What follows belongs to an exercise in optimizing a design on an open flow for small area; a production flow would make more cautious choices.
At most, simulation tests tie the RTL to the original design; equivalence was not proved.
The series may have gaps, and a smaller design here may also do less where the tests do not look.
For runs 2 to 4 and 6 to 8, only the layout was checked, not whether the RTL still works.

## config.mk

```make
export PLATFORM = sky130hd
export DESIGN_NAME = csi2_rx_core
export DESIGN_NICKNAME = csi2_rx_core
export VERILOG_FILES = /design/flow/design.v
export SDC_FILE = /design/flow/constraint.sdc
export NUM_CORES = 4
export LEC_CHECK = 0
export CAP_MARGIN = 20
export CORE_MARGIN = 2
export CORE_UTILIZATION = 40
export SLEW_MARGIN = 20
```

## constraint.sdc

```tcl
create_clock -name core_clock -period 5.0 [get_ports {clk_i}]
set_input_delay 1.0000 -clock core_clock [delete_from_list [all_inputs] [get_ports {clk_i}]]
set_output_delay 1.0000 -clock core_clock [all_outputs]
set_load 0.01 [all_outputs]
```

## design.v

```verilog
package csi2_data_types_pkg;
parameter bit [5:0] NULL            = 6'h10;
parameter bit [5:0] BLANKING        = 6'h11;
parameter bit [5:0] EMBEDDED        = 6'h12;
parameter bit [5:0] YUV_420_8       = 6'h18;
parameter bit [5:0] YUV_420_10      = 6'h19;
parameter bit [5:0] YUV_420_LEGACY  = 6'h1a;
parameter bit [5:0] YUV_8_CR_SHIFT  = 6'h1c;
parameter bit [5:0] YUV_10_CR_SHIFT = 6'h1d;
parameter bit [5:0] YUV_422_8       = 6'h1e;
parameter bit [5:0] YUV_422_10      = 6'h1f;
parameter bit [5:0] RGB_444         = 6'h20;
parameter bit [5:0] RGB_555         = 6'h21;
parameter bit [5:0] RGB_565         = 6'h22;
parameter bit [5:0] RGB_666         = 6'h23;
parameter bit [5:0] RGB_888         = 6'h24;
parameter bit [5:0] RAW_6           = 6'h28;
parameter bit [5:0] RAW_7           = 6'h29;
parameter bit [5:0] RAW_8           = 6'h2a;
parameter bit [5:0] RAW_10          = 6'h2b;
parameter bit [5:0] RAW_12          = 6'h2c;
parameter bit [5:0] RAW_14          = 6'h2d;
parameter bit [5:0] FRAME_START     = 6'h0;
parameter bit [5:0] FRAME_END       = 6'h1;
parameter bit [5:0] LINE_START      = 6'h2;
parameter bit [5:0] LINE_END        = 6'h3;
endpackage
module dphy_byte_align
(
  input                clk_i,
  input                rst_i,
  input        [7 : 0] unaligned_byte_i,
  input                reset_align_i,
  input                hs_data_valid_i,
  output logic         valid_o,
  output logic [7 : 0] aligned_byte_o
);
localparam bit [7 : 0] SYNC_PATTERN = 8'b10111000;
logic [7 : 0]  unaligned_byte_d1;
logic [7 : 0]  unaligned_byte_d2;
logic [3 : 0]  sync_offset;
logic          found_sync;
logic [15 : 0] compare_window;
logic [3 : 0]  align_shift;
logic          sync_done;
always_ff @( posedge clk_i, posedge rst_i )
  if( rst_i )
    begin
      unaligned_byte_d1 <= '0;
      unaligned_byte_d2 <= '0;
    end
  else
    begin
      unaligned_byte_d1 <= unaligned_byte_i;
      unaligned_byte_d2 <= unaligned_byte_d1;
    end
always_comb
  begin
    sync_offset = 4'd0;
    found_sync  = 1'b0;
    compare_window = { unaligned_byte_d1, unaligned_byte_d2 };
    if( hs_data_valid_i )
      for( int i = 7; i >= 0; i-- )
        begin
          compare_window = { unaligned_byte_d1, unaligned_byte_d2 } >> i;
          if( compare_window[7 : 0] == SYNC_PATTERN )
            begin
              sync_offset = 4'( i );
              found_sync  = 1'b1;
            end
        end
  end
always_ff @( posedge clk_i, posedge rst_i )
  if( rst_i )
    begin
      align_shift <= 3'd0;
      sync_done   <= 1'b0;
    end
  else
    if( !sync_done && found_sync )
      begin
        align_shift <= sync_offset;
        sync_done   <= 1'b1;
      end
    else
      if( reset_align_i )
        sync_done <= 1'b0;
always_ff @( posedge clk_i, posedge rst_i )
  if( rst_i )
    valid_o <= 1'b0;
  else
    if( reset_align_i || !hs_data_valid_i)
      valid_o <= 1'b0;
    else
      valid_o <= sync_done;
always_ff @( posedge clk_i, posedge rst_i )
  if( rst_i )
    aligned_byte_o <= '0;
  else
    for( int i = 0; i < 8; i++ )
      if( 4'( i ) == align_shift )
        aligned_byte_o <= { unaligned_byte_d1, unaligned_byte_d2 } >> i;
endmodule
module dphy_word_align #(
  parameter int DATA_LANES = 4
)(
  input                                    clk_i,
  input                                    rst_i,
  input                                    eop_i,
  input        [DATA_LANES - 1 : 0][7 : 0] byte_data_i,
  input        [DATA_LANES - 1 : 0]        valid_i,
  output logic                             reset_align_o,
  output logic [DATA_LANES - 1 : 0][7 : 0] word_o,
  output logic                             valid_o
);
logic [DATA_LANES - 1 : 0][7 : 0] word_d1;
logic [DATA_LANES - 1 : 0][7 : 0] word_d2;
logic [DATA_LANES - 1 : 0][7 : 0] word_d3;
logic [DATA_LANES - 1 : 0]        valid_d1;
logic [DATA_LANES - 1 : 0]        valid_d2;
logic [DATA_LANES - 1 : 0]        valid_d3;
logic [DATA_LANES - 1 : 0][1 : 0] sel_delay;
logic [DATA_LANES - 1 : 0][1 : 0] sel_delay_reg;
logic                             one_lane_sync;
logic                             all_lanes_valid;
logic                             invalid_start;
assign all_lanes_valid = &valid_d1;
assign invalid_start   = one_lane_sync && !all_lanes_valid;
assign reset_align_o   = eop_i || invalid_start;
always_ff @( posedge clk_i, posedge rst_i )
  if( rst_i )
    begin
      word_d1  <= '0;
      word_d2  <= '0;
      word_d3  <= '0;
      valid_d1 <= '0;
      valid_d2 <= '0;
      valid_d3 <= '0;
    end
  else
    begin
      word_d1  <= byte_data_i;
      word_d2  <= word_d1;
      word_d3  <= word_d2;
      valid_d1 <= valid_i;
      valid_d2 <= valid_d1;
      valid_d3 <= valid_d2;
    end
always_ff @( posedge clk_i, posedge rst_i )
  if( rst_i )
    valid_o <= 1'b0;
  else
    if( eop_i )
      valid_o <= 1'b0;
    else
      if( all_lanes_valid && &valid_i )
        valid_o <= 1'b1;
always_comb
  begin
    one_lane_sync = 1'b0;
    for( int i = 0; i < DATA_LANES; i++ )
      if( valid_d1[i] && valid_d2[i] && valid_d3[i] )
        one_lane_sync = 1'b1;
  end
always_ff @( posedge clk_i, posedge rst_i )
  if( rst_i )
    sel_delay_reg <= '0;
  else
    sel_delay_reg <= sel_delay;
always_comb
  begin
    sel_delay = sel_delay_reg;
    if( all_lanes_valid && !valid_o )
      for( int i = 0; i < DATA_LANES; i++ )
        if( valid_d3[i] )
          sel_delay[i] = 2'd2;
        else
          if( valid_d2[i] )
            sel_delay[i] = 2'd1;
          else
            sel_delay[i] = 2'd0;
  end
always_ff @( posedge clk_i, posedge rst_i )
  if( rst_i )
    word_o <= '0;
  else
    for( int i = 0; i < DATA_LANES; i++ )
      if( sel_delay[i] == 2'd2 )
        word_o[i] <= word_d3[i];
      else
        if( sel_delay[i] == 2'd1 )
          word_o[i] <= word_d2[i];
        else
          word_o[i] <= word_d1[i];
endmodule
module dphy_32b_map #(
  parameter int DATA_LANES = 4
)(
  input                                    clk_i,
  input                                    rst_i,
  input        [DATA_LANES - 1 : 0][7 : 0] word_data_i,
  input                                    valid_i,
  input                                    eop_i,
  output logic [31:0]                      maped_data_o,
  output logic                             valid_o
);
logic [3 : 0] word_pos;
logic         word_done;
always_ff @( posedge clk_i, posedge rst_i )
  if( rst_i )
    word_pos <= 'b1;
  else
    if( word_done || eop_i )
      word_pos <= 'b1;
    else
      if( valid_i )
        word_pos <= { word_pos[2 : 0], word_pos[3] };
generate
  case( DATA_LANES )
    1:
      begin : one_lane
        always_ff @( posedge clk_i, posedge rst_i )
          if( rst_i )
            maped_data_o <= '0;
          else
            for( int i = 0; i < 4; i++ )
              if( word_pos[i] )
                maped_data_o[(i + 1) * 8 - 1 -: 8] <= word_data_i;
        always_ff @( posedge clk_i, posedge rst_i )
          if( rst_i )
            valid_o <= 1'b0;
          else
            if( word_pos == 4'b1000 && !eop_i )
              valid_o <= valid_i;
            else
              valid_o <= 1'b0;
          assign word_done = ( word_pos == 4'b1000 && valid_i );
      end
    2:
      begin : two_lanes
        always_ff @( posedge clk_i, posedge rst_i )
          if( rst_i )
            maped_data_o <= '0;
          else
            for( int i = 0; i < 2; i++ )
              if( word_pos[i] )
                maped_data_o[( i + 1) * 16 - 1 -: 16] <= word_data_i;
        always_ff @( posedge clk_i, posedge rst_i )
          if( rst_i )
            valid_o <= 1'b0;
          else
            if( ( word_pos == 4'b1000 || word_pos == 4'b0010 ) &&
                !eop_i )
              valid_o <= valid_i;
            else
              valid_o <= 1'b0;
        assign word_done = ( ( word_pos == 4'b1000 || word_pos == 4'b0010 ) && valid_i );
      end
    3:
      begin : three_lanes
        logic [15:0] old_bytes;
        always_ff @( posedge clk_i, posedge rst_i )
          if( rst_i )
            begin
              maped_data_o <= '0;
              old_bytes    <= '0;
            end
          else
            case( word_pos )
              4'b0001:
                begin
                  maped_data_o[23 : 0] <= word_data_i;
                end
              4'b0010:
                begin
                  maped_data_o[31 : 24] <= word_data_i[0];
                  old_bytes             <= word_data_i[2:1];
                end
              4'b0100:
                begin
                  maped_data_o[15 : 0]  <= old_bytes;
                  maped_data_o[31 : 16] <= word_data_i[1 : 0];
                  old_bytes[7 : 0]      <= word_data_i[2];
                end
              4'b1000:
                begin
                  maped_data_o[7 : 0]  <= old_bytes[7 : 0];
                  maped_data_o[31 : 8] <= word_data_i;
                end
              default:
                begin
                  maped_data_o <= maped_data_o;
                  old_bytes    <= old_bytes;
                end
            endcase
        always_ff @( posedge clk_i, posedge rst_i )
          if( rst_i )
            valid_o <= 1'b0;
          else
            if( word_pos != 4'b0001 && !eop_i )
              valid_o <= valid_i;
            else
              valid_o <= 1'b0;
        assign word_done = ( word_pos == 4'b1000 && valid_i );
      end
    4:
      begin : four_lanes
        always_ff @( posedge clk_i, posedge rst_i )
          if( rst_i )
            maped_data_o <= '0;
          else
            maped_data_o <= word_data_i;
        always_ff @( posedge clk_i, posedge rst_i )
          if( rst_i )
            valid_o <= 1'b0;
          else
            if( !eop_i )
              valid_o <= valid_i;
        assign word_done = valid_i;
      end
    default:
      begin : unspecified_lanes
        always_ff @( posedge clk_i, posedge rst_i )
          if( rst_i )
            maped_data_o <= '0;
          else
            maped_data_o <= maped_data_o;
        always_ff @( posedge clk_i, posedge rst_i )
          if( rst_i )
            valid_o <= 1'b0;
          else
            valid_o <= valid_o;
        assign word_done = 1'b0;
      end
  endcase
endgenerate
endmodule
module csi2_hamming_dec
(
  input                 clk_i,
  input                 rst_i,
  input                 valid_i,
  input        [31 : 0] data_i,
  input                 pkt_done_i,
  output logic          error_o,
  output logic          error_corrected_o,
  output logic [31 : 0] data_o,
  output logic          valid_o
);
logic [5 : 0]         generated_parity;
logic [5 : 0]         syndrome;
logic [4 : 0]         err_bit_pos;
logic [31 : 0]        data_d;
logic                 valid_d;
logic                 header_valid;
logic                 header_passed;
logic                 error_detected;
assign syndrome       = generated_parity ^ data_i[29 : 24];
logic [4 : 0] err_bit_rom_q;
always_comb
  case( syndrome )
    6'd0: err_bit_rom_q = 5'h1F;
    6'd1: err_bit_rom_q = 5'h1F;
    6'd2: err_bit_rom_q = 5'h1F;
    6'd3: err_bit_rom_q = 5'h1F;
    6'd4: err_bit_rom_q = 5'h1F;
    6'd5: err_bit_rom_q = 5'h1F;
    6'd6: err_bit_rom_q = 5'h1F;
    6'd7: err_bit_rom_q = 5'h00;
    6'd8: err_bit_rom_q = 5'h1F;
    6'd9: err_bit_rom_q = 5'h1F;
    6'd10: err_bit_rom_q = 5'h1F;
    6'd11: err_bit_rom_q = 5'h01;
    6'd12: err_bit_rom_q = 5'h1F;
    6'd13: err_bit_rom_q = 5'h02;
    6'd14: err_bit_rom_q = 5'h03;
    6'd15: err_bit_rom_q = 5'h1F;
    6'd16: err_bit_rom_q = 5'h1F;
    6'd17: err_bit_rom_q = 5'h1F;
    6'd18: err_bit_rom_q = 5'h1F;
    6'd19: err_bit_rom_q = 5'h04;
    6'd20: err_bit_rom_q = 5'h1F;
    6'd21: err_bit_rom_q = 5'h05;
    6'd22: err_bit_rom_q = 5'h06;
    6'd23: err_bit_rom_q = 5'h1F;
    6'd24: err_bit_rom_q = 5'h1F;
    6'd25: err_bit_rom_q = 5'h07;
    6'd26: err_bit_rom_q = 5'h08;
    6'd27: err_bit_rom_q = 5'h1F;
    6'd28: err_bit_rom_q = 5'h09;
    6'd29: err_bit_rom_q = 5'h1F;
    6'd30: err_bit_rom_q = 5'h1F;
    6'd31: err_bit_rom_q = 5'h14;
    6'd32: err_bit_rom_q = 5'h1F;
    6'd33: err_bit_rom_q = 5'h1F;
    6'd34: err_bit_rom_q = 5'h1F;
    6'd35: err_bit_rom_q = 5'h0A;
    6'd36: err_bit_rom_q = 5'h1F;
    6'd37: err_bit_rom_q = 5'h0B;
    6'd38: err_bit_rom_q = 5'h0C;
    6'd39: err_bit_rom_q = 5'h1F;
    6'd40: err_bit_rom_q = 5'h1F;
    6'd41: err_bit_rom_q = 5'h0D;
    6'd42: err_bit_rom_q = 5'h0E;
    6'd43: err_bit_rom_q = 5'h1F;
    6'd44: err_bit_rom_q = 5'h0F;
    6'd45: err_bit_rom_q = 5'h1F;
    6'd46: err_bit_rom_q = 5'h1F;
    6'd47: err_bit_rom_q = 5'h15;
    6'd48: err_bit_rom_q = 5'h1F;
    6'd49: err_bit_rom_q = 5'h10;
    6'd50: err_bit_rom_q = 5'h11;
    6'd51: err_bit_rom_q = 5'h1F;
    6'd52: err_bit_rom_q = 5'h12;
    6'd53: err_bit_rom_q = 5'h1F;
    6'd54: err_bit_rom_q = 5'h1F;
    6'd55: err_bit_rom_q = 5'h16;
    6'd56: err_bit_rom_q = 5'h13;
    6'd57: err_bit_rom_q = 5'h1F;
    6'd58: err_bit_rom_q = 5'h1F;
    6'd59: err_bit_rom_q = 5'h17;
    6'd60: err_bit_rom_q = 5'h1F;
    6'd61: err_bit_rom_q = 5'h1F;
    6'd62: err_bit_rom_q = 5'h1F;
    6'd63: err_bit_rom_q = 5'h1F;
    default: err_bit_rom_q = 5'h1F;
  endcase
assign header_valid   = valid_d && !header_passed && !pkt_done_i;
always_ff @( posedge clk_i, posedge rst_i )
  if( rst_i )
    err_bit_pos <= '1;
  else
    err_bit_pos <= err_bit_rom_q;
always_ff @( posedge clk_i, posedge rst_i )
  if( rst_i )
    header_passed <= 1'b0;
  else
    if( pkt_done_i )
      header_passed <= 1'b0;
    else
      if( header_valid )
        header_passed <= 1'b1;
always_ff @( posedge clk_i, posedge rst_i )
  if( rst_i )
    error_detected <= 1'b0;
  else
    if( pkt_done_i )
      error_detected <= 1'b0;
    else
      if( syndrome != 6'd0 )
        error_detected <= 1'b1;
      else
        error_detected <= 1'b0;
always_ff @( posedge clk_i, posedge rst_i )
  if( rst_i )
    begin
      data_d  <= '0;
      valid_d <= '0;
    end
  else
    if( pkt_done_i )
      begin
        data_d  <= 32'd0;
        valid_d <= 1'b0;
      end
    else
      begin
        data_d  <= data_i;
        valid_d <= valid_i;
      end
always_comb
  begin
    generated_parity[0] = data_i[0]  ^ data_i[1]  ^ data_i[2]  ^ data_i[4]  ^ data_i[5]  ^
                          data_i[7]  ^ data_i[10] ^ data_i[11] ^ data_i[13] ^ data_i[16] ^
                          data_i[20] ^ data_i[21] ^ data_i[22] ^ data_i[23];
    generated_parity[1] = data_i[0]  ^ data_i[1]  ^ data_i[3]  ^ data_i[4]  ^ data_i[6]  ^
                          data_i[8]  ^ data_i[10] ^ data_i[12] ^ data_i[14] ^ data_i[17] ^
                          data_i[20] ^ data_i[21] ^ data_i[22] ^ data_i[23];
    generated_parity[2] = data_i[0]  ^ data_i[2]  ^ data_i[3]  ^ data_i[5]  ^ data_i[6]  ^
                          data_i[9]  ^ data_i[11] ^ data_i[12] ^ data_i[15] ^ data_i[18] ^
                          data_i[20] ^ data_i[21] ^ data_i[22];
    generated_parity[3] = data_i[1]  ^ data_i[2]  ^ data_i[3]  ^ data_i[7]  ^ data_i[8]  ^
                          data_i[9]  ^ data_i[13] ^ data_i[14] ^ data_i[15] ^ data_i[19] ^
                          data_i[20] ^ data_i[21] ^ data_i[23];
    generated_parity[4] = data_i[4]  ^ data_i[5]  ^ data_i[6]  ^ data_i[7]  ^ data_i[8]  ^
                          data_i[9]  ^ data_i[16] ^ data_i[17] ^ data_i[18] ^ data_i[19] ^
                          data_i[20] ^ data_i[22] ^ data_i[23];
    generated_parity[5] = data_i[10] ^ data_i[11] ^ data_i[12] ^ data_i[13] ^ data_i[14] ^
                          data_i[15] ^ data_i[16] ^ data_i[17] ^ data_i[18] ^ data_i[19] ^
                          data_i[21] ^ data_i[22] ^ data_i[23];
  end
always_ff @( posedge clk_i, posedge rst_i )
  if( rst_i )
    begin
      error_o           <= 1'b0;
      error_corrected_o <= 1'b0;
    end
  else
    if( pkt_done_i )
      begin
        error_o           <= 1'b0;
        error_corrected_o <= 1'b0;
      end
    else
      if( header_valid && error_detected )
        begin
          error_o <= 1'b1;
          if( err_bit_pos != 5'h1f )
            error_corrected_o <= 1'b1;
        end
always_ff @( posedge clk_i, posedge rst_i )
  if( rst_i )
    data_o <= '0;
  else
    begin
      data_o <= data_d;
      if( header_valid && error_detected && err_bit_pos != 5'h1f )
        for( int i = 0; i < 24; i++ )
          if( i == err_bit_pos )
            data_o[i] <= !data_d[i];
    end
always_ff @( posedge clk_i, posedge rst_i )
  if( rst_i )
    valid_o <= 1'b0;
  else
    if( pkt_done_i )
      valid_o <= 1'b0;
    else
      valid_o <= valid_d;
endmodule
import csi2_data_types_pkg::*;
module csi2_to_axi4_stream #(
  parameter int FRAMES_TO_IGNORE = 20
)(
  input                 clk_i,
  input                 rst_i,
  input                 enable_i,
  input [31 : 0]        data_i,
  input                 valid_i,
  input                 error_i,
  output                phy_rst_o,
  output logic [31 : 0] pkt_o_tdata,
  output logic [3 : 0]  pkt_o_tstrb,
  output logic          pkt_o_tlast,
  output logic          pkt_o_tvalid
);
localparam int FRAME_CNT_WIDTH = $clog2( FRAMES_TO_IGNORE ) + 1;
logic                           valid_d1;
logic                           pkt_running;
logic                           last_word;
logic                           header_valid;
logic                           short_pkt;
logic                           long_pkt;
logic [15 : 0]                  byte_cnt, byte_cnt_comb;
logic                           disable_flag;
logic                           enable_d1;
logic                           enable_d2;
logic                           frame_start;
logic                           stream_stable;
logic [FRAME_CNT_WIDTH - 1 : 0] ignore_cnt;
assign header_valid = valid_i && !valid_d1 && !error_i && 
                      !pkt_running;
assign long_pkt     = header_valid && data_i[5 : 0] >= 6'h10;
assign short_pkt    = header_valid && data_i[5 : 0] <  6'h10;
assign last_word    = pkt_running && byte_cnt_comb == '0;
assign phy_rst_o    = short_pkt || last_word || error_i || disable_flag;
assign frame_start  = header_valid && data_i[5 : 0] == FRAME_START;
always_ff @( posedge clk_i, posedge rst_i )
  if( rst_i )
    begin
      enable_d1 <= '0;
      enable_d2 <= '0;
    end
  else
    begin
      enable_d1 <= enable_i;
      enable_d2 <= enable_d1;
    end
always_ff @( posedge clk_i, posedge rst_i )
  if( rst_i )
    disable_flag <= 1'b0;
  else
    if( ( !pkt_running && !header_valid || last_word ) && !enable_d2 )
      disable_flag <= 1'b1;
    else
      if( enable_d2 )
        disable_flag <= 1'b0;
always_ff @( posedge clk_i, posedge rst_i )
  if( rst_i )
    valid_d1 <= '0;
  else
    valid_d1 <= valid_i;
always_ff @( posedge clk_i, posedge rst_i )
  if( rst_i )
    pkt_running <= '0;
  else
    if( long_pkt )
      pkt_running <= 1'b1;
    else
      if( phy_rst_o )
        pkt_running <= 1'b0;
always_ff @( posedge clk_i, posedge rst_i )
  if( rst_i )
    byte_cnt <= '0;
  else
    byte_cnt <= byte_cnt_comb;
always_comb
  begin
    byte_cnt_comb = byte_cnt;
    if( long_pkt )
      byte_cnt_comb = data_i[23 : 8] + 2'd2;
    else
      if( valid_i )
        if( byte_cnt < 16'd4 )
          byte_cnt_comb = '0;
        else
          byte_cnt_comb = byte_cnt - 3'd4;
  end
always_ff @( posedge clk_i, posedge rst_i )
  if( rst_i )
    ignore_cnt <= '0;
  else
    if( disable_flag )
      ignore_cnt <= '0;
    else
      if( frame_start && ignore_cnt < FRAMES_TO_IGNORE )
        ignore_cnt <= ignore_cnt + 1'b1;
assign stream_stable = ignore_cnt == FRAMES_TO_IGNORE;
always_ff @( posedge clk_i, posedge rst_i )
  if( rst_i )
    begin
      pkt_o_tvalid <= '0;
      pkt_o_tdata  <= '0;
    end
  else
    if( header_valid || pkt_running && valid_i && stream_stable )
      begin
        pkt_o_tvalid <= 1'b1;
        pkt_o_tdata  <= data_i;
      end
    else
      begin
        pkt_o_tvalid <= 1'b0;
        pkt_o_tdata  <= '0;
      end
always_ff @( posedge clk_i, posedge rst_i )
  if( rst_i )
    pkt_o_tstrb <= '0;
  else
    if( last_word )
      for( int i = 0; i < 4; i++ )
        if( i < byte_cnt )
          pkt_o_tstrb[i] <= 1'b1;
        else
          pkt_o_tstrb[i] <= 1'b0;
    else
      pkt_o_tstrb <= '1;
always_ff @( posedge clk_i, posedge rst_i )
  if( rst_i )
    pkt_o_tlast <= '0;
  else
    if( short_pkt || last_word )
      pkt_o_tlast <= 1'b1;
    else
      pkt_o_tlast <= 1'b0;
endmodule
module crc_calc #(
  parameter int                    POLY       = 16'h1021,
  parameter int                    CRC_SIZE   = 16,
  parameter int                    DATA_WIDTH = 32,
  parameter bit [CRC_SIZE - 1 : 0] INIT       = '1,
  parameter bit                    REF_IN     = 1'b1,
  parameter bit                    REF_OUT    = 1'b1,
  parameter bit [CRC_SIZE - 1 : 0] XOR_OUT    = '0
)(
  input                             clk_i,
  input                             rst_i,
  input                             soft_reset_i,
  input                             valid_i,
  input        [DATA_WIDTH - 1 : 0] data_i,
  output logic [CRC_SIZE - 1 : 0]   crc_o
);
logic [CRC_SIZE - 1 : 0] crc;
logic [CRC_SIZE - 1 : 0] crc_next;
logic                    fb;
always_comb
  begin
    crc_next = crc;
    for( int i = 0; i < DATA_WIDTH; i++ )
      begin
        fb       = crc_next[CRC_SIZE - 1] ^
                   ( REF_IN ? data_i[i] : data_i[DATA_WIDTH - 1 - i] );
        crc_next = { crc_next[CRC_SIZE - 2 : 0], 1'b0 } ^
                   ( fb ? POLY[CRC_SIZE - 1 : 0] : '0 );
      end
  end
always_ff @( posedge clk_i, posedge rst_i )
  if( rst_i )
    crc <= INIT;
  else
    if( soft_reset_i )
      crc <= INIT;
    else
      if( valid_i )
        crc <= crc_next;
always_comb
  for( int i = 0; i < CRC_SIZE; i++ )
    crc_o[i] = ( REF_OUT ? crc[CRC_SIZE - 1 - i] : crc[i] ) ^ XOR_OUT[i];
endmodule
module csi2_crc_calc
(
  input                 clk_i,
  input                 rst_i,
  input  [31 : 0]       tdata_i,
  input  [3 : 0]        tstrb_i,
  input                 tvalid_i,
  input                 tlast_i,
  output logic          crc_passed_o,
  output logic          crc_failed_o
);
localparam int CSI2_CRC_POLY = 16'h1021;
logic [15 : 0] main_crc;
logic [15 : 0] crc_8bit;
logic [15 : 0] crc_8bit_prev;
logic [15 : 0] crc_16bit;
logic [15 : 0] crc_16bit_prev;
logic [15 : 0] crc_24bit;
logic [15 : 0] crc_24bit_prev;
logic [15 : 0] crc_32bit;
logic [15 : 0] crc_32bit_prev;
logic          payload_in_progress;
logic          long_pkt_payload_valid;
logic [31 : 0] long_pkt_payload;
logic          long_pkt_eop;
logic          long_pkt_eop_d1;
logic          crc_passed;
logic          crc_failed;
assign long_pkt_payload       = tdata_i;
assign long_pkt_payload_valid = tvalid_i && payload_in_progress;
assign long_pkt_eop           = tlast_i && payload_in_progress;
always_ff @( posedge clk_i, posedge rst_i )
  if( rst_i )
    payload_in_progress <= '0;
  else
    if( !payload_in_progress && tvalid_i &&
        tdata_i[7 : 0] > 8'hf )
      payload_in_progress <= 1'b1;
    else
      if( payload_in_progress && tvalid_i &&
          tlast_i )
        payload_in_progress <= 1'b0;
always_ff @( posedge clk_i, posedge rst_i )
  if( rst_i )
    long_pkt_eop_d1 <= 1'b0;
  else
    long_pkt_eop_d1 <= long_pkt_eop;
crc_calc #(
  .POLY         ( CSI2_CRC_POLY          ),
  .CRC_SIZE     ( 16                     ),
  .DATA_WIDTH   ( 32                     ),
  .INIT         ( 16'hffff               ),
  .REF_IN       ( 1                      ),
  .REF_OUT      ( 1                      ),
  .XOR_OUT      ( 16'h0                  )
) main_calc (
  .clk_i        ( clk_i                  ),
  .rst_i        ( rst_i                  ),
  .soft_reset_i ( long_pkt_eop_d1        ),
  .valid_i      ( long_pkt_payload_valid ),
  .data_i       ( long_pkt_payload       ),
  .crc_o        ( main_crc               )
);
always_comb
  begin
    crc_8bit      = main_crc;
    crc_8bit_prev = main_crc;
    for( int i = 0; i < 8; i++ )
      begin
        crc_8bit[15] = crc_8bit_prev[0] ^ long_pkt_payload[i];
        for( int j = 1; j < 16; j++ )
          if( CSI2_CRC_POLY[j] )
            crc_8bit[15 - j] = crc_8bit_prev[16 - j] ^ crc_8bit_prev[0] ^ 
                               long_pkt_payload[i];
          else
            crc_8bit[15 - j] = crc_8bit_prev[16 - j];
        crc_8bit_prev = crc_8bit;
      end
  end
always_comb
  begin
    crc_16bit      = main_crc;
    crc_16bit_prev = main_crc;
    for( int i = 0; i < 16; i++ )
      begin
        crc_16bit[15] = crc_16bit_prev[0] ^ long_pkt_payload[i];
        for( int j = 1; j < 16; j++ )
          if( CSI2_CRC_POLY[j] )
            crc_16bit[15 - j] = crc_16bit_prev[16 - j] ^ crc_16bit_prev[0] ^ 
                                long_pkt_payload[i];
          else
            crc_16bit[15 - j] = crc_16bit_prev[16 - j];
        crc_16bit_prev = crc_16bit;
      end
  end
always_comb
  begin
    crc_24bit      = main_crc;
    crc_24bit_prev = main_crc;
    for( int i = 0; i < 24; i++ )
      begin
        crc_24bit[15] = crc_24bit_prev[0] ^ long_pkt_payload[i];
        for( int j = 1; j < 16; j++ )
          if( CSI2_CRC_POLY[j] )
            crc_24bit[15 - j] = crc_24bit_prev[16 - j] ^ crc_24bit_prev[0] ^ 
                               long_pkt_payload[i];
          else
            crc_24bit[15 - j] = crc_24bit_prev[16 - j];
        crc_24bit_prev = crc_24bit;
      end
  end
always_comb
  begin
    crc_32bit      = main_crc;
    crc_32bit_prev = main_crc;
    for( int i = 0; i < 32; i++ )
      begin
        crc_32bit[15] = crc_32bit_prev[0] ^ long_pkt_payload[i];
        for( int j = 1; j < 16; j++ )
          if( CSI2_CRC_POLY[j] )
            crc_32bit[15 - j] = crc_32bit_prev[16 - j] ^ crc_32bit_prev[0] ^ 
                               long_pkt_payload[i];
          else
            crc_32bit[15 - j] = crc_32bit_prev[16 - j];
        crc_32bit_prev = crc_32bit;
      end
  end
assign crc_passed = ( long_pkt_eop &&
                      ( ( tstrb_i == 4'b0001 && crc_8bit  == '0 ) ||
                        ( tstrb_i == 4'b0011 && crc_16bit == '0 ) ||
                        ( tstrb_i == 4'b0111 && crc_24bit == '0 ) ||
                        ( tstrb_i == 4'b1111 && crc_32bit == '0 ) ) );
assign crc_failed = ( long_pkt_eop &&
                      ( ( tstrb_i == 4'b0001 && crc_8bit  != '0 ) ||
                        ( tstrb_i == 4'b0011 && crc_16bit != '0 ) ||
                        ( tstrb_i == 4'b0111 && crc_24bit != '0 ) ||
                        ( tstrb_i == 4'b1111 && crc_32bit != '0 ) ) );
always_ff @( posedge clk_i, posedge rst_i )
  if( rst_i )
    begin
      crc_passed_o <= '0;
      crc_failed_o <= '0;
    end
  else
    begin
      crc_passed_o <= crc_passed;
      crc_failed_o <= crc_failed;
    end
endmodule
import csi2_data_types_pkg::*;
module csi2_pkt_handler
(
  input                 clk_i,
  input                 rst_i,
  input        [31 : 0] pkt_i_tdata,
  input        [3 : 0]  pkt_i_tstrb,
  input                 pkt_i_tvalid,
  output logic          pkt_i_tready,
  output logic          frame_start_o,
  output logic          frame_end_o,
  output logic [31 : 0] pkt_o_tdata,
  output logic          pkt_o_tvalid,
  output logic          pkt_o_tlast,
  input                 pkt_o_tready
);
assign pkt_i_tready = pkt_o_tready;
enum logic [1 : 0] { IDLE_S,
                     RUN_S,
                     IGNORE_CRC_S } state, next_state;
logic [15 : 0] byte_cnt, byte_cnt_comb;
logic [15 : 0] pkt_size;
always_ff @( posedge clk_i, posedge rst_i )
  if( rst_i )
    state <= IDLE_S;
  else
    state <= next_state;
always_comb
  begin
    next_state = state;
    case( state )
      IDLE_S:
        begin
          if( pkt_i_tvalid && pkt_i_tready &&
              pkt_i_tdata[5 : 0] == RAW_10 )
            next_state = RUN_S;
        end
      RUN_S:
        begin
          if( pkt_i_tready &&
              byte_cnt >= pkt_size )
            if( pkt_size[1 : 0] == 2'd0 || pkt_size[1 : 0] == 2'd3 )
              next_state = IGNORE_CRC_S;
            else
              next_state = IDLE_S;
        end
      IGNORE_CRC_S:
        begin
          if(pkt_i_tvalid && pkt_i_tready )
            next_state = IDLE_S;
        end
    endcase
  end
always_ff @( posedge clk_i, posedge rst_i )
  if( rst_i )
    pkt_size <= '0;
  else
    if( state == IDLE_S && pkt_i_tvalid && pkt_i_tready &&
        pkt_i_tdata[5 : 0] == RAW_10 )
      pkt_size <= pkt_i_tdata[23 : 8];
always_ff @( posedge clk_i, posedge rst_i )
  if ( rst_i )
    byte_cnt <= '0;
  else
    byte_cnt <= byte_cnt_comb;
always_comb
  begin
    byte_cnt_comb = byte_cnt;
    if( state == RUN_S )
      begin
        if( pkt_i_tvalid && pkt_i_tready )
          for( int i = 0; i < 4; i ++ )
            if( pkt_i_tstrb[i] )
              byte_cnt_comb = byte_cnt_comb + 1'b1;
      end
    else
      byte_cnt_comb = '0;
  end
always_ff @( posedge clk_i, posedge rst_i )
  if( rst_i )
    frame_start_o <= '0;
  else
    if( pkt_i_tvalid && pkt_i_tready )
      if( pkt_i_tdata[5 : 0] == FRAME_START && state == IDLE_S )
        frame_start_o <= 1'b1;
      else
        frame_start_o <= 1'b0;
always_ff @( posedge clk_i, posedge rst_i )
  if( rst_i )
    frame_end_o <= '0;
  else
    if( pkt_i_tvalid && pkt_i_tready  )
      if( pkt_i_tdata[5 : 0] == FRAME_END && state == IDLE_S )
        frame_end_o <= 1'b1;
      else
        frame_end_o <= 1'b0;
always_ff @( posedge clk_i, posedge rst_i )
  if( rst_i )
    pkt_o_tdata <= '0;
  else
    if( pkt_i_tvalid && pkt_i_tready )
      pkt_o_tdata <= pkt_i_tdata;
always_ff @( posedge clk_i, posedge rst_i )
  if( rst_i )
    pkt_o_tvalid <= '0;
  else
    if( state == RUN_S && pkt_i_tvalid && 
        pkt_i_tready && byte_cnt < pkt_size )
      pkt_o_tvalid <= 1'b1;
    else
      if( pkt_i_tready )
        pkt_o_tvalid <= 1'b0;
always_ff @( posedge clk_i, posedge rst_i )
  if( rst_i )
    pkt_o_tlast <= '0;
  else
    if( state == RUN_S && byte_cnt_comb >= pkt_size &&
        byte_cnt < pkt_size )
      pkt_o_tlast <= 1'b1;
    else
      if( pkt_i_tready )
        pkt_o_tlast <= 1'b0;
endmodule
module csi2_raw10_32b_40b_gbx
(
  input                 clk_i,
  input                 rst_i,
  input        [31 : 0] pkt_i_tdata,
  input                 pkt_i_tvalid,
  input                 pkt_i_tlast,
  output logic          pkt_i_tready,
  output logic [39 : 0] pkt_o_tdata,
  output logic          pkt_o_tvalid,
  output logic          pkt_o_tlast,
  input                 pkt_o_tready
);
logic [31 : 0] tdata_d1;
assign pkt_i_tready = pkt_o_tready;
enum logic [2 : 0] { FIRST_WORD_S,
                     SECOND_WORD_S,
                     THIRD_WORD_S,
                     FOURTH_WORD_S,
                     FITH_WORD_S } state, next_state;
always_ff @( posedge clk_i, posedge rst_i )
  if( rst_i )
    state <= FIRST_WORD_S;
  else
    state <= next_state;
always_comb
  begin
    next_state = state;
    case( state )
      FIRST_WORD_S:
        begin
          if( pkt_i_tvalid && pkt_i_tready && !pkt_i_tlast )
            next_state = SECOND_WORD_S;
        end
      SECOND_WORD_S:
        begin
          if( pkt_i_tvalid && pkt_i_tready )
            if( pkt_i_tlast )
              next_state = FIRST_WORD_S;
            else
              next_state = THIRD_WORD_S;
        end
      THIRD_WORD_S:
        begin
          if( pkt_i_tvalid && pkt_i_tready )
            if( pkt_i_tlast )
              next_state = FIRST_WORD_S;
            else
              next_state = FOURTH_WORD_S;
        end
      FOURTH_WORD_S:
        begin
          if( pkt_i_tvalid && pkt_i_tready )
            if( pkt_i_tlast )
              next_state = FIRST_WORD_S;
            else
              next_state = FITH_WORD_S;
        end
      FITH_WORD_S:
        begin
          if( pkt_i_tvalid && pkt_i_tready )
            next_state = FIRST_WORD_S;
        end
    endcase
  end
always_ff @( posedge clk_i, posedge rst_i )
  if( rst_i )
    tdata_d1  <= '0;
  else
    if( pkt_i_tready && pkt_i_tvalid )
      tdata_d1  <= pkt_i_tdata;
always_ff @( posedge clk_i, posedge rst_i )
  if ( rst_i )
    pkt_o_tdata <= '0;
  else
    if( pkt_i_tvalid && pkt_i_tready )
      case( state )
        FIRST_WORD_S:
          begin
            pkt_o_tdata[7 : 0]   <= pkt_i_tdata[7 : 0];
            pkt_o_tdata[15 : 8]  <= pkt_i_tdata[15 : 8];
            pkt_o_tdata[23 : 16] <= pkt_i_tdata[23 : 16];
            pkt_o_tdata[31 : 24] <= pkt_i_tdata[31 : 24];
          end
        SECOND_WORD_S:
          begin
            pkt_o_tdata[39 : 32] <= pkt_i_tdata[7 : 0];
          end
        THIRD_WORD_S:
          begin
            pkt_o_tdata[7 : 0]   <= tdata_d1[15 : 8];
            pkt_o_tdata[15 : 8]  <= tdata_d1[23 : 16];
            pkt_o_tdata[23 : 16] <= tdata_d1[31 : 24];
            pkt_o_tdata[31 : 24] <= pkt_i_tdata[7 : 0];
            pkt_o_tdata[39 : 32] <= pkt_i_tdata[15 : 8];
          end
        FOURTH_WORD_S:
          begin
            pkt_o_tdata[7 : 0]   <= tdata_d1[23 : 16];
            pkt_o_tdata[15 : 8]  <= tdata_d1[31 : 24];
            pkt_o_tdata[23 : 16] <= pkt_i_tdata[7 : 0];
            pkt_o_tdata[31 : 24] <= pkt_i_tdata[15 : 8];
            pkt_o_tdata[39 : 32] <= pkt_i_tdata[23 : 16];
          end
        FITH_WORD_S:
          begin
            pkt_o_tdata[7 : 0]   <= tdata_d1[31 : 24];
            pkt_o_tdata[15 : 8]  <= pkt_i_tdata[7 : 0];
            pkt_o_tdata[23 : 16] <= pkt_i_tdata[15 : 8];
            pkt_o_tdata[31 : 24] <= pkt_i_tdata[23 : 16];
            pkt_o_tdata[39 : 32] <= pkt_i_tdata[31 : 24];
          end
      endcase
always_ff @( posedge clk_i, posedge rst_i )
  if( rst_i )
    pkt_o_tvalid <= 1'b0;
  else
    if( state != FIRST_WORD_S && pkt_i_tvalid && pkt_i_tready )
      pkt_o_tvalid <= 1'b1;
    else
      if( pkt_o_tready )
        pkt_o_tvalid <= 1'b0;
always_ff @( posedge clk_i, posedge rst_i )
  if( rst_i )
    pkt_o_tlast <= 1'b0;
  else
    if( pkt_i_tvalid && pkt_i_tready )
      pkt_o_tlast <= pkt_i_tlast;
endmodule
module csi2_rx_core
(
  input                clk_i,
  input                rst_i,
  input                enable_i,
  input  [15 : 0]      byte_data_i,
  input  [1 : 0]       hs_data_valid_i,
  output               header_err_o,
  output               corr_header_err_o,
  output               crc_err_o,
  output               frame_start_o,
  output               frame_end_o,
  output [39 : 0]      px_tdata_o,
  output               px_tvalid_o,
  output               px_tlast_o
);
localparam int DATA_LANES = 2;
logic [DATA_LANES - 1 : 0]        hs_data_valid_d1;
logic [DATA_LANES - 1 : 0]        hs_data_valid_d2;
logic [DATA_LANES - 1 : 0][7 : 0] aligned_byte_data;
logic [DATA_LANES - 1 : 0]        aligned_byte_valid;
logic                             reset_align;
logic [DATA_LANES - 1 : 0][7 : 0] word_data;
logic                             word_valid;
logic          phy_rst;
logic [31 : 0] phy_data;
logic          phy_data_valid;
logic          header_error;
logic          header_error_corrected;
logic          pkt_error;
logic          crc_passed;
logic          crc_failed;
logic [31 : 0] corrected_phy_data;
logic          corrected_phy_data_valid;
logic [31 : 0] pkt_tdata;
logic [3 : 0]  pkt_tstrb;
logic          pkt_tlast;
logic          pkt_tvalid;
logic [31 : 0] payload_tdata;
logic          payload_tvalid;
logic          payload_tlast;
logic          payload_tready;
logic          pkt_tready;
always_ff @( posedge clk_i, posedge rst_i )
  if( rst_i )
    begin
      hs_data_valid_d1 <= '0;
      hs_data_valid_d2 <= '0;
    end
  else
    begin
      hs_data_valid_d1 <= hs_data_valid_i;
      hs_data_valid_d2 <= hs_data_valid_d1;
    end
generate
  for( genvar i = 0; i < DATA_LANES; i++ )
    begin : byte_align
      dphy_byte_align byte_align
      (
        .clk_i            ( clk_i                         ),
        .rst_i            ( rst_i                         ),
        .unaligned_byte_i ( byte_data_i[i * 8 + 7 -: 8]   ),
        .reset_align_i    ( reset_align                   ),
        .hs_data_valid_i  ( hs_data_valid_d2[i]           ),
        .valid_o          ( aligned_byte_valid[i]         ),
        .aligned_byte_o   ( aligned_byte_data[i]          )
      );
    end
endgenerate
dphy_word_align #(
  .DATA_LANES    ( DATA_LANES         )
) word_align (
  .clk_i         ( clk_i              ),
  .rst_i         ( rst_i              ),
  .eop_i         ( phy_rst            ),
  .byte_data_i   ( aligned_byte_data  ),
  .valid_i       ( aligned_byte_valid ),
  .reset_align_o ( reset_align        ),
  .word_o        ( word_data          ),
  .valid_o       ( word_valid         )
);
dphy_32b_map #(
  .DATA_LANES   ( DATA_LANES     )
) mapper (
  .clk_i        ( clk_i          ),
  .rst_i        ( rst_i          ),
  .word_data_i  ( word_data      ),
  .eop_i        ( phy_rst        ),
  .valid_i      ( word_valid     ),
  .maped_data_o ( phy_data       ),
  .valid_o      ( phy_data_valid )
);
assign pkt_error         = header_error && !header_error_corrected;
assign crc_err_o         = crc_failed;
assign header_err_o      = header_error;
assign corr_header_err_o = header_error_corrected;
csi2_hamming_dec header_corrector (
  .clk_i             ( clk_i                    ),
  .rst_i             ( rst_i                    ),
  .valid_i           ( phy_data_valid           ),
  .data_i            ( phy_data                 ),
  .pkt_done_i        ( phy_rst                  ),
  .error_o           ( header_error             ),
  .error_corrected_o ( header_error_corrected   ),
  .data_o            ( corrected_phy_data       ),
  .valid_o           ( corrected_phy_data_valid )
);
csi2_to_axi4_stream #(
  .FRAMES_TO_IGNORE ( 0                        )
) axi4_conv (
  .clk_i            ( clk_i                    ),
  .rst_i            ( rst_i                    ),
  .enable_i         ( enable_i                 ),
  .data_i           ( corrected_phy_data       ),
  .valid_i          ( corrected_phy_data_valid ),
  .error_i          ( pkt_error                ),
  .phy_rst_o        ( phy_rst                  ),
  .pkt_o_tdata      ( pkt_tdata                ),
  .pkt_o_tstrb      ( pkt_tstrb                ),
  .pkt_o_tlast      ( pkt_tlast                ),
  .pkt_o_tvalid     ( pkt_tvalid               )
);
csi2_crc_calc crc_calc (
  .clk_i        ( clk_i        ),
  .rst_i        ( rst_i        ),
  .tdata_i      ( pkt_tdata    ),
  .tstrb_i      ( pkt_tstrb    ),
  .tvalid_i     ( pkt_tvalid   ),
  .tlast_i      ( pkt_tlast    ),
  .crc_passed_o ( crc_passed   ),
  .crc_failed_o ( crc_failed   )
);
csi2_pkt_handler payload_extractor
(
  .clk_i         ( clk_i          ),
  .rst_i         ( rst_i          ),
  .pkt_i_tdata   ( pkt_tdata      ),
  .pkt_i_tstrb   ( 4'b1111        ),
  .pkt_i_tvalid  ( pkt_tvalid     ),
  .pkt_i_tready  ( pkt_tready     ),
  .frame_start_o ( frame_start_o  ),
  .frame_end_o   ( frame_end_o    ),
  .pkt_o_tdata   ( payload_tdata  ),
  .pkt_o_tvalid  ( payload_tvalid ),
  .pkt_o_tlast   ( payload_tlast  ),
  .pkt_o_tready  ( payload_tready )
);
csi2_raw10_32b_40b_gbx gbx
(
  .clk_i        ( clk_i          ),
  .rst_i        ( rst_i          ),
  .pkt_i_tdata  ( payload_tdata  ),
  .pkt_i_tvalid ( payload_tvalid ),
  .pkt_i_tlast  ( payload_tlast  ),
  .pkt_i_tready ( payload_tready ),
  .pkt_o_tdata  ( px_tdata_o     ),
  .pkt_o_tvalid ( px_tvalid_o    ),
  .pkt_o_tlast  ( px_tlast_o     ),
  .pkt_o_tready ( 1'b1           )
);
endmodule
```

## run.sh

```bash
#!/bin/bash
# synth_recipe.tcl (not shown) runs the flow's synth.tcl, then flattens the netlist and writes it again
# the make line also repeats each setting of config.mk as NAME=value (left out here)
make -C /OpenROAD-flow-scripts/flow DESIGN_CONFIG=/design/flow/config.mk WORK_HOME=/design/flow/orfs CLKGATE_MAP_FILE= SYNTH_SCRIPT=/design/flow/synth_recipe.tcl finish
```

Figure 1. Metal 1 (run 1).
Scale: 1.5 px per um. Supply wires on this layer in grey.
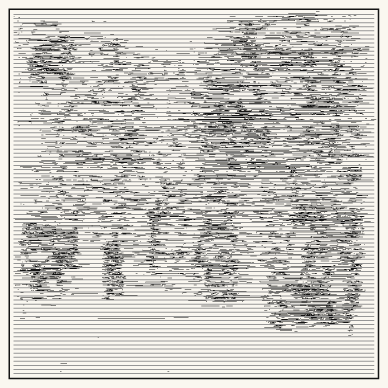
nets with wire on the layer: 2,096
longest straight run: 61.6 um

Figure 2. Signal wires on met2 (run 1).
Scale: 3 px per um.
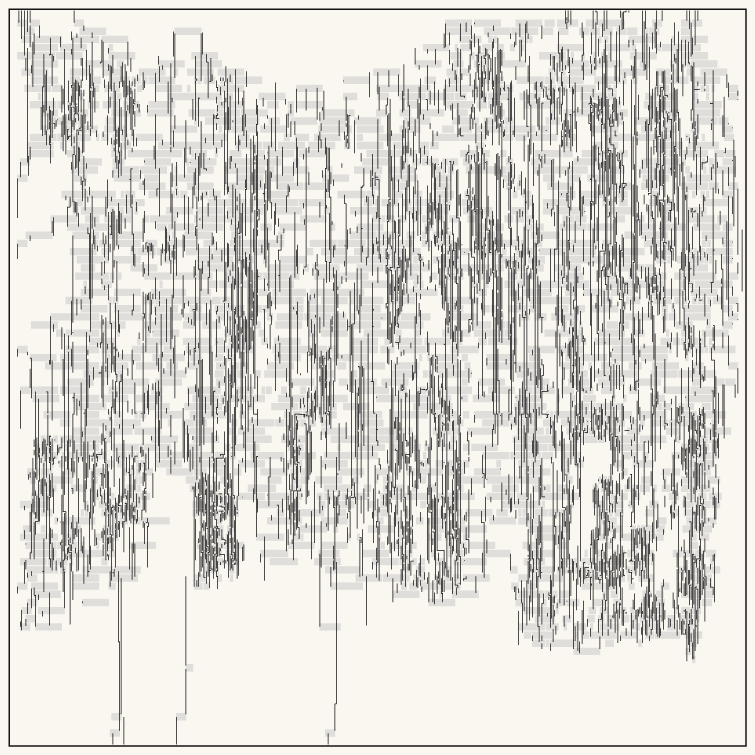
main direction: vertical
longest straight run: 80.9 um
wire length on this layer: 25.7 mm
nets with wire on the layer: 1,881
share of all routed wire: 49%

Figure 3. Signal wires on met3 (run 1).
Scale: 1.5 px per um.
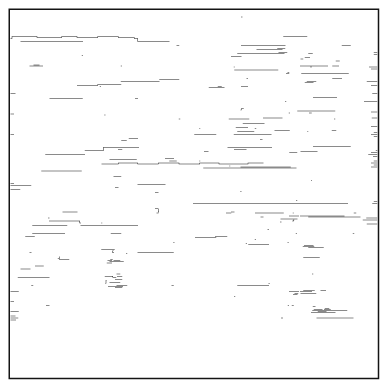
longest straight run: 103 um
nets with wire on the layer: 142
share of all routed wire: 3.8%
wire length on this layer: 2,000 um

[run 1: per-layer routing]
| metal | share of wire (%) | vias to the layer above | GRT usage, % |
|---|---|---|---|
| met3 | 3.8 | 95 | 2.25 |
| met1 | 44 | 7864 | 23.6 |
| met2 | 49 | 329 | 30.3 |
| met4 | 3.1 | 0 | 6.10 |
| li1 | - | 7609 | - |
| met5 | 0 | - | 0 |
[run 1: worst min path at each step]
stage	end	depth (start not counted)	from	slack [ns]
6_report	word_align.word_d1[7]$_DFF_PP0_	0	byte_align[0].byte_align.aligned_byte_o[7]$_DFFE_PP0P_	0.34
5_1_grt	word_align.word_d1[10]$_DFF_PP0_	0	byte_align[1].byte_align.aligned_byte_o[2]$_DFFE_PP0P_	0.35
2_1_floorplan	axi4_conv.enable_d2$_DFF_PP0_	0	axi4_conv.enable_d1$_DFF_PP0_	0.33
3_5_place_dp	word_align.word_d1[12]$_DFF_PP0_	0	byte_align[1].byte_align.aligned_byte_o[4]$_DFFE_PP0P_	0.33
3_3_place_gp	byte_align[1].byte_align.unaligned_byte_d2[7]$_DFF_PP0_	0	byte_align[1].byte_align.unaligned_byte_d1[7]$_DFF_PP0_	0.33
4_1_cts	word_align.word_d1[7]$_DFF_PP0_	0	byte_align[0].byte_align.aligned_byte_o[7]$_DFFE_PP0P_	0.35
[run 1: cell type report]
class	count	area (sq um)
fill	5377	31000
sequential	466	11700
multi-input combinational	1511	11100
clock buffer	71	1430
timing repair buffer	103	986
tap	765	957
clock inverter	18	248
inverter	53	203
[run 1: metrics by stage]
stage / setup TNS [ns] / setup slack [ns]
2_1_floorplan: -1029.13 / -2.29
3_3_place_gp: 0 / 0.224
3_5_place_dp: 0 / 0.120
4_1_cts: 0 / 0.0832
5_1_grt: -0.00500 / -0.00500
6_report: 0 / 0.207
[run 1: kinds of logic (layout without fill, tap and decap cells)]
kind of cell               after synthesis  count (layout)  synth area share, %
and+or+nand+nor                        663             663                 14.6
muxes                                  190             190                 9.04
adders and majority gates               48              48                 2.58
DFF                                    466             466                 50.3
AOI/OAI and AO/OA                      358             358                 10.4
xor gates and xnor gates               252             252                 10.7
buffers and inverters                  148             245                 2.42
[run 1: timing repair]
action                                  in CTS  in global routing
resized for setup                            0                 10
buffers inserted                             0                  0
endpoints found under the setup margin       0                  1
hold buffers                                 0                  0
==> run_results.csv, run 1 <==
group,metric,value,unit
worst_setup_path,reg2reg_from,"payload_extractor.byte_cnt[0]$_DFF_PP0_",
worst_setup_path,cp_top_family,"simple AND/OR/NAND/NOR gates",
die,design.core.area,0.0576,sq mm
global_routing,grt_max_degree,133,
synth,yosys_warnings,10,
synth,yosysMostFrequentCell,"dfrtp_1",
routing,antenna_left,0,
finish,syn2layout_area_growth,14.4,%
routing,firstDrtPassIters,5,
worst_setup_path,r2r_setup_slack,0.21,ns
finish,final_cell_mix,"442 x dfrtp_1, 179 x nand2_1, 158 x nor2_1",
worst_setup_path,cpMaxStageDelayCell,"or4_4",
worst_setup_path,cp_num_buf_inv,1,
worst_setup_path,path_class,"reg2reg",
sta,setup_viol,0,
routing,vias,15900,
synth,synth_top_area_share,47.8,%
finish,final_layout_size_suffix_gt1_share,14.6,%
status,outcome,"timing/DRC/antenna clean",
synth,synth_fp_nets,2194,
sta,fin_skew,0.0330,ns
sta,slew_viol_final,0,
die,dieArea,0.0601,sq mm
synth,ys_ff_latch,466,
synth,seq_area_frac_synth,50.3,%
finish,final_common_cell,"dfrtp_1",
clock_tree,cts_buffer_depth,3,
synth,synth.area.top_cells,"dfrtp_1 48%, mux2_2 5.8%, xnor2_1 5.5%",
sta,finalCritPeriodShare,95.9,%
synth,synth_area,0.0232,sq mm
clock_tree,clkSinkCount,466,
finish,largest_reg_flops,40,
clock_tree,cts_tree,"done",
clock_tree,clockRootBuffer,"clkbuf_16",
finish,nets,2253,
sta,period_needed,4.79,ns
worst_setup_path,cp.arrival,5.25,ns
worst_setup_path,cp.depth,16,
finish,final_cells,2987,
worst_setup_path,worstPathCellList,"ha_1, buf_4, or4b_1, nand3_2, nand4_1, or4_4, or4_4, nor3b_4, xnor2_1, nand4bb_1, o2111ai_2, o311ai_2, ha_1, and3_1, a221oi_1, a21oi_1",
routing,wirelength,52300,um
routing,drtIter0Drc,984,
die,num_rows,88,
finish,fin_area,0.0266,sq mm
Figure 4. The worst timing path (run 1).
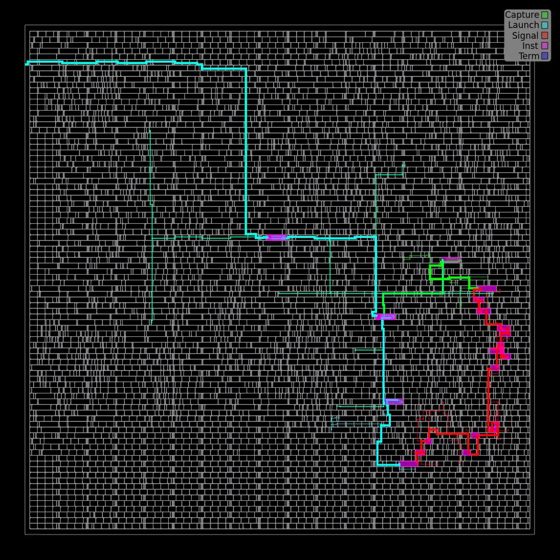

==> run 2: a larger rewrite; changed files in full <==
==> design.v <==
module csi2_rx_core
(
  input                 clk_i,
  input                 rst_i,
  input                 enable_i,
  input  [15 : 0]       byte_data_i,
  input  [1 : 0]        hs_data_valid_i,
  output logic          header_err_o,
  output logic          corr_header_err_o,
  output logic          crc_err_o,
  output logic          frame_start_o,
  output logic          frame_end_o,
  output logic [39 : 0] px_tdata_o,
  output logic          px_tvalid_o,
  output logic          px_tlast_o
);
localparam bit [7 : 0] SYNC_PATTERN = 8'b10111000;
logic phy_rst;
logic [1 : 0] hs_d1;
logic [1 : 0] hs_d2;
logic         en_d1;
logic         en_d2;
always_ff @( posedge clk_i, posedge rst_i )
  if( rst_i )
    begin
      hs_d1 <= '0;
      hs_d2 <= '0;
      en_d1 <= 1'b0;
      en_d2 <= 1'b0;
    end
  else
    begin
      hs_d1 <= hs_data_valid_i;
      hs_d2 <= hs_d1;
      en_d1 <= enable_i;
      en_d2 <= en_d1;
    end
logic [1 : 0][7 : 0] ub_d1;
logic [1 : 0][7 : 0] ub_d2;
logic [1 : 0][7 : 0] ba_byte;
logic [1 : 0][2 : 0] ba_shift;
logic [1 : 0]        ba_done;
logic [1 : 0]        ba_valid;
logic [1 : 0][2 : 0] ba_offs;
logic [1 : 0]        ba_found;
logic [1 : 0]        ba_lock;
logic                reset_align;
always_comb
  for( int l = 0; l < 2; l++ )
    begin
      ba_offs[l]  = 3'd0;
      ba_found[l] = 1'b0;
      for( int i = 7; i >= 0; i-- )
        if( 8'( { ub_d1[l], ub_d2[l] } >> i ) == SYNC_PATTERN )
          begin
            ba_offs[l]  = 3'( i );
            ba_found[l] = 1'b1;
          end
      ba_lock[l] = !ba_done[l] && ba_found[l] && hs_d2[l];
    end
always_ff @( posedge clk_i )
  for( int l = 0; l < 2; l++ )
    begin
      ub_d1[l]   <= byte_data_i[l * 8 +: 8];
      ub_d2[l]   <= ub_d1[l];
      ba_byte[l] <= 8'( { ub_d1[l], ub_d2[l] } >> ba_shift[l] );
      if( ba_lock[l] )
        ba_shift[l] <= ba_offs[l];
    end
always_ff @( posedge clk_i, posedge rst_i )
  if( rst_i )
    begin
      ba_done  <= '0;
      ba_valid <= '0;
    end
  else
    for( int l = 0; l < 2; l++ )
      begin
        if( ba_lock[l] )
          ba_done[l] <= 1'b1;
        else
          if( reset_align )
            ba_done[l] <= 1'b0;
        ba_valid[l] <= !reset_align && hs_d2[l] && ba_done[l];
      end
logic [1 : 0][7 : 0] wd1;
logic [1 : 0][7 : 0] wd2;
logic [1 : 0][7 : 0] wd3;
logic [1 : 0][7 : 0] wa_word;
logic [1 : 0]        vd1;
logic [1 : 0]        vd2;
logic [1 : 0]        vd3;
logic [1 : 0][1 : 0] sel_reg;
logic [1 : 0][1 : 0] sel;
logic                wa_valid;
logic                all_valid;
assign all_valid   = &vd1;
assign reset_align = phy_rst || ( |( vd1 & vd2 & vd3 ) && !all_valid );
always_comb
  for( int l = 0; l < 2; l++ )
    if( all_valid && !wa_valid )
      sel[l] = vd3[l] ? 2'd2 : vd2[l] ? 2'd1 : 2'd0;
    else
      sel[l] = sel_reg[l];
always_ff @( posedge clk_i )
  begin
    wd1     <= ba_byte;
    wd2     <= wd1;
    wd3     <= wd2;
    sel_reg <= sel;
    for( int l = 0; l < 2; l++ )
      wa_word[l] <= sel[l][1] ? wd3[l] : sel[l][0] ? wd2[l] : wd1[l];
  end
always_ff @( posedge clk_i, posedge rst_i )
  if( rst_i )
    begin
      vd1      <= '0;
      vd2      <= '0;
      vd3      <= '0;
      wa_valid <= 1'b0;
    end
  else
    begin
      vd1 <= ba_valid;
      vd2 <= vd1;
      vd3 <= vd2;
      if( phy_rst )
        wa_valid <= 1'b0;
      else
        if( all_valid && &ba_valid )
          wa_valid <= 1'b1;
    end
logic          map_hi;
logic [31 : 0] map_data;
logic          map_valid;
always_ff @( posedge clk_i )
  map_data <= { wa_word, map_data[31 : 16] };
always_ff @( posedge clk_i, posedge rst_i )
  if( rst_i )
    begin
      map_hi    <= 1'b0;
      map_valid <= 1'b0;
    end
  else
    begin
      if( phy_rst )
        map_hi <= 1'b0;
      else
        if( wa_valid )
          map_hi <= !map_hi;
      map_valid <= map_hi && wa_valid && !phy_rst;
    end
logic [31 : 0] hdr_word;
logic          hdr_valid_d;
logic          hdr_passed;
logic          hdr_flip;
logic          hdr_valid;
logic          hdr_first;
logic [5 : 0]  parity;
logic [5 : 0]  syndrome;
logic [23 : 0] err_mask;
logic          correctable;
logic [31 : 0] word_c;
logic          pkt_error;
localparam bit [143 : 0] ERR_SYNDROME = {
  6'd59, 6'd55, 6'd47, 6'd31, 6'd56, 6'd52, 6'd50, 6'd49,
  6'd44, 6'd42, 6'd41, 6'd38, 6'd37, 6'd35, 6'd28, 6'd26,
  6'd25, 6'd22, 6'd21, 6'd19, 6'd14, 6'd13, 6'd11, 6'd7 };
always_comb
  begin
    parity[0] = hdr_word[0]  ^ hdr_word[1]  ^ hdr_word[2]  ^ hdr_word[4]  ^ hdr_word[5]  ^
                hdr_word[7]  ^ hdr_word[10] ^ hdr_word[11] ^ hdr_word[13] ^ hdr_word[16] ^
                hdr_word[20] ^ hdr_word[21] ^ hdr_word[22] ^ hdr_word[23];
    parity[1] = hdr_word[0]  ^ hdr_word[1]  ^ hdr_word[3]  ^ hdr_word[4]  ^ hdr_word[6]  ^
                hdr_word[8]  ^ hdr_word[10] ^ hdr_word[12] ^ hdr_word[14] ^ hdr_word[17] ^
                hdr_word[20] ^ hdr_word[21] ^ hdr_word[22] ^ hdr_word[23];
    parity[2] = hdr_word[0]  ^ hdr_word[2]  ^ hdr_word[3]  ^ hdr_word[5]  ^ hdr_word[6]  ^
                hdr_word[9]  ^ hdr_word[11] ^ hdr_word[12] ^ hdr_word[15] ^ hdr_word[18] ^
                hdr_word[20] ^ hdr_word[21] ^ hdr_word[22];
    parity[3] = hdr_word[1]  ^ hdr_word[2]  ^ hdr_word[3]  ^ hdr_word[7]  ^ hdr_word[8]  ^
                hdr_word[9]  ^ hdr_word[13] ^ hdr_word[14] ^ hdr_word[15] ^ hdr_word[19] ^
                hdr_word[20] ^ hdr_word[21] ^ hdr_word[23];
    parity[4] = hdr_word[4]  ^ hdr_word[5]  ^ hdr_word[6]  ^ hdr_word[7]  ^ hdr_word[8]  ^
                hdr_word[9]  ^ hdr_word[16] ^ hdr_word[17] ^ hdr_word[18] ^ hdr_word[19] ^
                hdr_word[20] ^ hdr_word[22] ^ hdr_word[23];
    parity[5] = hdr_word[10] ^ hdr_word[11] ^ hdr_word[12] ^ hdr_word[13] ^ hdr_word[14] ^
                hdr_word[15] ^ hdr_word[16] ^ hdr_word[17] ^ hdr_word[18] ^ hdr_word[19] ^
                hdr_word[21] ^ hdr_word[22] ^ hdr_word[23];
  end
assign syndrome = parity ^ hdr_word[29 : 24];
always_comb
  for( int i = 0; i < 24; i++ )
    err_mask[i] = syndrome == ERR_SYNDROME[i * 6 +: 6];
assign correctable = |err_mask;
assign hdr_first   = hdr_valid_d && !hdr_passed && !phy_rst;
assign word_c      = { hdr_word[31 : 24],
                       hdr_word[23 : 0] ^ ( hdr_flip ? err_mask : 24'd0 ) };
assign pkt_error   = header_err_o && !corr_header_err_o;
always_ff @( posedge clk_i )
  begin
    if( map_valid )
      hdr_word <= map_data;
    hdr_flip <= hdr_first && correctable;
  end
always_ff @( posedge clk_i, posedge rst_i )
  if( rst_i )
    begin
      hdr_valid_d       <= 1'b0;
      hdr_passed        <= 1'b0;
      hdr_valid         <= 1'b0;
      header_err_o      <= 1'b0;
      corr_header_err_o <= 1'b0;
    end
  else
    if( phy_rst )
      begin
        hdr_valid_d       <= 1'b0;
        hdr_passed        <= 1'b0;
        hdr_valid         <= 1'b0;
        header_err_o      <= 1'b0;
        corr_header_err_o <= 1'b0;
      end
    else
      begin
        hdr_valid_d <= map_valid;
        hdr_valid   <= hdr_valid_d;
        if( hdr_first )
          begin
            hdr_passed <= 1'b1;
            if( syndrome != 6'd0 )
              header_err_o <= 1'b1;
            if( correctable )
              corr_header_err_o <= 1'b1;
          end
      end
logic          ax_running;
logic          ax_disable;
logic [15 : 0] ax_cnt;
logic          ax_tvalid;
logic          ax_tlast;
logic [1 : 0]  ax_strb;
logic [31 : 0] ax_data;
logic          ax_header;
logic          ax_long;
logic          ax_short;
logic          ax_last;
logic          ax_take;
assign ax_header = hdr_valid && !pkt_error && !ax_running;
assign ax_long   = ax_header && ( word_c[5 : 4] != 2'd0 );
assign ax_short  = ax_header && ( word_c[5 : 4] == 2'd0 );
assign ax_last   = ax_running &&
                   ( hdr_valid ? ( ( ax_cnt[15 : 2] == 14'd0 && ax_cnt[1 : 0] != 2'd3 ) ||
                                   &ax_cnt[15 : 1] )
                               : ( ax_cnt == 16'hfffe ) );
assign ax_take   = ax_header || ax_running && hdr_valid;
assign phy_rst   = ax_short || ax_last || pkt_error || ax_disable;
always_ff @( posedge clk_i )
  begin
    if( ax_long )
      ax_cnt <= word_c[23 : 8];
    else
      if( hdr_valid )
        ax_cnt[15 : 2] <= ax_cnt[15 : 2] - 1'b1;
    if( ax_take )
      ax_data <= word_c;
    ax_strb <= ax_last ? ax_cnt[1 : 0] + 1'b1 : 2'd3;
  end
always_ff @( posedge clk_i, posedge rst_i )
  if( rst_i )
    begin
      ax_running <= 1'b0;
      ax_disable <= 1'b0;
      ax_tvalid  <= 1'b0;
      ax_tlast   <= 1'b0;
    end
  else
    begin
      if( ax_long )
        ax_running <= 1'b1;
      else
        if( phy_rst )
          ax_running <= 1'b0;
      if( ( !ax_running && !ax_header || ax_last ) && !en_d2 )
        ax_disable <= 1'b1;
      else
        if( en_d2 )
          ax_disable <= 1'b0;
      ax_tvalid <= ax_take;
      ax_tlast  <= ax_short || ax_last;
    end
logic          crc_run;
logic          crc_eop_d1;
logic [15 : 0] crc;
logic [4 : 0][15 : 0] crc_b;
logic          crc_eop;
logic          crc_bad;
function automatic logic [15 : 0] crc_step( input logic [15 : 0] c, input logic [7 : 0] b );
  logic [15 : 0] r;
  r = c;
  for( int i = 0; i < 8; i++ )
    r = ( r >> 1 ) ^ ( ( r[0] ^ b[i] ) ? 16'h8408 : 16'h0 );
  crc_step = r;
endfunction
assign crc_b[0] = crc;
assign crc_b[1] = crc_step( crc_b[0], ax_data[7 : 0]   );
assign crc_b[2] = crc_step( crc_b[1], ax_data[15 : 8]  );
assign crc_b[3] = crc_step( crc_b[2], ax_data[23 : 16] );
assign crc_b[4] = crc_step( crc_b[3], ax_data[31 : 24] );
assign crc_eop = ax_tlast && crc_run;
always_comb
  case( ax_strb )
    2'd0:    crc_bad = crc_b[1] != 16'd0;
    2'd1:    crc_bad = crc_b[2] != 16'd0;
    2'd2:    crc_bad = crc_b[3] != 16'd0;
    default: crc_bad = crc_b[4] != 16'd0;
  endcase
always_ff @( posedge clk_i, posedge rst_i )
  if( rst_i )
    begin
      crc_run    <= 1'b0;
      crc_eop_d1 <= 1'b0;
      crc        <= 16'hffff;
      crc_err_o  <= 1'b0;
    end
  else
    begin
      if( !crc_run && ax_tvalid && ax_data[7 : 0] > 8'hf )
        crc_run <= 1'b1;
      else
        if( crc_run && ax_tvalid && ax_tlast )
          crc_run <= 1'b0;
      crc_eop_d1 <= crc_eop;
      if( crc_eop_d1 )
        crc <= 16'hffff;
      else
        if( ax_tvalid && crc_run )
          crc <= crc_b[4];
      crc_err_o <= crc_eop && ax_tvalid && crc_bad;
    end
localparam bit [1 : 0] IDLE_S = 2'd0;
localparam bit [1 : 0] RUN_S  = 2'd1;
localparam bit [1 : 0] IGN_S  = 2'd2;
logic [1 : 0]  pl_state;
logic [13 : 0] pl_left;
logic          pl_inf;
logic          pl_ign;
logic          pl_tvalid;
logic          pl_tlast;
logic          pl_start;
logic          pl_done;
assign pl_start = pl_state == IDLE_S && ax_tvalid && ax_data[5 : 0] == 6'h2b;
assign pl_done  = !pl_inf && pl_left == 14'd0;
always_ff @( posedge clk_i )
  if( pl_start )
    begin
      pl_left <= ax_data[23 : 10] + ( ax_data[9 : 8] != 2'd0 );
      pl_inf  <= &ax_data[23 : 10] && ax_data[9 : 8] != 2'd0;
      pl_ign  <= ax_data[9] == ax_data[8];
    end
  else
    if( ax_tvalid )
      pl_left <= pl_left - 1'b1;
always_ff @( posedge clk_i, posedge rst_i )
  if( rst_i )
    begin
      pl_state      <= IDLE_S;
      frame_start_o <= 1'b0;
      frame_end_o   <= 1'b0;
      pl_tvalid     <= 1'b0;
      pl_tlast      <= 1'b0;
    end
  else
    begin
      case( pl_state )
        IDLE_S:
          if( pl_start )
            pl_state <= RUN_S;
        RUN_S:
          if( pl_done )
            pl_state <= pl_ign ? IGN_S : IDLE_S;
        IGN_S:
          if( ax_tvalid )
            pl_state <= IDLE_S;
        default:
          pl_state <= pl_state;
      endcase
      if( ax_tvalid )
        begin
          frame_start_o <= pl_state == IDLE_S && ax_data[5 : 0] == 6'h00;
          frame_end_o   <= pl_state == IDLE_S && ax_data[5 : 0] == 6'h01;
        end
      pl_tvalid <= pl_state == RUN_S && ax_tvalid && !pl_done;
      pl_tlast  <= pl_state == RUN_S && ax_tvalid && !pl_inf && pl_left == 14'd1;
    end
localparam bit [2 : 0] G1_S = 3'd0;
localparam bit [2 : 0] G2_S = 3'd1;
localparam bit [2 : 0] G3_S = 3'd2;
localparam bit [2 : 0] G4_S = 3'd3;
localparam bit [2 : 0] G5_S = 3'd4;
logic [2 : 0]  gb_state;
logic [31 : 8] gb_prev;
always_ff @( posedge clk_i )
  if( pl_tvalid )
    gb_prev <= ax_data[31 : 8];
always_ff @( posedge clk_i, posedge rst_i )
  if( rst_i )
    begin
      gb_state    <= G1_S;
      px_tdata_o  <= '0;
      px_tvalid_o <= 1'b0;
      px_tlast_o  <= 1'b0;
    end
  else
    begin
      px_tvalid_o <= gb_state != G1_S && pl_tvalid;
      if( pl_tvalid )
        begin
          px_tlast_o <= pl_tlast;
          case( gb_state )
            G1_S:
              begin
                px_tdata_o[31 : 0] <= ax_data;
                if( !pl_tlast )
                  gb_state <= G2_S;
              end
            G2_S:
              begin
                px_tdata_o[39 : 32] <= ax_data[7 : 0];
                gb_state <= pl_tlast ? G1_S : G3_S;
              end
            G3_S:
              begin
                px_tdata_o <= { ax_data[15 : 0], gb_prev[31 : 8] };
                gb_state <= pl_tlast ? G1_S : G4_S;
              end
            G4_S:
              begin
                px_tdata_o <= { ax_data[23 : 0], gb_prev[31 : 16] };
                gb_state <= pl_tlast ? G1_S : G5_S;
              end
            G5_S:
              begin
                px_tdata_o <= { ax_data[31 : 0], gb_prev[31 : 24] };
                gb_state <= G1_S;
              end
            default:
              gb_state <= gb_state;
          endcase
        end
    end
endmodule
==> config.mk <==
export PLATFORM = sky130hd
export DESIGN_NAME = csi2_rx_core
export DESIGN_NICKNAME = csi2_rx_core
export VERILOG_FILES = /design/flow/design.v
export SDC_FILE = /design/flow/constraint.sdc
export NUM_CORES = 4
export LEC_CHECK = 0
export CAP_MARGIN = 20
export CORE_MARGIN = 2
export CORE_UTILIZATION = 40
export CTS_BUF_LIST = sky130_fd_sc_hd__clkbuf_4
export SLEW_MARGIN = 20
Figure 5. The worst timing path (run 2).
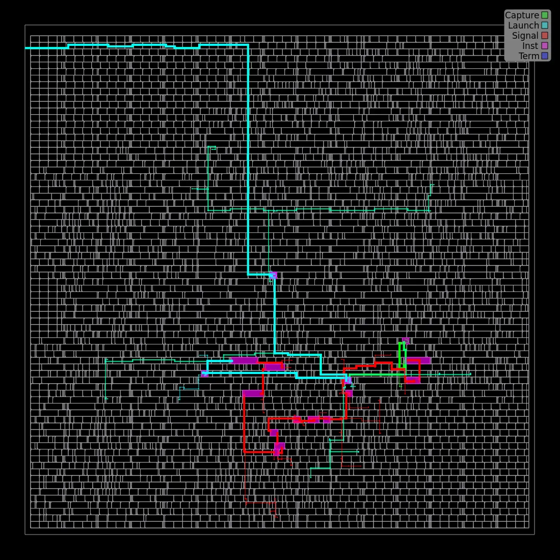
Final WS setup: 1.03 ns
Final min period: 3.97 ns
final core utilization: 46.7%

Figure 6. Signal wires on met3 (run 2).
Scale: 2 px per um.
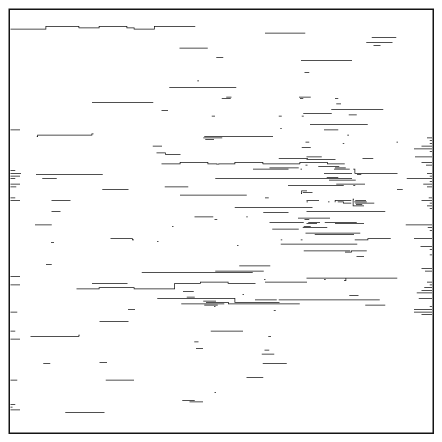
longest straight run: 68.1 um
nets with wire on the layer: 131
main direction: horizontal

==> run 2 against run 1 <==
Against the previous run:
- still clean on timing, DRC and antenna
- utilization increased by 0.56 points
- register-to-register slack improved by 0.82 ns
- via count fell by 27%
- non-clock buffer count down 13
- global-route usage increased by 0.33 points
- maximum frequency is 21% higher
- critical path depth is 6 lower
- count of clock-buffer cells in the layout grew 76
- first-iteration DRC count decreased by 30%
- wire length shrank 24%
==> run_results.csv, run 2 <==
group,metric,value,unit
status,outcome,"timing/DRC/antenna clean",
worst_hold_path,holdCritStartpoint,"ba_byte[2]$_DFF_P_",
synth,synth-simple-area-share,12.3,%
clock_tree,clkSinkCount,375,
clock_tree,cts_buffer_depth,3,
die,design.core.area,0.0421,sq mm
flow_run,cap_violations,0,
routing,drc,0,
sta,finalCritPeriodShare,79.4,%
synth,synth_compound_area_share,8.67,%
sta,setup_viol,0,
routing,wirelength,39800,um
finish,ff_latch_area,0.00928,sq mm
sta,tns,0,ns
global_routing,first_global_vias,11600,
worst_setup_path,cp.arrival,4.47,ns
synth,synth_area,0.0172,sq mm
global_routing,grt_max_degree,65,
placement,place_area,0.0184,sq mm
finish,multiInputGateArea,0.00747,sq mm
synth,seq_area_frac_synth,54.0,%
routing,firstDrtPassIters,5,
synth,synth_top_area_share,22.0,%
worst_hold_path,worst_hold_path_type,"reg2reg",
routing,vias,11500,
placement,place_ws,1.05,ns
finish,final_cell_mix,"151 x dfxtp_1, 147 x clkbuf_4, 141 x nand2_1",
worst_setup_path,cp-end-kind,"flip-flop",
clock_tree,cts_resized,0,
placement,gp_congestion,0.875,
worst_setup_path,startpoint,"hdr_word[1]$_DFFE_PP_",
synth,synth_xor_area_share,14.6,%
placement,port_buffers,67,
synth,synth_fp_nets,1537,
synth,syn_area_per_cell,11.4,sq um
synth,synth.area.top_cells,"edfxtp_1 22%, dfxtp_1 18%, dfrtp_1 12%",
synth,yosysMostFrequentCell,"dfxtp_1",
clock_tree,post-cts-setup-buffer-count,0,
synth,ys_ff_latch,375,
finish,largest_reg_flops,40,
worst_setup_path,cp.required,5.50,ns
sta,rsz0062_at_grt,"false",
synth,synth_cell_type_count,80,
clock_tree,htreeDepth,3,
sta,final-hold-violation-count,0,
routing,viasPerCell,5.16,
clock_tree,cts_tree,"done",
synth,synth.mux.area_fraction,6.82,%
finish,nets,1656,
finish,final_cells,2238,
die,dieArea,0.0446,sq mm
die,num_rows,75,
worst_setup_path,path_class,"reg2reg",
placement,hpwlAfterDp,28200,um
clock_tree,cts-hold-fix-buffers,0,
synth,synthArstFlopShare,26.1,%
worst_setup_path,reg2reg_from,"hdr_word[1]$_DFFE_PP_",
die,fp.dieH,211,um
finish,fillers,3909,
synth,synth_top_family_by_area,"XOR/XNOR gates",
finish,max_flop_register,"px_tdata_o",
routing,drtIter0Drc,687,
synth,synth-edff-count,126,
clock_tree,clockRootBuffer,"clkbuf_4",
synth,yosys_warnings,1,
finish,syn2layout_area_growth,14.7,%
finish,fin_area,0.0197,sq mm
finish,final_common_cell,"dfxtp_1",
worst_setup_path,crit_fanout,10,
synth,synthAdderAreaFrac,1.02,%
sta,slew_viol_final,0,
sta,fin_skew,0.0748,ns
finish,final_layout_size_suffix_gt1_share,15.1,%
clock_tree,clkLatencyLatePin,0.79,ns
synth,synthCells,1502,
routing,antenna_left,0,
die,initial_utilization,40.8,%
worst_setup_path,cp-start-kind,"flip-flop",
Figure 7. Metal 1 (run 2).
Scale: 2 px per um. Supply wires on this layer in grey.
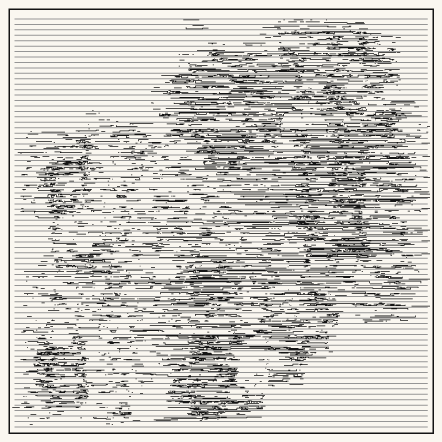
longest straight run: 139 um
wire length on this layer: 17,100 um
main direction: horizontal
share of all routed wire: 43%

## run 2: cell families after synthesis
logic type                 after synthesis
xor gates and xnor gates               213
AOI/OAI and AO/OA                      238
adders and majority gates               14
buffers and inverters                  108
DFF                                    375
muxes                                  111
and+or+nand+nor                        443
## run 2: path summary, 6_finish.rpt
| kind | cells after the start | slack (ns) | to |
|---|---|---|---|
| max in group asynchronous | 3 | 3.22 | crc[2]$_DFFE_PP1P_ |
| setup / recovery | 10 | 1.03 | ax_cnt[12]$_DFFE_PP_ |
| min in group asynchronous | 2 | 0.72 | vd3[1]$_DFF_PP0_ |
| hold reg to reg | 0 | 0.29 | wd1[2]$_DFF_P_ |
| hold / removal | 0 | 0.29 | wd1[2]$_DFF_P_ |
| setup reg to reg | 10 | 1.03 | ax_cnt[12]$_DFFE_PP_ |
## run 2: critical path: stages (launching register included)
cell	delay (ns)
edfxtp_1	0.44
xnor3_1	0.46
xnor3_2	0.55
nand2b_1	0.21
mux2_2	0.31
a211o_1	0.30
a21o_1	0.21
a211oi_2	0.24
and2b_1	0.39
buf_4	0.29
mux2_4	0.32
## run 2: metal layers
| layer | global-route usage [%] | vias to the layer above | wire length [um] |
|---|---|---|---|
| met2 | 31.3 | 336 | 19600 |
| met1 | 22.0 | 5520 | 17100 |
| met3 | 4.58 | 72 | 2220 |
| li1 | - | 5612 | - |
| met5 | 0 | - | 0 |
| met4 | 6.75 | 0 | 924 |
## run 2: layout make-up
| class | count | share of cell area, % |
|---|---|---|
| flip-flops and latches | 375 | 47.1 |
| multi-input cells | 1019 | 38.0 |
| clock buffers | 147 | 5.60 |
| repair buffers | 90 | 4.28 |
| well taps | 539 | 3.43 |
| clock inverters | 28 | 0.839 |
| inverters | 38 | 0.737 |
| diodes | 2 | 0.0254 |
Figure 8. Signal wires on met2 (run 2).
Scale: 3 px per um.
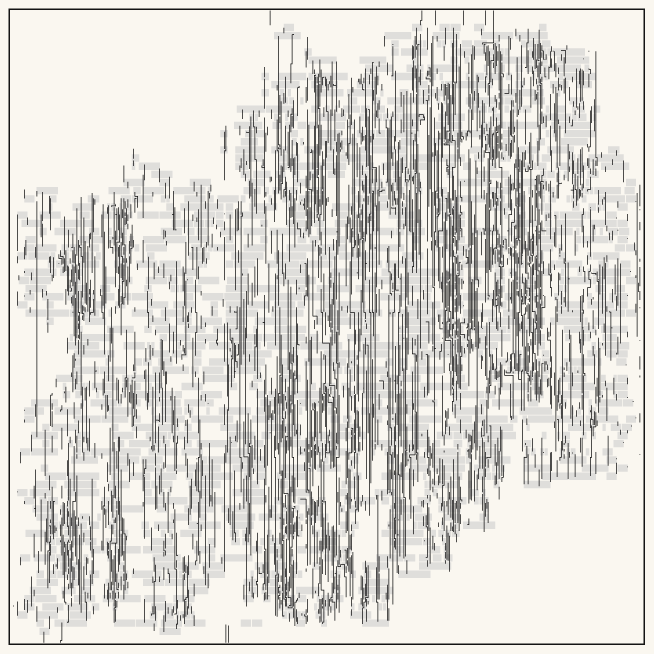

## Run 3: what changed since run 2
--- a/config.mk
+++ b/config.mk
@@ -8,5 +8,6 @@
 export CAP_MARGIN = 20
 export CORE_MARGIN = 2
 export CORE_UTILIZATION = 40
-export CTS_BUF_LIST = sky130_fd_sc_hd__clkbuf_4
+export CTS_BUF_LIST = sky130_fd_sc_hd__clkbuf_2
+export CTS_CLUSTER_SIZE = 20
 export SLEW_MARGIN = 20
Figure 9. Signal wires on met2 (run 3).
Scale: 3 px per um.
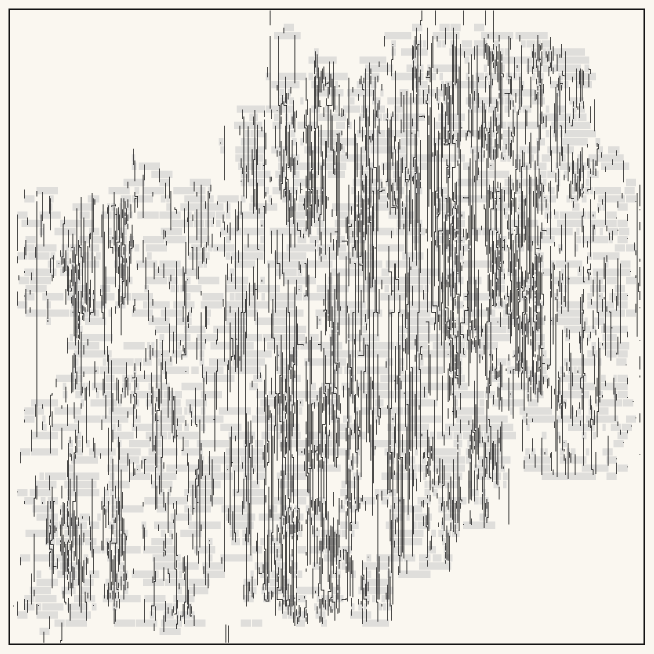
share of all routed wire: 49%
nets with wire on the layer: 1,362
wire length on this layer: 19,400 um

Figure 10. Signal wires on met3 (run 3).
Scale: 2 px per um.
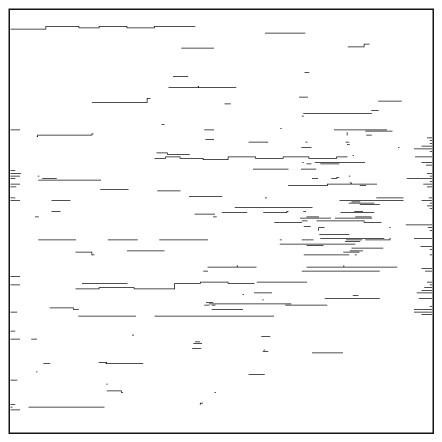
longest straight run: 59.3 um
main direction: horizontal
share of all routed wire: 5.2%

==> run 3 against run 2 <==
Against the previous run:
- still clean on timing, DRC and antenna
- utilization down 0.91 points
- global-route usage is 0.13 points lower
- synthesized cell count did not move
- via count shrank 0.56%
- sequential cell count unchanged
- critical path type unchanged
==> run_results.csv, run 3 <==
group,metric,value,unit
clock_tree,cts_tree,"done",
worst_setup_path,cp.required,5.72,ns
placement,port_buffers,67,
synth,synthArstFlopShare,26.1,%
clock_tree,post-cts-setup-buffer-count,0,
routing,drc,0,
sta,fin_skew,0.110,ns
sta,final-hold-violation-count,0,
synth,synthCells,1502,
flow_run,cap_violations,0,
finish,final_common_cell,"dfxtp_1",
synth,synth.mux.area_fraction,6.82,%
worst_setup_path,worstPathCellList,"xor3_2, xnor3_1, nand2b_1, mux2_2, a211o_1, a21o_1, a211oi_2, and2b_1, buf_4, mux2_4",
placement,hpwlAfterDp,28200,um
global_routing,first_global_vias,11500,
worst_setup_path,cp-end-kind,"flip-flop",
synth,yosys.area.top_type,"edfxtp_1",
synth,synth_fp_nets,1537,
placement,place_ws,1.05,ns
sta,period_needed,3.98,ns
die,fp.dieH,211,um
finish,max_flop_register,"px_tdata_o",
synth,synth_top_family_by_area,"XOR/XNOR gates",
clock_tree,cts-hold-fix-buffers,0,
synth,synth-simple-area-share,12.3,%
die,pin_count,68,
routing,viasPerCell,5.12,
placement,gp_congestion,0.875,
worst_setup_path,cp.arrival,4.70,ns
sta,setup_viol,0,
sta,tns,0,ns
finish,final_layout_size_suffix_gt1_share,15.1,%
worst_setup_path,cp-start-kind,"flip-flop",
sta,fmax,251,MHz
global_routing,grt_max_degree,65,
worst_setup_path,path_class,"reg2reg",
global_routing,groute.usage.overall,18.1,%
synth,syn_area_per_cell,11.4,sq um
worst_setup_path,crit_fanout,10,
sta,fin_ws,1.02,ns
synth,synth_cell_type_count,80,
status,outcome,"timing/DRC/antenna clean",
synth,synth_top_area_share,22.0,%
finish,multiInputGateArea,0.00747,sq mm
sta,rsz0062_at_grt,"false",
finish,syn2layout_area_growth,12.4,%
synth,synth.area.top_cells,"edfxtp_1 22%, dfxtp_1 18%, dfrtp_1 12%",
clock_tree,cts_buffers,97,
sta,finalCritPeriodShare,79.7,%
finish,largest_reg_flops,40,
clock_tree,clockRootBuffer,"clkbuf_2",
clock_tree,cts_buffer_depth,3,
routing,firstDrtPassIters,5,
global_routing,grt_pass1_wl,62700,um
worst_setup_path,cpMaxStageDelayCell,"edfxtp_1",
synth,synth_xor_area_share,14.6,%
synth,synthAdderAreaFrac,1.02,%
routing,vias,11500,
routing,antenna_left,0,
routing,drtIter0Drc,777,
synth,synth_compound_area_share,8.67,%
finish,final_cell_mix,"151 x dfxtp_1, 147 x clkbuf_2, 141 x nand2_1",
synth,synth_area,0.0172,sq mm
synth,seq_area_frac_synth,54.0,%
synth,ys_ff_latch,375,
sta,slew_viol_final,0,
die,num_rows,75,
synth,yosysMostFrequentCell,"dfxtp_1",
clock_tree,htreeDepth,3,
finish,nets,1656,
die,initial_utilization,40.8,%
worst_setup_path,max_stage_delay,0.52,ns
worst_hold_path,worst_hold_path_type,"reg2reg",
die,design.core.area,0.0421,sq mm
synth,synth-edff-count,126,
synth,yosys_warnings,1,
clock_tree,clkLatencyLatePin,1.00,ns
global_routing,grt_antenna_before_repair,2,
clock_tree,cts_resized,0,
finish,ff_latch_area,0.00928,sq mm
synth,ys_top_cells_by_count,"151 x dfxtp_1, 141 x nand2_1, 131 x nor2_1",
sta,tightest_slew,0.995,ns
clock_tree,clkSinkCount,375,
finish,final_util,45.8,%
routing,wirelength,39600,um
die,dieArea,0.0446,sq mm
finish,fillers,3946,
Figure 11. Metal 1 (run 3).
Scale: 2 px per um. Supply wires on this layer in grey.
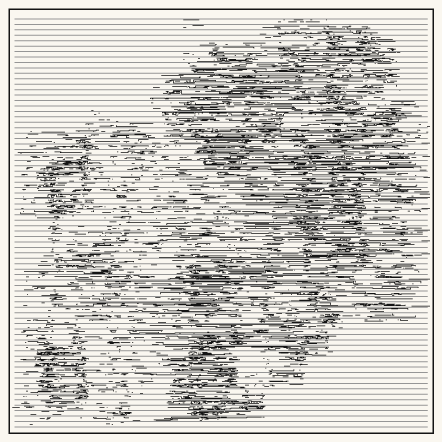
longest straight run: 138 um
wire length on this layer: 17,200 um
share of all routed wire: 43%

run 3: cell counts after synthesis:
Identical to the previous run, type by type.
run 3: final cells by class:
cell class | count | share of cell area, %
Inverter | 38 | 0.752
Timing Repair Buffer | 90 | 4.37
Sequential cell | 375 | 48.1
Antenna cell | 3 | 0.0389
Multi-Input combinational cell | 1019 | 38.7
Tap cell | 539 | 3.49
Clock inverter | 29 | 0.771
Clock buffer | 147 | 3.81
run 3: critical path, delay by kind of cell, from the launching register on:
kind	cells	cell delay [ns]
DFF	1	0.52
buffers and inverters	1	0.29
muxes	2	0.63
and+or+nand+nor	2	0.53
xor gates and xnor gates	2	0.98
AOI/OAI and AO/OA	3	0.74
run 3: routing by layer:
metal | vias to the layer above | global-route usage (%) | part of all wire, %
met5 | - | 0 | 0
met4 | 0 | 6.51 | 2.3
met3 | 69 | 4.19 | 5.2
met2 | 302 | 31.1 | 49
met1 | 5489 | 22.2 | 43
li1 | 5615 | - | -
run 3: metrics by stage:
| stage | hold WS (ns) | instances | instance area [sq um] |
|---|---|---|---|
| after floorplan | 0.310 | 1502 | 17200 |
| after global placement | 0.310 | 2061 | 18400 |
| after detailed placement | 0.312 | 2061 | 18400 |
| after CTS | 0.275 | 2237 | 19300 |
| after global routing | 0.293 | 2239 | 19300 |
| final | 0.270 | 2240 | 19300 |
run 3: final timing paths:
| kind | startpoint | to | slack, ns | depth (start not counted) |
|---|---|---|---|---|
| setup / recovery | hdr_word[21]$_DFFE_PP_ | ax_cnt[12]$_DFFE_PP_ | 1.02 | 10 |
| hold / removal | wd1[13]$_DFF_P_ | wd2[13]$_DFF_P_ | 0.27 | 0 |
| setup reg to reg | hdr_word[21]$_DFFE_PP_ | ax_cnt[12]$_DFFE_PP_ | 1.02 | 10 |
| hold reg to reg | wd1[13]$_DFF_P_ | wd2[13]$_DFF_P_ | 0.27 | 0 |
| max in group asynchronous | rst_i | crc[12]$_DFFE_PP1P_ | 3.41 | 3 |
| min in group asynchronous | rst_i | vd3[1]$_DFF_PP0_ | 0.47 | 2 |
Figure 12. Metal 4 (run 3).
Scale: 2 px per um. Supply wires on this layer in grey.
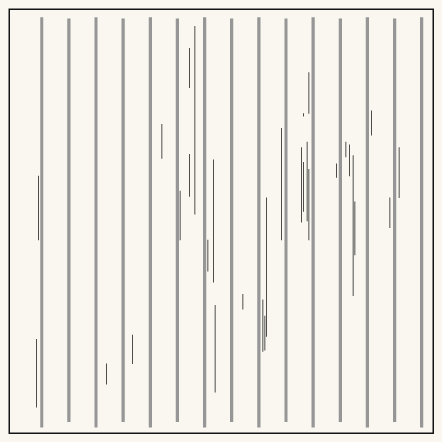

## Run 4: what changed since run 3
--- a/config.mk
+++ b/config.mk
@@ -8,6 +8,5 @@
 export CAP_MARGIN = 20
 export CORE_MARGIN = 2
 export CORE_UTILIZATION = 40
-export CTS_BUF_LIST = sky130_fd_sc_hd__clkbuf_2
-export CTS_CLUSTER_SIZE = 20
+export CTS_BUF_LIST = sky130_fd_sc_hd__clkbuf_8
 export SLEW_MARGIN = 20
Figure 13. Metal 4 (run 4).
Scale: 2 px per um. Supply wires on this layer in grey.
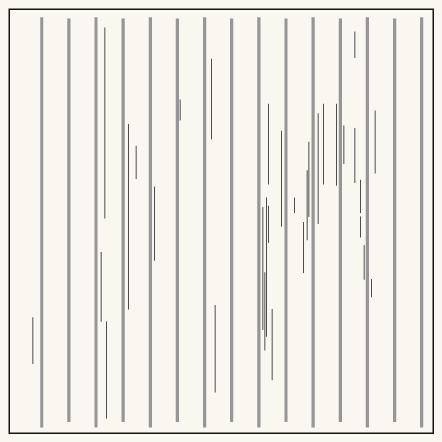
main direction: vertical
nets with wire on the layer: 18
longest straight run: 95.2 um

Figure 14. The worst timing path (run 4).
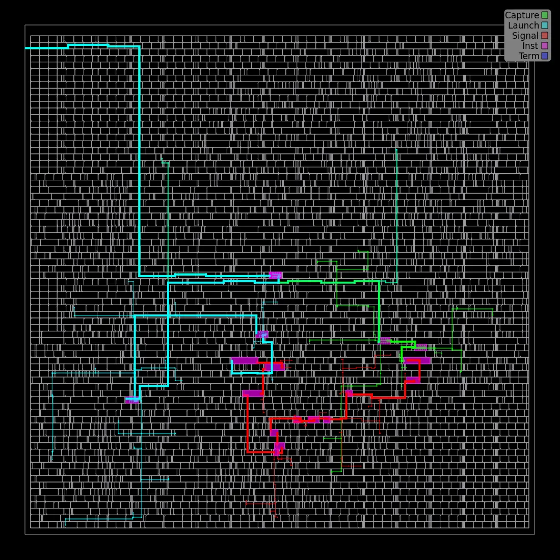
setup TNS: 0 ns
fin cells: 2,175

Figure 15. Signal wires on met3 (run 4).
Scale: 2 px per um.
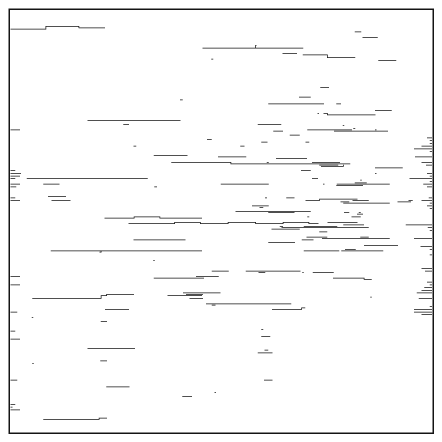
longest straight run: 75.4 um
main direction: horizontal
wire length on this layer: 1,920 um
share of all routed wire: 4.9%

==> run 4 against run 3 <==
Against the previous run:
- maximum frequency up 0.31%
- global-route usage shrank 0.094 points
- largest cell class unchanged
- clock skew decreased by 0.079 ns
- non-clock buffer count is the same
- still clean
- final cell count shrank 2.9%
- die area did not move
- register-to-register slack about the same
- wire length down 0.24%
==> run_results.csv, run 4 <==
group,metric,value,unit
flow_run,cap_violations,0,
worst_setup_path,cp-end-kind,"flip-flop",
routing,firstDrtPassIters,5,
status,outcome,"timing/DRC/antenna clean",
sta,tightest_slew,0.994,ns
clock_tree,cts_buffers,61,
sta,period_needed,3.97,ns
sta,finalCritPeriodShare,79.4,%
synth,synthCells,1502,
placement,place_ws,1.05,ns
routing,vias,11300,
worst_setup_path,r2r_setup_slack,1.03,ns
die,pin_count,68,
sta,slew_viol_final,0,
clock_tree,cts_tree,"done",
clock_tree,clkSinkCount,375,
routing,drtIter0Drc,834,
synth,yosys.area.top_type,"edfxtp_1",
worst_setup_path,cp-start-kind,"flip-flop",
sta,fin_ws,1.03,ns
global_routing,grt_antenna_before_repair,0,
routing,wirelength,39500,um
worst_setup_path,path_class,"reg2reg",
sta,rsz0062_at_grt,"false",
sta,fmax,252,MHz
finish,diodes,0,
placement,place_inst,2061,
synth,synth_area,0.0172,sq mm
synth,syn_area_per_cell,11.4,sq um
placement,gp_congestion,0.875,
clock_tree,post-cts-setup-buffer-count,0,
synth,synth_top_area_share,22.0,%
finish,final_common_cell,"dfxtp_1",
die,design.core.area,0.0421,sq mm
worst_setup_path,crit_fanout,10,
worst_hold_path,worst_hold_path_type,"reg2reg",
finish,largest_reg_flops,40,
finish,final_cell_mix,"151 x dfxtp_1, 141 x nand2_1, 131 x nor2_1",
worst_setup_path,cp.arrival,4.37,ns
synth,synth_cell_type_count,80,
die,dieArea,0.0446,sq mm
finish,final_util,46.6,%
clock_tree,htreeDepth,2,
clock_tree,clkLatencyLatePin,0.67,ns
synth,synth-edff-count,126,
sta,final-hold-violation-count,0,
die,initial_utilization,40.8,%
finish,fin_area,0.0197,sq mm
synth,yosysMostFrequentCell,"dfxtp_1",
global_routing,grt_max_degree,65,
finish,final_layout_size_suffix_gt1_share,11.4,%
global_routing,groute.usage.overall,18.0,%
routing,antenna_left,0,
die,num_rows,75,
finish,syn2layout_area_growth,14.4,%
synth,ys_top_cells_by_count,"151 x dfxtp_1, 141 x nand2_1, 131 x nor2_1",
routing,viasPerCell,5.19,
synth,seq_area_frac_synth,54.0,%
synth,synth.area.top_cells,"edfxtp_1 22%, dfxtp_1 18%, dfrtp_1 12%",
finish,nets,1620,
[run 4: changes by cell type in the layout (fill, tap and decap cells not counted), moves of 2 or more]
cell,delta
clkinv_1,-20
inv_1,+27
clkinv_2,+8
bufinv_16,+2
clkbuf_8,+72
clkinv_4,-2
diode_2,-3
clkbuf_2,-147
[run 4: critical path: stages (launching register included)]
cell      delay [ns]
edfxtp_1        0.44
xnor3_1         0.46
xnor3_2         0.54
nand2b_1        0.21
mux2_2          0.31
a211o_1         0.29
a21o_1          0.21
a211oi_2        0.24
and2b_1         0.39
buf_4           0.29
mux2_4          0.32
[run 4: per-layer routing]
metal | vias up | track usage (%) | wire length (um)
li1 | 5487 | - | -
met1 | 5452 | 22.6 | 17200
met2 | 275 | 30.6 | 19300
met3 | 77 | 3.20 | 1920
met4 | 0 | 7.38 | 1130
met5 | - | 0 | 0
[run 4: kinds of logic (layout without fill, tap and decap cells)]
logic type               count (synthesis)  after routing  synth area share, %
AND/OR/NAND/NOR                        443            443                 12.3
flip-flops                             375            375                 54.0
AO/OA/AOI/OAI                          238            238                 8.67
XOR/XNOR                               213            213                 14.6
multiplexers                           111            111                 6.82
buffers and inverters                  108            242                 2.54
adder cells (fa/ha/maj)                 14             14                 1.02
[run 4: cell type report]
class / count / area (sq um)
fillers: 3866 / 22500
flip-flops and latches: 375 / 9280
multi-input cells: 1019 / 7470
clock buffers: 72 / 991
repair buffers: 90 / 843
well taps: 539 / 674
clock inverters: 42 / 246
inverters: 38 / 145
[run 4: final timing paths]
| check | startpoint | endpoint | depth (start not counted) |
|---|---|---|---|
| setup reg to reg | hdr_word[1]$_DFFE_PP_ | ax_cnt[12]$_DFFE_PP_ | 10 |
| max in group asynchronous | rst_i | crc[14]$_DFFE_PP1P_ | 3 |
| hold reg to reg | ba_byte[2]$_DFF_P_ | wd1[2]$_DFF_P_ | 0 |
| min in group asynchronous | rst_i | hs_d1[1]$_DFF_PP0_ | 2 |
| setup / recovery | hdr_word[1]$_DFFE_PP_ | ax_cnt[12]$_DFFE_PP_ | 10 |
| hold / removal | ba_byte[2]$_DFF_P_ | wd1[2]$_DFF_P_ | 0 |
Figure 16. Metal 1 (run 4).
Scale: 2 px per um. Supply wires on this layer in grey.
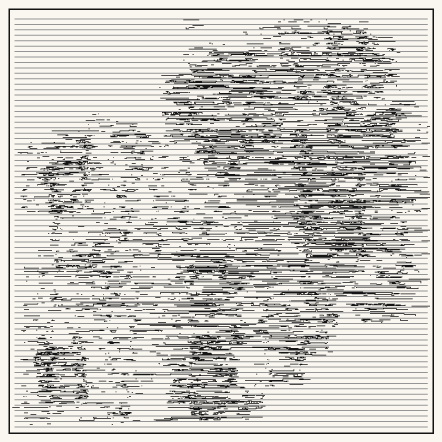

## Run 5: what changed since run 4
--- a/design.v
+++ b/design.v
@@ -134,7 +134,10 @@
 logic [31 : 0] map_data;
 logic          map_valid;
 always_ff @( posedge clk_i )
-  map_data <= { wa_word, map_data[31 : 16] };
+  if( map_hi )
+    map_data[31 : 16] <= wa_word;
+  else
+    map_data[15 : 0]  <= wa_word;
 always_ff @( posedge clk_i, posedge rst_i )
   if( rst_i )
     begin
--- a/config.mk
+++ b/config.mk
@@ -8,5 +8,4 @@
 export CAP_MARGIN = 20
 export CORE_MARGIN = 2
 export CORE_UTILIZATION = 40
-export CTS_BUF_LIST = sky130_fd_sc_hd__clkbuf_8
 export SLEW_MARGIN = 20
Figure 17. Metal 1 (run 5).
Scale: 2 px per um. Supply wires on this layer in grey.
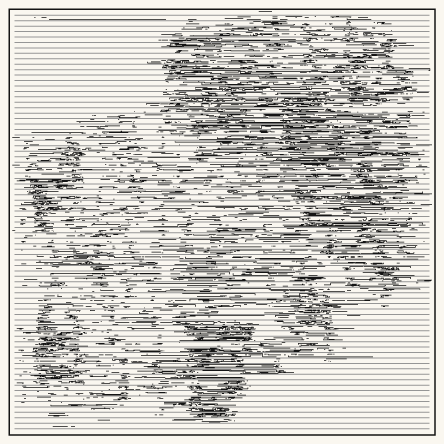
nets with wire on the layer: 1,464
wire length on this layer: 17,600 um
longest straight run: 58.4 um
main direction: horizontal
share of all routed wire: 44%

Figure 18. Signal wires on met2 (run 5).
Scale: 3 px per um.
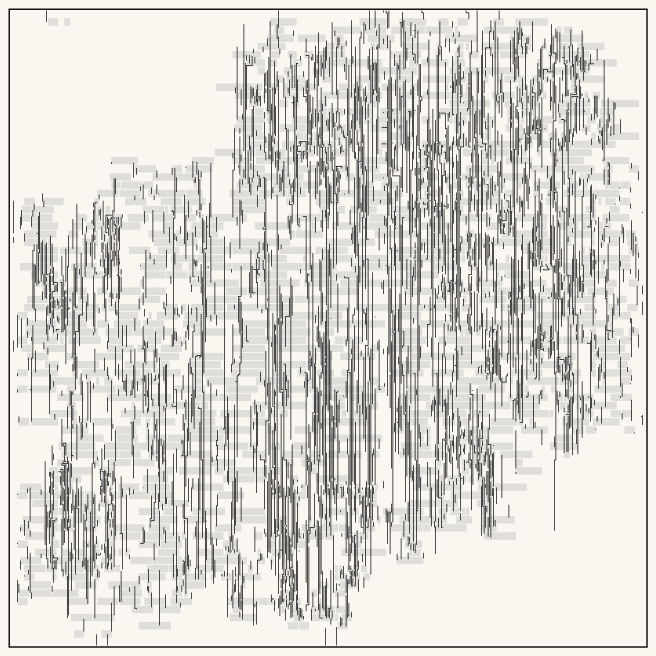
wire length on this layer: 19,900 um
nets with wire on the layer: 1,293
share of all routed wire: 49%
main direction: vertical
longest straight run: 111 um

==> run 5 against run 4 <==
Against the previous run:
- still clean
- wire length increased by 2.1%
- design area increased by 1.8%
- synthesized cell count decreased by 1.9%
- count of clock-buffer cells in the layout decreased by 21
- register-to-register slack got worse by 0.18 ns
- critical path depth decreased by 1
- first-iteration DRC count increased by 3.7%
- critical endpoint is now ax_cnt[15]$_DFFE_PP_
==> run_results.csv, run 5 <==
group,metric,value,unit
finish,largest_reg_flops,40,
sta,final-hold-violation-count,0,
routing,firstDrtPassIters,5,
worst_setup_path,cpMaxStageDelayCell,"o21a_1",
worst_setup_path,cp.arrival,4.44,ns
routing,wl_met3,1900,um
worst_setup_path,cp-start-kind,"flip-flop",
global_routing,groute.usage.overall,18.1,%
placement,gp_congestion,0.880,
die,dieArea,0.0450,sq mm
global_routing,grt_max_degree,56,
routing,wirelength,40300,um
finish,final_cell_mix,"158 x edfxtp_1, 133 x nor2_1, 119 x dfxtp_1",
worst_setup_path,worstPathCellList,"xor2_1, xnor3_2, xor2_1, nand3_1, and2_4, or4_1, nand2_1, o21a_1, mux2_2",
global_routing,busiest_layer,"met2",
routing,drtIter0Drc,865,
routing,viasPerCell,5.20,
die,design.core.area,0.0429,sq mm
synth,ys_top_cells_by_count,"158 x edfxtp_1, 134 x nor2_1, 119 x dfxtp_1",
synth,synth_top_area_share,27.4,%
synth,syn_area_per_cell,11.8,sq um
worst_hold_path,worst_hold_path_type,"reg2reg",
synth,synth_area,0.0173,sq mm
flow_run,cap_violations,0,
status,outcome,"timing/DRC/antenna clean",
finish,diodes,0,
die,initial_utilization,40.4,%
finish,nets,1567,
sta,tightest_slew,0.956,ns
synth,synthCells,1473,
die,num_rows,76,
worst_setup_path,crit_fanout,16,
worst_setup_path,max_stage_delay,0.71,ns
finish,final_common_cell,"edfxtp_1",
synth,yosysMostFrequentCell,"edfxtp_1",
routing,met1Wirelength,17600,um
finish,final_util,46.7,%
routing,antenna_left,0,
clock_tree,cts_buffers,41,
sta,rsz0062_at_grt,"false",
sta,slew_viol_final,0,
clock_tree,cts_tree,"done",
synth,yosys.area.top_type,"edfxtp_1",
global_routing,use_met2,31.3,%
clock_tree,post-cts-setup-buffer-count,0,
sta,tns,0,ns
clock_tree,clkSinkCount,375,
worst_setup_path,path_class,"reg2reg",
finish,syn2layout_area_growth,15.5,%
die,pin_count,68,
worst_setup_path,r2r_setup_slack,0.85,ns
global_routing,use_met1,23.2,%
synth,synth_cell_type_count,73,
synth,seq_area_frac_synth,55.4,%
worst_setup_path,timing.critical_path.mode_cell,"xor2_1",
routing,met2_length,19900,um
routing,vias,11200,
synth,synth.area.top_cells,"edfxtp_1 27%, dfxtp_1 14%, dfrtp_1 12%",
Figure 19. Metal 4 (run 5).
Scale: 2 px per um. Supply wires on this layer in grey.
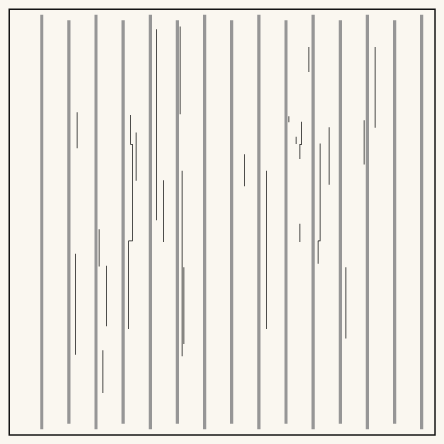
wire length on this layer: 898 um
main direction: vertical
nets with wire on the layer: 13
share of all routed wire: 2.2%

## run 5: cell families (layout without fill, tap and decap cells)
| logic type | Yosys count | after routing | synth area share [%] |
|---|---|---|---|
| xor+xnor | 209 | 209 | 13.6 |
| mux | 110 | 110 | 6.70 |
| buf+inv | 113 | 205 | 2.72 |
| compound gates | 235 | 235 | 8.88 |
| fa+ha+maj | 14 | 14 | 1.01 |
| flops | 375 | 375 | 55.4 |
| simple gates | 417 | 417 | 11.7 |
## run 5: per-stage QoR
stage | setup WS [ns] | hold slack [ns] | area [sq um] | std cells
after floorplan | 1.46 | 0.310 | 17300 | 1473
after global placement | 0.983 | 0.310 | 18600 | 2074
after detailed placement | 0.916 | 0.312 | 18600 | 2074
after CTS | 0.857 | 0.323 | 20000 | 2150
after global routing | 0.628 | 0.327 | 20000 | 2150
final | 0.847 | 0.323 | 20000 | 2150
## run 5: final cells by class
| type | instances | area [sq um] |
|---|---|---|
| fill | 3924 | 22900 |
| sequential | 375 | 9600 |
| multi-input combinational | 985 | 7270 |
| clock buffer | 51 | 1120 |
| timing repair buffer | 85 | 806 |
| tap | 585 | 732 |
| clock inverter | 25 | 313 |
| inverter | 44 | 168 |
## run 5: worst paths after layout
kind | startpoint | to | cells after the start
worst max-delay path | hdr_word[22]$_DFFE_PP_ | ax_cnt[15]$_DFFE_PP_ | 9
worst min-delay path | ba_byte[9]$_DFF_P_ | wd1[9]$_DFF_P_ | 0
worst max register to register | hdr_word[22]$_DFFE_PP_ | ax_cnt[15]$_DFFE_PP_ | 9
worst min register to register | ba_byte[9]$_DFF_P_ | wd1[9]$_DFF_P_ | 0
max in group asynchronous | rst_i | ax_running$_DFFE_PP0P_ | 3
min in group asynchronous | rst_i | px_tdata_o[35]$_DFFE_PP0P_ | 2
## run 5: critical path: cells and delay by family, from the launching register on
kind             cells  cell delay (ns)
AO/OA/AOI/OAI        1             0.71
XOR/XNOR             3             1.31
flip-flops           1             0.46
multiplexers         1             0.42
AND/OR/NAND/NOR      4             0.96
Figure 20. The worst timing path (run 5).
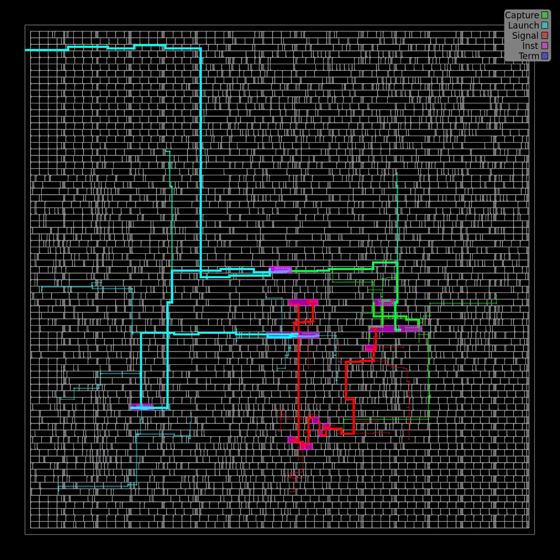

## Run 6: what changed since run 5
--- a/design.v
+++ b/design.v
@@ -134,10 +134,7 @@
 logic [31 : 0] map_data;
 logic          map_valid;
 always_ff @( posedge clk_i )
-  if( map_hi )
-    map_data[31 : 16] <= wa_word;
-  else
-    map_data[15 : 0]  <= wa_word;
+  map_data <= { wa_word, map_data[31 : 16] };
 always_ff @( posedge clk_i, posedge rst_i )
   if( rst_i )
     begin
@@ -264,8 +261,9 @@
     else
       if( hdr_valid )
         ax_cnt[15 : 2] <= ax_cnt[15 : 2] - 1'b1;
-    if( ax_take )
+    if( hdr_valid )
       ax_data <= word_c;
+    ax_tlast <= ax_short || ax_last;
     ax_strb <= ax_last ? ax_cnt[1 : 0] + 1'b1 : 2'd3;
   end
 always_ff @( posedge clk_i, posedge rst_i )
@@ -274,7 +272,6 @@
       ax_running <= 1'b0;
       ax_disable <= 1'b0;
       ax_tvalid  <= 1'b0;
-      ax_tlast   <= 1'b0;
     end
   else
     begin
@@ -289,7 +286,6 @@
         if( en_d2 )
           ax_disable <= 1'b0;
       ax_tvalid <= ax_take;
-      ax_tlast  <= ax_short || ax_last;
     end
 logic          crc_run;
 logic          crc_eop_d1;
@@ -317,13 +313,20 @@
     2'd2:    crc_bad = crc_b[3] != 16'd0;
     default: crc_bad = crc_b[4] != 16'd0;
   endcase
+always_ff @( posedge clk_i )
+  begin
+    crc_eop_d1 <= crc_eop;
+    if( crc_eop_d1 || !crc_run )
+      crc <= 16'hffff;
+    else
+      if( ax_tvalid )
+        crc <= crc_b[4];
+  end
 always_ff @( posedge clk_i, posedge rst_i )
   if( rst_i )
     begin
-      crc_run    <= 1'b0;
-      crc_eop_d1 <= 1'b0;
-      crc        <= 16'hffff;
-      crc_err_o  <= 1'b0;
+      crc_run   <= 1'b0;
+      crc_err_o <= 1'b0;
     end
   else
     begin
@@ -332,12 +335,6 @@
       else
         if( crc_run && ax_tvalid && ax_tlast )
           crc_run <= 1'b0;
-      crc_eop_d1 <= crc_eop;
-      if( crc_eop_d1 )
-        crc <= 16'hffff;
-      else
-        if( ax_tvalid && crc_run )
-          crc <= crc_b[4];
       crc_err_o <= crc_eop && ax_tvalid && crc_bad;
     end
 localparam bit [1 : 0] IDLE_S = 2'd0;
@@ -347,16 +344,21 @@
 logic [13 : 0] pl_left;
 logic          pl_inf;
 logic          pl_ign;
+logic          pl_rem;
 logic          pl_tvalid;
 logic          pl_tlast;
 logic          pl_start;
 logic          pl_done;
 assign pl_start = pl_state == IDLE_S && ax_tvalid && ax_data[5 : 0] == 6'h2b;
-assign pl_done  = !pl_inf && pl_left == 14'd0;
+assign pl_done  = !pl_inf && pl_left == ( pl_rem ? 14'h3fff : 14'd0 );
+always_ff @( posedge clk_i )
+  pl_tlast <= pl_state == RUN_S && ax_tvalid && !pl_inf &&
+              pl_left == ( pl_rem ? 14'd0 : 14'd1 );
 always_ff @( posedge clk_i )
   if( pl_start )
     begin
-      pl_left <= ax_data[23 : 10] + ( ax_data[9 : 8] != 2'd0 );
+      pl_left <= ax_data[23 : 10];
+      pl_rem  <= ax_data[9 : 8] != 2'd0;
       pl_inf  <= &ax_data[23 : 10] && ax_data[9 : 8] != 2'd0;
       pl_ign  <= ax_data[9] == ax_data[8];
     end
@@ -370,7 +372,6 @@
       frame_start_o <= 1'b0;
       frame_end_o   <= 1'b0;
       pl_tvalid     <= 1'b0;
-      pl_tlast      <= 1'b0;
     end
   else
     begin
@@ -393,7 +394,6 @@
           frame_end_o   <= pl_state == IDLE_S && ax_data[5 : 0] == 6'h01;
         end
       pl_tvalid <= pl_state == RUN_S && ax_tvalid && !pl_done;
-      pl_tlast  <= pl_state == RUN_S && ax_tvalid && !pl_inf && pl_left == 14'd1;
     end
 localparam bit [2 : 0] G1_S = 3'd0;
 localparam bit [2 : 0] G2_S = 3'd1;
--- a/config.mk
+++ b/config.mk
@@ -8,4 +8,7 @@
 export CAP_MARGIN = 20
 export CORE_MARGIN = 2
 export CORE_UTILIZATION = 40
+export CTS_BUF_LIST = sky130_fd_sc_hd__clkbuf_8
+export CTS_CLUSTER_DIAMETER = 60
+export CTS_CLUSTER_SIZE = 16
 export SLEW_MARGIN = 20
Figure 21. The worst timing path (run 6).
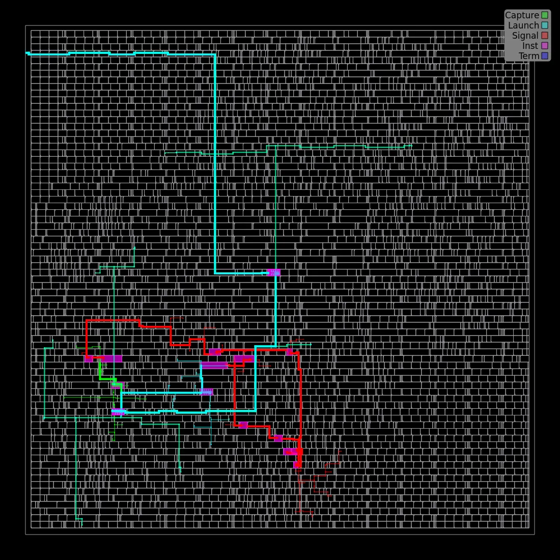
fin cells: 2,116
Final WS setup: 0.603 ns
Final min period: 4.40 ns

Figure 22. Metal 4 (run 6).
Scale: 2 px per um. Supply wires on this layer in grey.
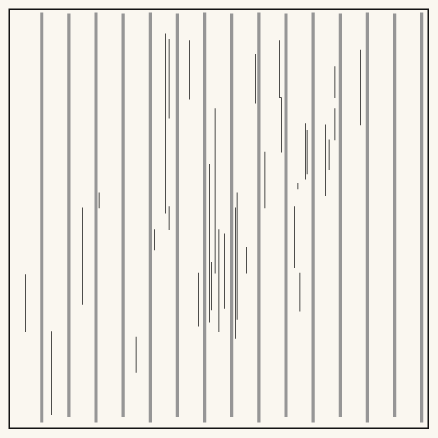
nets with wire on the layer: 19
share of all routed wire: 2.8%
main direction: vertical

Figure 23. Metal 1 (run 6).
Scale: 2 px per um. Supply wires on this layer in grey.
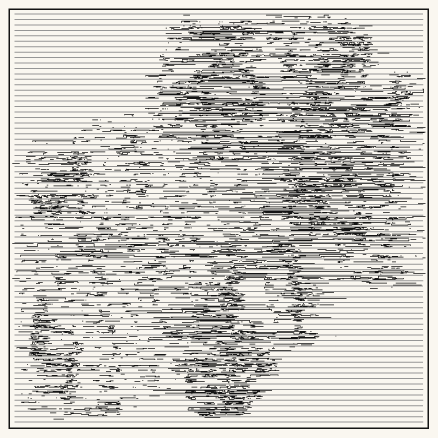
main direction: horizontal
longest straight run: 59.3 um
wire length on this layer: 17,200 um
nets with wire on the layer: 1,478

==> run 6 against run 5 <==
Against the previous run:
- still clean on timing, DRC and antenna
- design area shrank 6.3%
- global-route usage increased by 0.069 points
- maximum frequency down 5.5%
- area after synthesis is 3.2% lower
- die area decreased by 3.1%
- critical path depth stayed put
- first-iteration DRC count rose by 2.5%
- critical path type unchanged
==> run_results.csv, run 6 <==
group,metric,value,unit
status,outcome,"timing/DRC/antenna clean",
finish,diodes,0,
synth,syn_area_per_cell,11.2,sq um
routing,drtIter0Drc,887,
synth,ys_ff_latch,376,
clock_tree,cts_buffers,35,
finish,ff_latch_area,0.00920,sq mm
synth,yosys_warnings,1,
die,pin_count,68,
worst_setup_path,r2r_cells,9,
placement,place_inst,2052,
worst_setup_path,cp-start-kind,"flip-flop",
finish,final_util,45.0,%
clock_tree,clk_pin_slew_worst_paths,0.10,ns
worst_setup_path,cp-endpoint,"ba_valid[0]$_DFF_PP0_",
die,num_rows,75,
worst_hold_path,min_to,"wd1[14]$_DFF_P_",
clock_tree,cts_resized,0,
routing,viasPerCell,5.28,
clock_tree,clkSinkCount,376,
placement,port_buffers,67,
sta,rsz0062_at_grt,"false",
routing,wl_per_cell,18.5,um
worst_setup_path,path_class,"reg2reg",
finish,multiInputGateArea,0.00718,sq mm
worst_setup_path,crit_fanout,13,
clock_tree,post-cts-setup-buffer-count,0,
finish,final_cell_mix,"170 x dfxtp_1, 146 x nand2_1, 127 x edfxtp_1",
synth,synthCells,1491,
flow_run,cap_violations,0,
sta,fmax,227,MHz
synth,synth_top_area_share,22.7,%
synth,synthArstFlopShare,21.0,%
finish,final_common_cell,"dfxtp_1",
sta,final-hold-violation-count,0,
worst_setup_path,cp.arrival,4.94,ns
finish,nets,1582,
finish,largest_reg_flops,40,
worst_setup_path,rr_endpoint,"ba_valid[0]$_DFF_PP0_",
sta,slew_viol_final,0,
placement,place_ws,0.652,ns
routing,firstDrtPassIters,7,
clock_tree,cts_tree,"done",
sta,whs,0.315,ns
synth,ys_top_cells_by_count,"170 x dfxtp_1, 146 x nand2_1, 127 x edfxtp_1",
worst_setup_path,r2r_setup_slack,0.60,ns
finish,syn2layout_area_growth,11.8,%
synth,synth.area.top_cells,"edfxtp_1 23%, dfxtp_1 20%, dfrtp_1 12%",
clock_tree,cts_buffer_depth,3,
sta,tightest_slew,0.978,ns
finish,fillers,3957,
routing,antenna_left,0,
synth,synth_fp_nets,1523,
placement,gp_congestion,0.887,
die,design.core.area,0.0417,sq mm
worst_hold_path,worst_hold_path_type,"reg2reg",
synth,synth_ff_type,"dfxtp_1",
synth,synth_cell_type_count,72,
synth,yosys.area.top_type,"edfxtp_1",
synth,synth_area,0.0168,sq mm
synth,seq_area_frac_synth,54.8,%
finish,final_layout_size_suffix_gt1_share,7.74,%
finish,max_flop_register,"px_tdata_o",
worst_hold_path,hold_depth,0,
global_routing,grt_pass1_wl,62000,um
placement,place_area,0.0180,sq mm
worst_setup_path,reg2reg_from,"hdr_word[22]$_DFFE_PP_",
finish,fin_area,0.0188,sq mm
die,die_w,209,um
sta,max-slew-margin-rel,34.2,%
die,initial_utilization,40.3,%
die,dieArea,0.0436,sq mm
worst_setup_path,cp-end-kind,"flip-flop",
worst_hold_path,holdCritStartpoint,"ba_byte[14]$_DFF_P_",
global_routing,grt_max_degree,65,
routing,wirelength,39100,um
global_routing,groute.usage.overall,18.2,%
routing,vias,11200,
global_routing,first_global_vias,10900,
sta,tns,0,ns
placement,hpwlAfterDp,28200,um
synth,yosysMostFrequentCell,"dfxtp_1",
worst_setup_path,startpoint,"hdr_word[22]$_DFFE_PP_",
clock_tree,htreeDepth,2,
-- run 6: changes by cell type in the layout (fill, tap and decap cells not counted), sizes merged, moves of 11 or more --
| cell | previous run | this run |
|---|---|---|
| o22a | 17 | 0 |
| dfstp | 16 | 0 |
| o21ai | 72 | 87 |
| nand2 | 112 | 146 |
| nor2 | 134 | 99 |
| clkbuf | 51 | 37 |
| inv | 43 | 54 |
| dfxtp | 119 | 170 |
| a221oi | 43 | 16 |
| o221ai | 3 | 23 |
| edfxtp | 158 | 127 |
-- run 6: logic make-up (layout without fill, tap and decap cells) --
| group | count (synthesis) | count (layout) | share of synthesized area [%] |
|---|---|---|---|
| and+or+nand+nor | 432 | 432 | 12.5 |
| DFF | 376 | 376 | 54.8 |
| AOI/OAI and AO/OA | 237 | 237 | 8.91 |
| xor gates and xnor gates | 209 | 209 | 13.3 |
| muxes | 117 | 117 | 7.15 |
| buffers and inverters | 109 | 195 | 2.51 |
| adders and majority gates | 11 | 11 | 0.821 |
-- run 6: critical path, cell delays in order, from the launching register on --
cell      delay [ns]
edfxtp_1        0.50
xnor3_1         0.44
xor2_1          0.28
xor2_1          0.74
nand3_1         0.25
a222oi_1        0.37
xor2_1          0.44
nor4_1          0.17
nor4_2          0.83
and4_1          0.30
-- run 6: layout make-up --
cell class              count  area share [%]
clock buffers              37            2.72
clock inverters            27           0.968
inverters                  38           0.767
multi-input cells        1006            38.3
flip-flops and latches    376            49.0
well taps                 539            3.60
repair buffers             93            4.62
-- run 6: layer usage --
| layer | global-route usage (%) | share of wire, % | vias to the layer above | wire length [um] |
|---|---|---|---|---|
| met4 | 6.48 | 2.8 | 2 | 1100 |
| li1 | - | - | 5436 | - |
| met2 | 30.1 | 48 | 313 | 18600 |
| met1 | 23.6 | 44 | 5358 | 17200 |
| met5 | 0 | 0.033 | - | 13 |
| met3 | 3.85 | 5.4 | 70 | 2120 |
Figure 24. Signal wires on met3 (run 6).
Scale: 2 px per um.
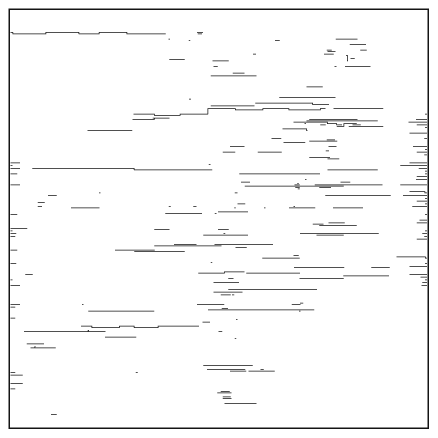

## Run 7: what changed since run 6
--- a/config.mk
+++ b/config.mk
@@ -5,6 +5,7 @@
 export SDC_FILE = /design/flow/constraint.sdc
 export NUM_CORES = 4
 export LEC_CHECK = 0
+export ABC_AREA = 1
 export CAP_MARGIN = 20
 export CORE_MARGIN = 2
 export CORE_UTILIZATION = 40
Figure 25. Signal wires on met3 (run 7).
Scale: 2 px per um.
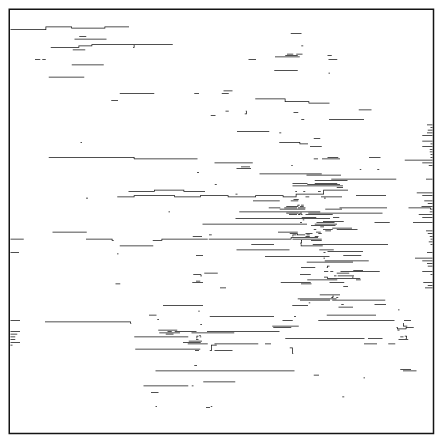
longest straight run: 69.2 um
nets with wire on the layer: 193
share of all routed wire: 5.4%
main direction: horizontal

Figure 26. Metal 4 (run 7).
Scale: 2 px per um. Supply wires on this layer in grey.
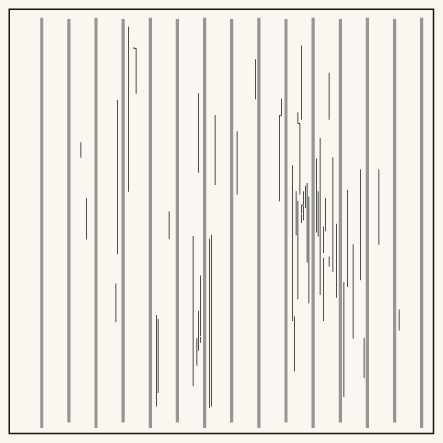
longest straight run: 85.7 um
main direction: vertical

Figure 27. Signal wires on met2 (run 7).
Scale: 3 px per um.
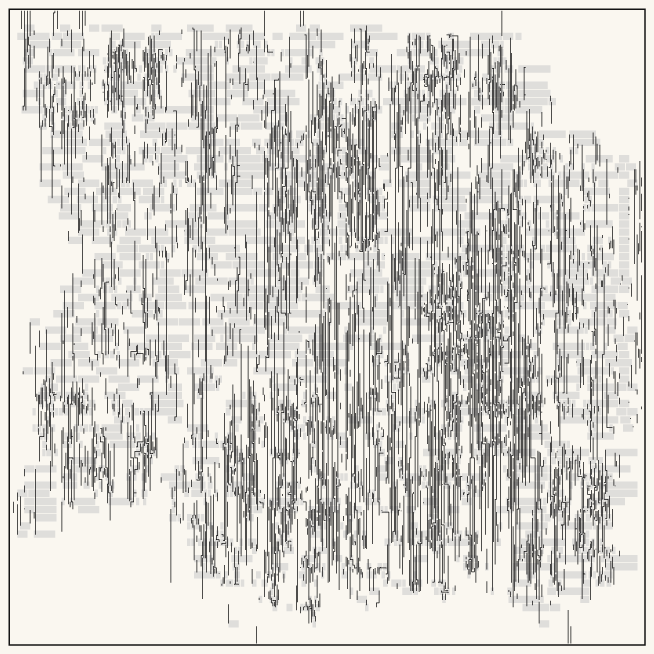
share of all routed wire: 46%
longest straight run: 89.8 um
wire length on this layer: 22.8 mm
main direction: vertical
nets with wire on the layer: 1,650

==> run 7 against run 6 <==
Against the previous run:
- critical path type unchanged
- largest cell class unchanged
- critical path depth is 14 higher
- maximum frequency increased by 24%
- die area is 2.6% higher
- wire length is 26% higher
==> run_results.csv, run 7 <==
group,metric,value,unit
sta,whs,0.327,ns
placement,gp_congestion,0.979,
worst_setup_path,reg2reg_from,"ax_data[1]$_DFFE_PP_",
routing,vias,13600,
worst_setup_path,crit_fanout,8,
synth,yosys_warnings,1,
synth,synthArstFlopShare,21.0,%
worst_hold_path,holdCritStartpoint,"wa_word[11]$_DFF_P_",
worst_setup_path,worstPathCellList,"inv_2, nand2_1, nand2_1, xor2_1, nand2_1, nand2_1, nand3_1, nand2_2, nand2_2, nand2_1, nand2_1, nand3_2, nand2_2, nand2_1, nand3_1, nand2_2, nand2_2, nand2_2, nand2_1, nand2_1, nand3_1, nor2_1, a21oi_1",
worst_setup_path,max_stage_delay,0.51,ns
synth,synthCells,1934,
synth,synth.mux.area_fraction,0.771,%
sta,period_needed,3.55,ns
synth,yosysMostFrequentCell,"nand2_1",
die,num_rows,75,
placement,hpwlAfterDp,37800,um
synth,synth_top_area_share,22.2,%
global_routing,grt_pass1_wl,76400,um
sta,max-slew-margin-rel,39.8,%
clock_tree,cts_resized,0,
synth,syn_area_per_cell,8.90,sq um
finish,diodes,0,
sta,slew_viol_final,0,
finish,final_util,45.4,%
sta,tightest_slew,0.899,ns
global_routing,first_global_vias,13000,
sta,fin_ws,1.45,ns
placement,place_inst,2506,
worst_setup_path,cpMaxStageDelayCell,"edfxtp_1",
die,initial_utilization,40.8,%
worst_setup_path,cp-start-kind,"flip-flop",
clock_tree,post-cts-setup-buffer-count,0,
finish,syn2layout_area_growth,11.3,%
synth,synth_fp_nets,1966,
finish,final_cell_mix,"431 x nand2_1, 191 x inv_1, 170 x dfxtp_1",
synth,synth_area,0.0172,sq mm
finish,final_cells,2567,
worst_setup_path,cp-end-kind,"flip-flop",
synth,synth-simple-area-share,22.7,%
die,pin_count,68,
placement,port_buffers,67,
finish,fin_area,0.0192,sq mm
status,outcome,"timing/DRC/antenna clean",
synth,synth.area.top_cells,"edfxtp_1 22%, dfxtp_1 20%, dfrtp_1 11%",
worst_setup_path,path_class,"reg2reg",
clock_tree,cts_buffer_depth,3,
run 7: cell count changes after synthesis, moves of 24 or more:
| cell | change |
|---|---|
| a21oi_1 | -24 |
| inv_1 | +145 |
| mux2i_1 | -84 |
| nand2_1 | +285 |
| nand2_2 | +46 |
| nand3_1 | +114 |
| nor2_1 | +53 |
| o21ai_0 | +70 |
| xnor2_1 | -51 |
run 7: cell families after synthesis:
| group | after synthesis |
|---|---|
| AND/OR/NAND/NOR | 875 |
| flip-flops | 376 |
| AO/OA/AOI/OAI | 292 |
| buffers and inverters | 240 |
| XOR/XNOR | 127 |
| multiplexers | 13 |
| adder cells (fa/ha/maj) | 11 |
run 7: critical path, delay by kind of cell (launching register included):
kind	cells	cell delay, ns
AOI/OAI and AO/OA	1	0.07
DFF	1	0.51
xor gates and xnor gates	1	0.32
and+or+nand+nor	20	2.33
buffers and inverters	1	0.18
run 7: path summary, 6_finish.rpt:
check / to / slack, ns / depth (start not counted)
max: crc_err_o$_DFF_PP0_ / 1.45 / 23
min: map_data[27]$_DFF_P_ / 0.33 / 0
max reg2reg: crc_err_o$_DFF_PP0_ / 1.45 / 23
min reg2reg: map_data[27]$_DFF_P_ / 0.33 / 0
max in group asynchronous: px_tdata_o[6]$_DFFE_PP0P_ / 3.26 / 3
min in group asynchronous: px_tdata_o[4]$_DFFE_PP0P_ / 0.83 / 2
run 7: cell type report:
class	instances	area, sq um
fill	4128	23100
sequential	376	9200
clock inverter	24	208
multi-input combinational	1318	7080
inverter	194	736
timing repair buffer	79	761
clock buffer	37	509
tap	539	674
run 7: routing by layer:
metal,up-vias,part of all wire [%]
li1,6613,-
met1,6379,45
met2,460,46
met3,112,5.4
met4,0,3.6
met5,-,0
Figure 28. The worst timing path (run 7).
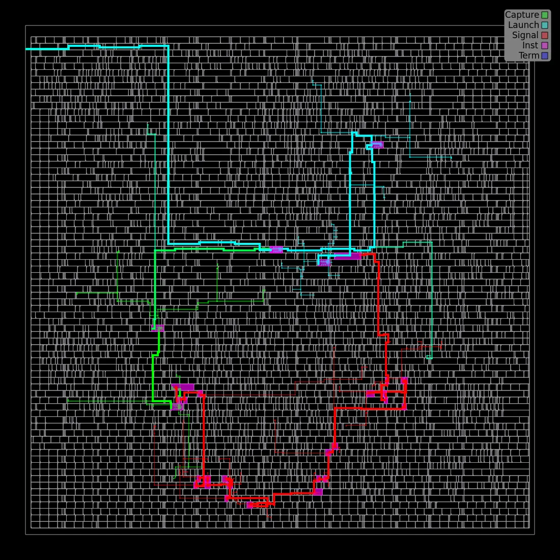

## Run 8: what changed since run 7
==> config.mk (replaced) <==
export PLATFORM = sky130hd
export DESIGN_NAME = csi2_rx_core
export DESIGN_NICKNAME = csi2_rx_core
export VERILOG_FILES = /design/flow/design.v
export SDC_FILE = /design/flow/constraint.sdc
export NUM_CORES = 4
export LEC_CHECK = 0
export CAP_MARGIN = 20
export CORE_MARGIN = 2
export CORE_UTILIZATION = 40
export CTS_BUF_LIST = sky130_fd_sc_hd__clkbuf_16
export CTS_CLUSTER_DIAMETER = 80
export CTS_CLUSTER_SIZE = 25
export SLEW_MARGIN = 20
Figure 29. The worst timing path (run 8).
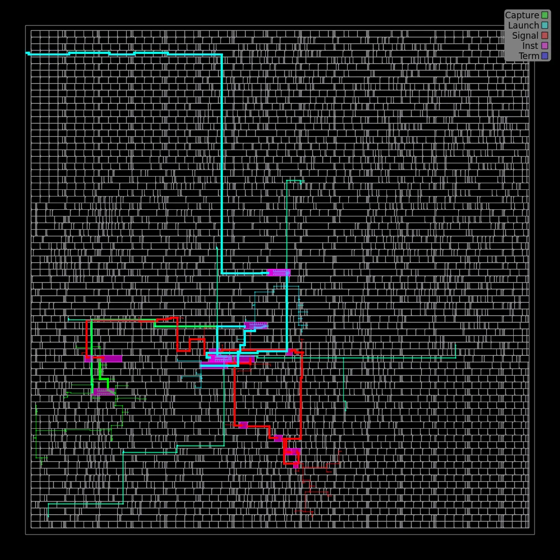
Final min period: 4.37 ns
Final WS setup: 0.627 ns
fin cells: 2,093
final core utilization: 45.2%

Figure 30. Signal wires on met2 (run 8).
Scale: 3 px per um.
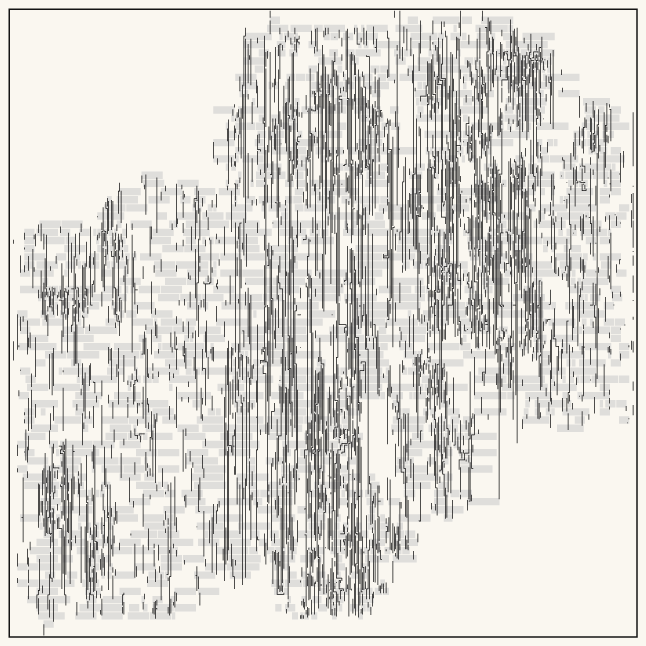
longest straight run: 75.1 um
main direction: vertical
nets with wire on the layer: 1,290
share of all routed wire: 48%

==> run 8 against run 7 <==
Against the previous run:
- wire length is 21% lower
- clock skew is 0.016 ns lower
- hold slack worse by 0.0081 ns
- sequential cell count stayed put
- die area is 2.5% lower
- maximum frequency is 19% lower
- critical endpoint is now ba_valid[0]$_DFF_PP0_
- largest cell class unchanged
==> run_results.csv, run 8 <==
group,metric,value,unit
clock_tree,clk_pin_slew_worst_paths,0.09,ns
synth,synth_ff_type,"dfxtp_1",
worst_setup_path,timing.critical_path.mode_cell,"xor2_1",
clock_tree,cts_buffers,23,
die,fp.dieH,209,um
finish,syn2layout_area_growth,12.4,%
sta,fmax,229,MHz
worst_setup_path,cp_num_buf_inv,0,
worst_setup_path,r2r_setup_slack,0.63,ns
finish,nets,1570,
synth,synthAdderAreaFrac,0.821,%
worst_setup_path,crit_fanout,13,
routing,firstDrtPassIters,7,
synth,synth_compound_area_share,8.91,%
finish,max_flop_register,"px_tdata_o",
synth,synth_top_area_share,22.7,%
worst_setup_path,max_stage_delay,0.83,ns
finish,final_layout_size_suffix_gt1_share,6.89,%
worst_setup_path,cp-end-kind,"flip-flop",
placement,gp_congestion,0.887,
sta,rsz0062_at_grt,"false",
worst_setup_path,cpMaxStageDelayCell,"nor4_2",
die,num_rows,75,
status,outcome,"timing/DRC/antenna clean",
worst_setup_path,worstPathCellList,"xnor3_1, xor2_1, xor2_1, nand3_1, a222oi_1, xor2_1, nor4_1, nor4_2, and4_1",
routing,viasPerCell,5.33,
routing,drtIter0Drc,892,
synth,yosys.area.top_type,"edfxtp_1",
placement,place_inst,2052,
routing,wl_per_cell,18.6,um
synth,synth.area.top_cells,"edfxtp_1 23%, dfxtp_1 20%, dfrtp_1 12%",
sta,tightest_slew,0.982,ns
clock_tree,htreeDepth,1,
sta,slew_viol_final,0,
worst_setup_path,cp_top_family,"XOR/XNOR gates",
worst_setup_path,cp.arrival,4.86,ns
synth,synth-edff-count,127,
synth,synthArstFlopShare,21.0,%
clock_tree,cts_buffer_depth,3,
sta,max-slew-margin-rel,34.0,%
sta,setup_viol,0,
clock_tree,cts-hold-fix-buffers,0,
global_routing,grt_antenna_before_repair,1,
routing,antenna_left,0,
placement,port_buffers,67,
clock_tree,cts_tree,"done",
sta,finalCritPeriodShare,87.5,%
global_routing,grt_pass1_wl,61600,um
finish,final_common_cell,"dfxtp_1",
finish,diodes,0,
worst_setup_path,path_class,"reg2reg",
clock_tree,clkSinkCount,376,
synth,synthCells,1491,
finish,largest_reg_flops,40,
placement,hpwlAfterDp,28200,um
routing,wirelength,38900,um
global_routing,grt_max_degree,65,
worst_hold_path,worst_hold_path_type,"reg2reg",
global_routing,first_global_vias,10700,
synth,yosys_warnings,1,
synth,yosysMostFrequentCell,"dfxtp_1",
synth,synth.mux.area_fraction,7.15,%
die,die_w,209,um
synth,synth-simple-area-share,12.5,%
routing,drc,0,
synth,synth_area,0.0168,sq mm
clock_tree,clockRootBuffer,"clkbuf_16",
worst_setup_path,cp-start-kind,"flip-flop",
clock_tree,post-cts-setup-buffer-count,0,
global_routing,groute.usage.overall,17.9,%
routing,vias,11200,
synth,ys_ff_latch,376,
die,initial_utilization,40.3,%
die,dieArea,0.0436,sq mm
die,pin_count,68,
finish,fillers,3930,
synth,seq_area_frac_synth,54.8,%
sta,fin_skew,0.0192,ns
synth,synth_cell_type_count,72,
global_routing,gr-total-overflow,0,
clock_tree,clkLatencyLatePin,0.55,ns
worst_setup_path,cp.required,5.49,ns
sta,tns,0,ns
synth,synth_fp_nets,1523,
synth,synth_xor_area_share,13.3,%
synth,synth_top_family_by_area,"XOR/XNOR gates",
finish,final_cell_mix,"170 x dfxtp_1, 146 x nand2_1, 127 x edfxtp_1",
synth,ys_top_cells_by_count,"170 x dfxtp_1, 146 x nand2_1, 127 x edfxtp_1",
flow_run,cap_violations,0,
die,design.core.area,0.0417,sq mm
clock_tree,cts_resized,0,
synth,syn_area_per_cell,11.2,sq um
Figure 31. Metal 4 (run 8).
Scale: 2 px per um. Supply wires on this layer in grey.
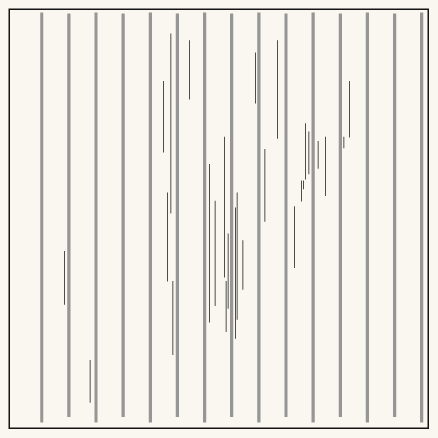
wire length on this layer: 980 um
longest straight run: 89.8 um
main direction: vertical
nets with wire on the layer: 19

==> run 8: cell count changes in the layout (fill, tap and decap cells not counted), sizes merged, moves of 20 or more <==
cell | before | now
nand2 | 480 | 146
nor2 | 155 | 99
xnor2 | 64 | 115
o21ai | 165 | 87
mux2i | 11 | 95
a21oi | 36 | 60
xnor3 | 2 | 22
inv | 211 | 46
nand3 | 159 | 28
mux2 | 2 | 22
==> run 8: layout make-up <==
type                    instances  area (sq um)  share of cell area, %
multi-input cells            1006          7180                   38.1
well taps                     539           674                   3.58
repair buffers                 93           866                   4.59
clock inverters                16           158                  0.837
inverters                      38           144                  0.764
clock buffers                  25           626                   3.32
flip-flops and latches        376          9200                   48.8
==> run 8: path summary, 6_finish.rpt <==
check | start | cells after the start | end
min reg2reg | ub_d1[7]$_DFF_P_ | 0 | ub_d2[7]$_DFF_P_
max in group asynchronous | rst_i | 3 | gb_state[0]$_DFFE_PP0P_
max reg2reg | hdr_word[22]$_DFFE_PP_ | 9 | ba_valid[0]$_DFF_PP0_
min in group asynchronous | rst_i | 2 | hs_d1[1]$_DFF_PP0_
min | ub_d1[7]$_DFF_P_ | 0 | ub_d2[7]$_DFF_P_
max | hdr_word[22]$_DFFE_PP_ | 9 | ba_valid[0]$_DFF_PP0_
==> run 8: cells by family (layout without fill, tap and decap cells) <==
group	after synthesis	after routing
flip-flops	376	376
buffers and inverters	109	172
adder cells (fa/ha/maj)	11	11
multiplexers	117	117
AO/OA/AOI/OAI	237	237
XOR/XNOR	209	209
AND/OR/NAND/NOR	432	432
==> run 8: through the flow <==
step	area, sq um	utilization (%)	worst slack (ns)	hold WS [ns]
3_3_place_gp	18000	43.3	0.754	0.310
2_1_floorplan	16800	-	1.38	0.310
4_1_cts	18800	45.2	0.648	0.320
3_5_place_dp	18000	43.3	0.652	0.312
6_report	18800	45.2	0.627	0.318
5_1_grt	18800	45.2	0.229	0.325
==> run 8: layer usage <==
layer	vias to the layer above	track usage, %	wire length [um]
met4	2	5.69	979
met2	314	30.2	18700
met5	-	0	13
met1	5384	23.6	17100
met3	59	2.80	2100
li1	5405	-	-
Figure 32. Metal 1 (run 8).
Scale: 2 px per um. Supply wires on this layer in grey.
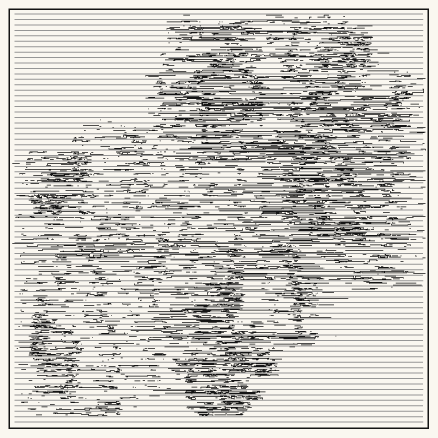

## Run 9: what changed since run 8
--- a/design.v
+++ b/design.v
@@ -395,12 +395,7 @@
         end
       pl_tvalid <= pl_state == RUN_S && ax_tvalid && !pl_done;
     end
-localparam bit [2 : 0] G1_S = 3'd0;
-localparam bit [2 : 0] G2_S = 3'd1;
-localparam bit [2 : 0] G3_S = 3'd2;
-localparam bit [2 : 0] G4_S = 3'd3;
-localparam bit [2 : 0] G5_S = 3'd4;
-logic [2 : 0]  gb_state;
+logic [4 : 0]  gb_st;
 logic [31 : 8] gb_prev;
 always_ff @( posedge clk_i )
   if( pl_tvalid )
@@ -408,47 +403,28 @@
 always_ff @( posedge clk_i, posedge rst_i )
   if( rst_i )
     begin
-      gb_state    <= G1_S;
+      gb_st       <= 5'b00001;
       px_tdata_o  <= '0;
       px_tvalid_o <= 1'b0;
       px_tlast_o  <= 1'b0;
     end
   else
     begin
-      px_tvalid_o <= gb_state != G1_S && pl_tvalid;
+      px_tvalid_o <= !gb_st[0] && pl_tvalid;
       if( pl_tvalid )
         begin
           px_tlast_o <= pl_tlast;
-          case( gb_state )
-            G1_S:
-              begin
-                px_tdata_o[31 : 0] <= ax_data;
-                if( !pl_tlast )
-                  gb_state <= G2_S;
-              end
-            G2_S:
-              begin
-                px_tdata_o[39 : 32] <= ax_data[7 : 0];
-                gb_state <= pl_tlast ? G1_S : G3_S;
-              end
-            G3_S:
-              begin
-                px_tdata_o <= { ax_data[15 : 0], gb_prev[31 : 8] };
-                gb_state <= pl_tlast ? G1_S : G4_S;
-              end
-            G4_S:
-              begin
-                px_tdata_o <= { ax_data[23 : 0], gb_prev[31 : 16] };
-                gb_state <= pl_tlast ? G1_S : G5_S;
-              end
-            G5_S:
-              begin
-                px_tdata_o <= { ax_data[31 : 0], gb_prev[31 : 24] };
-                gb_state <= G1_S;
-              end
-            default:
-              gb_state <= gb_state;
-          endcase
+          gb_st      <= ( pl_tlast || gb_st[4] ) ? 5'b00001 : { gb_st[3 : 0], 1'b0 };
+          if( gb_st[0] )
+            px_tdata_o[31 : 0] <= ax_data;
+          if( gb_st[1] )
+            px_tdata_o[39 : 32] <= ax_data[7 : 0];
+          if( gb_st[2] )
+            px_tdata_o <= { ax_data[15 : 0], gb_prev[31 : 8] };
+          if( gb_st[3] )
+            px_tdata_o <= { ax_data[23 : 0], gb_prev[31 : 16] };
+          if( gb_st[4] )
+            px_tdata_o <= { ax_data[31 : 0], gb_prev[31 : 24] };
         end
     end
 endmodule
==> flow/run.sh (new file) <==
#!/bin/bash
# The standard layout flow; only the port buffers are the smallest
# buffer cell instead of the delay buffer buffer_ports picks by default.
bash standard.sh BUFFER_PORTS_ARGS="-buffer_cell sky130_fd_sc_hd__buf_1" finish > standard.log 2>&1
==> standard.sh (new file) <==
#!/bin/bash
# synth_recipe.tcl (not shown) runs the flow's synth.tcl, then flattens the netlist and writes it again
# the make line also repeats each setting of config.mk as NAME=value (left out here)
make -C /OpenROAD-flow-scripts/flow DESIGN_CONFIG=/design/flow/config.mk WORK_HOME=/design/flow/orfs CLKGATE_MAP_FILE= SYNTH_SCRIPT=/design/flow/synth_recipe.tcl "${@:-finish}"
--- a/config.mk
+++ b/config.mk
@@ -8,7 +8,7 @@
 export CAP_MARGIN = 20
 export CORE_MARGIN = 2
 export CORE_UTILIZATION = 40
-export CTS_BUF_LIST = sky130_fd_sc_hd__clkbuf_16
-export CTS_CLUSTER_DIAMETER = 80
-export CTS_CLUSTER_SIZE = 25
+export CTS_BUF_LIST = sky130_fd_sc_hd__clkbuf_8
+export CTS_CLUSTER_DIAMETER = 60
+export CTS_CLUSTER_SIZE = 16
 export SLEW_MARGIN = 20
removed: run.sh
Figure 33. Metal 1 (run 9).
Scale: 2 px per um. Supply wires on this layer in grey.
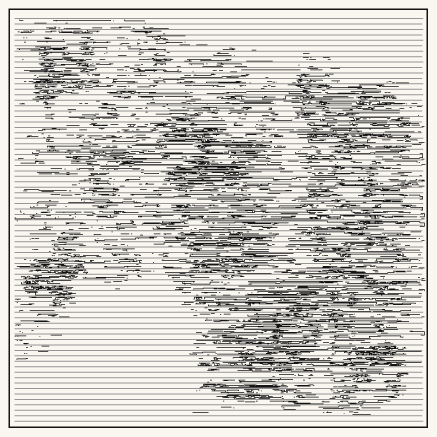
nets with wire on the layer: 1,465
longest straight run: 61.6 um
share of all routed wire: 45%

Figure 34. Signal wires on met3 (run 9).
Scale: 2 px per um.
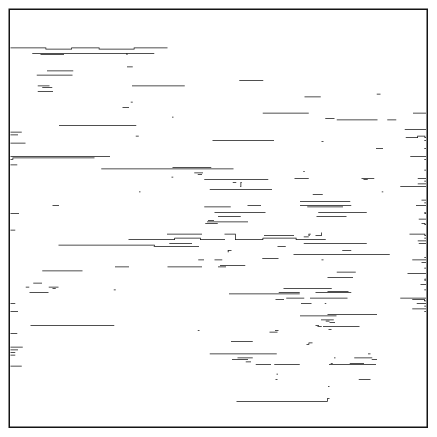
share of all routed wire: 5.1%
main direction: horizontal
wire length on this layer: 1,910 um

Figure 35. Signal wires on met2 (run 9).
Scale: 3 px per um.
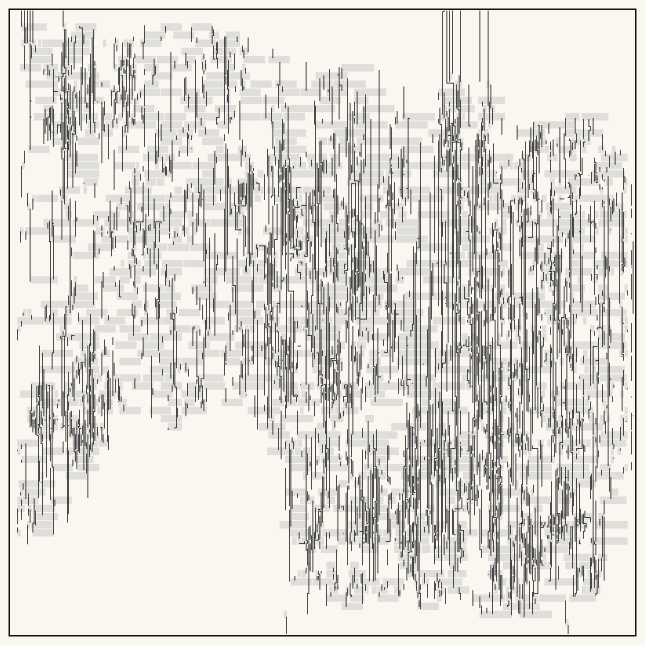
wire length on this layer: 17,700 um
nets with wire on the layer: 1,250
longest straight run: 96.6 um
main direction: vertical

==> run 9 against run 8 <==
Against the previous run:
- non-clock buffer count is 14 lower
- sequential share of layout area is 1.9 points higher
- clock skew is 0.011 ns higher
- first-iteration DRC count is 0.67% higher
- via count is 4.2% lower
- worst setup slack better by 0.44 ns
==> run_results.csv, run 9 <==
group,metric,value,unit
status,outcome,"timing/DRC/antenna clean",
routing,drc,0,
synth,synth.area.top_cells,"edfxtp_1 23%, dfxtp_1 20%, dfrtp_1 12%",
worst_setup_path,r2r_cells,9,
placement,place_ws,1.06,ns
finish,ff_latch_area,0.00925,sq mm
sta,max-slew-margin-rel,38.2,%
finish,largest_reg_flops,40,
synth,yosys_warnings,1,
sta,slew_viol_final,0,
finish,max_flop_register,"px_tdata_o",
finish,multiInputGateArea,0.00705,sq mm
die,dieArea,0.0434,sq mm
synth,ys_ff_latch,378,
worst_setup_path,rr_endpoint,"ax_cnt[9]$_DFFE_PP_",
global_routing,grt_antenna_before_repair,0,
worst_setup_path,cp.arrival,4.30,ns
worst_setup_path,crit_fanout,16,
worst_setup_path,path_class,"reg2reg",
global_routing,gr-total-overflow,0,
finish,syn2layout_area_growth,9.35,%
routing,wirelength,37200,um
worst_hold_path,worst_hold_path_type,"in2async",
clock_tree,cts_buffers,35,
routing,drtIter0Drc,898,
clock_tree,cts-hold-fix-buffers,0,
finish,fillers,3813,
clock_tree,clockRootBuffer,"clkbuf_8",
clock_tree,cts_resized,0,
placement,gp_congestion,0.851,
worst_setup_path,startpoint,"hdr_word[23]$_DFFE_PP_",
finish,final_layout_size_suffix_gt1_share,6.94,%
global_routing,grt_max_degree,83,
routing,firstDrtPassIters,5,
clock_tree,clk_pin_slew_worst_paths,0.10,ns
synth,synth_cell_type_count,67,
finish,final_cells,2102,
finish,final_cell_mix,"170 x dfxtp_1, 142 x nor2_1, 141 x a21oi_1",
sta,tightest_slew,0.903,ns
routing,vias,10700,
synth,seq_area_frac_synth,55.4,%
placement,place_inst,2037,
placement,hpwlAfterDp,26300,um
synth,synth_ff_type,"dfxtp_1",
worst_setup_path,reg2reg_from,"hdr_word[23]$_DFFE_PP_",
routing,antenna_left,0,
flow_run,cap_violations,0,
sta,finalCritPeriodShare,78.7,%
synth,synthCells,1500,
die,initial_utilization,40.7,%
worst_setup_path,cp-endpoint,"ax_cnt[9]$_DFFE_PP_",
global_routing,grt_pass1_wl,58000,um
worst_setup_path,cp-end-kind,"flip-flop",
synth,yosysMostFrequentCell,"dfxtp_1",
clock_tree,cts_buffer_depth,3,
global_routing,first_global_vias,10000,
die,design.core.area,0.0410,sq mm
die,fp.dieH,208,um
routing,wl_per_cell,17.7,um
finish,final_common_cell,"dfxtp_1",
finish,diodes,0,
sta,whs,0.328,ns
synth,ys_top_cells_by_count,"170 x dfxtp_1, 143 x a21oi_1, 142 x nor2_1",
die,pin_count,68,
die,die_w,208,um
synth,synth_fp_nets,1532,
synth,synth_top_area_share,22.8,%
routing,viasPerCell,5.09,
worst_setup_path,cp.required,5.37,ns
run 9: final cells by class:
| type | count | share of cell area [%] |
|---|---|---|
| clock inverter | 27 | 1.56 |
| tap | 532 | 3.65 |
| inverter | 38 | 0.788 |
| sequential | 378 | 50.7 |
| timing repair buffer | 79 | 1.94 |
| clock buffer | 37 | 2.79 |
| multi-input combinational | 1011 | 38.6 |
run 9: critical path: stages, from the launching register on:
cell and delay [ns]:
edfxtp_1 0.47, xnor2_1 0.29, xnor3_1 0.45, xnor3_1 0.48, or3b_1 0.50, nor3_2 0.16, xnor2_1 0.20, inv_2 0.07
o21ai_2 0.66, mux2_1 0.40
run 9: kinds of logic after synthesis:
family	count (synthesis)	synth area share, %
xor+xnor	198	14.0
buf+inv	111	2.56
simple gates	441	12.7
mux	88	5.74
fa+ha+maj	11	0.824
compound gates	273	8.83
flops	378	55.4
run 9: routing by layer:
metal / part of all wire (%) / track usage (%) / vias to the layer above
li1: - / - / 5339
met1: 45 / 22.7 / 5029
met2: 48 / 28.5 / 282
met3: 5.1 / 2.97 / 49
met4: 2.1 / 5.16 / 0
met5: 0 / 0 / -
run 9: worst min-delay path by stage:
stage / cells past startpoint / from / slack (ns) / endpoint
floorplan: 0 / wa_word[0]$_DFF_P_ / 0.31 / map_data[16]$_DFF_P_
global placement: 0 / wa_word[12]$_DFF_P_ / 0.31 / map_data[28]$_DFF_P_
detailed placement: 0 / ba_byte[13]$_DFF_P_ / 0.31 / wd1[13]$_DFF_P_
CTS: 0 / wa_word[11]$_DFF_P_ / 0.33 / map_data[27]$_DFF_P_
global route: 2 / rst_i / 0.32 / hs_d1[0]$_DFF_PP0_
finish: 2 / rst_i / 0.33 / vd2[0]$_DFF_PP0_
Figure 36. The worst timing path (run 9).
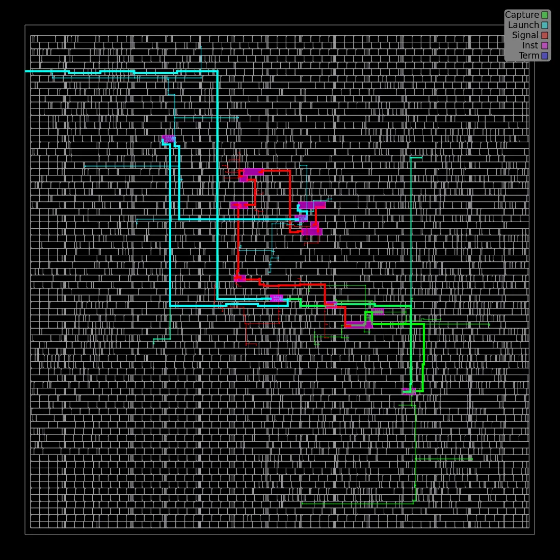

## Run 10: what changed since run 9
--- a/config.mk
+++ b/config.mk
@@ -7,7 +7,7 @@
 export LEC_CHECK = 0
 export CAP_MARGIN = 20
 export CORE_MARGIN = 2
-export CORE_UTILIZATION = 40
+export CORE_UTILIZATION = 65
 export CTS_BUF_LIST = sky130_fd_sc_hd__clkbuf_8
 export CTS_CLUSTER_DIAMETER = 60
 export CTS_CLUSTER_SIZE = 16
Figure 37. The worst timing path (run 10).
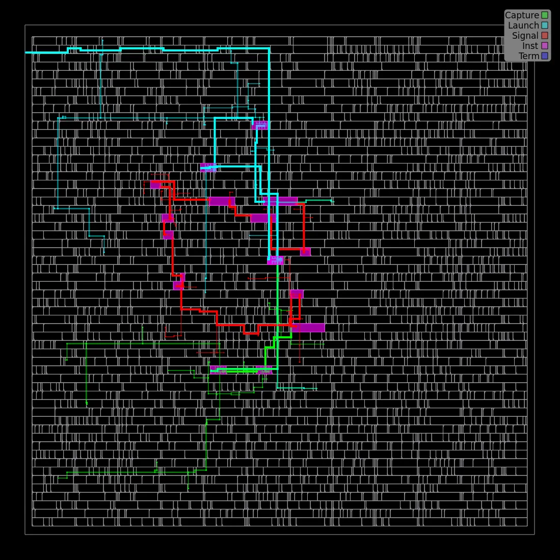
fin cells: 1,899
Final WS setup: 1.03 ns
final core utilization: 71.3%
Final min period: 3.97 ns

Figure 38. Signal wires on met3 (run 10).
Scale: 2 px per um.
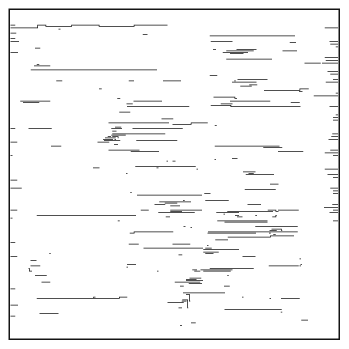
share of all routed wire: 5.2%
wire length on this layer: 1,870 um

Figure 39. Signal wires on met2 (run 10).
Scale: 4 px per um.
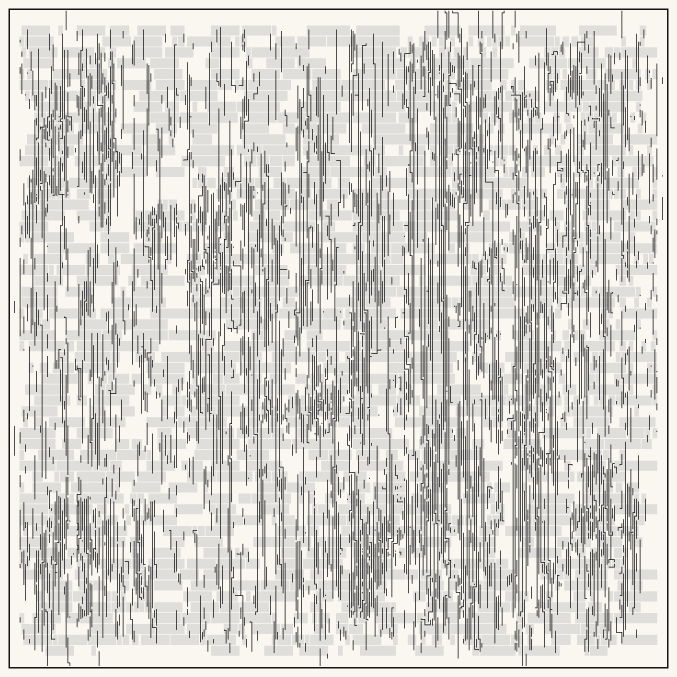
nets with wire on the layer: 1,284
share of all routed wire: 48%
wire length on this layer: 17,400 um
longest straight run: 92.1 um
main direction: vertical

==> run 10 against run 9 <==
Against the previous run:
- register-to-register slack got worse by 0.03 ns
- maximum frequency decreased by 0.83%
- non-clock buffer count increased by 3
- still clean
==> run_results.csv, run 10 <==
group,metric,value,unit
synth,seq_area_frac_synth,55.4,%
finish,nets,1577,
clock_tree,cts_resized,0,
worst_setup_path,cp_num_buf_inv,1,
finish,final_common_cell,"dfxtp_1",
finish,max_flop_register,"px_tdata_o",
global_routing,grt_max_degree,83,
synth,yosysMostFrequentCell,"dfxtp_1",
worst_setup_path,max_stage_delay,0.69,ns
worst_hold_path,min_to,"wd1[2]$_DFF_P_",
finish,syn2layout_area_growth,7.47,%
placement,hpwlAfterDp,25600,um
routing,wirelength,36100,um
finish,largest_reg_flops,40,
worst_setup_path,cp.required,5.29,ns
finish,final_layout_size_suffix_gt1_share,6.82,%
die,design.core.area,0.0252,sq mm
synth,synthCells,1500,
routing,drc,0,
synth,ys_top_cells_by_count,"170 x dfxtp_1, 143 x a21oi_1, 142 x nor2_1",
flow_run,cap_violations,0,
sta,finalCritPeriodShare,79.4,%
worst_hold_path,holdCritStartpoint,"ba_byte[2]$_DFF_P_",
clock_tree,cts-hold-fix-buffers,0,
status,outcome,"timing/DRC/antenna clean",
worst_setup_path,rr_endpoint,"ax_cnt[5]$_DFFE_PP_",
worst_setup_path,cp.arrival,4.26,ns
clock_tree,cts_buffer_depth,3,
worst_setup_path,cp-end-kind,"flip-flop",
routing,viasPerCell,5.79,
worst_setup_path,cpMaxStageDelayCell,"o21ai_2",
routing,vias,11000,
placement,place_ws,1.10,ns
global_routing,grt_antenna_before_repair,0,
worst_setup_path,cp_top_family,"XOR/XNOR gates",
sta,max-slew-margin-rel,38.6,%
die,initial_utilization,66.3,%
routing,antenna_left,0,
finish,diodes,0,
synth,synth_fp_nets,1532,
placement,gp_congestion,0.911,
die,die_w,164,um
sta,tightest_slew,0.920,ns
synth,synth_top_area_share,22.8,%
routing,drtIter0Drc,1019,
clock_tree,cts_buffers,34,
global_routing,grt_pass1_wl,57200,um
global_routing,gr-total-overflow,0,
worst_setup_path,path_class,"reg2reg",
clock_tree,clk_pin_slew_worst_paths,0.09,ns
synth,synth_cell_type_count,67,
worst_setup_path,reg2reg_from,"hdr_word[23]$_DFFE_PP_",
synth,ys_ff_latch,378,
die,fp.dieH,164,um
sta,slew_viol_final,0,
synth,synth_ff_type,"dfxtp_1",
synth,synth.area.top_cells,"edfxtp_1 23%, dfxtp_1 20%, dfrtp_1 12%",
## run 10: cell counts after synthesis
No cell type changed its count.
## run 10: area by class of cell
class,count,area (sq um)
well taps,330,413
repair buffers,82,364
inverters,38,144
multi-input cells,1011,7040
fillers,1828,7240
flip-flops and latches,378,9250
clock buffers,37,509
clock inverters,23,224
## run 10: worst max path at each step
| stage | from | end | slack (ns) | cells past startpoint |
|---|---|---|---|---|
| 5_1_grt | hdr_word[23]$_DFFE_PP_ | ax_cnt[3]$_DFFE_PP_ | 0.86 | 9 |
| 4_1_cts | hdr_word[23]$_DFFE_PP_ | ax_cnt[3]$_DFFE_PP_ | 1.02 | 9 |
| 2_1_floorplan | hdr_word[23]$_DFFE_PP_ | ax_cnt[10]$_DFFE_PP_ | 1.59 | 11 |
| 3_5_place_dp | hdr_word[23]$_DFFE_PP_ | ax_cnt[5]$_DFFE_PP_ | 1.10 | 9 |
| 3_3_place_gp | hdr_word[23]$_DFFE_PP_ | ax_cnt[2]$_DFFE_PP_ | 1.21 | 9 |
| 6_report | hdr_word[23]$_DFFE_PP_ | ax_cnt[5]$_DFFE_PP_ | 1.03 | 9 |
## run 10: metal layers
| layer | GRT usage (%) | up-vias | part of all wire [%] |
|---|---|---|---|
| met4 | 9.57 | 0 | 3.4 |
| li1 | - | 5327 | - |
| met2 | 46.3 | 355 | 48 |
| met5 | 0 | - | 0 |
| met1 | 36.7 | 5238 | 43 |
| met3 | 3.43 | 82 | 5.2 |
## run 10: metrics by stage
| stage | hold slack (ns) | std cells | utilization, % |
|---|---|---|---|
| 4_1_cts | 0.333 | 1899 | 71.2 |
| 3_3_place_gp | 0.310 | 1839 | 68.3 |
| 5_1_grt | 0.340 | 1899 | 71.3 |
| 3_5_place_dp | 0.312 | 1839 | 68.3 |
| 2_1_floorplan | 0.310 | 1500 | - |
| 6_report | 0.333 | 1899 | 71.3 |
## run 10: logic make-up after synthesis
logic type,share of synthesized area [%]
fa+ha+maj,0.824
simple gates,12.7
xor+xnor,14.0
compound gates,8.83
buf+inv,2.56
mux,5.74
flops,55.4
Figure 40. Metal 1 (run 10).
Scale: 2 px per um. Supply wires on this layer in grey.
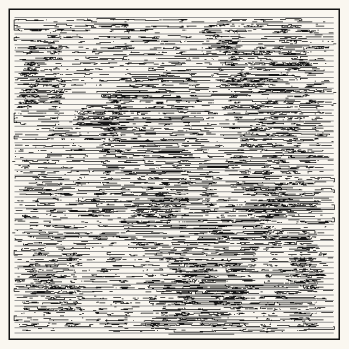

## Run 11: what changed since run 10
==> flow/run.sh (replaced) <==
#!/bin/bash
# The standard layout flow (standard.sh) with two changes:
#  1. after the standard synthesis, its combinational logic is mapped
#     again by ABC with an area-oriented script (flow/area.abc); the
#     registers, their names and cells are left as they are;
#  2. the port buffers are the smallest buffer cell (buf_1) instead of
#     the delay buffer that buffer_ports picks by default.
# Each tool's output goes to a log file of its own in this folder.
set -euo pipefail
F=flow
RES=orfs/results/$FLOW_PLATFORM/csi2_rx_core/base
LIB=$FLOW_HOME/platforms/$FLOW_PLATFORM/lib/sky130_fd_sc_hd__tt_025C_1v80.lib
YOSYS=$FLOW_HOME/../tools/install/yosys/bin/yosys
[ -x "$YOSYS" ] || YOSYS=yosys

# 1. standard synthesis
bash standard.sh synth > 1_standard_synth.log 2>&1

# 2. area re-mapping of the combinational logic
mkdir -p resyn
python3 $F/split_lib.py $LIB resyn/keep.lib resyn/comb.lib
DONT_USE=$(grep -o -- "-dont_use [A-Za-z0-9_]*" orfs/logs/$FLOW_PLATFORM/csi2_rx_core/base/1_2_yosys.log | sort -u | tr '\n' ' ')
cp $RES/1_2_yosys.v resyn/1_2_yosys.standard.v
cat > resyn/resyn.ys <<EOT
read_liberty -lib resyn/keep.lib
read_liberty -ignore_miss_func resyn/comb.lib
read_verilog resyn/1_2_yosys.standard.v
hierarchy -top $FLOW_TOP
flatten
opt_clean -purge
tee -o resyn/stat_before.txt stat -liberty $LIB
abc -script $F/area.abc -liberty $LIB $DONT_USE
read_liberty -lib -overwrite resyn/comb.lib
opt_clean -purge
setundef -zero
splitnets
opt_clean -purge
hilomap -singleton -hicell sky130_fd_sc_hd__conb_1 HI -locell sky130_fd_sc_hd__conb_1 LO
insbuf -buf sky130_fd_sc_hd__buf_4 A X
check -assert -mapped
tee -o resyn/stat_after.txt stat -liberty $LIB
write_verilog -noattr -nohex -nodec resyn/1_2_yosys.area.v
EOT
$YOSYS -s resyn/resyn.ys > 2_resyn_yosys.log 2>&1
cp resyn/1_2_yosys.area.v $RES/1_2_yosys.v
rm -f $RES/1_synth.odb $RES/1_synth.sdc

# 3. the rest of the standard flow, with buf_1 port buffers
bash standard.sh BUFFER_PORTS_ARGS="-buffer_cell sky130_fd_sc_hd__buf_1" finish > 3_standard_finish.log 2>&1
==> flow/area.abc (new file) <==
strash
dc2
dch -f
amap
mfs2
strash
dc2
dch -f
amap
==> flow/split_lib.py (new file) <==
#!/usr/bin/env python3
"""Split a Liberty file into the cells kept as they are (flip-flops,
latches, tie cells: seq.lib) and the combinational cells whose
functions are read in for re-mapping (comb.lib)."""
import re
import sys

text = open(sys.argv[1]).read()
starts = [m.start() for m in re.finditer(r'\n\s*cell\s*\(', text)]
head = text[:starts[0]]
end = text.rindex('}')
cells = [text[s:(starts[i + 1] if i + 1 < len(starts) else end)]
         for i, s in enumerate(starts)]
keep = [c for c in cells
        if re.search(r'\b(ff|latch|statetable)\s*\(', c) or 'conb' in c[:80]]
comb = [c for c in cells if c not in keep]
open(sys.argv[2], 'w').write(head + ''.join(keep) + '\n}\n')
open(sys.argv[3], 'w').write(head + ''.join(comb) + '\n}\n')
--- a/config.mk
+++ b/config.mk
@@ -7,7 +7,7 @@
 export LEC_CHECK = 0
 export CAP_MARGIN = 20
 export CORE_MARGIN = 2
-export CORE_UTILIZATION = 65
+export CORE_UTILIZATION = 40
 export CTS_BUF_LIST = sky130_fd_sc_hd__clkbuf_8
 export CTS_CLUSTER_DIAMETER = 60
 export CTS_CLUSTER_SIZE = 16
Figure 41. Metal 1 (run 11).
Scale: 2 px per um. Supply wires on this layer in grey.
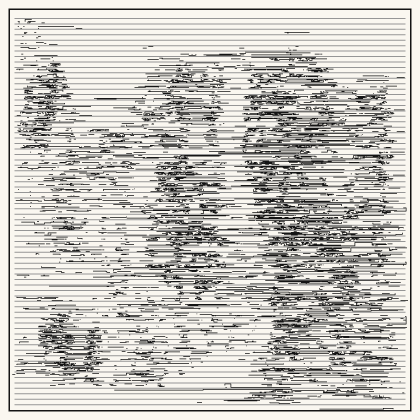
wire length on this layer: 17,100 um
share of all routed wire: 41%
nets with wire on the layer: 1,590
main direction: horizontal

Figure 42. The worst timing path (run 11).
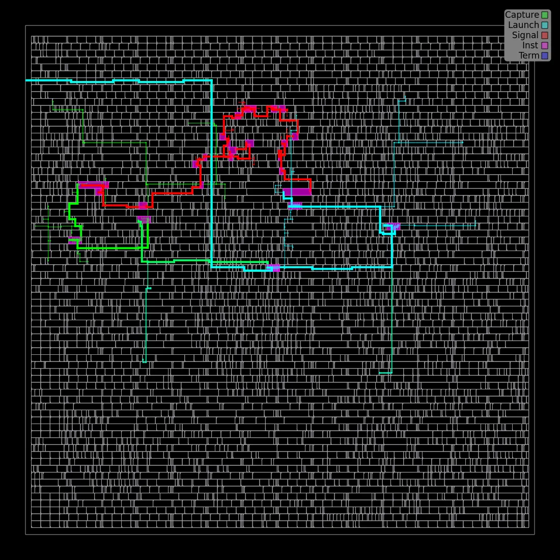
fin cells: 2,176
Final min period: 4.60 ns
Final WS setup: 0.399 ns
final core utilization: 45.1%

==> run 11 against run 10 <==
Against the previous run:
- wire length rose by 14%
- still clean on timing, DRC and antenna
- via count grew 8.5%
- maximum frequency decreased by 14%
- highest routed layer unchanged
- design area shrank 5.1%
- final cell count increased by 15%
- largest cell class unchanged
==> run_results.csv, run 11 <==
group,metric,value,unit
status,outcome,"timing/DRC/antenna clean",
worst_setup_path,cp-end-kind,"flip-flop",
worst_setup_path,startpoint,"ax_cnt[2]$_DFFE_PP_",
worst_setup_path,cp.required,5.46,ns
global_routing,grt_max_degree,50,
finish,diodes,0,
placement,hpwlAfterDp,30400,um
worst_hold_path,hold_depth,0,
clock_tree,post-cts-setup-buffer-count,0,
flow_run,cap_violations,0,
routing,firstDrtPassIters,10,
finish,final_layout_size_suffix_gt1_share,6.01,%
die,initial_utilization,40.7,%
placement,gp_congestion,0.955,
routing,vias,11900,
synth,synthCells,1536,
finish,syn2layout_area_growth,10.7,%
routing,wl_per_cell,19.0,um
sta,tightest_slew,1.09,ns
routing,drtIter0Drc,944,
clock_tree,cts_buffers,36,
clock_tree,cts_tree,"done",
synth,syn_area_per_cell,10.0,sq um
worst_setup_path,path_class,"reg2reg",
sta,slew_viol_final,0,
worst_hold_path,holdCritStartpoint,"ba_byte[15]$_DFF_P_",
synth,synth_fp_nets,1557,
global_routing,first_global_vias,11200,
die,design.core.area,0.0378,sq mm
clock_tree,clkSinkCount,378,
finish,max_flop_register,"px_tdata_o",
sta,finalCritPeriodShare,92.0,%
worst_hold_path,worst_hold_path_type,"reg2reg",
worst_setup_path,cp-start-kind,"flip-flop",
clock_tree,cts_resized,0,
die,fp.dieH,200,um
global_routing,groute.usage.overall,20.8,%
die,num_rows,71,
worst_setup_path,reg2reg_from,"ax_cnt[2]$_DFFE_PP_",
routing,wirelength,41300,um
clock_tree,cts-hold-fix-buffers,0,
finish,final_common_cell,"nor2_1",
sta,fmax,217,MHz
finish,fillers,3667,
worst_setup_path,cp.arrival,5.06,ns
clock_tree,cts_buffer_depth,3,
global_routing,gr-total-overflow,0,
routing,viasPerCell,5.49,
routing,drc,0,
placement,port_buffers,67,
worst_setup_path,crit_fanout,4,
sta,tns,0,ns
global_routing,grt_antenna_before_repair,0,
finish,largest_reg_flops,40,
clock_tree,clkLatencyLatePin,0.60,ns
sta,fin_skew,0.0390,ns
clock_tree,htreeDepth,2,
synth,synth_area,0.0154,sq mm
sta,max-slew-margin-rel,27.4,%
finish,final_cell_mix,"179 x nor2_1, 170 x dfxtp_1, 168 x clkinv_1",
die,pin_count,68,
routing,antenna_left,0,
sta,final-hold-violation-count,0,
clock_tree,clk_pin_slew_worst_paths,0.09,ns
finish,nets,1659,
sta,setup_viol,0,
worst_setup_path,r2r_cells,20,
sta,rsz0062_at_grt,"false",
die,die_w,200,um
clock_tree,clockRootBuffer,"clkbuf_8",
die,dieArea,0.0400,sq mm
global_routing,grt_pass1_wl,63700,um
synth,yosys_warnings,1,
Figure 43. Metal 4 (run 11).
Scale: 2 px per um. Supply wires on this layer in grey.
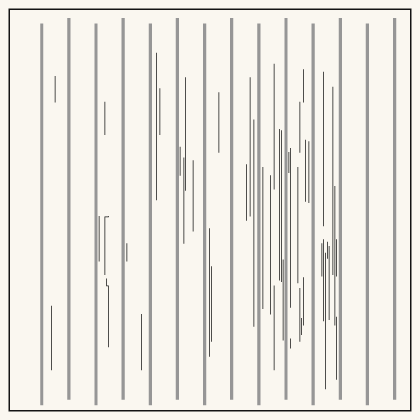
nets with wire on the layer: 35
share of all routed wire: 4.8%
longest straight run: 103 um
main direction: vertical
wire length on this layer: 1,970 um

-- run 11: changes by cell type in the layout (fill, tap and decap cells not counted), sizes merged, moves of 61 or more --
| cell | delta |
|---|---|
| xor2 | -61 |
| mux2i | -62 |
| xnor2 | -101 |
| clkinv | +169 |
| o22ai | +116 |
| a21oi | -63 |
-- run 11: layout make-up --
cell class / count / area [sq um] / share of cell area (%)
tap: 511 / 639 / 3.76
clock buffer: 39 / 537 / 3.15
clock inverter: 26 / 218 / 1.28
sequential: 378 / 9250 / 54.3
multi-input combinational: 949 / 5220 / 30.6
timing repair buffer: 104 / 529 / 3.11
inverter: 169 / 636 / 3.73
-- run 11: metal layers --
metal	track usage (%)	share of wire, %	vias to the layer above
met2	36.0	48	419
met1	25.9	41	5557
li1	-	-	5857
met4	9.85	4.8	0
met3	2.74	5.3	104
met5	0	0	-
-- run 11: worst max-delay path, cell delays in order, from the launching register on --
cell and delay, ns:
edfxtp_1 0.41, nor2_1 0.19, nand2_1 0.10, or2_0 0.24
or2_0 0.25, or2_0 0.26, or2_0 0.26, or2_0 0.25
or2_0 0.25, or2_0 0.27, or3_1 0.40, nor2_1 0.17
nand2_1 0.08, or4_1 0.40, o41ai_1 0.15, nor2_1 0.12
o21ai_0 0.14, nor2_1 0.12, o311ai_1 0.14, nor2b_1 0.09
or2_0 0.21
-- run 11: worst paths after layout --
check,to,slack [ns]
max,ba_done[0]$_DFFE_PP0P_,0.40
min,wd1[15]$_DFF_P_,0.32
max reg2reg,ba_done[0]$_DFFE_PP0P_,0.40
min reg2reg,wd1[15]$_DFF_P_,0.32
max in group asynchronous,frame_start_o$_DFFE_PP0P_,3.42
min in group asynchronous,px_tdata_o[28]$_DFFE_PP0P_,0.48
-- run 11: through the flow --
step                cells  setup WS, ns  instance area [sq um]  hold slack (ns)
floorplan            1536         0.493                  15400            0.310
global placement     2111         0.517                  16300            0.310
detailed placement   2111         0.391                  16300            0.312
CTS                  2176         0.364                  17000            0.324
global route         2176        0.0192                  17000            0.331
finish               2176         0.399                  17000            0.320
Figure 44. Signal wires on met2 (run 11).
Scale: 3 px per um.
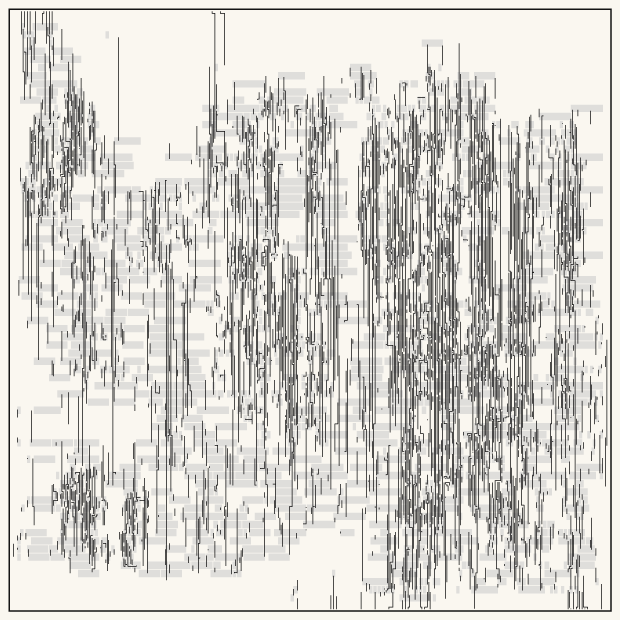

## Run 12: what changed since run 11
--- a/flow/run.sh
+++ b/flow/run.sh
@@ -27,6 +27,7 @@
 read_verilog resyn/1_2_yosys.standard.v
 hierarchy -top $FLOW_TOP
 flatten
+rename -hide w:*.*
 opt_clean -purge
 tee -o resyn/stat_before.txt stat -liberty $LIB
 abc -script $F/area.abc -liberty $LIB $DONT_USE
--- a/config.mk
+++ b/config.mk
@@ -7,7 +7,7 @@
 export LEC_CHECK = 0
 export CAP_MARGIN = 20
 export CORE_MARGIN = 2
-export CORE_UTILIZATION = 40
+export CORE_UTILIZATION = 70
 export CTS_BUF_LIST = sky130_fd_sc_hd__clkbuf_8
 export CTS_CLUSTER_DIAMETER = 60
 export CTS_CLUSTER_SIZE = 16
Figure 45. Signal wires on met2 (run 12).
Scale: 4 px per um.
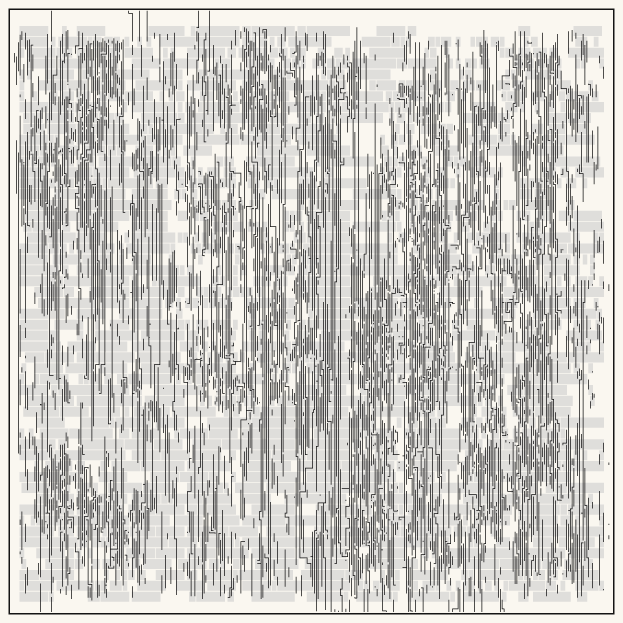
longest straight run: 76.3 um
main direction: vertical
share of all routed wire: 49%
wire length on this layer: 19,300 um

Figure 46. Metal 4 (run 12).
Scale: 3 px per um. Supply wires on this layer in grey.
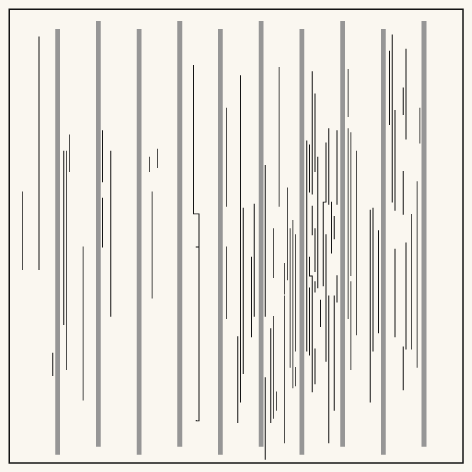
longest straight run: 109 um
share of all routed wire: 6.6%

==> run 12 against run 11 <==
Against the previous run:
- critical path depth unchanged
- global-route usage up 14 points
- first-iteration DRC count grew 49%
- worst setup slack lost 0.12 ns
- hold slack better by 0.0039 ns
- synthesized cell count shrank 2.6%
- design area is 3.7% lower
- utilization increased by 33 points
- count of clock-buffer cells in the layout is 10 lower
- die area shrank 43%
- critical endpoint is now ba_done[1]$_DFFE_PP0P_
==> run_results.csv, run 12 <==
group,metric,value,unit
clock_tree,clkLatencyLatePin,0.63,ns
clock_tree,cts_tree,"done",
synth,synth_area,0.0151,sq mm
die,die_w,151,um
global_routing,groute.usage.overall,35.1,%
die,num_rows,53,
global_routing,gr-total-overflow,0,
routing,firstDrtPassIters,9,
sta,final-hold-violation-count,0,
finish,final_common_cell,"nor2_1",
flow_run,cap_violations,0,
finish,final_layout_size_suffix_gt1_share,4.10,%
sta,slew_viol_final,0,
synth,synthCells,1496,
worst_setup_path,path_class,"reg2reg",
global_routing,grt_max_degree,50,
routing,drtIter0Drc,1403,
sta,tightest_slew,1.12,ns
placement,place_area,0.0158,sq mm
worst_setup_path,cp-start-kind,"flip-flop",
synth,syn_area_per_cell,10.1,sq um
routing,drc,0,
die,pin_count,68,
die,design.core.area,0.0211,sq mm
clock_tree,htreeDepth,1,
finish,multiInputGateArea,0.00524,sq mm
clock_tree,clockRootBuffer,"clkbuf_8",
finish,fin_area,0.0164,sq mm
finish,final_cell_mix,"177 x nor2_1, 170 x dfxtp_1, 168 x clkinv_1",
routing,vias,12400,
sta,setup_viol,0,
status,outcome,"timing/DRC/antenna clean",
clock_tree,clk_pin_slew_worst_paths,0.10,ns
synth,synth_fp_nets,1517,
die,dieArea,0.0227,sq mm
finish,max_flop_register,"px_tdata_o",
die,initial_utilization,71.5,%
worst_setup_path,cp.required,5.52,ns
finish,fillers,1404,
global_routing,first_global_vias,11700,
routing,wirelength,39700,um
global_routing,grt_antenna_before_repair,0,
die,fp.dieH,151,um
worst_setup_path,cp-end-kind,"flip-flop",
finish,nets,1635,
routing,viasPerCell,6.49,
worst_setup_path,crit_fanout,4,
clock_tree,cts_buffer_depth,3,
worst_hold_path,worst_hold_path_type,"reg2reg",
finish,ff_latch_area,0.00925,sq mm
sta,finalCritPeriodShare,94.4,%
placement,port_buffers,67,
routing,antenna_left,0,
placement,place_ws,0.317,ns
sta,fmax,212,MHz
Figure 47. The worst timing path (run 12).
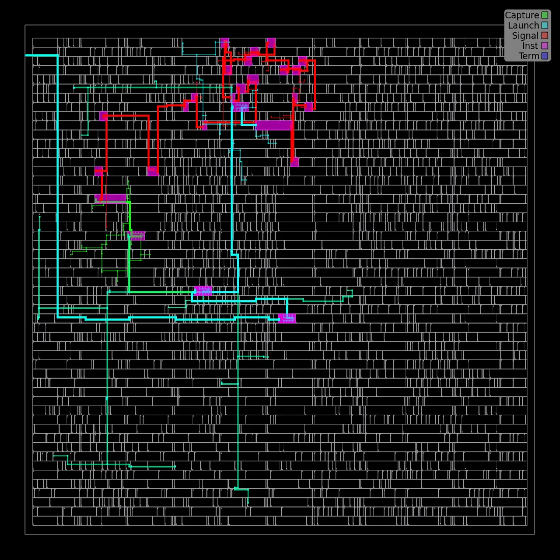
fin cells: 1,909
Final min period: 4.72 ns
Final WS setup: 0.280 ns
final core utilization: 77.7%

run 12: through the flow:
stage               instances  utilization, %  setup TNS (ns)
floorplan                1496               -               0
CTS                      1908            77.6               0
global placement         1858            75.1               0
global route             1909            77.7         -0.0417
finish                   1909            77.7               0
detailed placement       1858            75.1               0
run 12: worst paths after layout:
path	from	end	slack (ns)	cells past startpoint
setup / recovery	ax_cnt[2]$_DFFE_PP_	ba_done[1]$_DFFE_PP0P_	0.28	20
hold / removal	wa_word[2]$_DFF_P_	map_data[18]$_DFF_P_	0.32	0
setup reg to reg	ax_cnt[2]$_DFFE_PP_	ba_done[1]$_DFFE_PP0P_	0.28	20
hold reg to reg	wa_word[2]$_DFF_P_	map_data[18]$_DFF_P_	0.32	0
max in group asynchronous	rst_i	crc_err_o$_DFF_PP0_	3.47	3
min in group asynchronous	rst_i	px_tdata_o[7]$_DFFE_PP0P_	0.49	2
run 12: area by class of cell:
type | instances | share of cell area, %
Multi-Input combinational cell | 949 | 32.0
Timing Repair Buffer | 88 | 2.50
Clock buffer | 29 | 2.44
Inverter | 169 | 3.88
Clock inverter | 21 | 0.710
Tap cell | 275 | 2.10
Sequential cell | 378 | 56.4
run 12: critical path, cell delays in order (launching register included):
cell and delay (ns):
edfxtp_1 0.43, nor2_2 0.19, nand2_1 0.10, or2_0 0.26, or2_0 0.25, or2_0 0.25, or2_0 0.26, or2_0 0.26
or2_0 0.25, or2_0 0.26, or3_1 0.42, nor2_2 0.16, nand2_1 0.09, or4_1 0.40, o41ai_1 0.15, nor2_1 0.13
o21ai_1 0.14, nor2_1 0.10, o311ai_1 0.16, nor2b_1 0.13, or2_0 0.22
run 12: repair_timing:
item / CTS / global route
setup endpoints to repair: 0 / 26
gates resized for setup: 0 / 11
hold buffers: 0 / 0
hold endpoints to repair: 0 / 0
setup buffers: 0 / 1
run 12: per-layer routing:
| metal | share of wire, % | track usage, % | vias to the layer above |
|---|---|---|---|
| met5 | 0 | 0 | - |
| met1 | 36 | 43.4 | 5698 |
| met3 | 8.3 | 5.09 | 173 |
| met4 | 6.6 | 20.0 | 0 |
| li1 | - | - | 5800 |
| met2 | 49 | 59.4 | 724 |
Figure 48. Metal 1 (run 12).
Scale: 2 px per um. Supply wires on this layer in grey.
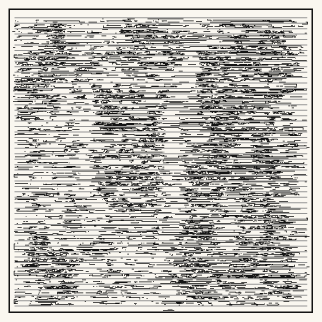

## Run 13: what changed since run 12
==> flow/area.abc (replaced) <==
strash
&get -n
&deepsyn -T 30
&put
dch -f
amap
mfs2
strash
dch -f
amap
--- a/config.mk
+++ b/config.mk
@@ -7,7 +7,7 @@
 export LEC_CHECK = 0
 export CAP_MARGIN = 20
 export CORE_MARGIN = 2
-export CORE_UTILIZATION = 70
+export CORE_UTILIZATION = 40
 export CTS_BUF_LIST = sky130_fd_sc_hd__clkbuf_8
 export CTS_CLUSTER_DIAMETER = 60
 export CTS_CLUSTER_SIZE = 16
Figure 49. Metal 1 (run 13).
Scale: 2 px per um. Supply wires on this layer in grey.
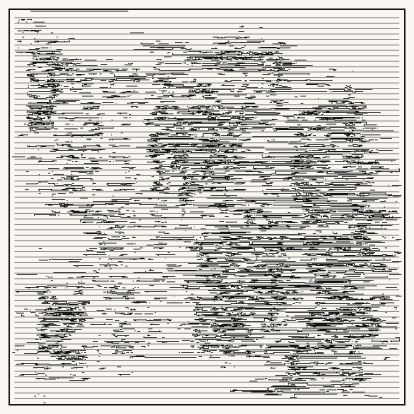
share of all routed wire: 41%
nets with wire on the layer: 1,583

Figure 50. Signal wires on met2 (run 13).
Scale: 3 px per um.
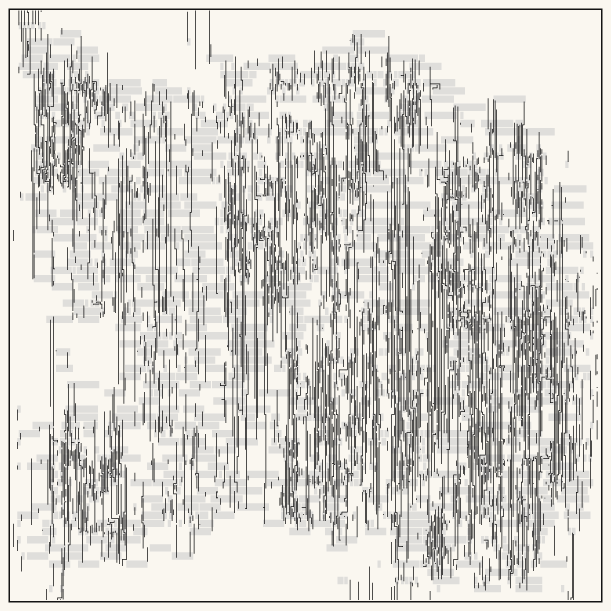
share of all routed wire: 49%
nets with wire on the layer: 1,361
main direction: vertical

==> run 13 against run 12 <==
Against the previous run:
- worst setup slack better by 0.16 ns
- clock skew down 0.026 ns
- non-clock buffer count is 9 higher
- final cell count up 12%
- critical path type unchanged
- largest cell class unchanged
==> run_results.csv, run 13 <==
group,metric,value,unit
status,outcome,"timing/DRC/antenna clean",
worst_setup_path,cp-start-kind,"flip-flop",
finish,fillers,3536,
finish,ff_latch_area,0.00925,sq mm
global_routing,gr-total-overflow,0,
synth,synthCells,1497,
placement,place_area,0.0160,sq mm
routing,antenna_left,0,
die,design.core.area,0.0366,sq mm
die,fp.dieH,197,um
worst_hold_path,holdCritStartpoint,"ba_byte[10]$_DFF_P_",
finish,final_common_cell,"nor2_1",
clock_tree,cts_tree,"done",
routing,wl_per_cell,19.0,um
finish,final_cell_mix,"271 x nor2_1, 170 x dfxtp_1, 167 x clkinv_1",
clock_tree,clk_pin_slew_worst_paths,0.10,ns
sta,setup_viol,0,
placement,place_inst,2062,
worst_setup_path,rr_endpoint,"ba_done[1]$_DFFE_PP0P_",
worst_setup_path,path_class,"reg2reg",
sta,final-hold-violation-count,0,
worst_setup_path,cp-end-kind,"flip-flop",
die,num_rows,70,
sta,whs,0.319,ns
sta,max-slew-margin-rel,40.2,%
routing,drtIter0Drc,899,
sta,slew_viol_final,0,
worst_setup_path,crit_fanout,4,
routing,wirelength,40600,um
worst_hold_path,hold_depth,0,
flow_run,cap_violations,0,
die,initial_utilization,40.7,%
global_routing,groute.usage.overall,21.1,%
finish,multiInputGateArea,0.00504,sq mm
synth,synth_fp_nets,1518,
synth,syn_area_per_cell,9.95,sq um
sta,finalCritPeriodShare,91.1,%
routing,firstDrtPassIters,6,
sta,rsz0062_at_grt,"false",
placement,gp_congestion,0.940,
die,dieArea,0.0388,sq mm
worst_hold_path,worst_hold_path_type,"reg2reg",
global_routing,first_global_vias,11100,
clock_tree,cts-hold-fix-buffers,0,
routing,vias,11700,
clock_tree,clkLatencyLatePin,0.58,ns
global_routing,grt_antenna_before_repair,0,
finish,nets,1654,
sta,tightest_slew,0.897,ns
sta,fmax,219,MHz
die,die_w,197,um
synth,yosys_warnings,1,
worst_setup_path,r2r_setup_slack,0.44,ns
die,pin_count,68,
placement,place_ws,0.180,ns
finish,fin_area,0.0168,sq mm
finish,final_layout_size_suffix_gt1_share,5.84,%
finish,max_flop_register,"px_tdata_o",
global_routing,grt_max_degree,56,
clock_tree,clockRootBuffer,"clkbuf_8",
clock_tree,cts_buffer_depth,3,
placement,port_buffers,67,
sta,tns,0,ns
routing,viasPerCell,5.51,
routing,drc,0,
synth,synth_area,0.0149,sq mm
worst_hold_path,min_to,"wd1[10]$_DFF_P_",
worst_setup_path,reg2reg_from,"ax_cnt[2]$_DFFE_PP_",
worst_setup_path,r2r_cells,20,
clock_tree,htreeDepth,2,
placement,hpwlAfterDp,30200,um
worst_setup_path,cp.required,5.48,ns
Figure 51. The worst timing path (run 13).
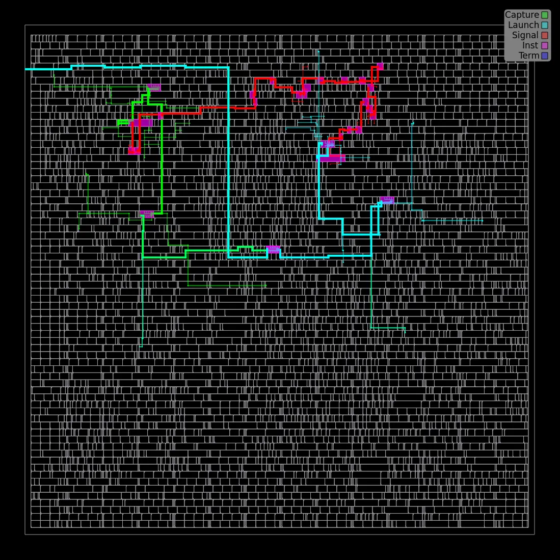
final core utilization: 45.8%
Final min period: 4.56 ns
Final WS setup: 0.443 ns
fin cells: 2,130

-- run 13: worst max path at each step --
stage / start / to / slack [ns] / depth (start not counted)
after detailed placement: ax_data[1]$_DFFE_PP_ / crc_err_o$_DFF_PP0_ / 0.18 / 21
after CTS: ax_data[1]$_DFFE_PP_ / crc_err_o$_DFF_PP0_ / 0.15 / 21
final: ax_cnt[2]$_DFFE_PP_ / ba_done[1]$_DFFE_PP0P_ / 0.44 / 20
after global routing: ax_data[1]$_DFFE_PP_ / crc_err_o$_DFF_PP0_ / 0.007 / 22
after global placement: ax_data[1]$_DFFE_PP_ / crc_err_o$_DFF_PP0_ / 0.35 / 21
after floorplan: ax_data[1]$_DFFE_PP_ / crc_err_o$_DFF_PP0_ / 0.67 / 21
-- run 13: area by class of cell --
cell class | instances | area share [%]
inverters | 168 | 3.77
repair buffers | 97 | 2.84
flip-flops and latches | 378 | 55.1
clock inverters | 29 | 1.55
multi-input cells | 951 | 30.0
clock buffers | 39 | 3.20
well taps | 468 | 3.49
-- run 13: layer usage --
metal  GRT usage [%]  share of wire [%]  wire length, um
met5               0                  0                0
met4            8.41                3.7             1510
met3            3.37                6.2             2520
met2            36.6                 49            19800
met1            26.4                 41            16700
-- run 13: worst max-delay path: stages (launching register included) --
cell       delay (ns)
edfxtp_1         0.42
nor2_1           0.21
nand2_1          0.10
or2_0            0.24
or2_0            0.25
or2_0            0.24
or2_0            0.25
or2_0            0.25
or2_0            0.25
or2_0            0.25
or2_0            0.26
or3_1            0.42
a2111oi_0        0.29
nor2_1           0.09
nor2_2           0.16
nor2_1           0.08
o21ai_0          0.10
nor2_1           0.12
o21ai_0          0.17
nor2b_1          0.09
or2_0            0.21
-- run 13: timing repair --
| item | 4_1_cts | 5_1_grt |
|---|---|---|
| buffers inserted | 0 | 0 |
| setup endpoints to repair | 0 | 20 |
| gates resized for setup | 0 | 8 |
Figure 52. Metal 4 (run 13).
Scale: 2 px per um. Supply wires on this layer in grey.
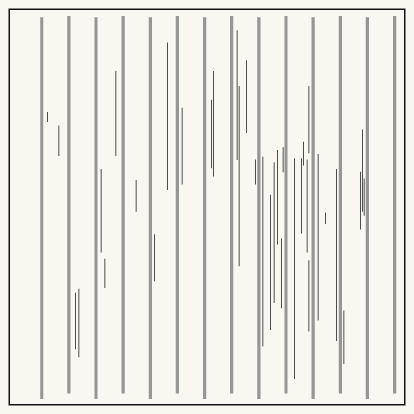

## Run 14: what changed since run 13
==> flow/area.abc (replaced) <==
strash
dc2
dch -f
amap
mfs2
strash
dc2
dch -f
amap
Figure 53. Metal 4 (run 14).
Scale: 2 px per um. Supply wires on this layer in grey.
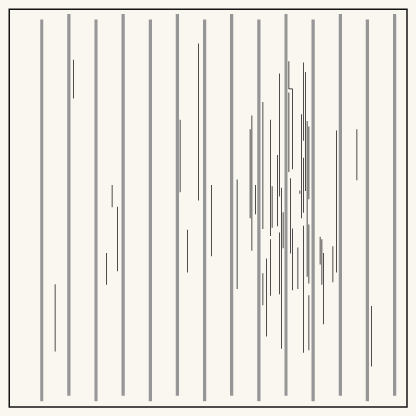
longest straight run: 80.2 um
share of all routed wire: 4.3%
wire length on this layer: 1,720 um
main direction: vertical
nets with wire on the layer: 36

Figure 54. Metal 1 (run 14).
Scale: 2 px per um. Supply wires on this layer in grey.
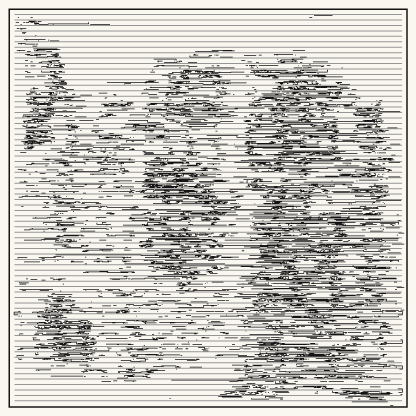
main direction: horizontal
share of all routed wire: 41%
longest straight run: 57.0 um

Figure 55. Signal wires on met2 (run 14).
Scale: 3 px per um.
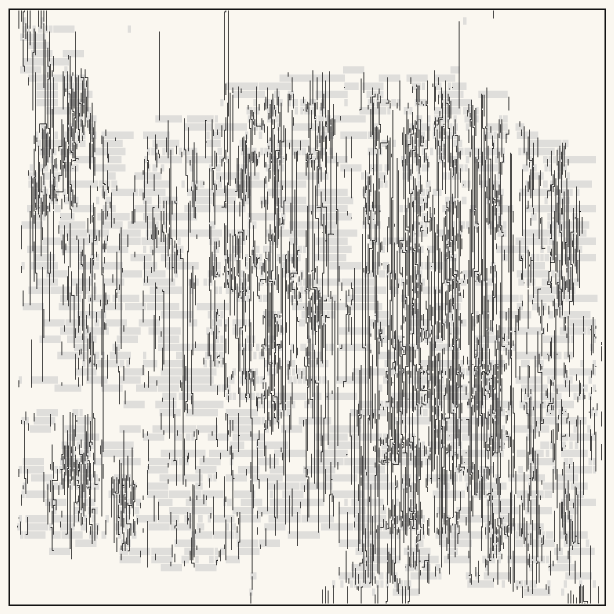
nets with wire on the layer: 1,347
longest straight run: 88.6 um

==> run 14 against run 13 <==
Against the previous run:
- hold slack improved by 0.012 ns
- count of clock-buffer cells in the layout is 4 lower
- worst setup slack got worse by 0.013 ns
- sequential cell count is the same
- largest cell class unchanged
- sequential share of layout area down 0.27 points
==> run_results.csv, run 14 <==
group,metric,value,unit
placement,gp_congestion,0.963,
routing,firstDrtPassIters,8,
clock_tree,clkLatencyLatePin,0.58,ns
sta,finalCritPeriodShare,91.4,%
die,fp.dieH,198,um
global_routing,groute.usage.overall,20.7,%
worst_setup_path,cp-end-kind,"flip-flop",
die,initial_utilization,40.3,%
die,die_w,198,um
synth,yosys_warnings,1,
global_routing,grt_max_degree,53,
worst_hold_path,hold_depth,0,
status,outcome,"timing/DRC/antenna clean",
synth,synth_area,0.0151,sq mm
clock_tree,cts_buffer_depth,3,
worst_setup_path,r2r_cells,20,
clock_tree,htreeDepth,2,
sta,max-slew-margin-rel,30.9,%
die,num_rows,71,
routing,wl_per_cell,18.7,um
flow_run,cap_violations,0,
routing,vias,11700,
worst_setup_path,path_class,"reg2reg",
global_routing,first_global_vias,11100,
sta,tightest_slew,1.04,ns
sta,final-hold-violation-count,0,
placement,hpwlAfterDp,29900,um
finish,final_common_cell,"nor2_1",
die,pin_count,68,
routing,antenna_left,0,
sta,rsz0062_at_grt,"false",
sta,slew_viol_final,0,
clock_tree,cts_tree,"done",
routing,viasPerCell,5.43,
clock_tree,clk_pin_slew_worst_paths,0.09,ns
finish,final_cell_mix,"180 x nor2_1, 170 x clkinv_1, 170 x dfxtp_1",
finish,final_util,45.1,%
worst_setup_path,reg2reg_from,"ax_cnt[2]$_DFFE_PP_",
worst_hold_path,worst_hold_path_type,"reg2reg",
synth,synthCells,1496,
sta,period_needed,4.57,ns
clock_tree,clockRootBuffer,"clkbuf_8",
global_routing,gr-total-overflow,0,
finish,fillers,3579,
worst_hold_path,holdCritStartpoint,"ub_d1[7]$_DFF_P_",
placement,port_buffers,67,
worst_setup_path,cp-start-kind,"flip-flop",
clock_tree,cts-hold-fix-buffers,0,
worst_setup_path,max_stage_delay,0.42,ns
sta,setup_viol,0,
sta,whs,0.331,ns
-- run 14: final timing paths --
kind / to
max: ba_done[0]$_DFFE_PP0P_
min: ub_d2[7]$_DFF_P_
max reg2reg: ba_done[0]$_DFFE_PP0P_
min reg2reg: ub_d2[7]$_DFF_P_
max in group asynchronous: pl_state[0]$_DFFE_PP0P_
min in group asynchronous: hs_d2[1]$_DFF_PP0_
-- run 14: final cells by class --
| class | instances | area (sq um) | area share, % |
|---|---|---|---|
| Sequential cell | 378 | 9250 | 54.8 |
| Tap cell | 511 | 639 | 3.79 |
| Inverter | 169 | 637 | 3.78 |
| Clock buffer | 35 | 482 | 2.86 |
| Timing Repair Buffer | 93 | 447 | 2.65 |
| Multi-Input combinational cell | 949 | 5220 | 30.9 |
| Clock inverter | 26 | 193 | 1.14 |
-- run 14: layer usage --
metal  vias up  global-route usage, %  part of all wire (%)
li1       5831                      -                     -
met1      5415                   25.0                    41
met2       398                   36.0                    49
met3        96                   3.59                   5.7
met4         0                   9.55                   4.3
met5         -                      0                     0
-- run 14: through the flow --
| step | cell area (sq um) | setup WS (ns) | cells |
|---|---|---|---|
| after detailed placement | 16200 | 0.402 | 2100 |
| after global placement | 16200 | 0.500 | 2100 |
| after global routing | 16900 | 0.00520 | 2161 |
| after floorplan | 15100 | 0.493 | 1496 |
| after CTS | 16900 | 0.391 | 2161 |
| final | 16900 | 0.430 | 2161 |
-- run 14: what timing repair did --
item / in CTS / in global routing
setup endpoints to repair: 0 / 5
resized for setup: 0 / 3
hold endpoints to repair: 0 / 0
-- run 14: worst max-delay path, delay by kind of cell (launching register included) --
family	cells	cell delay, ns
and+or+nand+nor	17	3.65
DFF	1	0.42
AOI/OAI and AO/OA	3	0.40
Figure 56. Signal wires on met3 (run 14).
Scale: 2 px per um.
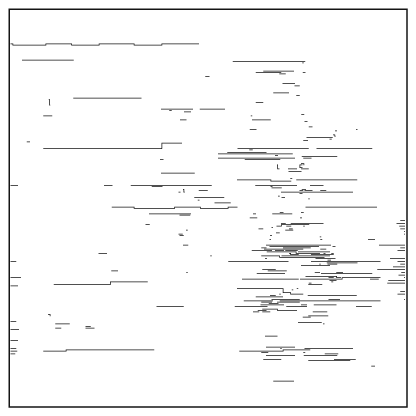

## Run 15: what changed since run 14
==> flow/area.abc (replaced) <==
strash
&get -n
&deepsyn -T 30
&put
dch -f
amap
mfs2
strash
dch -f
amap
--- a/config.mk
+++ b/config.mk
@@ -5,10 +5,10 @@
 export SDC_FILE = /design/flow/constraint.sdc
 export NUM_CORES = 4
 export LEC_CHECK = 0
-export CAP_MARGIN = 20
+export CAP_MARGIN = 0
 export CORE_MARGIN = 2
-export CORE_UTILIZATION = 40
+export CORE_UTILIZATION = 65
 export CTS_BUF_LIST = sky130_fd_sc_hd__clkbuf_8
 export CTS_CLUSTER_DIAMETER = 60
 export CTS_CLUSTER_SIZE = 16
-export SLEW_MARGIN = 20
+export SLEW_MARGIN = 0
Figure 57. Signal wires on met3 (run 15).
Scale: 2 px per um.
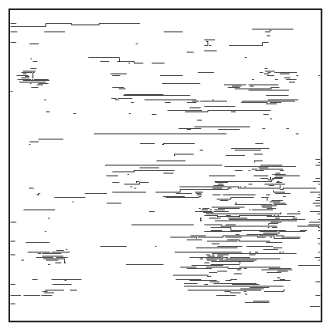
nets with wire on the layer: 248
share of all routed wire: 8.0%
longest straight run: 66.0 um

Figure 58. Metal 1 (run 15).
Scale: 2 px per um. Supply wires on this layer in grey.
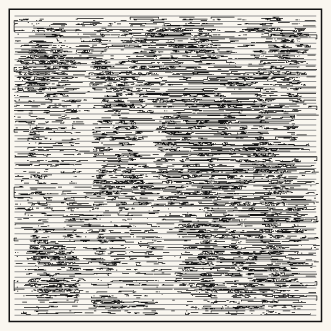
share of all routed wire: 38%
nets with wire on the layer: 1,577
main direction: horizontal
longest straight run: 40.9 um

==> run 15 against run 14 <==
Against the previous run:
- sequential cell count unchanged
- clock skew up 0.0015 ns
- highest routed layer unchanged
- register-to-register slack about the same
- final cell count down 11%
- maximum frequency about the same
==> run_results.csv, run 15 <==
group,metric,value,unit
global_routing,groute.usage.overall,33.4,%
clock_tree,clockRootBuffer,"clkbuf_8",
worst_setup_path,cp_num_buf_inv,0,
worst_setup_path,path_class,"reg2reg",
clock_tree,clkLatencyLatePin,0.63,ns
clock_tree,cts_tree,"done",
die,fp.dieH,155,um
worst_hold_path,worst_hold_path_type,"reg2reg",
clock_tree,clkSinkCount,378,
status,outcome,"timing/DRC/antenna clean",
synth,synthCells,1497,
flow_run,cap_violations,0,
global_routing,grt_max_degree,49,
global_routing,gr-total-overflow,0,
synth,yosys_warnings,1,
sta,slew_viol_final,0,
sta,finalCritPeriodShare,91.4,%
die,die_w,155,um
worst_setup_path,max_stage_delay,0.43,ns
finish,syn2layout_area_growth,9.38,%
routing,viasPerCell,6.23,
worst_setup_path,cpMaxStageDelayCell,"or3_1",
worst_setup_path,cp-start-kind,"flip-flop",
clock_tree,clk_pin_slew_worst_paths,0.10,ns
placement,hpwlAfterDp,30200,um
clock_tree,cts_buffer_depth,3,
sta,setup_viol,0,
worst_hold_path,holdCritStartpoint,"ub_d1[15]$_DFF_P_",
routing,wirelength,40300,um
finish,final_common_cell,"nor2_1",
routing,vias,12000,
worst_setup_path,cp_top_family,"simple AND/OR/NAND/NOR gates",
synth,synth_area,0.0149,sq mm
worst_setup_path,reg2reg_from,"ax_cnt[2]$_DFFE_PP_",
global_routing,first_global_vias,11400,
routing,wl_per_cell,20.9,um
die,initial_utilization,66.0,%
finish,final_cell_mix,"271 x nor2_1, 170 x dfxtp_1, 167 x clkinv_1",
sta,rsz0062_at_grt,"false",
die,pin_count,68,
clock_tree,htreeDepth,1,
finish,fillers,1668,
placement,port_buffers,67,
sta,tightest_slew,0.890,ns
routing,firstDrtPassIters,7,
placement,gp_congestion,1.02,
sta,final-hold-violation-count,0,
die,num_rows,55,
routing,antenna_left,0,
sta,period_needed,4.57,ns
sta,max-slew-margin-rel,40.6,%
worst_setup_path,cp.arrival,5.07,ns
Figure 59. The worst timing path (run 15).
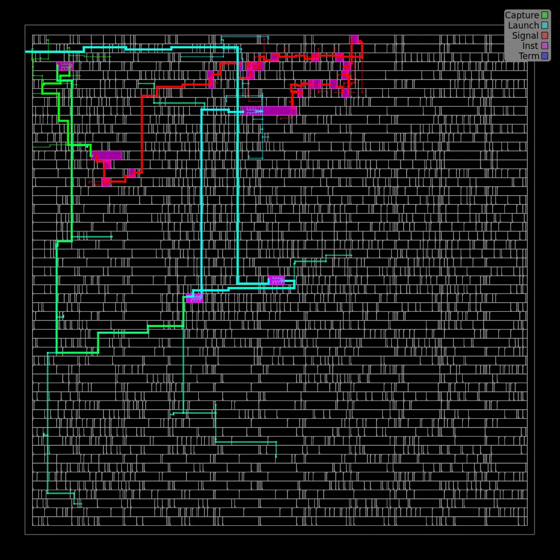
final core utilization: 72.2%
Final WS setup: 0.432 ns

==> run 15: timing repair <==
item | 4_1_cts | 5_1_grt
hold endpoints to repair | 0 | 0
setup endpoints to repair | 0 | 23
gates resized for setup | 0 | 10
setup buffers | 0 | 0
hold buffers | 0 | 0
==> run 15: per-layer routing <==
layer  GRT usage [%]  part of all wire, %
met1            41.3                   38
met2            56.5                   48
met3            5.68                  8.0
met4            17.5                  6.0
met5               0                    0
==> run 15: worst paths after layout <==
check	endpoint	slack [ns]	depth (start not counted)
hold / removal	ub_d2[15]$_DFF_P_	0.32	0
hold reg to reg	ub_d2[15]$_DFF_P_	0.32	0
setup / recovery	ba_done[0]$_DFFE_PP0P_	0.43	20
setup reg to reg	ba_done[0]$_DFFE_PP0P_	0.43	20
max in group asynchronous	pl_state[0]$_DFFE_PP0P_	3.53	3
min in group asynchronous	px_tdata_o[11]$_DFFE_PP0P_	0.44	2
==> run 15: cell type report <==
| cell class | instances | area [sq um] | share of cell area, % |
|---|---|---|---|
| Sequential cell | 378 | 9250 | 56.8 |
| Multi-Input combinational cell | 951 | 5050 | 31.0 |
| Inverter | 168 | 632 | 3.88 |
| Timing Repair Buffer | 98 | 484 | 2.97 |
| Clock buffer | 30 | 413 | 2.53 |
| Tap cell | 285 | 357 | 2.19 |
| Clock inverter | 21 | 114 | 0.699 |
==> run 15: through the flow <==
step           worst slack (ns)  cells  hold slack [ns]  instance area (sq um)
5_1_grt                  0.0406   1931            0.311                  16300
4_1_cts                   0.138   1931            0.320                  16300
6_report                  0.432   1931            0.321                  16300
3_3_place_gp              0.343   1880            0.310                  15700
3_5_place_dp              0.169   1880            0.312                  15700
2_1_floorplan             0.667   1497            0.310                  14900
Figure 60. Signal wires on met2 (run 15).
Scale: 4 px per um.
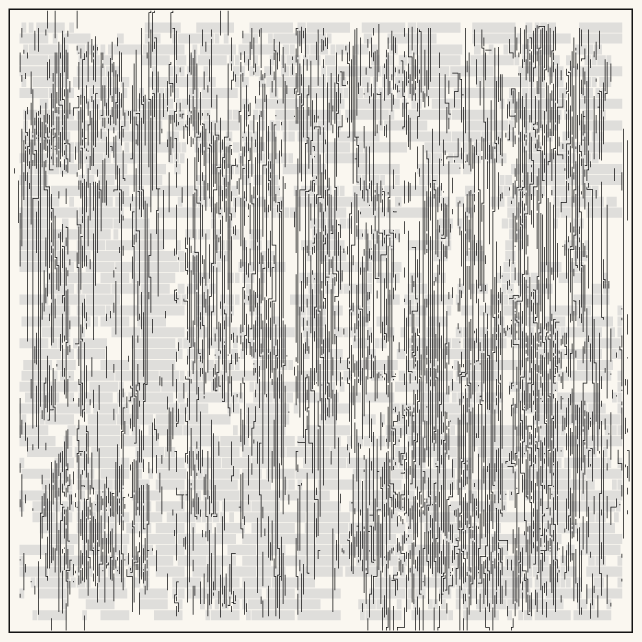

## Run 16: what changed since run 15
--- a/flow/run.sh
+++ b/flow/run.sh
@@ -4,7 +4,8 @@
 #     again by ABC with an area-oriented script (flow/area.abc); the
 #     registers, their names and cells are left as they are;
 #  2. the port buffers are the smallest buffer cell (buf_1) instead of
-#     the delay buffer that buffer_ports picks by default.
+#     the delay buffer that buffer_ports picks by default;
+#  3. clock tree synthesis adds no dummy loads.
 # Each tool's output goes to a log file of its own in this folder.
 set -euo pipefail
 F=flow
@@ -47,4 +48,6 @@
 rm -f $RES/1_synth.odb $RES/1_synth.sdc
 
 # 3. the rest of the standard flow, with buf_1 port buffers
-bash standard.sh BUFFER_PORTS_ARGS="-buffer_cell sky130_fd_sc_hd__buf_1" finish > 3_standard_finish.log 2>&1
+bash standard.sh BUFFER_PORTS_ARGS="-buffer_cell sky130_fd_sc_hd__buf_1" \
+  CTS_ARGS="-sink_clustering_enable -repair_clock_nets -dont_use_dummy_load -sink_clustering_size 16 -sink_clustering_max_diameter 60 -buf_list sky130_fd_sc_hd__clkbuf_8" \
+  finish > 3_standard_finish.log 2>&1
--- a/config.mk
+++ b/config.mk
@@ -11,4 +11,5 @@
 export CTS_BUF_LIST = sky130_fd_sc_hd__clkbuf_8
 export CTS_CLUSTER_DIAMETER = 60
 export CTS_CLUSTER_SIZE = 16
+export GPL_TIMING_DRIVEN = 0
 export SLEW_MARGIN = 0
Figure 61. Signal wires on met2 (run 16).
Scale: 4 px per um.
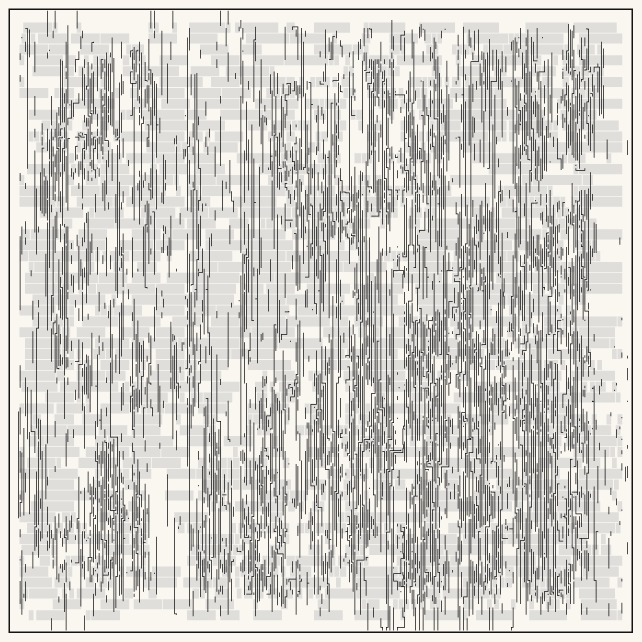
nets with wire on the layer: 1,351
main direction: vertical

Figure 62. The worst timing path (run 16).
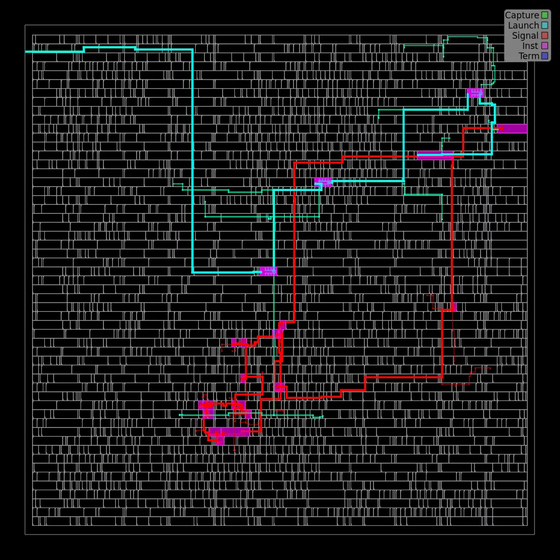
fin cells: 1,892
Final min period: 4.62 ns

==> run 16 against run 15 <==
Against the previous run:
- sequential share of layout area rose by 0.44 points
- global-route usage fell by 2.4 points
- via count fell by 1.4%
- still clean
- critical path depth fell by 2
==> run_results.csv, run 16 <==
group,metric,value,unit
placement,gp_congestion,0.987,
placement,port_buffers,67,
worst_hold_path,worst_hold_path_type,"reg2reg",
sta,setup_viol,0,
worst_setup_path,cp_top_family,"compound AO/OA/AOI/OAI gates",
placement,place_area,0.0156,sq mm
clock_tree,clkLatencyLatePin,0.55,ns
clock_tree,cts_buffer_depth,3,
status,outcome,"timing/DRC/antenna clean",
global_routing,groute.usage.overall,31.0,%
clock_tree,clk_pin_slew_worst_paths,0.10,ns
worst_setup_path,cp_num_buf_inv,4,
synth,yosys_warnings,1,
sta,finalCritPeriodShare,92.5,%
clock_tree,htreeDepth,2,
finish,syn2layout_area_growth,8.54,%
sta,tightest_slew,1.37,ns
die,initial_utilization,66.0,%
clock_tree,clockRootBuffer,"clkbuf_8",
worst_setup_path,cp-start-kind,"flip-flop",
routing,wl_per_cell,20.0,um
placement,hpwlAfterDp,27600,um
finish,final_util,71.6,%
worst_setup_path,max_stage_delay,0.43,ns
sta,whs,0.268,ns
worst_setup_path,path_class,"reg2reg",
routing,wirelength,37900,um
die,die_w,155,um
die,pin_count,68,
routing,viasPerCell,6.27,
synth,synthCells,1497,
worst_setup_path,cpMaxStageDelayCell,"edfxtp_1",
finish,fin_area,0.0162,sq mm
finish,final_common_cell,"nor2_1",
sta,final-hold-violation-count,0,
Figure 63. Metal 4 (run 16).
Scale: 3 px per um. Supply wires on this layer in grey.
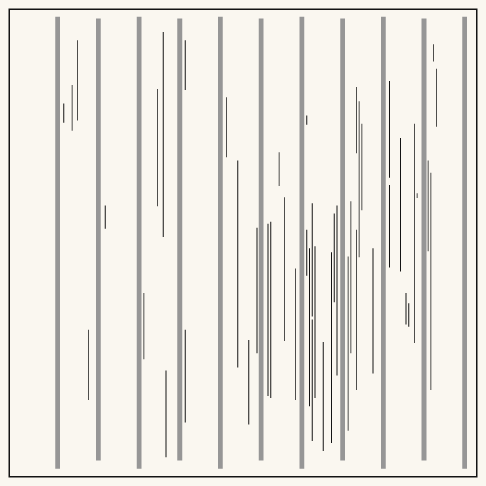
main direction: vertical
nets with wire on the layer: 39
wire length on this layer: 1,670 um

run 16: final cells by class:
class	count	area [sq um]
repair buffers	75	332
clock buffers	34	468
repair inverters	1	7.51
flip-flops and latches	378	9250
inverters	168	646
fillers	1683	6400
multi-input cells	951	5110
well taps	285	357
run 16: routing by layer:
layer | vias up | GRT usage, % | wire length (um)
met5 | - | 0 | 0
met2 | 641 | 49.5 | 17300
met1 | 5440 | 42.6 | 15400
li1 | 5669 | - | -
met4 | 0 | 12.9 | 1670
met3 | 108 | 4.90 | 3400
run 16: repair_timing:
item                       CTS  global route
cloned                       0             1
setup endpoints to repair    2            33
resized for setup            6            28
hold buffers                 0             0
buffers inserted             0             5
run 16: worst paths after layout:
kind	startpoint	endpoint	slack [ns]	cells past startpoint
setup / recovery	ax_data[2]$_DFFE_PP_	crc_err_o$_DFF_PP0_	0.38	18
hold / removal	ba_byte[11]$_DFF_P_	wd1[11]$_DFF_P_	0.27	0
setup reg to reg	ax_data[2]$_DFFE_PP_	crc_err_o$_DFF_PP0_	0.38	18
hold reg to reg	ba_byte[11]$_DFF_P_	wd1[11]$_DFF_P_	0.27	0
max in group asynchronous	rst_i	crc_run$_DFFE_PP0P_	3.85	2
min in group asynchronous	rst_i	px_tdata_o[6]$_DFFE_PP0P_	0.56	2
run 16: worst reg2reg max path, stage by stage (launching register included):
cell and delay, ns:
edfxtp_1 0.43, clkinv_1 0.30, a21oi_2 0.34, nand2_1 0.10
o21ai_1 0.19, clkinv_1 0.20, o21ai_1 0.32, clkinv_1 0.25
o21ai_0 0.37, clkinv_1 0.19, o22ai_1 0.26, nor2_1 0.10
a21oi_2 0.17, nor2_1 0.07, a21oi_1 0.21, nand4_1 0.12
o32a_1 0.36, nor4b_4 0.33, nor3_1 0.19
run 16: stage by stage:
stage / TNS, ns / instances
2_1_floorplan: 0 / 1497
4_1_cts: 0 / 1886
5_1_grt: -0.0505 / 1892
3_5_place_dp: -0.787 / 1852
3_3_place_gp: -45.08 / 1849
6_report: 0 / 1892
Figure 64. Metal 1 (run 16).
Scale: 2 px per um. Supply wires on this layer in grey.
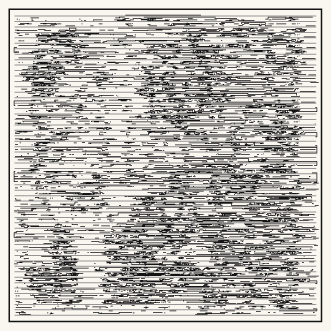

## Run 17: what changed since run 16
--- a/config.mk
+++ b/config.mk
@@ -11,5 +11,4 @@
 export CTS_BUF_LIST = sky130_fd_sc_hd__clkbuf_8
 export CTS_CLUSTER_DIAMETER = 60
 export CTS_CLUSTER_SIZE = 16
-export GPL_TIMING_DRIVEN = 0
 export SLEW_MARGIN = 0
Figure 65. Metal 1 (run 17).
Scale: 2 px per um. Supply wires on this layer in grey.
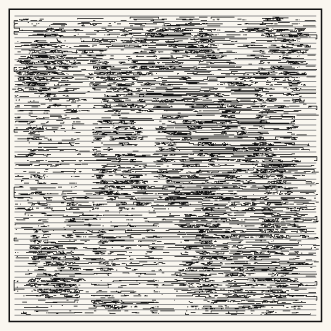
main direction: horizontal
nets with wire on the layer: 1,581
share of all routed wire: 37%

Figure 66. Metal 4 (run 17).
Scale: 3 px per um. Supply wires on this layer in grey.
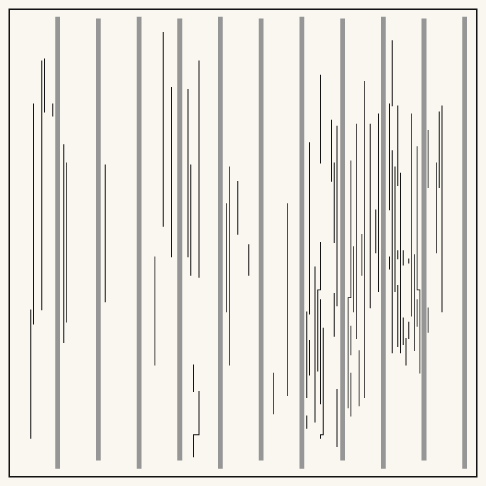
main direction: vertical
wire length on this layer: 2,500 um

Figure 67. Signal wires on met2 (run 17).
Scale: 4 px per um.
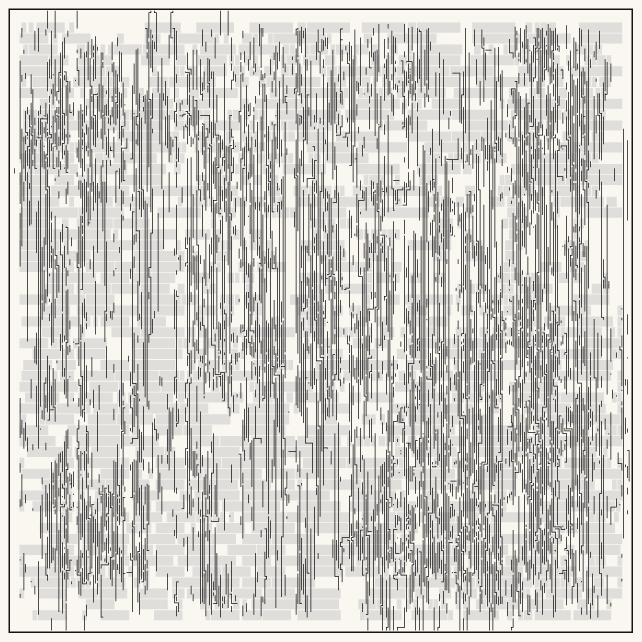
wire length on this layer: 19,500 um
share of all routed wire: 48%

==> run 17 against run 16 <==
Against the previous run:
- area after synthesis is the same
- first-iteration DRC count grew 14%
- worst setup slack gained 0.058 ns
- count of clock-buffer cells in the layout shrank 5
- utilization is essentially flat
- critical path type unchanged
==> run_results.csv, run 17 <==
group,metric,value,unit
die,design.core.area,0.0226,sq mm
synth,synthCells,1497,
routing,firstDrtPassIters,7,
worst_hold_path,worst_hold_path_type,"reg2reg",
global_routing,gr-total-overflow,0,
worst_hold_path,hold_depth,0,
synth,synth_area,0.0149,sq mm
die,fp.dieH,155,um
finish,max_flop_register,"px_tdata_o",
sta,slew_viol_final,0,
sta,setup_viol,0,
placement,place_inst,1880,
die,pin_count,68,
worst_setup_path,r2r_cells,20,
clock_tree,clk_pin_slew_worst_paths,0.09,ns
worst_setup_path,cpMaxStageDelayCell,"or3_1",
worst_setup_path,cp-end-kind,"flip-flop",
finish,final_layout_size_suffix_gt1_share,4.31,%
global_routing,grt_antenna_before_repair,0,
worst_setup_path,cp.required,5.50,ns
synth,synth_fp_nets,1518,
routing,wirelength,40300,um
synth,yosys_warnings,1,
worst_setup_path,worstPathCellList,"nor2_1, nand2_1, or2_0, or2_0, or2_0, or2_0, or2_0, or2_0, or2_0, or2_0, or3_1, a2111oi_1, nor2_1, nor2_2, nor2_1, o21ai_0, nor2_1, o21ai_0, nor2b_1, or2_0",
placement,gp_congestion,1.02,
finish,final_cells,1910,
sta,fmax,219,MHz
sta,tns,0,ns
worst_setup_path,max_stage_delay,0.43,ns
sta,max-slew-margin-rel,39.3,%
clock_tree,cts_tree,"done",
worst_setup_path,crit_fanout,4,
die,dieArea,0.0241,sq mm
status,outcome,"timing/DRC/antenna clean",
placement,port_buffers,67,
finish,nets,1647,
worst_setup_path,cp-start-kind,"flip-flop",
finish,fin_area,0.0162,sq mm
routing,drc,0,
placement,place_area,0.0157,sq mm
routing,vias,12000,
synth,syn_area_per_cell,9.95,sq um
worst_setup_path,path_class,"reg2reg",
die,num_rows,55,
clock_tree,clockRootBuffer,"clkbuf_8",
finish,largest_reg_flops,40,
clock_tree,cts_buffer_depth,3,
sta,period_needed,4.56,ns
finish,final_common_cell,"nor2_1",
clock_tree,clkLatencyLatePin,0.61,ns
sta,fin_skew,0.0498,ns
flow_run,cap_violations,0,
global_routing,grt_max_degree,49,
finish,syn2layout_area_growth,8.56,%
die,die_w,155,um
routing,wl_per_cell,21.1,um
clock_tree,htreeDepth,1,
sta,rsz0062_at_grt,"false",
die,initial_utilization,66.0,%
routing,drtIter0Drc,1318,
routing,antenna_left,0,
clock_tree,cts-hold-fix-buffers,0,
global_routing,groute.usage.overall,33.3,%
sta,finalCritPeriodShare,91.3,%
worst_setup_path,cp.arrival,5.07,ns
finish,final_cell_mix,"271 x nor2_1, 170 x dfxtp_1, 167 x clkinv_1",
global_routing,grt_pass1_wl,61800,um
placement,hpwlAfterDp,30200,um
worst_setup_path,timing.critical_path.mode_cell,"or2_0",
global_routing,first_global_vias,11300,
clock_tree,clkSinkCount,378,
sta,tightest_slew,0.910,ns
sta,final-hold-violation-count,0,
clock_tree,cts_buffers,29,
routing,viasPerCell,6.30,
[run 17: layer usage]
| layer | vias to the layer above | global-route usage [%] | wire length [um] |
|---|---|---|---|
| met5 | - | 0 | 0 |
| met4 | 0 | 17.2 | 2500 |
| met3 | 161 | 5.26 | 3270 |
| met2 | 659 | 56.9 | 19500 |
| met1 | 5502 | 41.2 | 15100 |
| li1 | 5713 | - | - |
[run 17: worst max-delay path, delay by kind of cell (launching register included)]
kind	cells	cell delay, ns
flip-flops	1	0.41
AND/OR/NAND/NOR	17	3.52
AO/OA/AOI/OAI	3	0.53
[run 17: area by class of cell]
type                       count  area, sq um
timing repair buffer          98          484
multi-input combinational    951         5050
fill                        1686         6400
antenna                        1         2.50
tap                          285          357
inverter                     168          632
sequential                   378         9250
clock buffer                  29          399
[run 17: path summary, 6_finish.rpt]
check	startpoint	to	slack [ns]
hold reg to reg	ub_d1[15]$_DFF_P_	ub_d2[15]$_DFF_P_	0.28
hold / removal	ub_d1[15]$_DFF_P_	ub_d2[15]$_DFF_P_	0.28
setup reg to reg	ax_cnt[2]$_DFFE_PP_	ba_done[0]$_DFFE_PP0P_	0.44
min in group asynchronous	rst_i	px_tdata_o[11]$_DFFE_PP0P_	0.48
max in group asynchronous	rst_i	pl_state[0]$_DFFE_PP0P_	3.49
setup / recovery	ax_cnt[2]$_DFFE_PP_	ba_done[0]$_DFFE_PP0P_	0.44
[run 17: metrics by stage]
step                hold WS [ns]  setup WS (ns)  util [%]
floorplan                  0.310          0.667         -
global placement           0.310          0.343      69.7
detailed placement         0.312          0.169      69.7
CTS                        0.282          0.141      71.5
global route               0.274         0.0296      71.6
finish                     0.283          0.435      71.6
[run 17: repair_timing]
action	4_1_cts	5_1_grt
resized for setup	0	10
setup endpoints to repair	0	22
buffers inserted	0	0
Figure 68. The worst timing path (run 17).
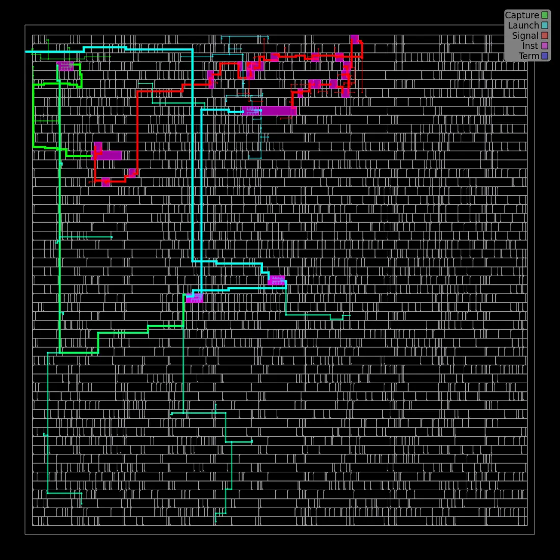

## Run 18: what changed since run 17
--- a/config.mk
+++ b/config.mk
@@ -7,7 +7,7 @@
 export LEC_CHECK = 0
 export CAP_MARGIN = 0
 export CORE_MARGIN = 2
-export CORE_UTILIZATION = 65
+export CORE_UTILIZATION = 72
 export CTS_BUF_LIST = sky130_fd_sc_hd__clkbuf_8
 export CTS_CLUSTER_DIAMETER = 60
 export CTS_CLUSTER_SIZE = 16
Figure 69. The worst timing path (run 18).
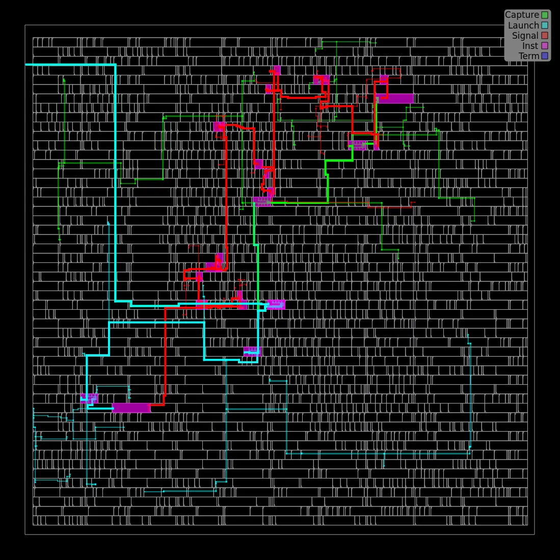
fin cells: 1,888
Final WS setup: 0.420 ns
final core utilization: 79.3%
Final min period: 4.58 ns

Figure 70. Metal 1 (run 18).
Scale: 2 px per um. Supply wires on this layer in grey.
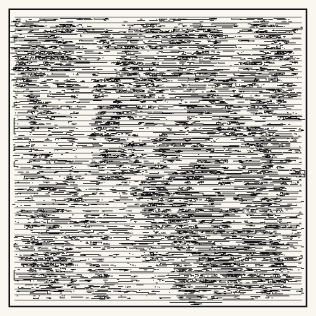
share of all routed wire: 35%
longest straight run: 28.5 um
nets with wire on the layer: 1,569

Figure 71. Signal wires on met3 (run 18).
Scale: 2 px per um.
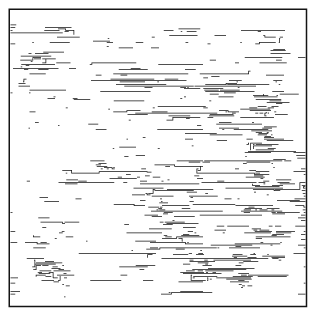
nets with wire on the layer: 316
wire length on this layer: 3,600 um
main direction: horizontal
longest straight run: 53.1 um

==> run 18 against run 17 <==
Against the previous run:
- still clean on timing, DRC and antenna
- area after synthesis unchanged
- utilization is 7.7 points higher
- sequential cell count did not move
- final cell count shrank 1.2%
- register-to-register slack lost 0.02 ns
- critical path depth shrank 2
- synthesized cell count did not move
==> run_results.csv, run 18 <==
group,metric,value,unit
status,outcome,"timing/DRC/antenna clean",
finish,nets,1640,
die,initial_utilization,73.4,%
worst_setup_path,crit_fanout,15,
global_routing,first_global_vias,12200,
clock_tree,clkSinkCount,378,
worst_setup_path,cpMaxStageDelayCell,"o21ai_0",
finish,max_flop_register,"px_tdata_o",
global_routing,grt_max_degree,51,
die,die_w,148,um
clock_tree,cts_buffers,29,
worst_setup_path,cp.required,5.33,ns
clock_tree,clk_pin_slew_worst_paths,0.10,ns
sta,fin_skew,0.0689,ns
sta,setup_viol,0,
synth,yosys_warnings,1,
die,dieArea,0.0219,sq mm
sta,finalCritPeriodShare,91.6,%
finish,fin_area,0.0161,sq mm
worst_hold_path,worst_hold_path_type,"reg2reg",
sta,tightest_slew,1.28,ns
synth,synth_area,0.0149,sq mm
sta,max-slew-margin-rel,14.7,%
sta,tns,0,ns
synth,synthCells,1497,
finish,largest_reg_flops,40,
flow_run,cap_violations,0,
clock_tree,cts_buffer_depth,3,
routing,viasPerCell,6.59,
routing,firstDrtPassIters,8,
worst_setup_path,cp-end-kind,"flip-flop",
placement,gp_congestion,1.02,
sta,slew_viol_final,0,
placement,place_area,0.0157,sq mm
worst_setup_path,cp.arrival,4.91,ns
finish,final_cell_mix,"271 x nor2_1, 170 x dfxtp_1, 167 x clkinv_1",
global_routing,grt_pass1_wl,64300,um
global_routing,grt_antenna_before_repair,0,
routing,met2_length,20500,um
routing,wl_met3,3600,um
routing,wl_per_cell,22.3,um
die,fp.dieH,148,um
finish,fillers,1268,
worst_setup_path,worstPathCellList,"clkinv_1, o22ai_1, xnor2_1, o21ai_0, nor2_1, a21oi_1, xor2_1, clkinv_1, nand3_1, or3_1, nor2_1, o21ai_0, nor3_1, nor2_1, clkinv_1, buf_4, nor2_1, a31oi_1",
die,num_rows,52,
routing,met1Wirelength,14500,um
worst_setup_path,cp-start-kind,"flip-flop",
clock_tree,cts_tree,"done",
die,design.core.area,0.0203,sq mm
[run 18: repair_timing]
item	4_1_cts	5_1_grt
hold buffers	0	0
setup buffers	0	2
setup endpoints to repair	1	13
resized for setup	1	10
[run 18: worst max-delay path, delay by kind of cell (launching register included)]
kind / cells / cell delay [ns]
AND/OR/NAND/NOR: 7 / 1.19
XOR/XNOR: 2 / 0.53
AO/OA/AOI/OAI: 5 / 1.46
buffers and inverters: 4 / 0.68
flip-flops: 1 / 0.45
[run 18: cell type report]
| cell class | instances | area [sq um] | area share (%) |
|---|---|---|---|
| diodes | 1 | 2.50 | 0.0155 |
| clock buffers | 29 | 399 | 2.48 |
| inverters | 168 | 632 | 3.93 |
| multi-input cells | 951 | 5050 | 31.4 |
| flip-flops and latches | 378 | 9250 | 57.4 |
| well taps | 270 | 338 | 2.10 |
| repair buffers | 91 | 432 | 2.68 |
[run 18: path summary, 6_finish.rpt]
path	startpoint	to	slack, ns
max	hdr_word[23]$_DFFE_PP_	ax_cnt[9]$_DFFE_PP_	0.42
min	wa_word[7]$_DFF_P_	map_data[23]$_DFF_P_	0.33
max reg2reg	hdr_word[23]$_DFFE_PP_	ax_cnt[9]$_DFFE_PP_	0.42
min reg2reg	wa_word[7]$_DFF_P_	map_data[23]$_DFF_P_	0.33
max in group asynchronous	rst_i	frame_start_o$_DFFE_PP0P_	3.43
min in group asynchronous	rst_i	vd3[0]$_DFF_PP0_	0.46
[run 18: per-stage QoR]
step | setup slack (ns) | utilization, % | hold slack (ns) | instances
2_1_floorplan | 0.667 | - | 0.310 | 1497
3_3_place_gp | 0.314 | 77.1 | 0.310 | 1856
3_5_place_dp | 0.0303 | 77.1 | 0.312 | 1856
4_1_cts | 0.123 | 79.1 | 0.327 | 1885
5_1_grt | -0.00552 | 79.3 | 0.339 | 1887
6_report | 0.420 | 79.3 | 0.330 | 1888
[run 18: routing by layer]
metal / track usage, % / vias to the layer above
met1: 44.3 / 5667
met3: 5.56 / 230
met4: 25.3 / 0
met2: 66.3 / 856
met5: 0 / -
li1: - / 5694
Figure 72. Metal 4 (run 18).
Scale: 3 px per um. Supply wires on this layer in grey.
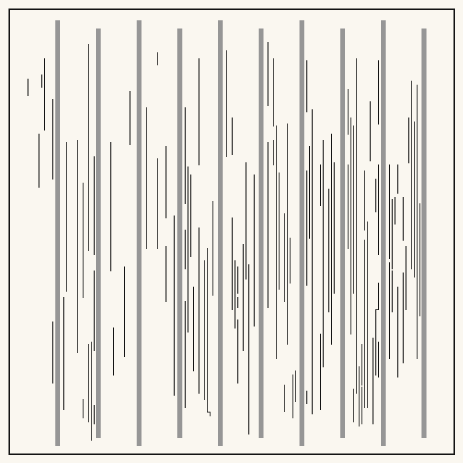

## Run 19: what changed since run 18
--- a/design.v
+++ b/design.v
@@ -45,18 +45,15 @@
 logic [1 : 0]        ba_found;
 logic [1 : 0]        ba_lock;
 logic                reset_align;
+logic [1 : 0][7 : 0] ba_match;
 always_comb
   for( int l = 0; l < 2; l++ )
     begin
-      ba_offs[l]  = 3'd0;
-      ba_found[l] = 1'b0;
-      for( int i = 7; i >= 0; i-- )
-        if( 8'( { ub_d1[l], ub_d2[l] } >> i ) == SYNC_PATTERN )
-          begin
-            ba_offs[l]  = 3'( i );
-            ba_found[l] = 1'b1;
-          end
-      ba_lock[l] = !ba_done[l] && ba_found[l] && hs_d2[l];
+      for( int i = 0; i < 8; i++ )
+        ba_match[l][i] = 8'( { ub_d1[l], ub_d2[l] } >> i ) == SYNC_PATTERN;
+      ba_found[l] = |ba_match[l];
+      ba_offs[l]  = { |( ba_match[l] & 8'hf0 ), |( ba_match[l] & 8'hcc ), |( ba_match[l] & 8'haa ) };
+      ba_lock[l]  = !ba_done[l] && ba_found[l] && hs_d2[l];
     end
 always_ff @( posedge clk_i )
   for( int l = 0; l < 2; l++ )
--- a/config.mk
+++ b/config.mk
@@ -11,4 +11,5 @@
 export CTS_BUF_LIST = sky130_fd_sc_hd__clkbuf_8
 export CTS_CLUSTER_DIAMETER = 60
 export CTS_CLUSTER_SIZE = 16
+export GPL_TIMING_DRIVEN = 0
 export SLEW_MARGIN = 0
Figure 73. Metal 4 (run 19).
Scale: 3 px per um. Supply wires on this layer in grey.
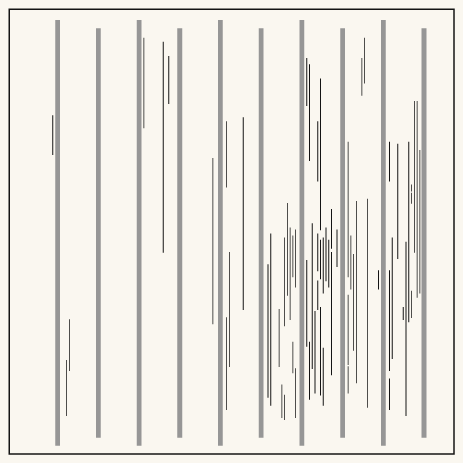
wire length on this layer: 1,830 um
nets with wire on the layer: 53
share of all routed wire: 4.7%

Figure 74. Signal wires on met2 (run 19).
Scale: 4 px per um.
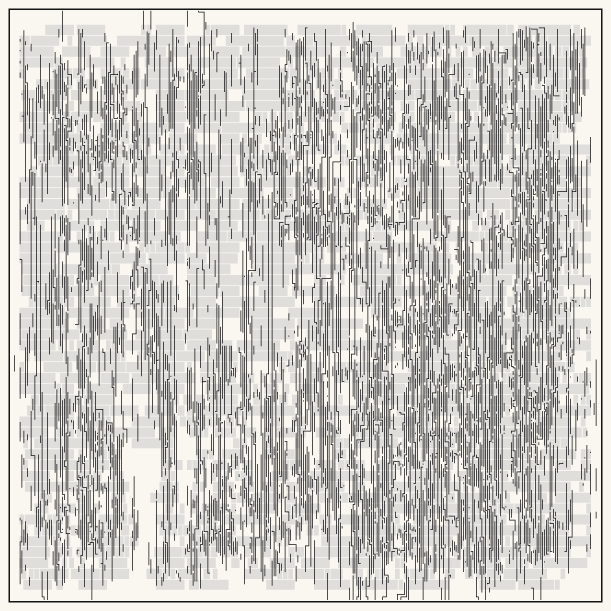
nets with wire on the layer: 1,403
wire length on this layer: 18,200 um
share of all routed wire: 47%

Figure 75. Signal wires on met3 (run 19).
Scale: 2 px per um.
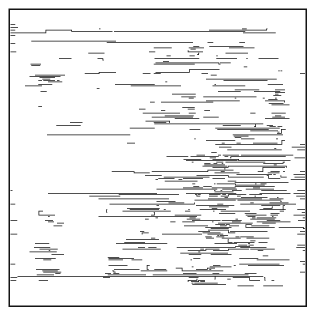
longest straight run: 123 um
wire length on this layer: 4,090 um

==> run 19 against run 18 <==
Against the previous run:
- global-route usage decreased by 3.3 points
- non-clock buffer count decreased by 17
- still clean
- design area decreased by 0.61%
- die area about the same
- hold slack got worse by 0.020 ns
- area after synthesis about the same
- maximum frequency decreased by 3.7%
- critical path type unchanged
==> run_results.csv, run 19 <==
group,metric,value,unit
synth,syn_area_per_cell,9.97,sq um
sta,fin_skew,0.0608,ns
worst_setup_path,cp-end-kind,"flip-flop",
sta,max-slew-margin-rel,9.53,%
worst_setup_path,cpMaxStageDelayCell,"edfxtp_1",
status,outcome,"timing/DRC/antenna clean",
synth,yosys_warnings,1,
sta,fmax,210,MHz
clock_tree,clockRootBuffer,"clkbuf_8",
finish,max_flop_register,"px_tdata_o",
worst_setup_path,crit_fanout,7,
finish,final_cell_mix,"241 x nor2_1, 170 x dfxtp_1, 165 x clkinv_1",
worst_setup_path,cp-start-kind,"flip-flop",
global_routing,first_global_vias,11500,
die,pin_count,68,
placement,place_ws,-0.681,ns
placement,gp_congestion,0.979,
synth,synthCells,1492,
worst_setup_path,cp_num_buf_inv,4,
clock_tree,cts_buffer_depth,3,
worst_setup_path,cp.required,5.48,ns
clock_tree,clk_pin_slew_worst_paths,0.10,ns
global_routing,grt_antenna_before_repair,0,
finish,final_layout_size_suffix_gt1_share,3.51,%
routing,vias,12200,
sta,final-hold-violation-count,0,
clock_tree,clkLatencyLatePin,0.62,ns
sta,slew_viol_final,0,
die,die_w,148,um
finish,fillers,1303,
sta,finalCritPeriodShare,95.1,%
clock_tree,clkSinkCount,378,
clock_tree,cts_buffers,29,
worst_setup_path,path_class,"reg2reg",
routing,firstDrtPassIters,6,
sta,period_needed,4.76,ns
worst_setup_path,cp_top_family,"compound AO/OA/AOI/OAI gates",
die,initial_utilization,73.5,%
finish,nets,1618,
finish,largest_reg_flops,40,
clock_tree,cts_tree,"done",
placement,port_buffers,67,
flow_run,cap_violations,0,
routing,viasPerCell,6.54,
die,design.core.area,0.0202,sq mm
routing,drtIter0Drc,1304,
routing,drc,0,
die,fp.dieH,148,um
worst_hold_path,worst_hold_path_type,"reg2reg",
sta,rsz0062_at_grt,"true",
clock_tree,htreeDepth,1,
sta,fin_ws,0.243,ns
die,num_rows,52,
placement,hpwlAfterDp,27600,um
worst_setup_path,worstPathCellList,"nor2_1, a21oi_2, clkinv_1, o21ai_0, clkinv_1, o21ai_1, clkinv_1, o22ai_1, clkinv_1, o22ai_1, nand2_1, o21ai_0, nor2_1, a21oi_2, o21ai_0, nor2_1, a21oi_1, nor3_1, nor2_1, nor4b_2, nor3_2",
routing,wirelength,38500,um
worst_setup_path,cp.arrival,5.24,ns
die,dieArea,0.0218,sq mm
sta,setup_viol,0,
routing,wl_per_cell,20.7,um
finish,final_common_cell,"nor2_1",
global_routing,grt_max_degree,82,
sta,tightest_slew,1.36,ns
global_routing,grt_pass1_wl,59600,um
synth,synth_area,0.0149,sq mm
clock_tree,cts-hold-fix-buffers,0,
## run 19: worst paths after layout
path	cells past startpoint	to	slack [ns]	start
min in group asynchronous	2	px_tdata_o[4]$_DFFE_PP0P_	0.50	rst_i
setup / recovery	21	crc_err_o$_DFF_PP0_	0.24	ax_data[0]$_DFFE_PP_
setup reg to reg	21	crc_err_o$_DFF_PP0_	0.24	ax_data[0]$_DFFE_PP_
max in group asynchronous	2	hdr_valid$_DFF_PP0_	3.89	rst_i
hold reg to reg	0	map_data[25]$_DFF_P_	0.31	wa_word[9]$_DFF_P_
hold / removal	0	map_data[25]$_DFF_P_	0.31	wa_word[9]$_DFF_P_
## run 19: what timing repair did
item / CTS / global route
gates resized for setup: 10 / 10
setup endpoints to repair: 43 / 38
buffers inserted: 0 / 4
pin swaps: 0 / 2
## run 19: metrics by stage
stage,instances,utilization [%],area (sq um),hold slack [ns],TNS (ns)
2_1_floorplan,1492,-,14900,0.310,0
4_1_cts,1861,78.8,15900,0.291,0
3_5_place_dp,1832,76.7,15500,0.312,-14.39
6_report,1866,79.1,16000,0.310,0
3_3_place_gp,1829,76.5,15500,0.311,-14.27
5_1_grt,1865,79.1,16000,0.297,-0.125
## run 19: area by class of cell
class / count / area, sq um / share of cell area [%]
Timing Repair Buffer: 74 / 317 / 1.98
Sequential cell: 378 / 9250 / 57.8
Multi-Input combinational cell: 944 / 5050 / 31.6
Antenna cell: 1 / 2.50 / 0.0156
Tap cell: 270 / 338 / 2.11
Clock buffer: 29 / 399 / 2.49
Inverter: 170 / 647 / 4.04
## run 19: per-layer routing
metal  vias up  wire length [um]  track usage, %
met4         0              1830            15.2
met2       768             18200            57.3
met5         -                 0               0
met1      5658             14500            46.3
li1       5625                 -               -
met3       154              4090            6.08
Figure 76. Metal 1 (run 19).
Scale: 2 px per um. Supply wires on this layer in grey.
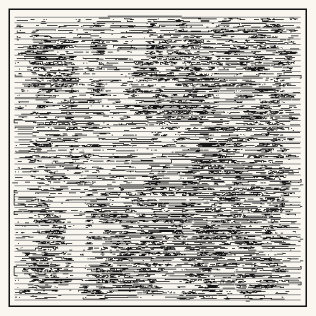

## Run 20: what changed since run 19
--- a/config.mk
+++ b/config.mk
@@ -11,5 +11,4 @@
 export CTS_BUF_LIST = sky130_fd_sc_hd__clkbuf_8
 export CTS_CLUSTER_DIAMETER = 60
 export CTS_CLUSTER_SIZE = 16
-export GPL_TIMING_DRIVEN = 0
 export SLEW_MARGIN = 0
Figure 77. Metal 1 (run 20).
Scale: 2 px per um. Supply wires on this layer in grey.
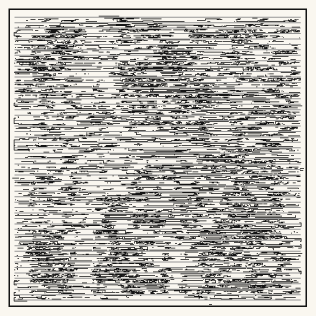
wire length on this layer: 14,700 um
main direction: horizontal
longest straight run: 47.8 um

Figure 78. Metal 4 (run 20).
Scale: 3 px per um. Supply wires on this layer in grey.
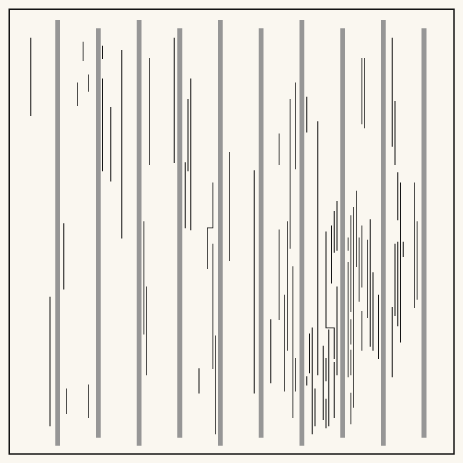
longest straight run: 84.3 um
nets with wire on the layer: 62

Figure 79. Signal wires on met2 (run 20).
Scale: 4 px per um.
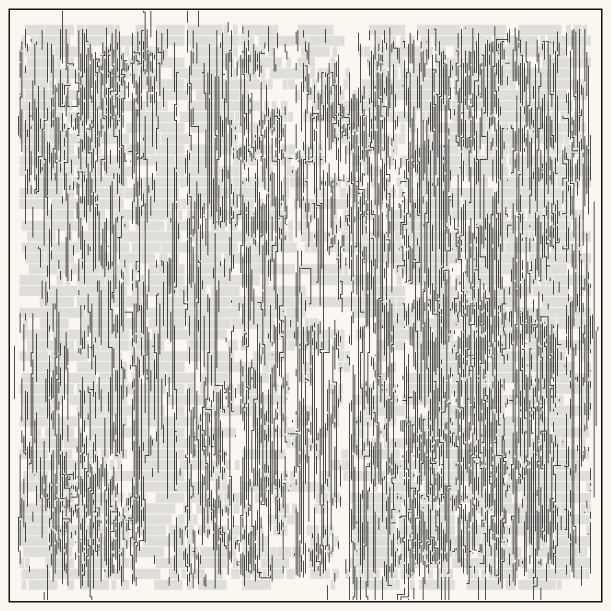
main direction: vertical
wire length on this layer: 19,300 um
share of all routed wire: 48%
longest straight run: 83.6 um

==> run 20 against run 19 <==
Against the previous run:
- still clean on timing, DRC and antenna
- register-to-register slack better by 0.08 ns
- count of clock-buffer cells in the layout increased by 1
- maximum frequency grew 1.8%
- largest cell class unchanged
==> run_results.csv, run 20 <==
group,metric,value,unit
finish,max_flop_register,"px_tdata_o",
worst_setup_path,r2r_setup_slack,0.33,ns
worst_setup_path,rr_endpoint,"ba_done[1]$_DFFE_PP0P_",
worst_setup_path,r2r_cells,25,
sta,tns,0,ns
die,design.core.area,0.0202,sq mm
finish,largest_reg_flops,40,
global_routing,grt_antenna_before_repair,0,
worst_setup_path,reg2reg_from,"ax_cnt[2]$_DFFE_PP_",
clock_tree,htreeDepth,1,
clock_tree,cts_buffers,30,
placement,hpwlAfterDp,30000,um
die,fp.dieH,148,um
global_routing,grt_pass1_wl,61000,um
sta,slew_viol_final,0,
sta,whs,0.308,ns
global_routing,grt_max_degree,54,
die,pin_count,68,
worst_setup_path,crit_fanout,4,
die,initial_utilization,73.5,%
worst_hold_path,min_to,"map_data[24]$_DFF_P_",
placement,port_buffers,67,
worst_setup_path,cpMaxStageDelayCell,"edfxtp_1",
worst_hold_path,worst_hold_path_type,"reg2reg",
synth,synth_area,0.0149,sq mm
clock_tree,clk_pin_slew_worst_paths,0.09,ns
clock_tree,post-cts-setup-buffer-count,0,
routing,wirelength,40000,um
sta,max-slew-margin-rel,36.1,%
sta,fin_ws,0.327,ns
sta,period_needed,4.67,ns
clock_tree,clkSinkCount,378,
synth,synthCells,1492,
finish,nets,1633,
die,dieArea,0.0218,sq mm
routing,vias,12200,
finish,diodes,0,
placement,place_ws,0.226,ns
status,outcome,"timing/DRC/antenna clean",
worst_setup_path,cp-start-kind,"flip-flop",
finish,final_util,79.4,%
sta,final-hold-violation-count,0,
finish,final_common_cell,"nor2_1",
clock_tree,clockRootBuffer,"clkbuf_8",
clock_tree,cts-hold-fix-buffers,0,
clock_tree,cts_tree,"done",
[run 20: changes by cell type in the layout (fill, tap and decap cells not counted), moves of 3 or more]
cell,previous run,this run
nor2_1,241,245
buf_4,6,21
clkinv_1,165,169
nor2_2,4,1
[run 20: worst max-delay path: cells and delay by family (launching register included)]
kind | cells | cell delay, ns
compound gates | 3 | 0.55
buf+inv | 6 | 0.65
flops | 1 | 0.42
simple gates | 16 | 2.92
[run 20: worst max-delay path by stage]
stage	startpoint	to	slack [ns]	cells past startpoint
floorplan	hdr_word[23]$_DFFE_PP_	ax_cnt[4]$_DFFE_PP_	0.72	16
global placement	ax_data[0]$_DFFE_PP_	crc_err_o$_DFF_PP0_	0.37	20
detailed placement	ax_data[0]$_DFFE_PP_	crc_err_o$_DFF_PP0_	0.23	20
CTS	ax_data[0]$_DFFE_PP_	crc_err_o$_DFF_PP0_	0.11	20
global route	hdr_word[12]$_DFFE_PP_	ax_cnt[9]$_DFFE_PP_	0.01	21
finish	ax_cnt[2]$_DFFE_PP_	ba_done[1]$_DFFE_PP0P_	0.33	25
[run 20: routing by layer]
metal | share of wire, % | vias up | global-route usage (%)
met2 | 48 | 807 | 61.0
met3 | 10 | 171 | 5.28
met5 | 0 | - | 0
met1 | 37 | 5574 | 46.9
li1 | - | 5693 | -
met4 | 5.1 | 0 | 15.9
[run 20: per-stage QoR]
| step | std cells | area (sq um) |
|---|---|---|
| 3_3_place_gp | 1850 | 15600 |
| 5_1_grt | 1880 | 16100 |
| 2_1_floorplan | 1492 | 14900 |
| 6_report | 1880 | 16100 |
| 4_1_cts | 1880 | 16100 |
| 3_5_place_dp | 1850 | 15600 |
[run 20: final cells by class]
cell class / count / area [sq um]
clock buffers: 30 / 413
fillers: 1267 / 4170
inverters: 170 / 639
multi-input cells: 944 / 5020
flip-flops and latches: 378 / 9250
well taps: 270 / 338
repair buffers: 88 / 409
[run 20: timing repair]
item                       4_1_cts  5_1_grt
hold endpoints to repair         0        0
gates resized for setup          0        6
setup endpoints to repair        0       19
Figure 80. The worst timing path (run 20).
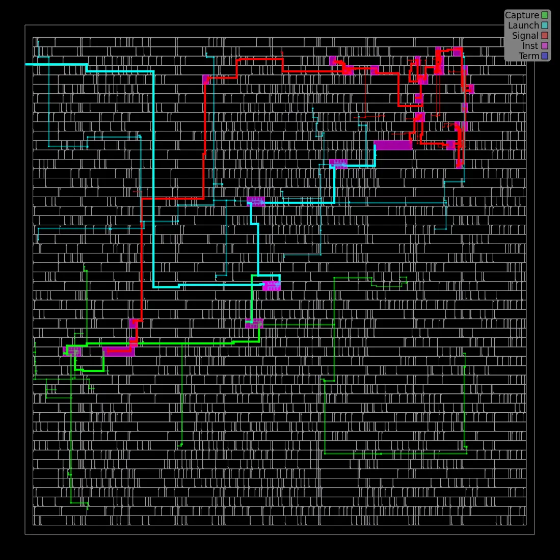

## Run 21: what changed since run 20
--- a/flow/run.sh
+++ b/flow/run.sh
@@ -1,5 +1,5 @@
 #!/bin/bash
-# The standard layout flow (standard.sh) with two changes:
+# The standard layout flow (standard.sh) with three changes:
 #  1. after the standard synthesis, its combinational logic is mapped
 #     again by ABC with an area-oriented script (flow/area.abc); the
 #     registers, their names and cells are left as they are;
--- a/config.mk
+++ b/config.mk
@@ -11,4 +11,5 @@
 export CTS_BUF_LIST = sky130_fd_sc_hd__clkbuf_8
 export CTS_CLUSTER_DIAMETER = 60
 export CTS_CLUSTER_SIZE = 16
+export GPL_TIMING_DRIVEN = 0
 export SLEW_MARGIN = 0
Figure 81. The worst timing path (run 21).
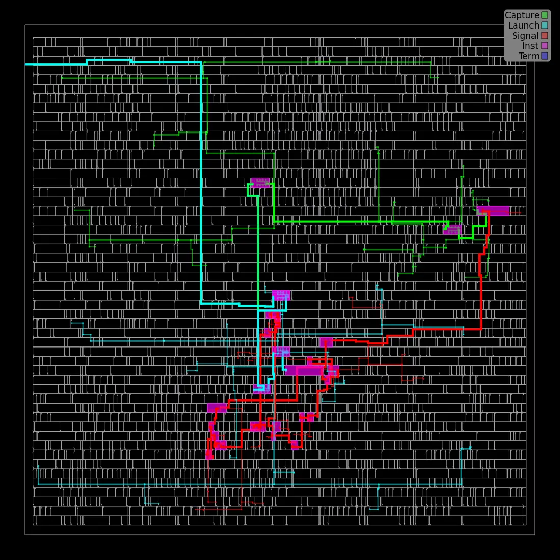
final core utilization: 79.1%
Final min period: 4.76 ns

==> run 21 against run 20 <==
Against the previous run:
- via count shrank 0.33%
- die area is the same
- critical path depth shrank 4
- count of clock-buffer cells in the layout shrank 1
- still clean
- clock skew shrank 0.0033 ns
- design area shrank 0.42%
- utilization shrank 0.33 points
- non-clock buffer count shrank 14
- wire length shrank 3.7%
- maximum frequency shrank 1.8%
==> run_results.csv, run 21 <==
group,metric,value,unit
status,outcome,"timing/DRC/antenna clean",
die,pin_count,68,
clock_tree,clockRootBuffer,"clkbuf_8",
die,dieArea,0.0218,sq mm
worst_setup_path,crit_fanout,7,
global_routing,use_met1,46.3,%
finish,largest_reg_flops,40,
placement,hpwlAfterDp,27600,um
worst_setup_path,cp_top_family,"compound AO/OA/AOI/OAI gates",
global_routing,grt_pass1_wl,59600,um
finish,multiInputGateArea,0.00505,sq mm
global_routing,grt_antenna_before_repair,0,
sta,max-slew-margin-rel,9.53,%
clock_tree,cts_buffers,29,
global_routing,grt_max_degree,82,
routing,vias,12200,
worst_hold_path,min_to,"map_data[25]$_DFF_P_",
finish,final_cells,1866,
global_routing,use_met3,6.08,%
routing,wirelength,38500,um
worst_setup_path,cpMaxStageDelayCell,"edfxtp_1",
clock_tree,cts_tree,"done",
die,design.core.area,0.0202,sq mm
placement,place_inst,1832,
finish,fillers,1303,
finish,nets,1618,
synth,synth_area,0.0149,sq mm
synth,synthCells,1492,
global_routing,use_met2,57.3,%
worst_setup_path,r2r_cells,21,
worst_setup_path,r2r_setup_slack,0.24,ns
clock_tree,cts-hold-fix-buffers,0,
clock_tree,htreeDepth,1,
placement,port_buffers,67,
worst_setup_path,cp_num_buf_inv,4,
die,initial_utilization,73.5,%
clock_tree,clk_pin_slew_worst_paths,0.10,ns
clock_tree,clkSinkCount,378,
-- run 21: repair_timing --
action                     CTS  global route
setup endpoints to repair   43            38
gates resized for setup     10            10
cloned                       0             0
pin swaps                    0             2
setup buffers                0             4
-- run 21: per-layer routing --
metal | up-vias | routed length, um
li1 | 5625 | -
met1 | 5658 | 14500
met2 | 768 | 18200
met3 | 154 | 4090
met4 | 0 | 1830
met5 | - | 0
-- run 21: final cells by class --
| cell class | count | share of cell area [%] |
|---|---|---|
| Antenna cell | 1 | 0.0156 |
| Clock buffer | 29 | 2.49 |
| Inverter | 170 | 4.04 |
| Multi-Input combinational cell | 944 | 31.6 |
| Sequential cell | 378 | 57.8 |
| Tap cell | 270 | 2.11 |
| Timing Repair Buffer | 74 | 1.98 |
-- run 21: worst max path at each step --
| stage | endpoint | depth (start not counted) | slack [ns] | start |
|---|---|---|---|---|
| 2_1_floorplan | ax_cnt[4]$_DFFE_PP_ | 16 | 0.72 | hdr_word[23]$_DFFE_PP_ |
| 3_3_place_gp | pl_left[12]$_DFFE_PP_ | 7 | -0.68 | ax_tvalid$_DFF_PP0_ |
| 3_5_place_dp | ax_cnt[5]$_DFFE_PP_ | 17 | -0.68 | hdr_word[23]$_DFFE_PP_ |
| 4_1_cts | crc_err_o$_DFF_PP0_ | 21 | 0.05 | ax_data[0]$_DFFE_PP_ |
| 5_1_grt | crc_err_o$_DFF_PP0_ | 19 | -0.12 | ax_data[0]$_DFFE_PP_ |
| 6_report | crc_err_o$_DFF_PP0_ | 21 | 0.24 | ax_data[0]$_DFFE_PP_ |
-- run 21: stage by stage --
step	instance area, sq um	setup TNS [ns]	hold slack (ns)	util, %	worst slack (ns)
after floorplan	14900	0	0.310	-	0.724
after global placement	15500	-14.27	0.311	76.5	-0.682
after detailed placement	15500	-14.39	0.312	76.7	-0.681
after CTS	15900	0	0.291	78.8	0.0495
after global routing	16000	-0.125	0.297	79.1	-0.119
final	16000	0	0.310	79.1	0.243

## Gallery

Signal wires on met3.
Scale: 2 px per um.
Plate I
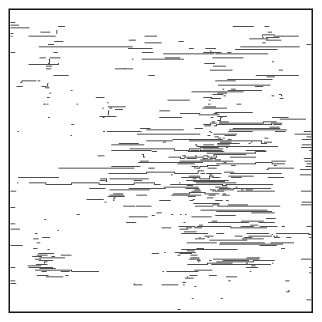
Plate II
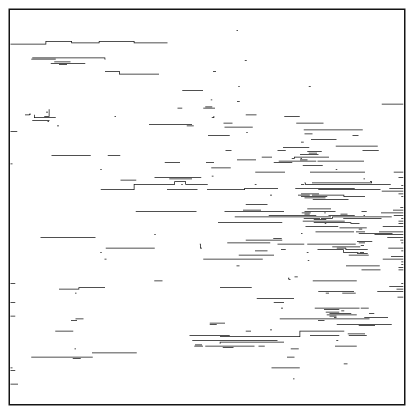
Plate III
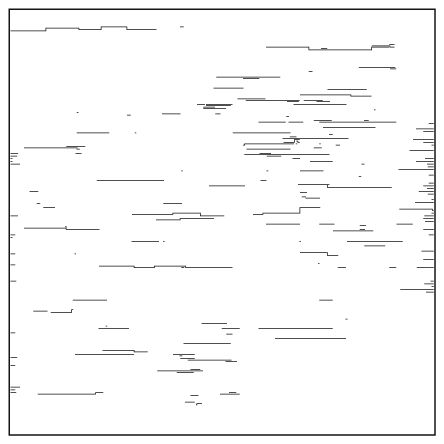
- Plate II = run 13
- Plate III = run 5
- Plate I = run 12
Of these, smallest die: Plate I

Key to Plate II:
main direction: horizontal
wire length on this layer: 2,520 um


==> gallery <==
Metal 4.
shot_01.png
Scale: 2 px per um. Supply wires on this layer in grey.
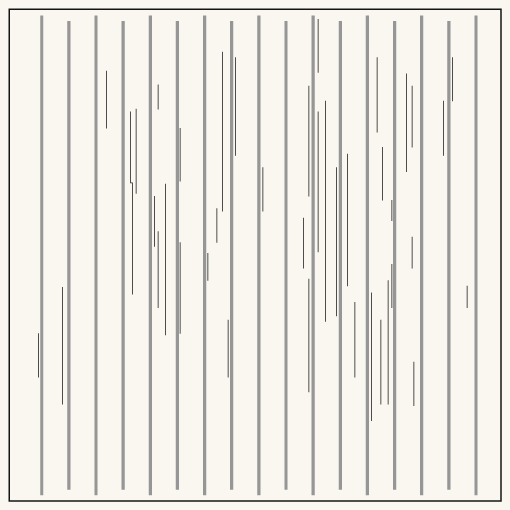
shot_02.png
Scale: 2 px per um. Supply wires on this layer in grey.
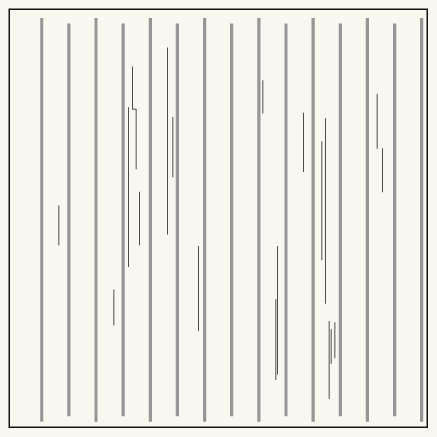
shot_03.png
Scale: 3 px per um. Supply wires on this layer in grey.
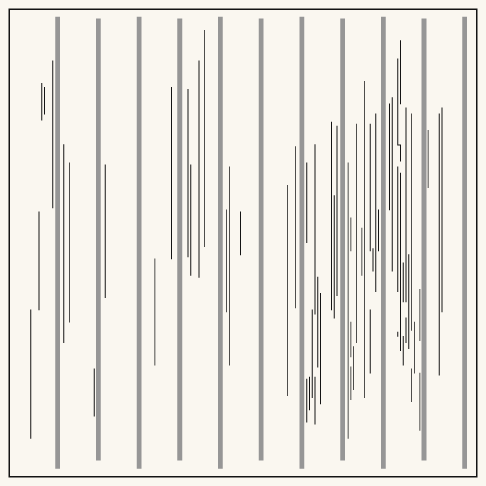
shot_04.png
Scale: 2 px per um. Supply wires on this layer in grey.
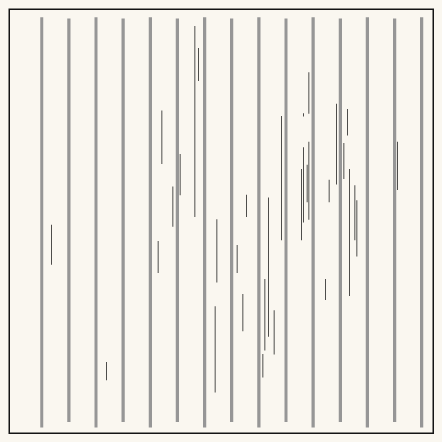
shot_05.png
Scale: 3 px per um. Supply wires on this layer in grey.
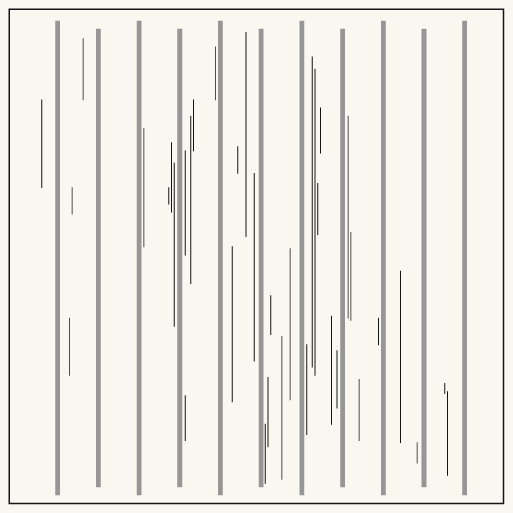
Run 9 is shot_02.png.
Run 2 is shot_04.png.
Run 15 is shot_03.png.
Run 1 is shot_01.png.
Run 10 is shot_05.png.
Of these, largest die: shot_01.png

Key to shot_01.png:
wire length on this layer: 1,640 um
nets with wire on the layer: 26
longest straight run: 110 um
main direction: vertical
share of all routed wire: 3.1%

[what the ideal ports hide]
No port has a modelled driver above. Below, the same layouts with a new extraction and two added sets of constraints.
Step 1 (the two cells are an assumption about what drives the block):
set clk [get_ports {clk_i}]
set_driving_cell -lib_cell sky130_fd_sc_hd__clkbuf_16 $clk
set_driving_cell -lib_cell sky130_fd_sc_hd__buf_2 [delete_from_list [all_inputs] $clk]
Step 2 moves the port delays by t, midway between the first and last clock arrival at a register: inputs arrive t later, outputs are due t later. That takes back most of the time a late clock gives input paths.
Three values: ideal, step 1, step 2; two values: the first two.
run	t (ns)	setup WS [ns]	worst hold slack (ns)	slew at the worst register clock pin (ns)	worst slew at a driven data input, ns
run 1	0.639	0.207 / 0.207 / 0.207	0.343 / 0.343 / 0.343	0.06 / 0.06	0.03
run 2	0.796	1.028 / 1.028 / 1.028	0.288 / 0.288 / 0.288	0.08 / 0.08	0.03
run 3	0.994	1.016 / 1.016 / 1.016	0.270 / 0.270 / 0.270	0.12 / 0.12	0.03
run 4	0.698	1.028 / 1.028 / 1.028	0.319 / 0.319 / 0.319	0.07 / 0.07	0.03
run 5	0.612	0.847 / 0.847 / 0.847	0.323 / 0.323 / 0.323	0.07 / 0.07	0.03
run 6	0.637	0.603 / 0.603 / 0.603	0.315 / 0.315 / 0.315	0.10 / 0.10	0.03
run 7	0.643	1.449 / 1.449 / 1.449	0.327 / 0.327 / 0.327	0.11 / 0.11	0.04
run 8	0.590	0.627 / 0.627 / 0.627	0.318 / 0.318 / 0.318	0.10 / 0.10	0.03
run 9	0.647	1.064 / 1.064 / 1.064	0.328 / 0.303 / 0.328	0.10 / 0.10	0.03
run 10	0.585	1.031 / 1.031 / 1.031	0.333 / 0.333 / 0.333	0.10 / 0.10	0.03
run 11	0.629	0.399 / 0.399 / 0.399	0.320 / 0.320 / 0.320	0.11 / 0.11	0.04
run 12	0.659	0.280 / 0.280 / 0.280	0.324 / 0.324 / 0.324	0.12 / 0.12	0.04
run 13	0.618	0.443 / 0.443 / 0.443	0.319 / 0.319 / 0.319	0.10 / 0.10	0.05
run 14	0.615	0.430 / 0.430 / 0.430	0.331 / 0.331 / 0.331	0.11 / 0.11	0.04
run 15	0.657	0.432 / 0.432 / 0.432	0.321 / 0.321 / 0.321	0.11 / 0.11	0.03
run 16	0.562	0.377 / 0.377 / 0.377	0.268 / 0.268 / 0.268	0.10 / 0.10	0.03
run 17	0.633	0.435 / 0.435 / 0.435	0.283 / 0.283 / 0.283	0.10 / 0.10	0.03
run 18	0.613	0.420 / 0.420 / 0.420	0.330 / 0.330 / 0.330	0.10 / 0.10	0.03
run 19	0.631	0.243 / 0.243 / 0.243	0.310 / 0.310 / 0.310	0.10 / 0.10	0.03
run 20	0.620	0.327 / 0.327 / 0.327	0.308 / 0.308 / 0.308	0.10 / 0.10	0.05
run 21	0.631	0.243 / 0.243 / 0.243	0.310 / 0.310 / 0.310	0.10 / 0.10	0.03
After both steps every run listed still meets setup and hold.
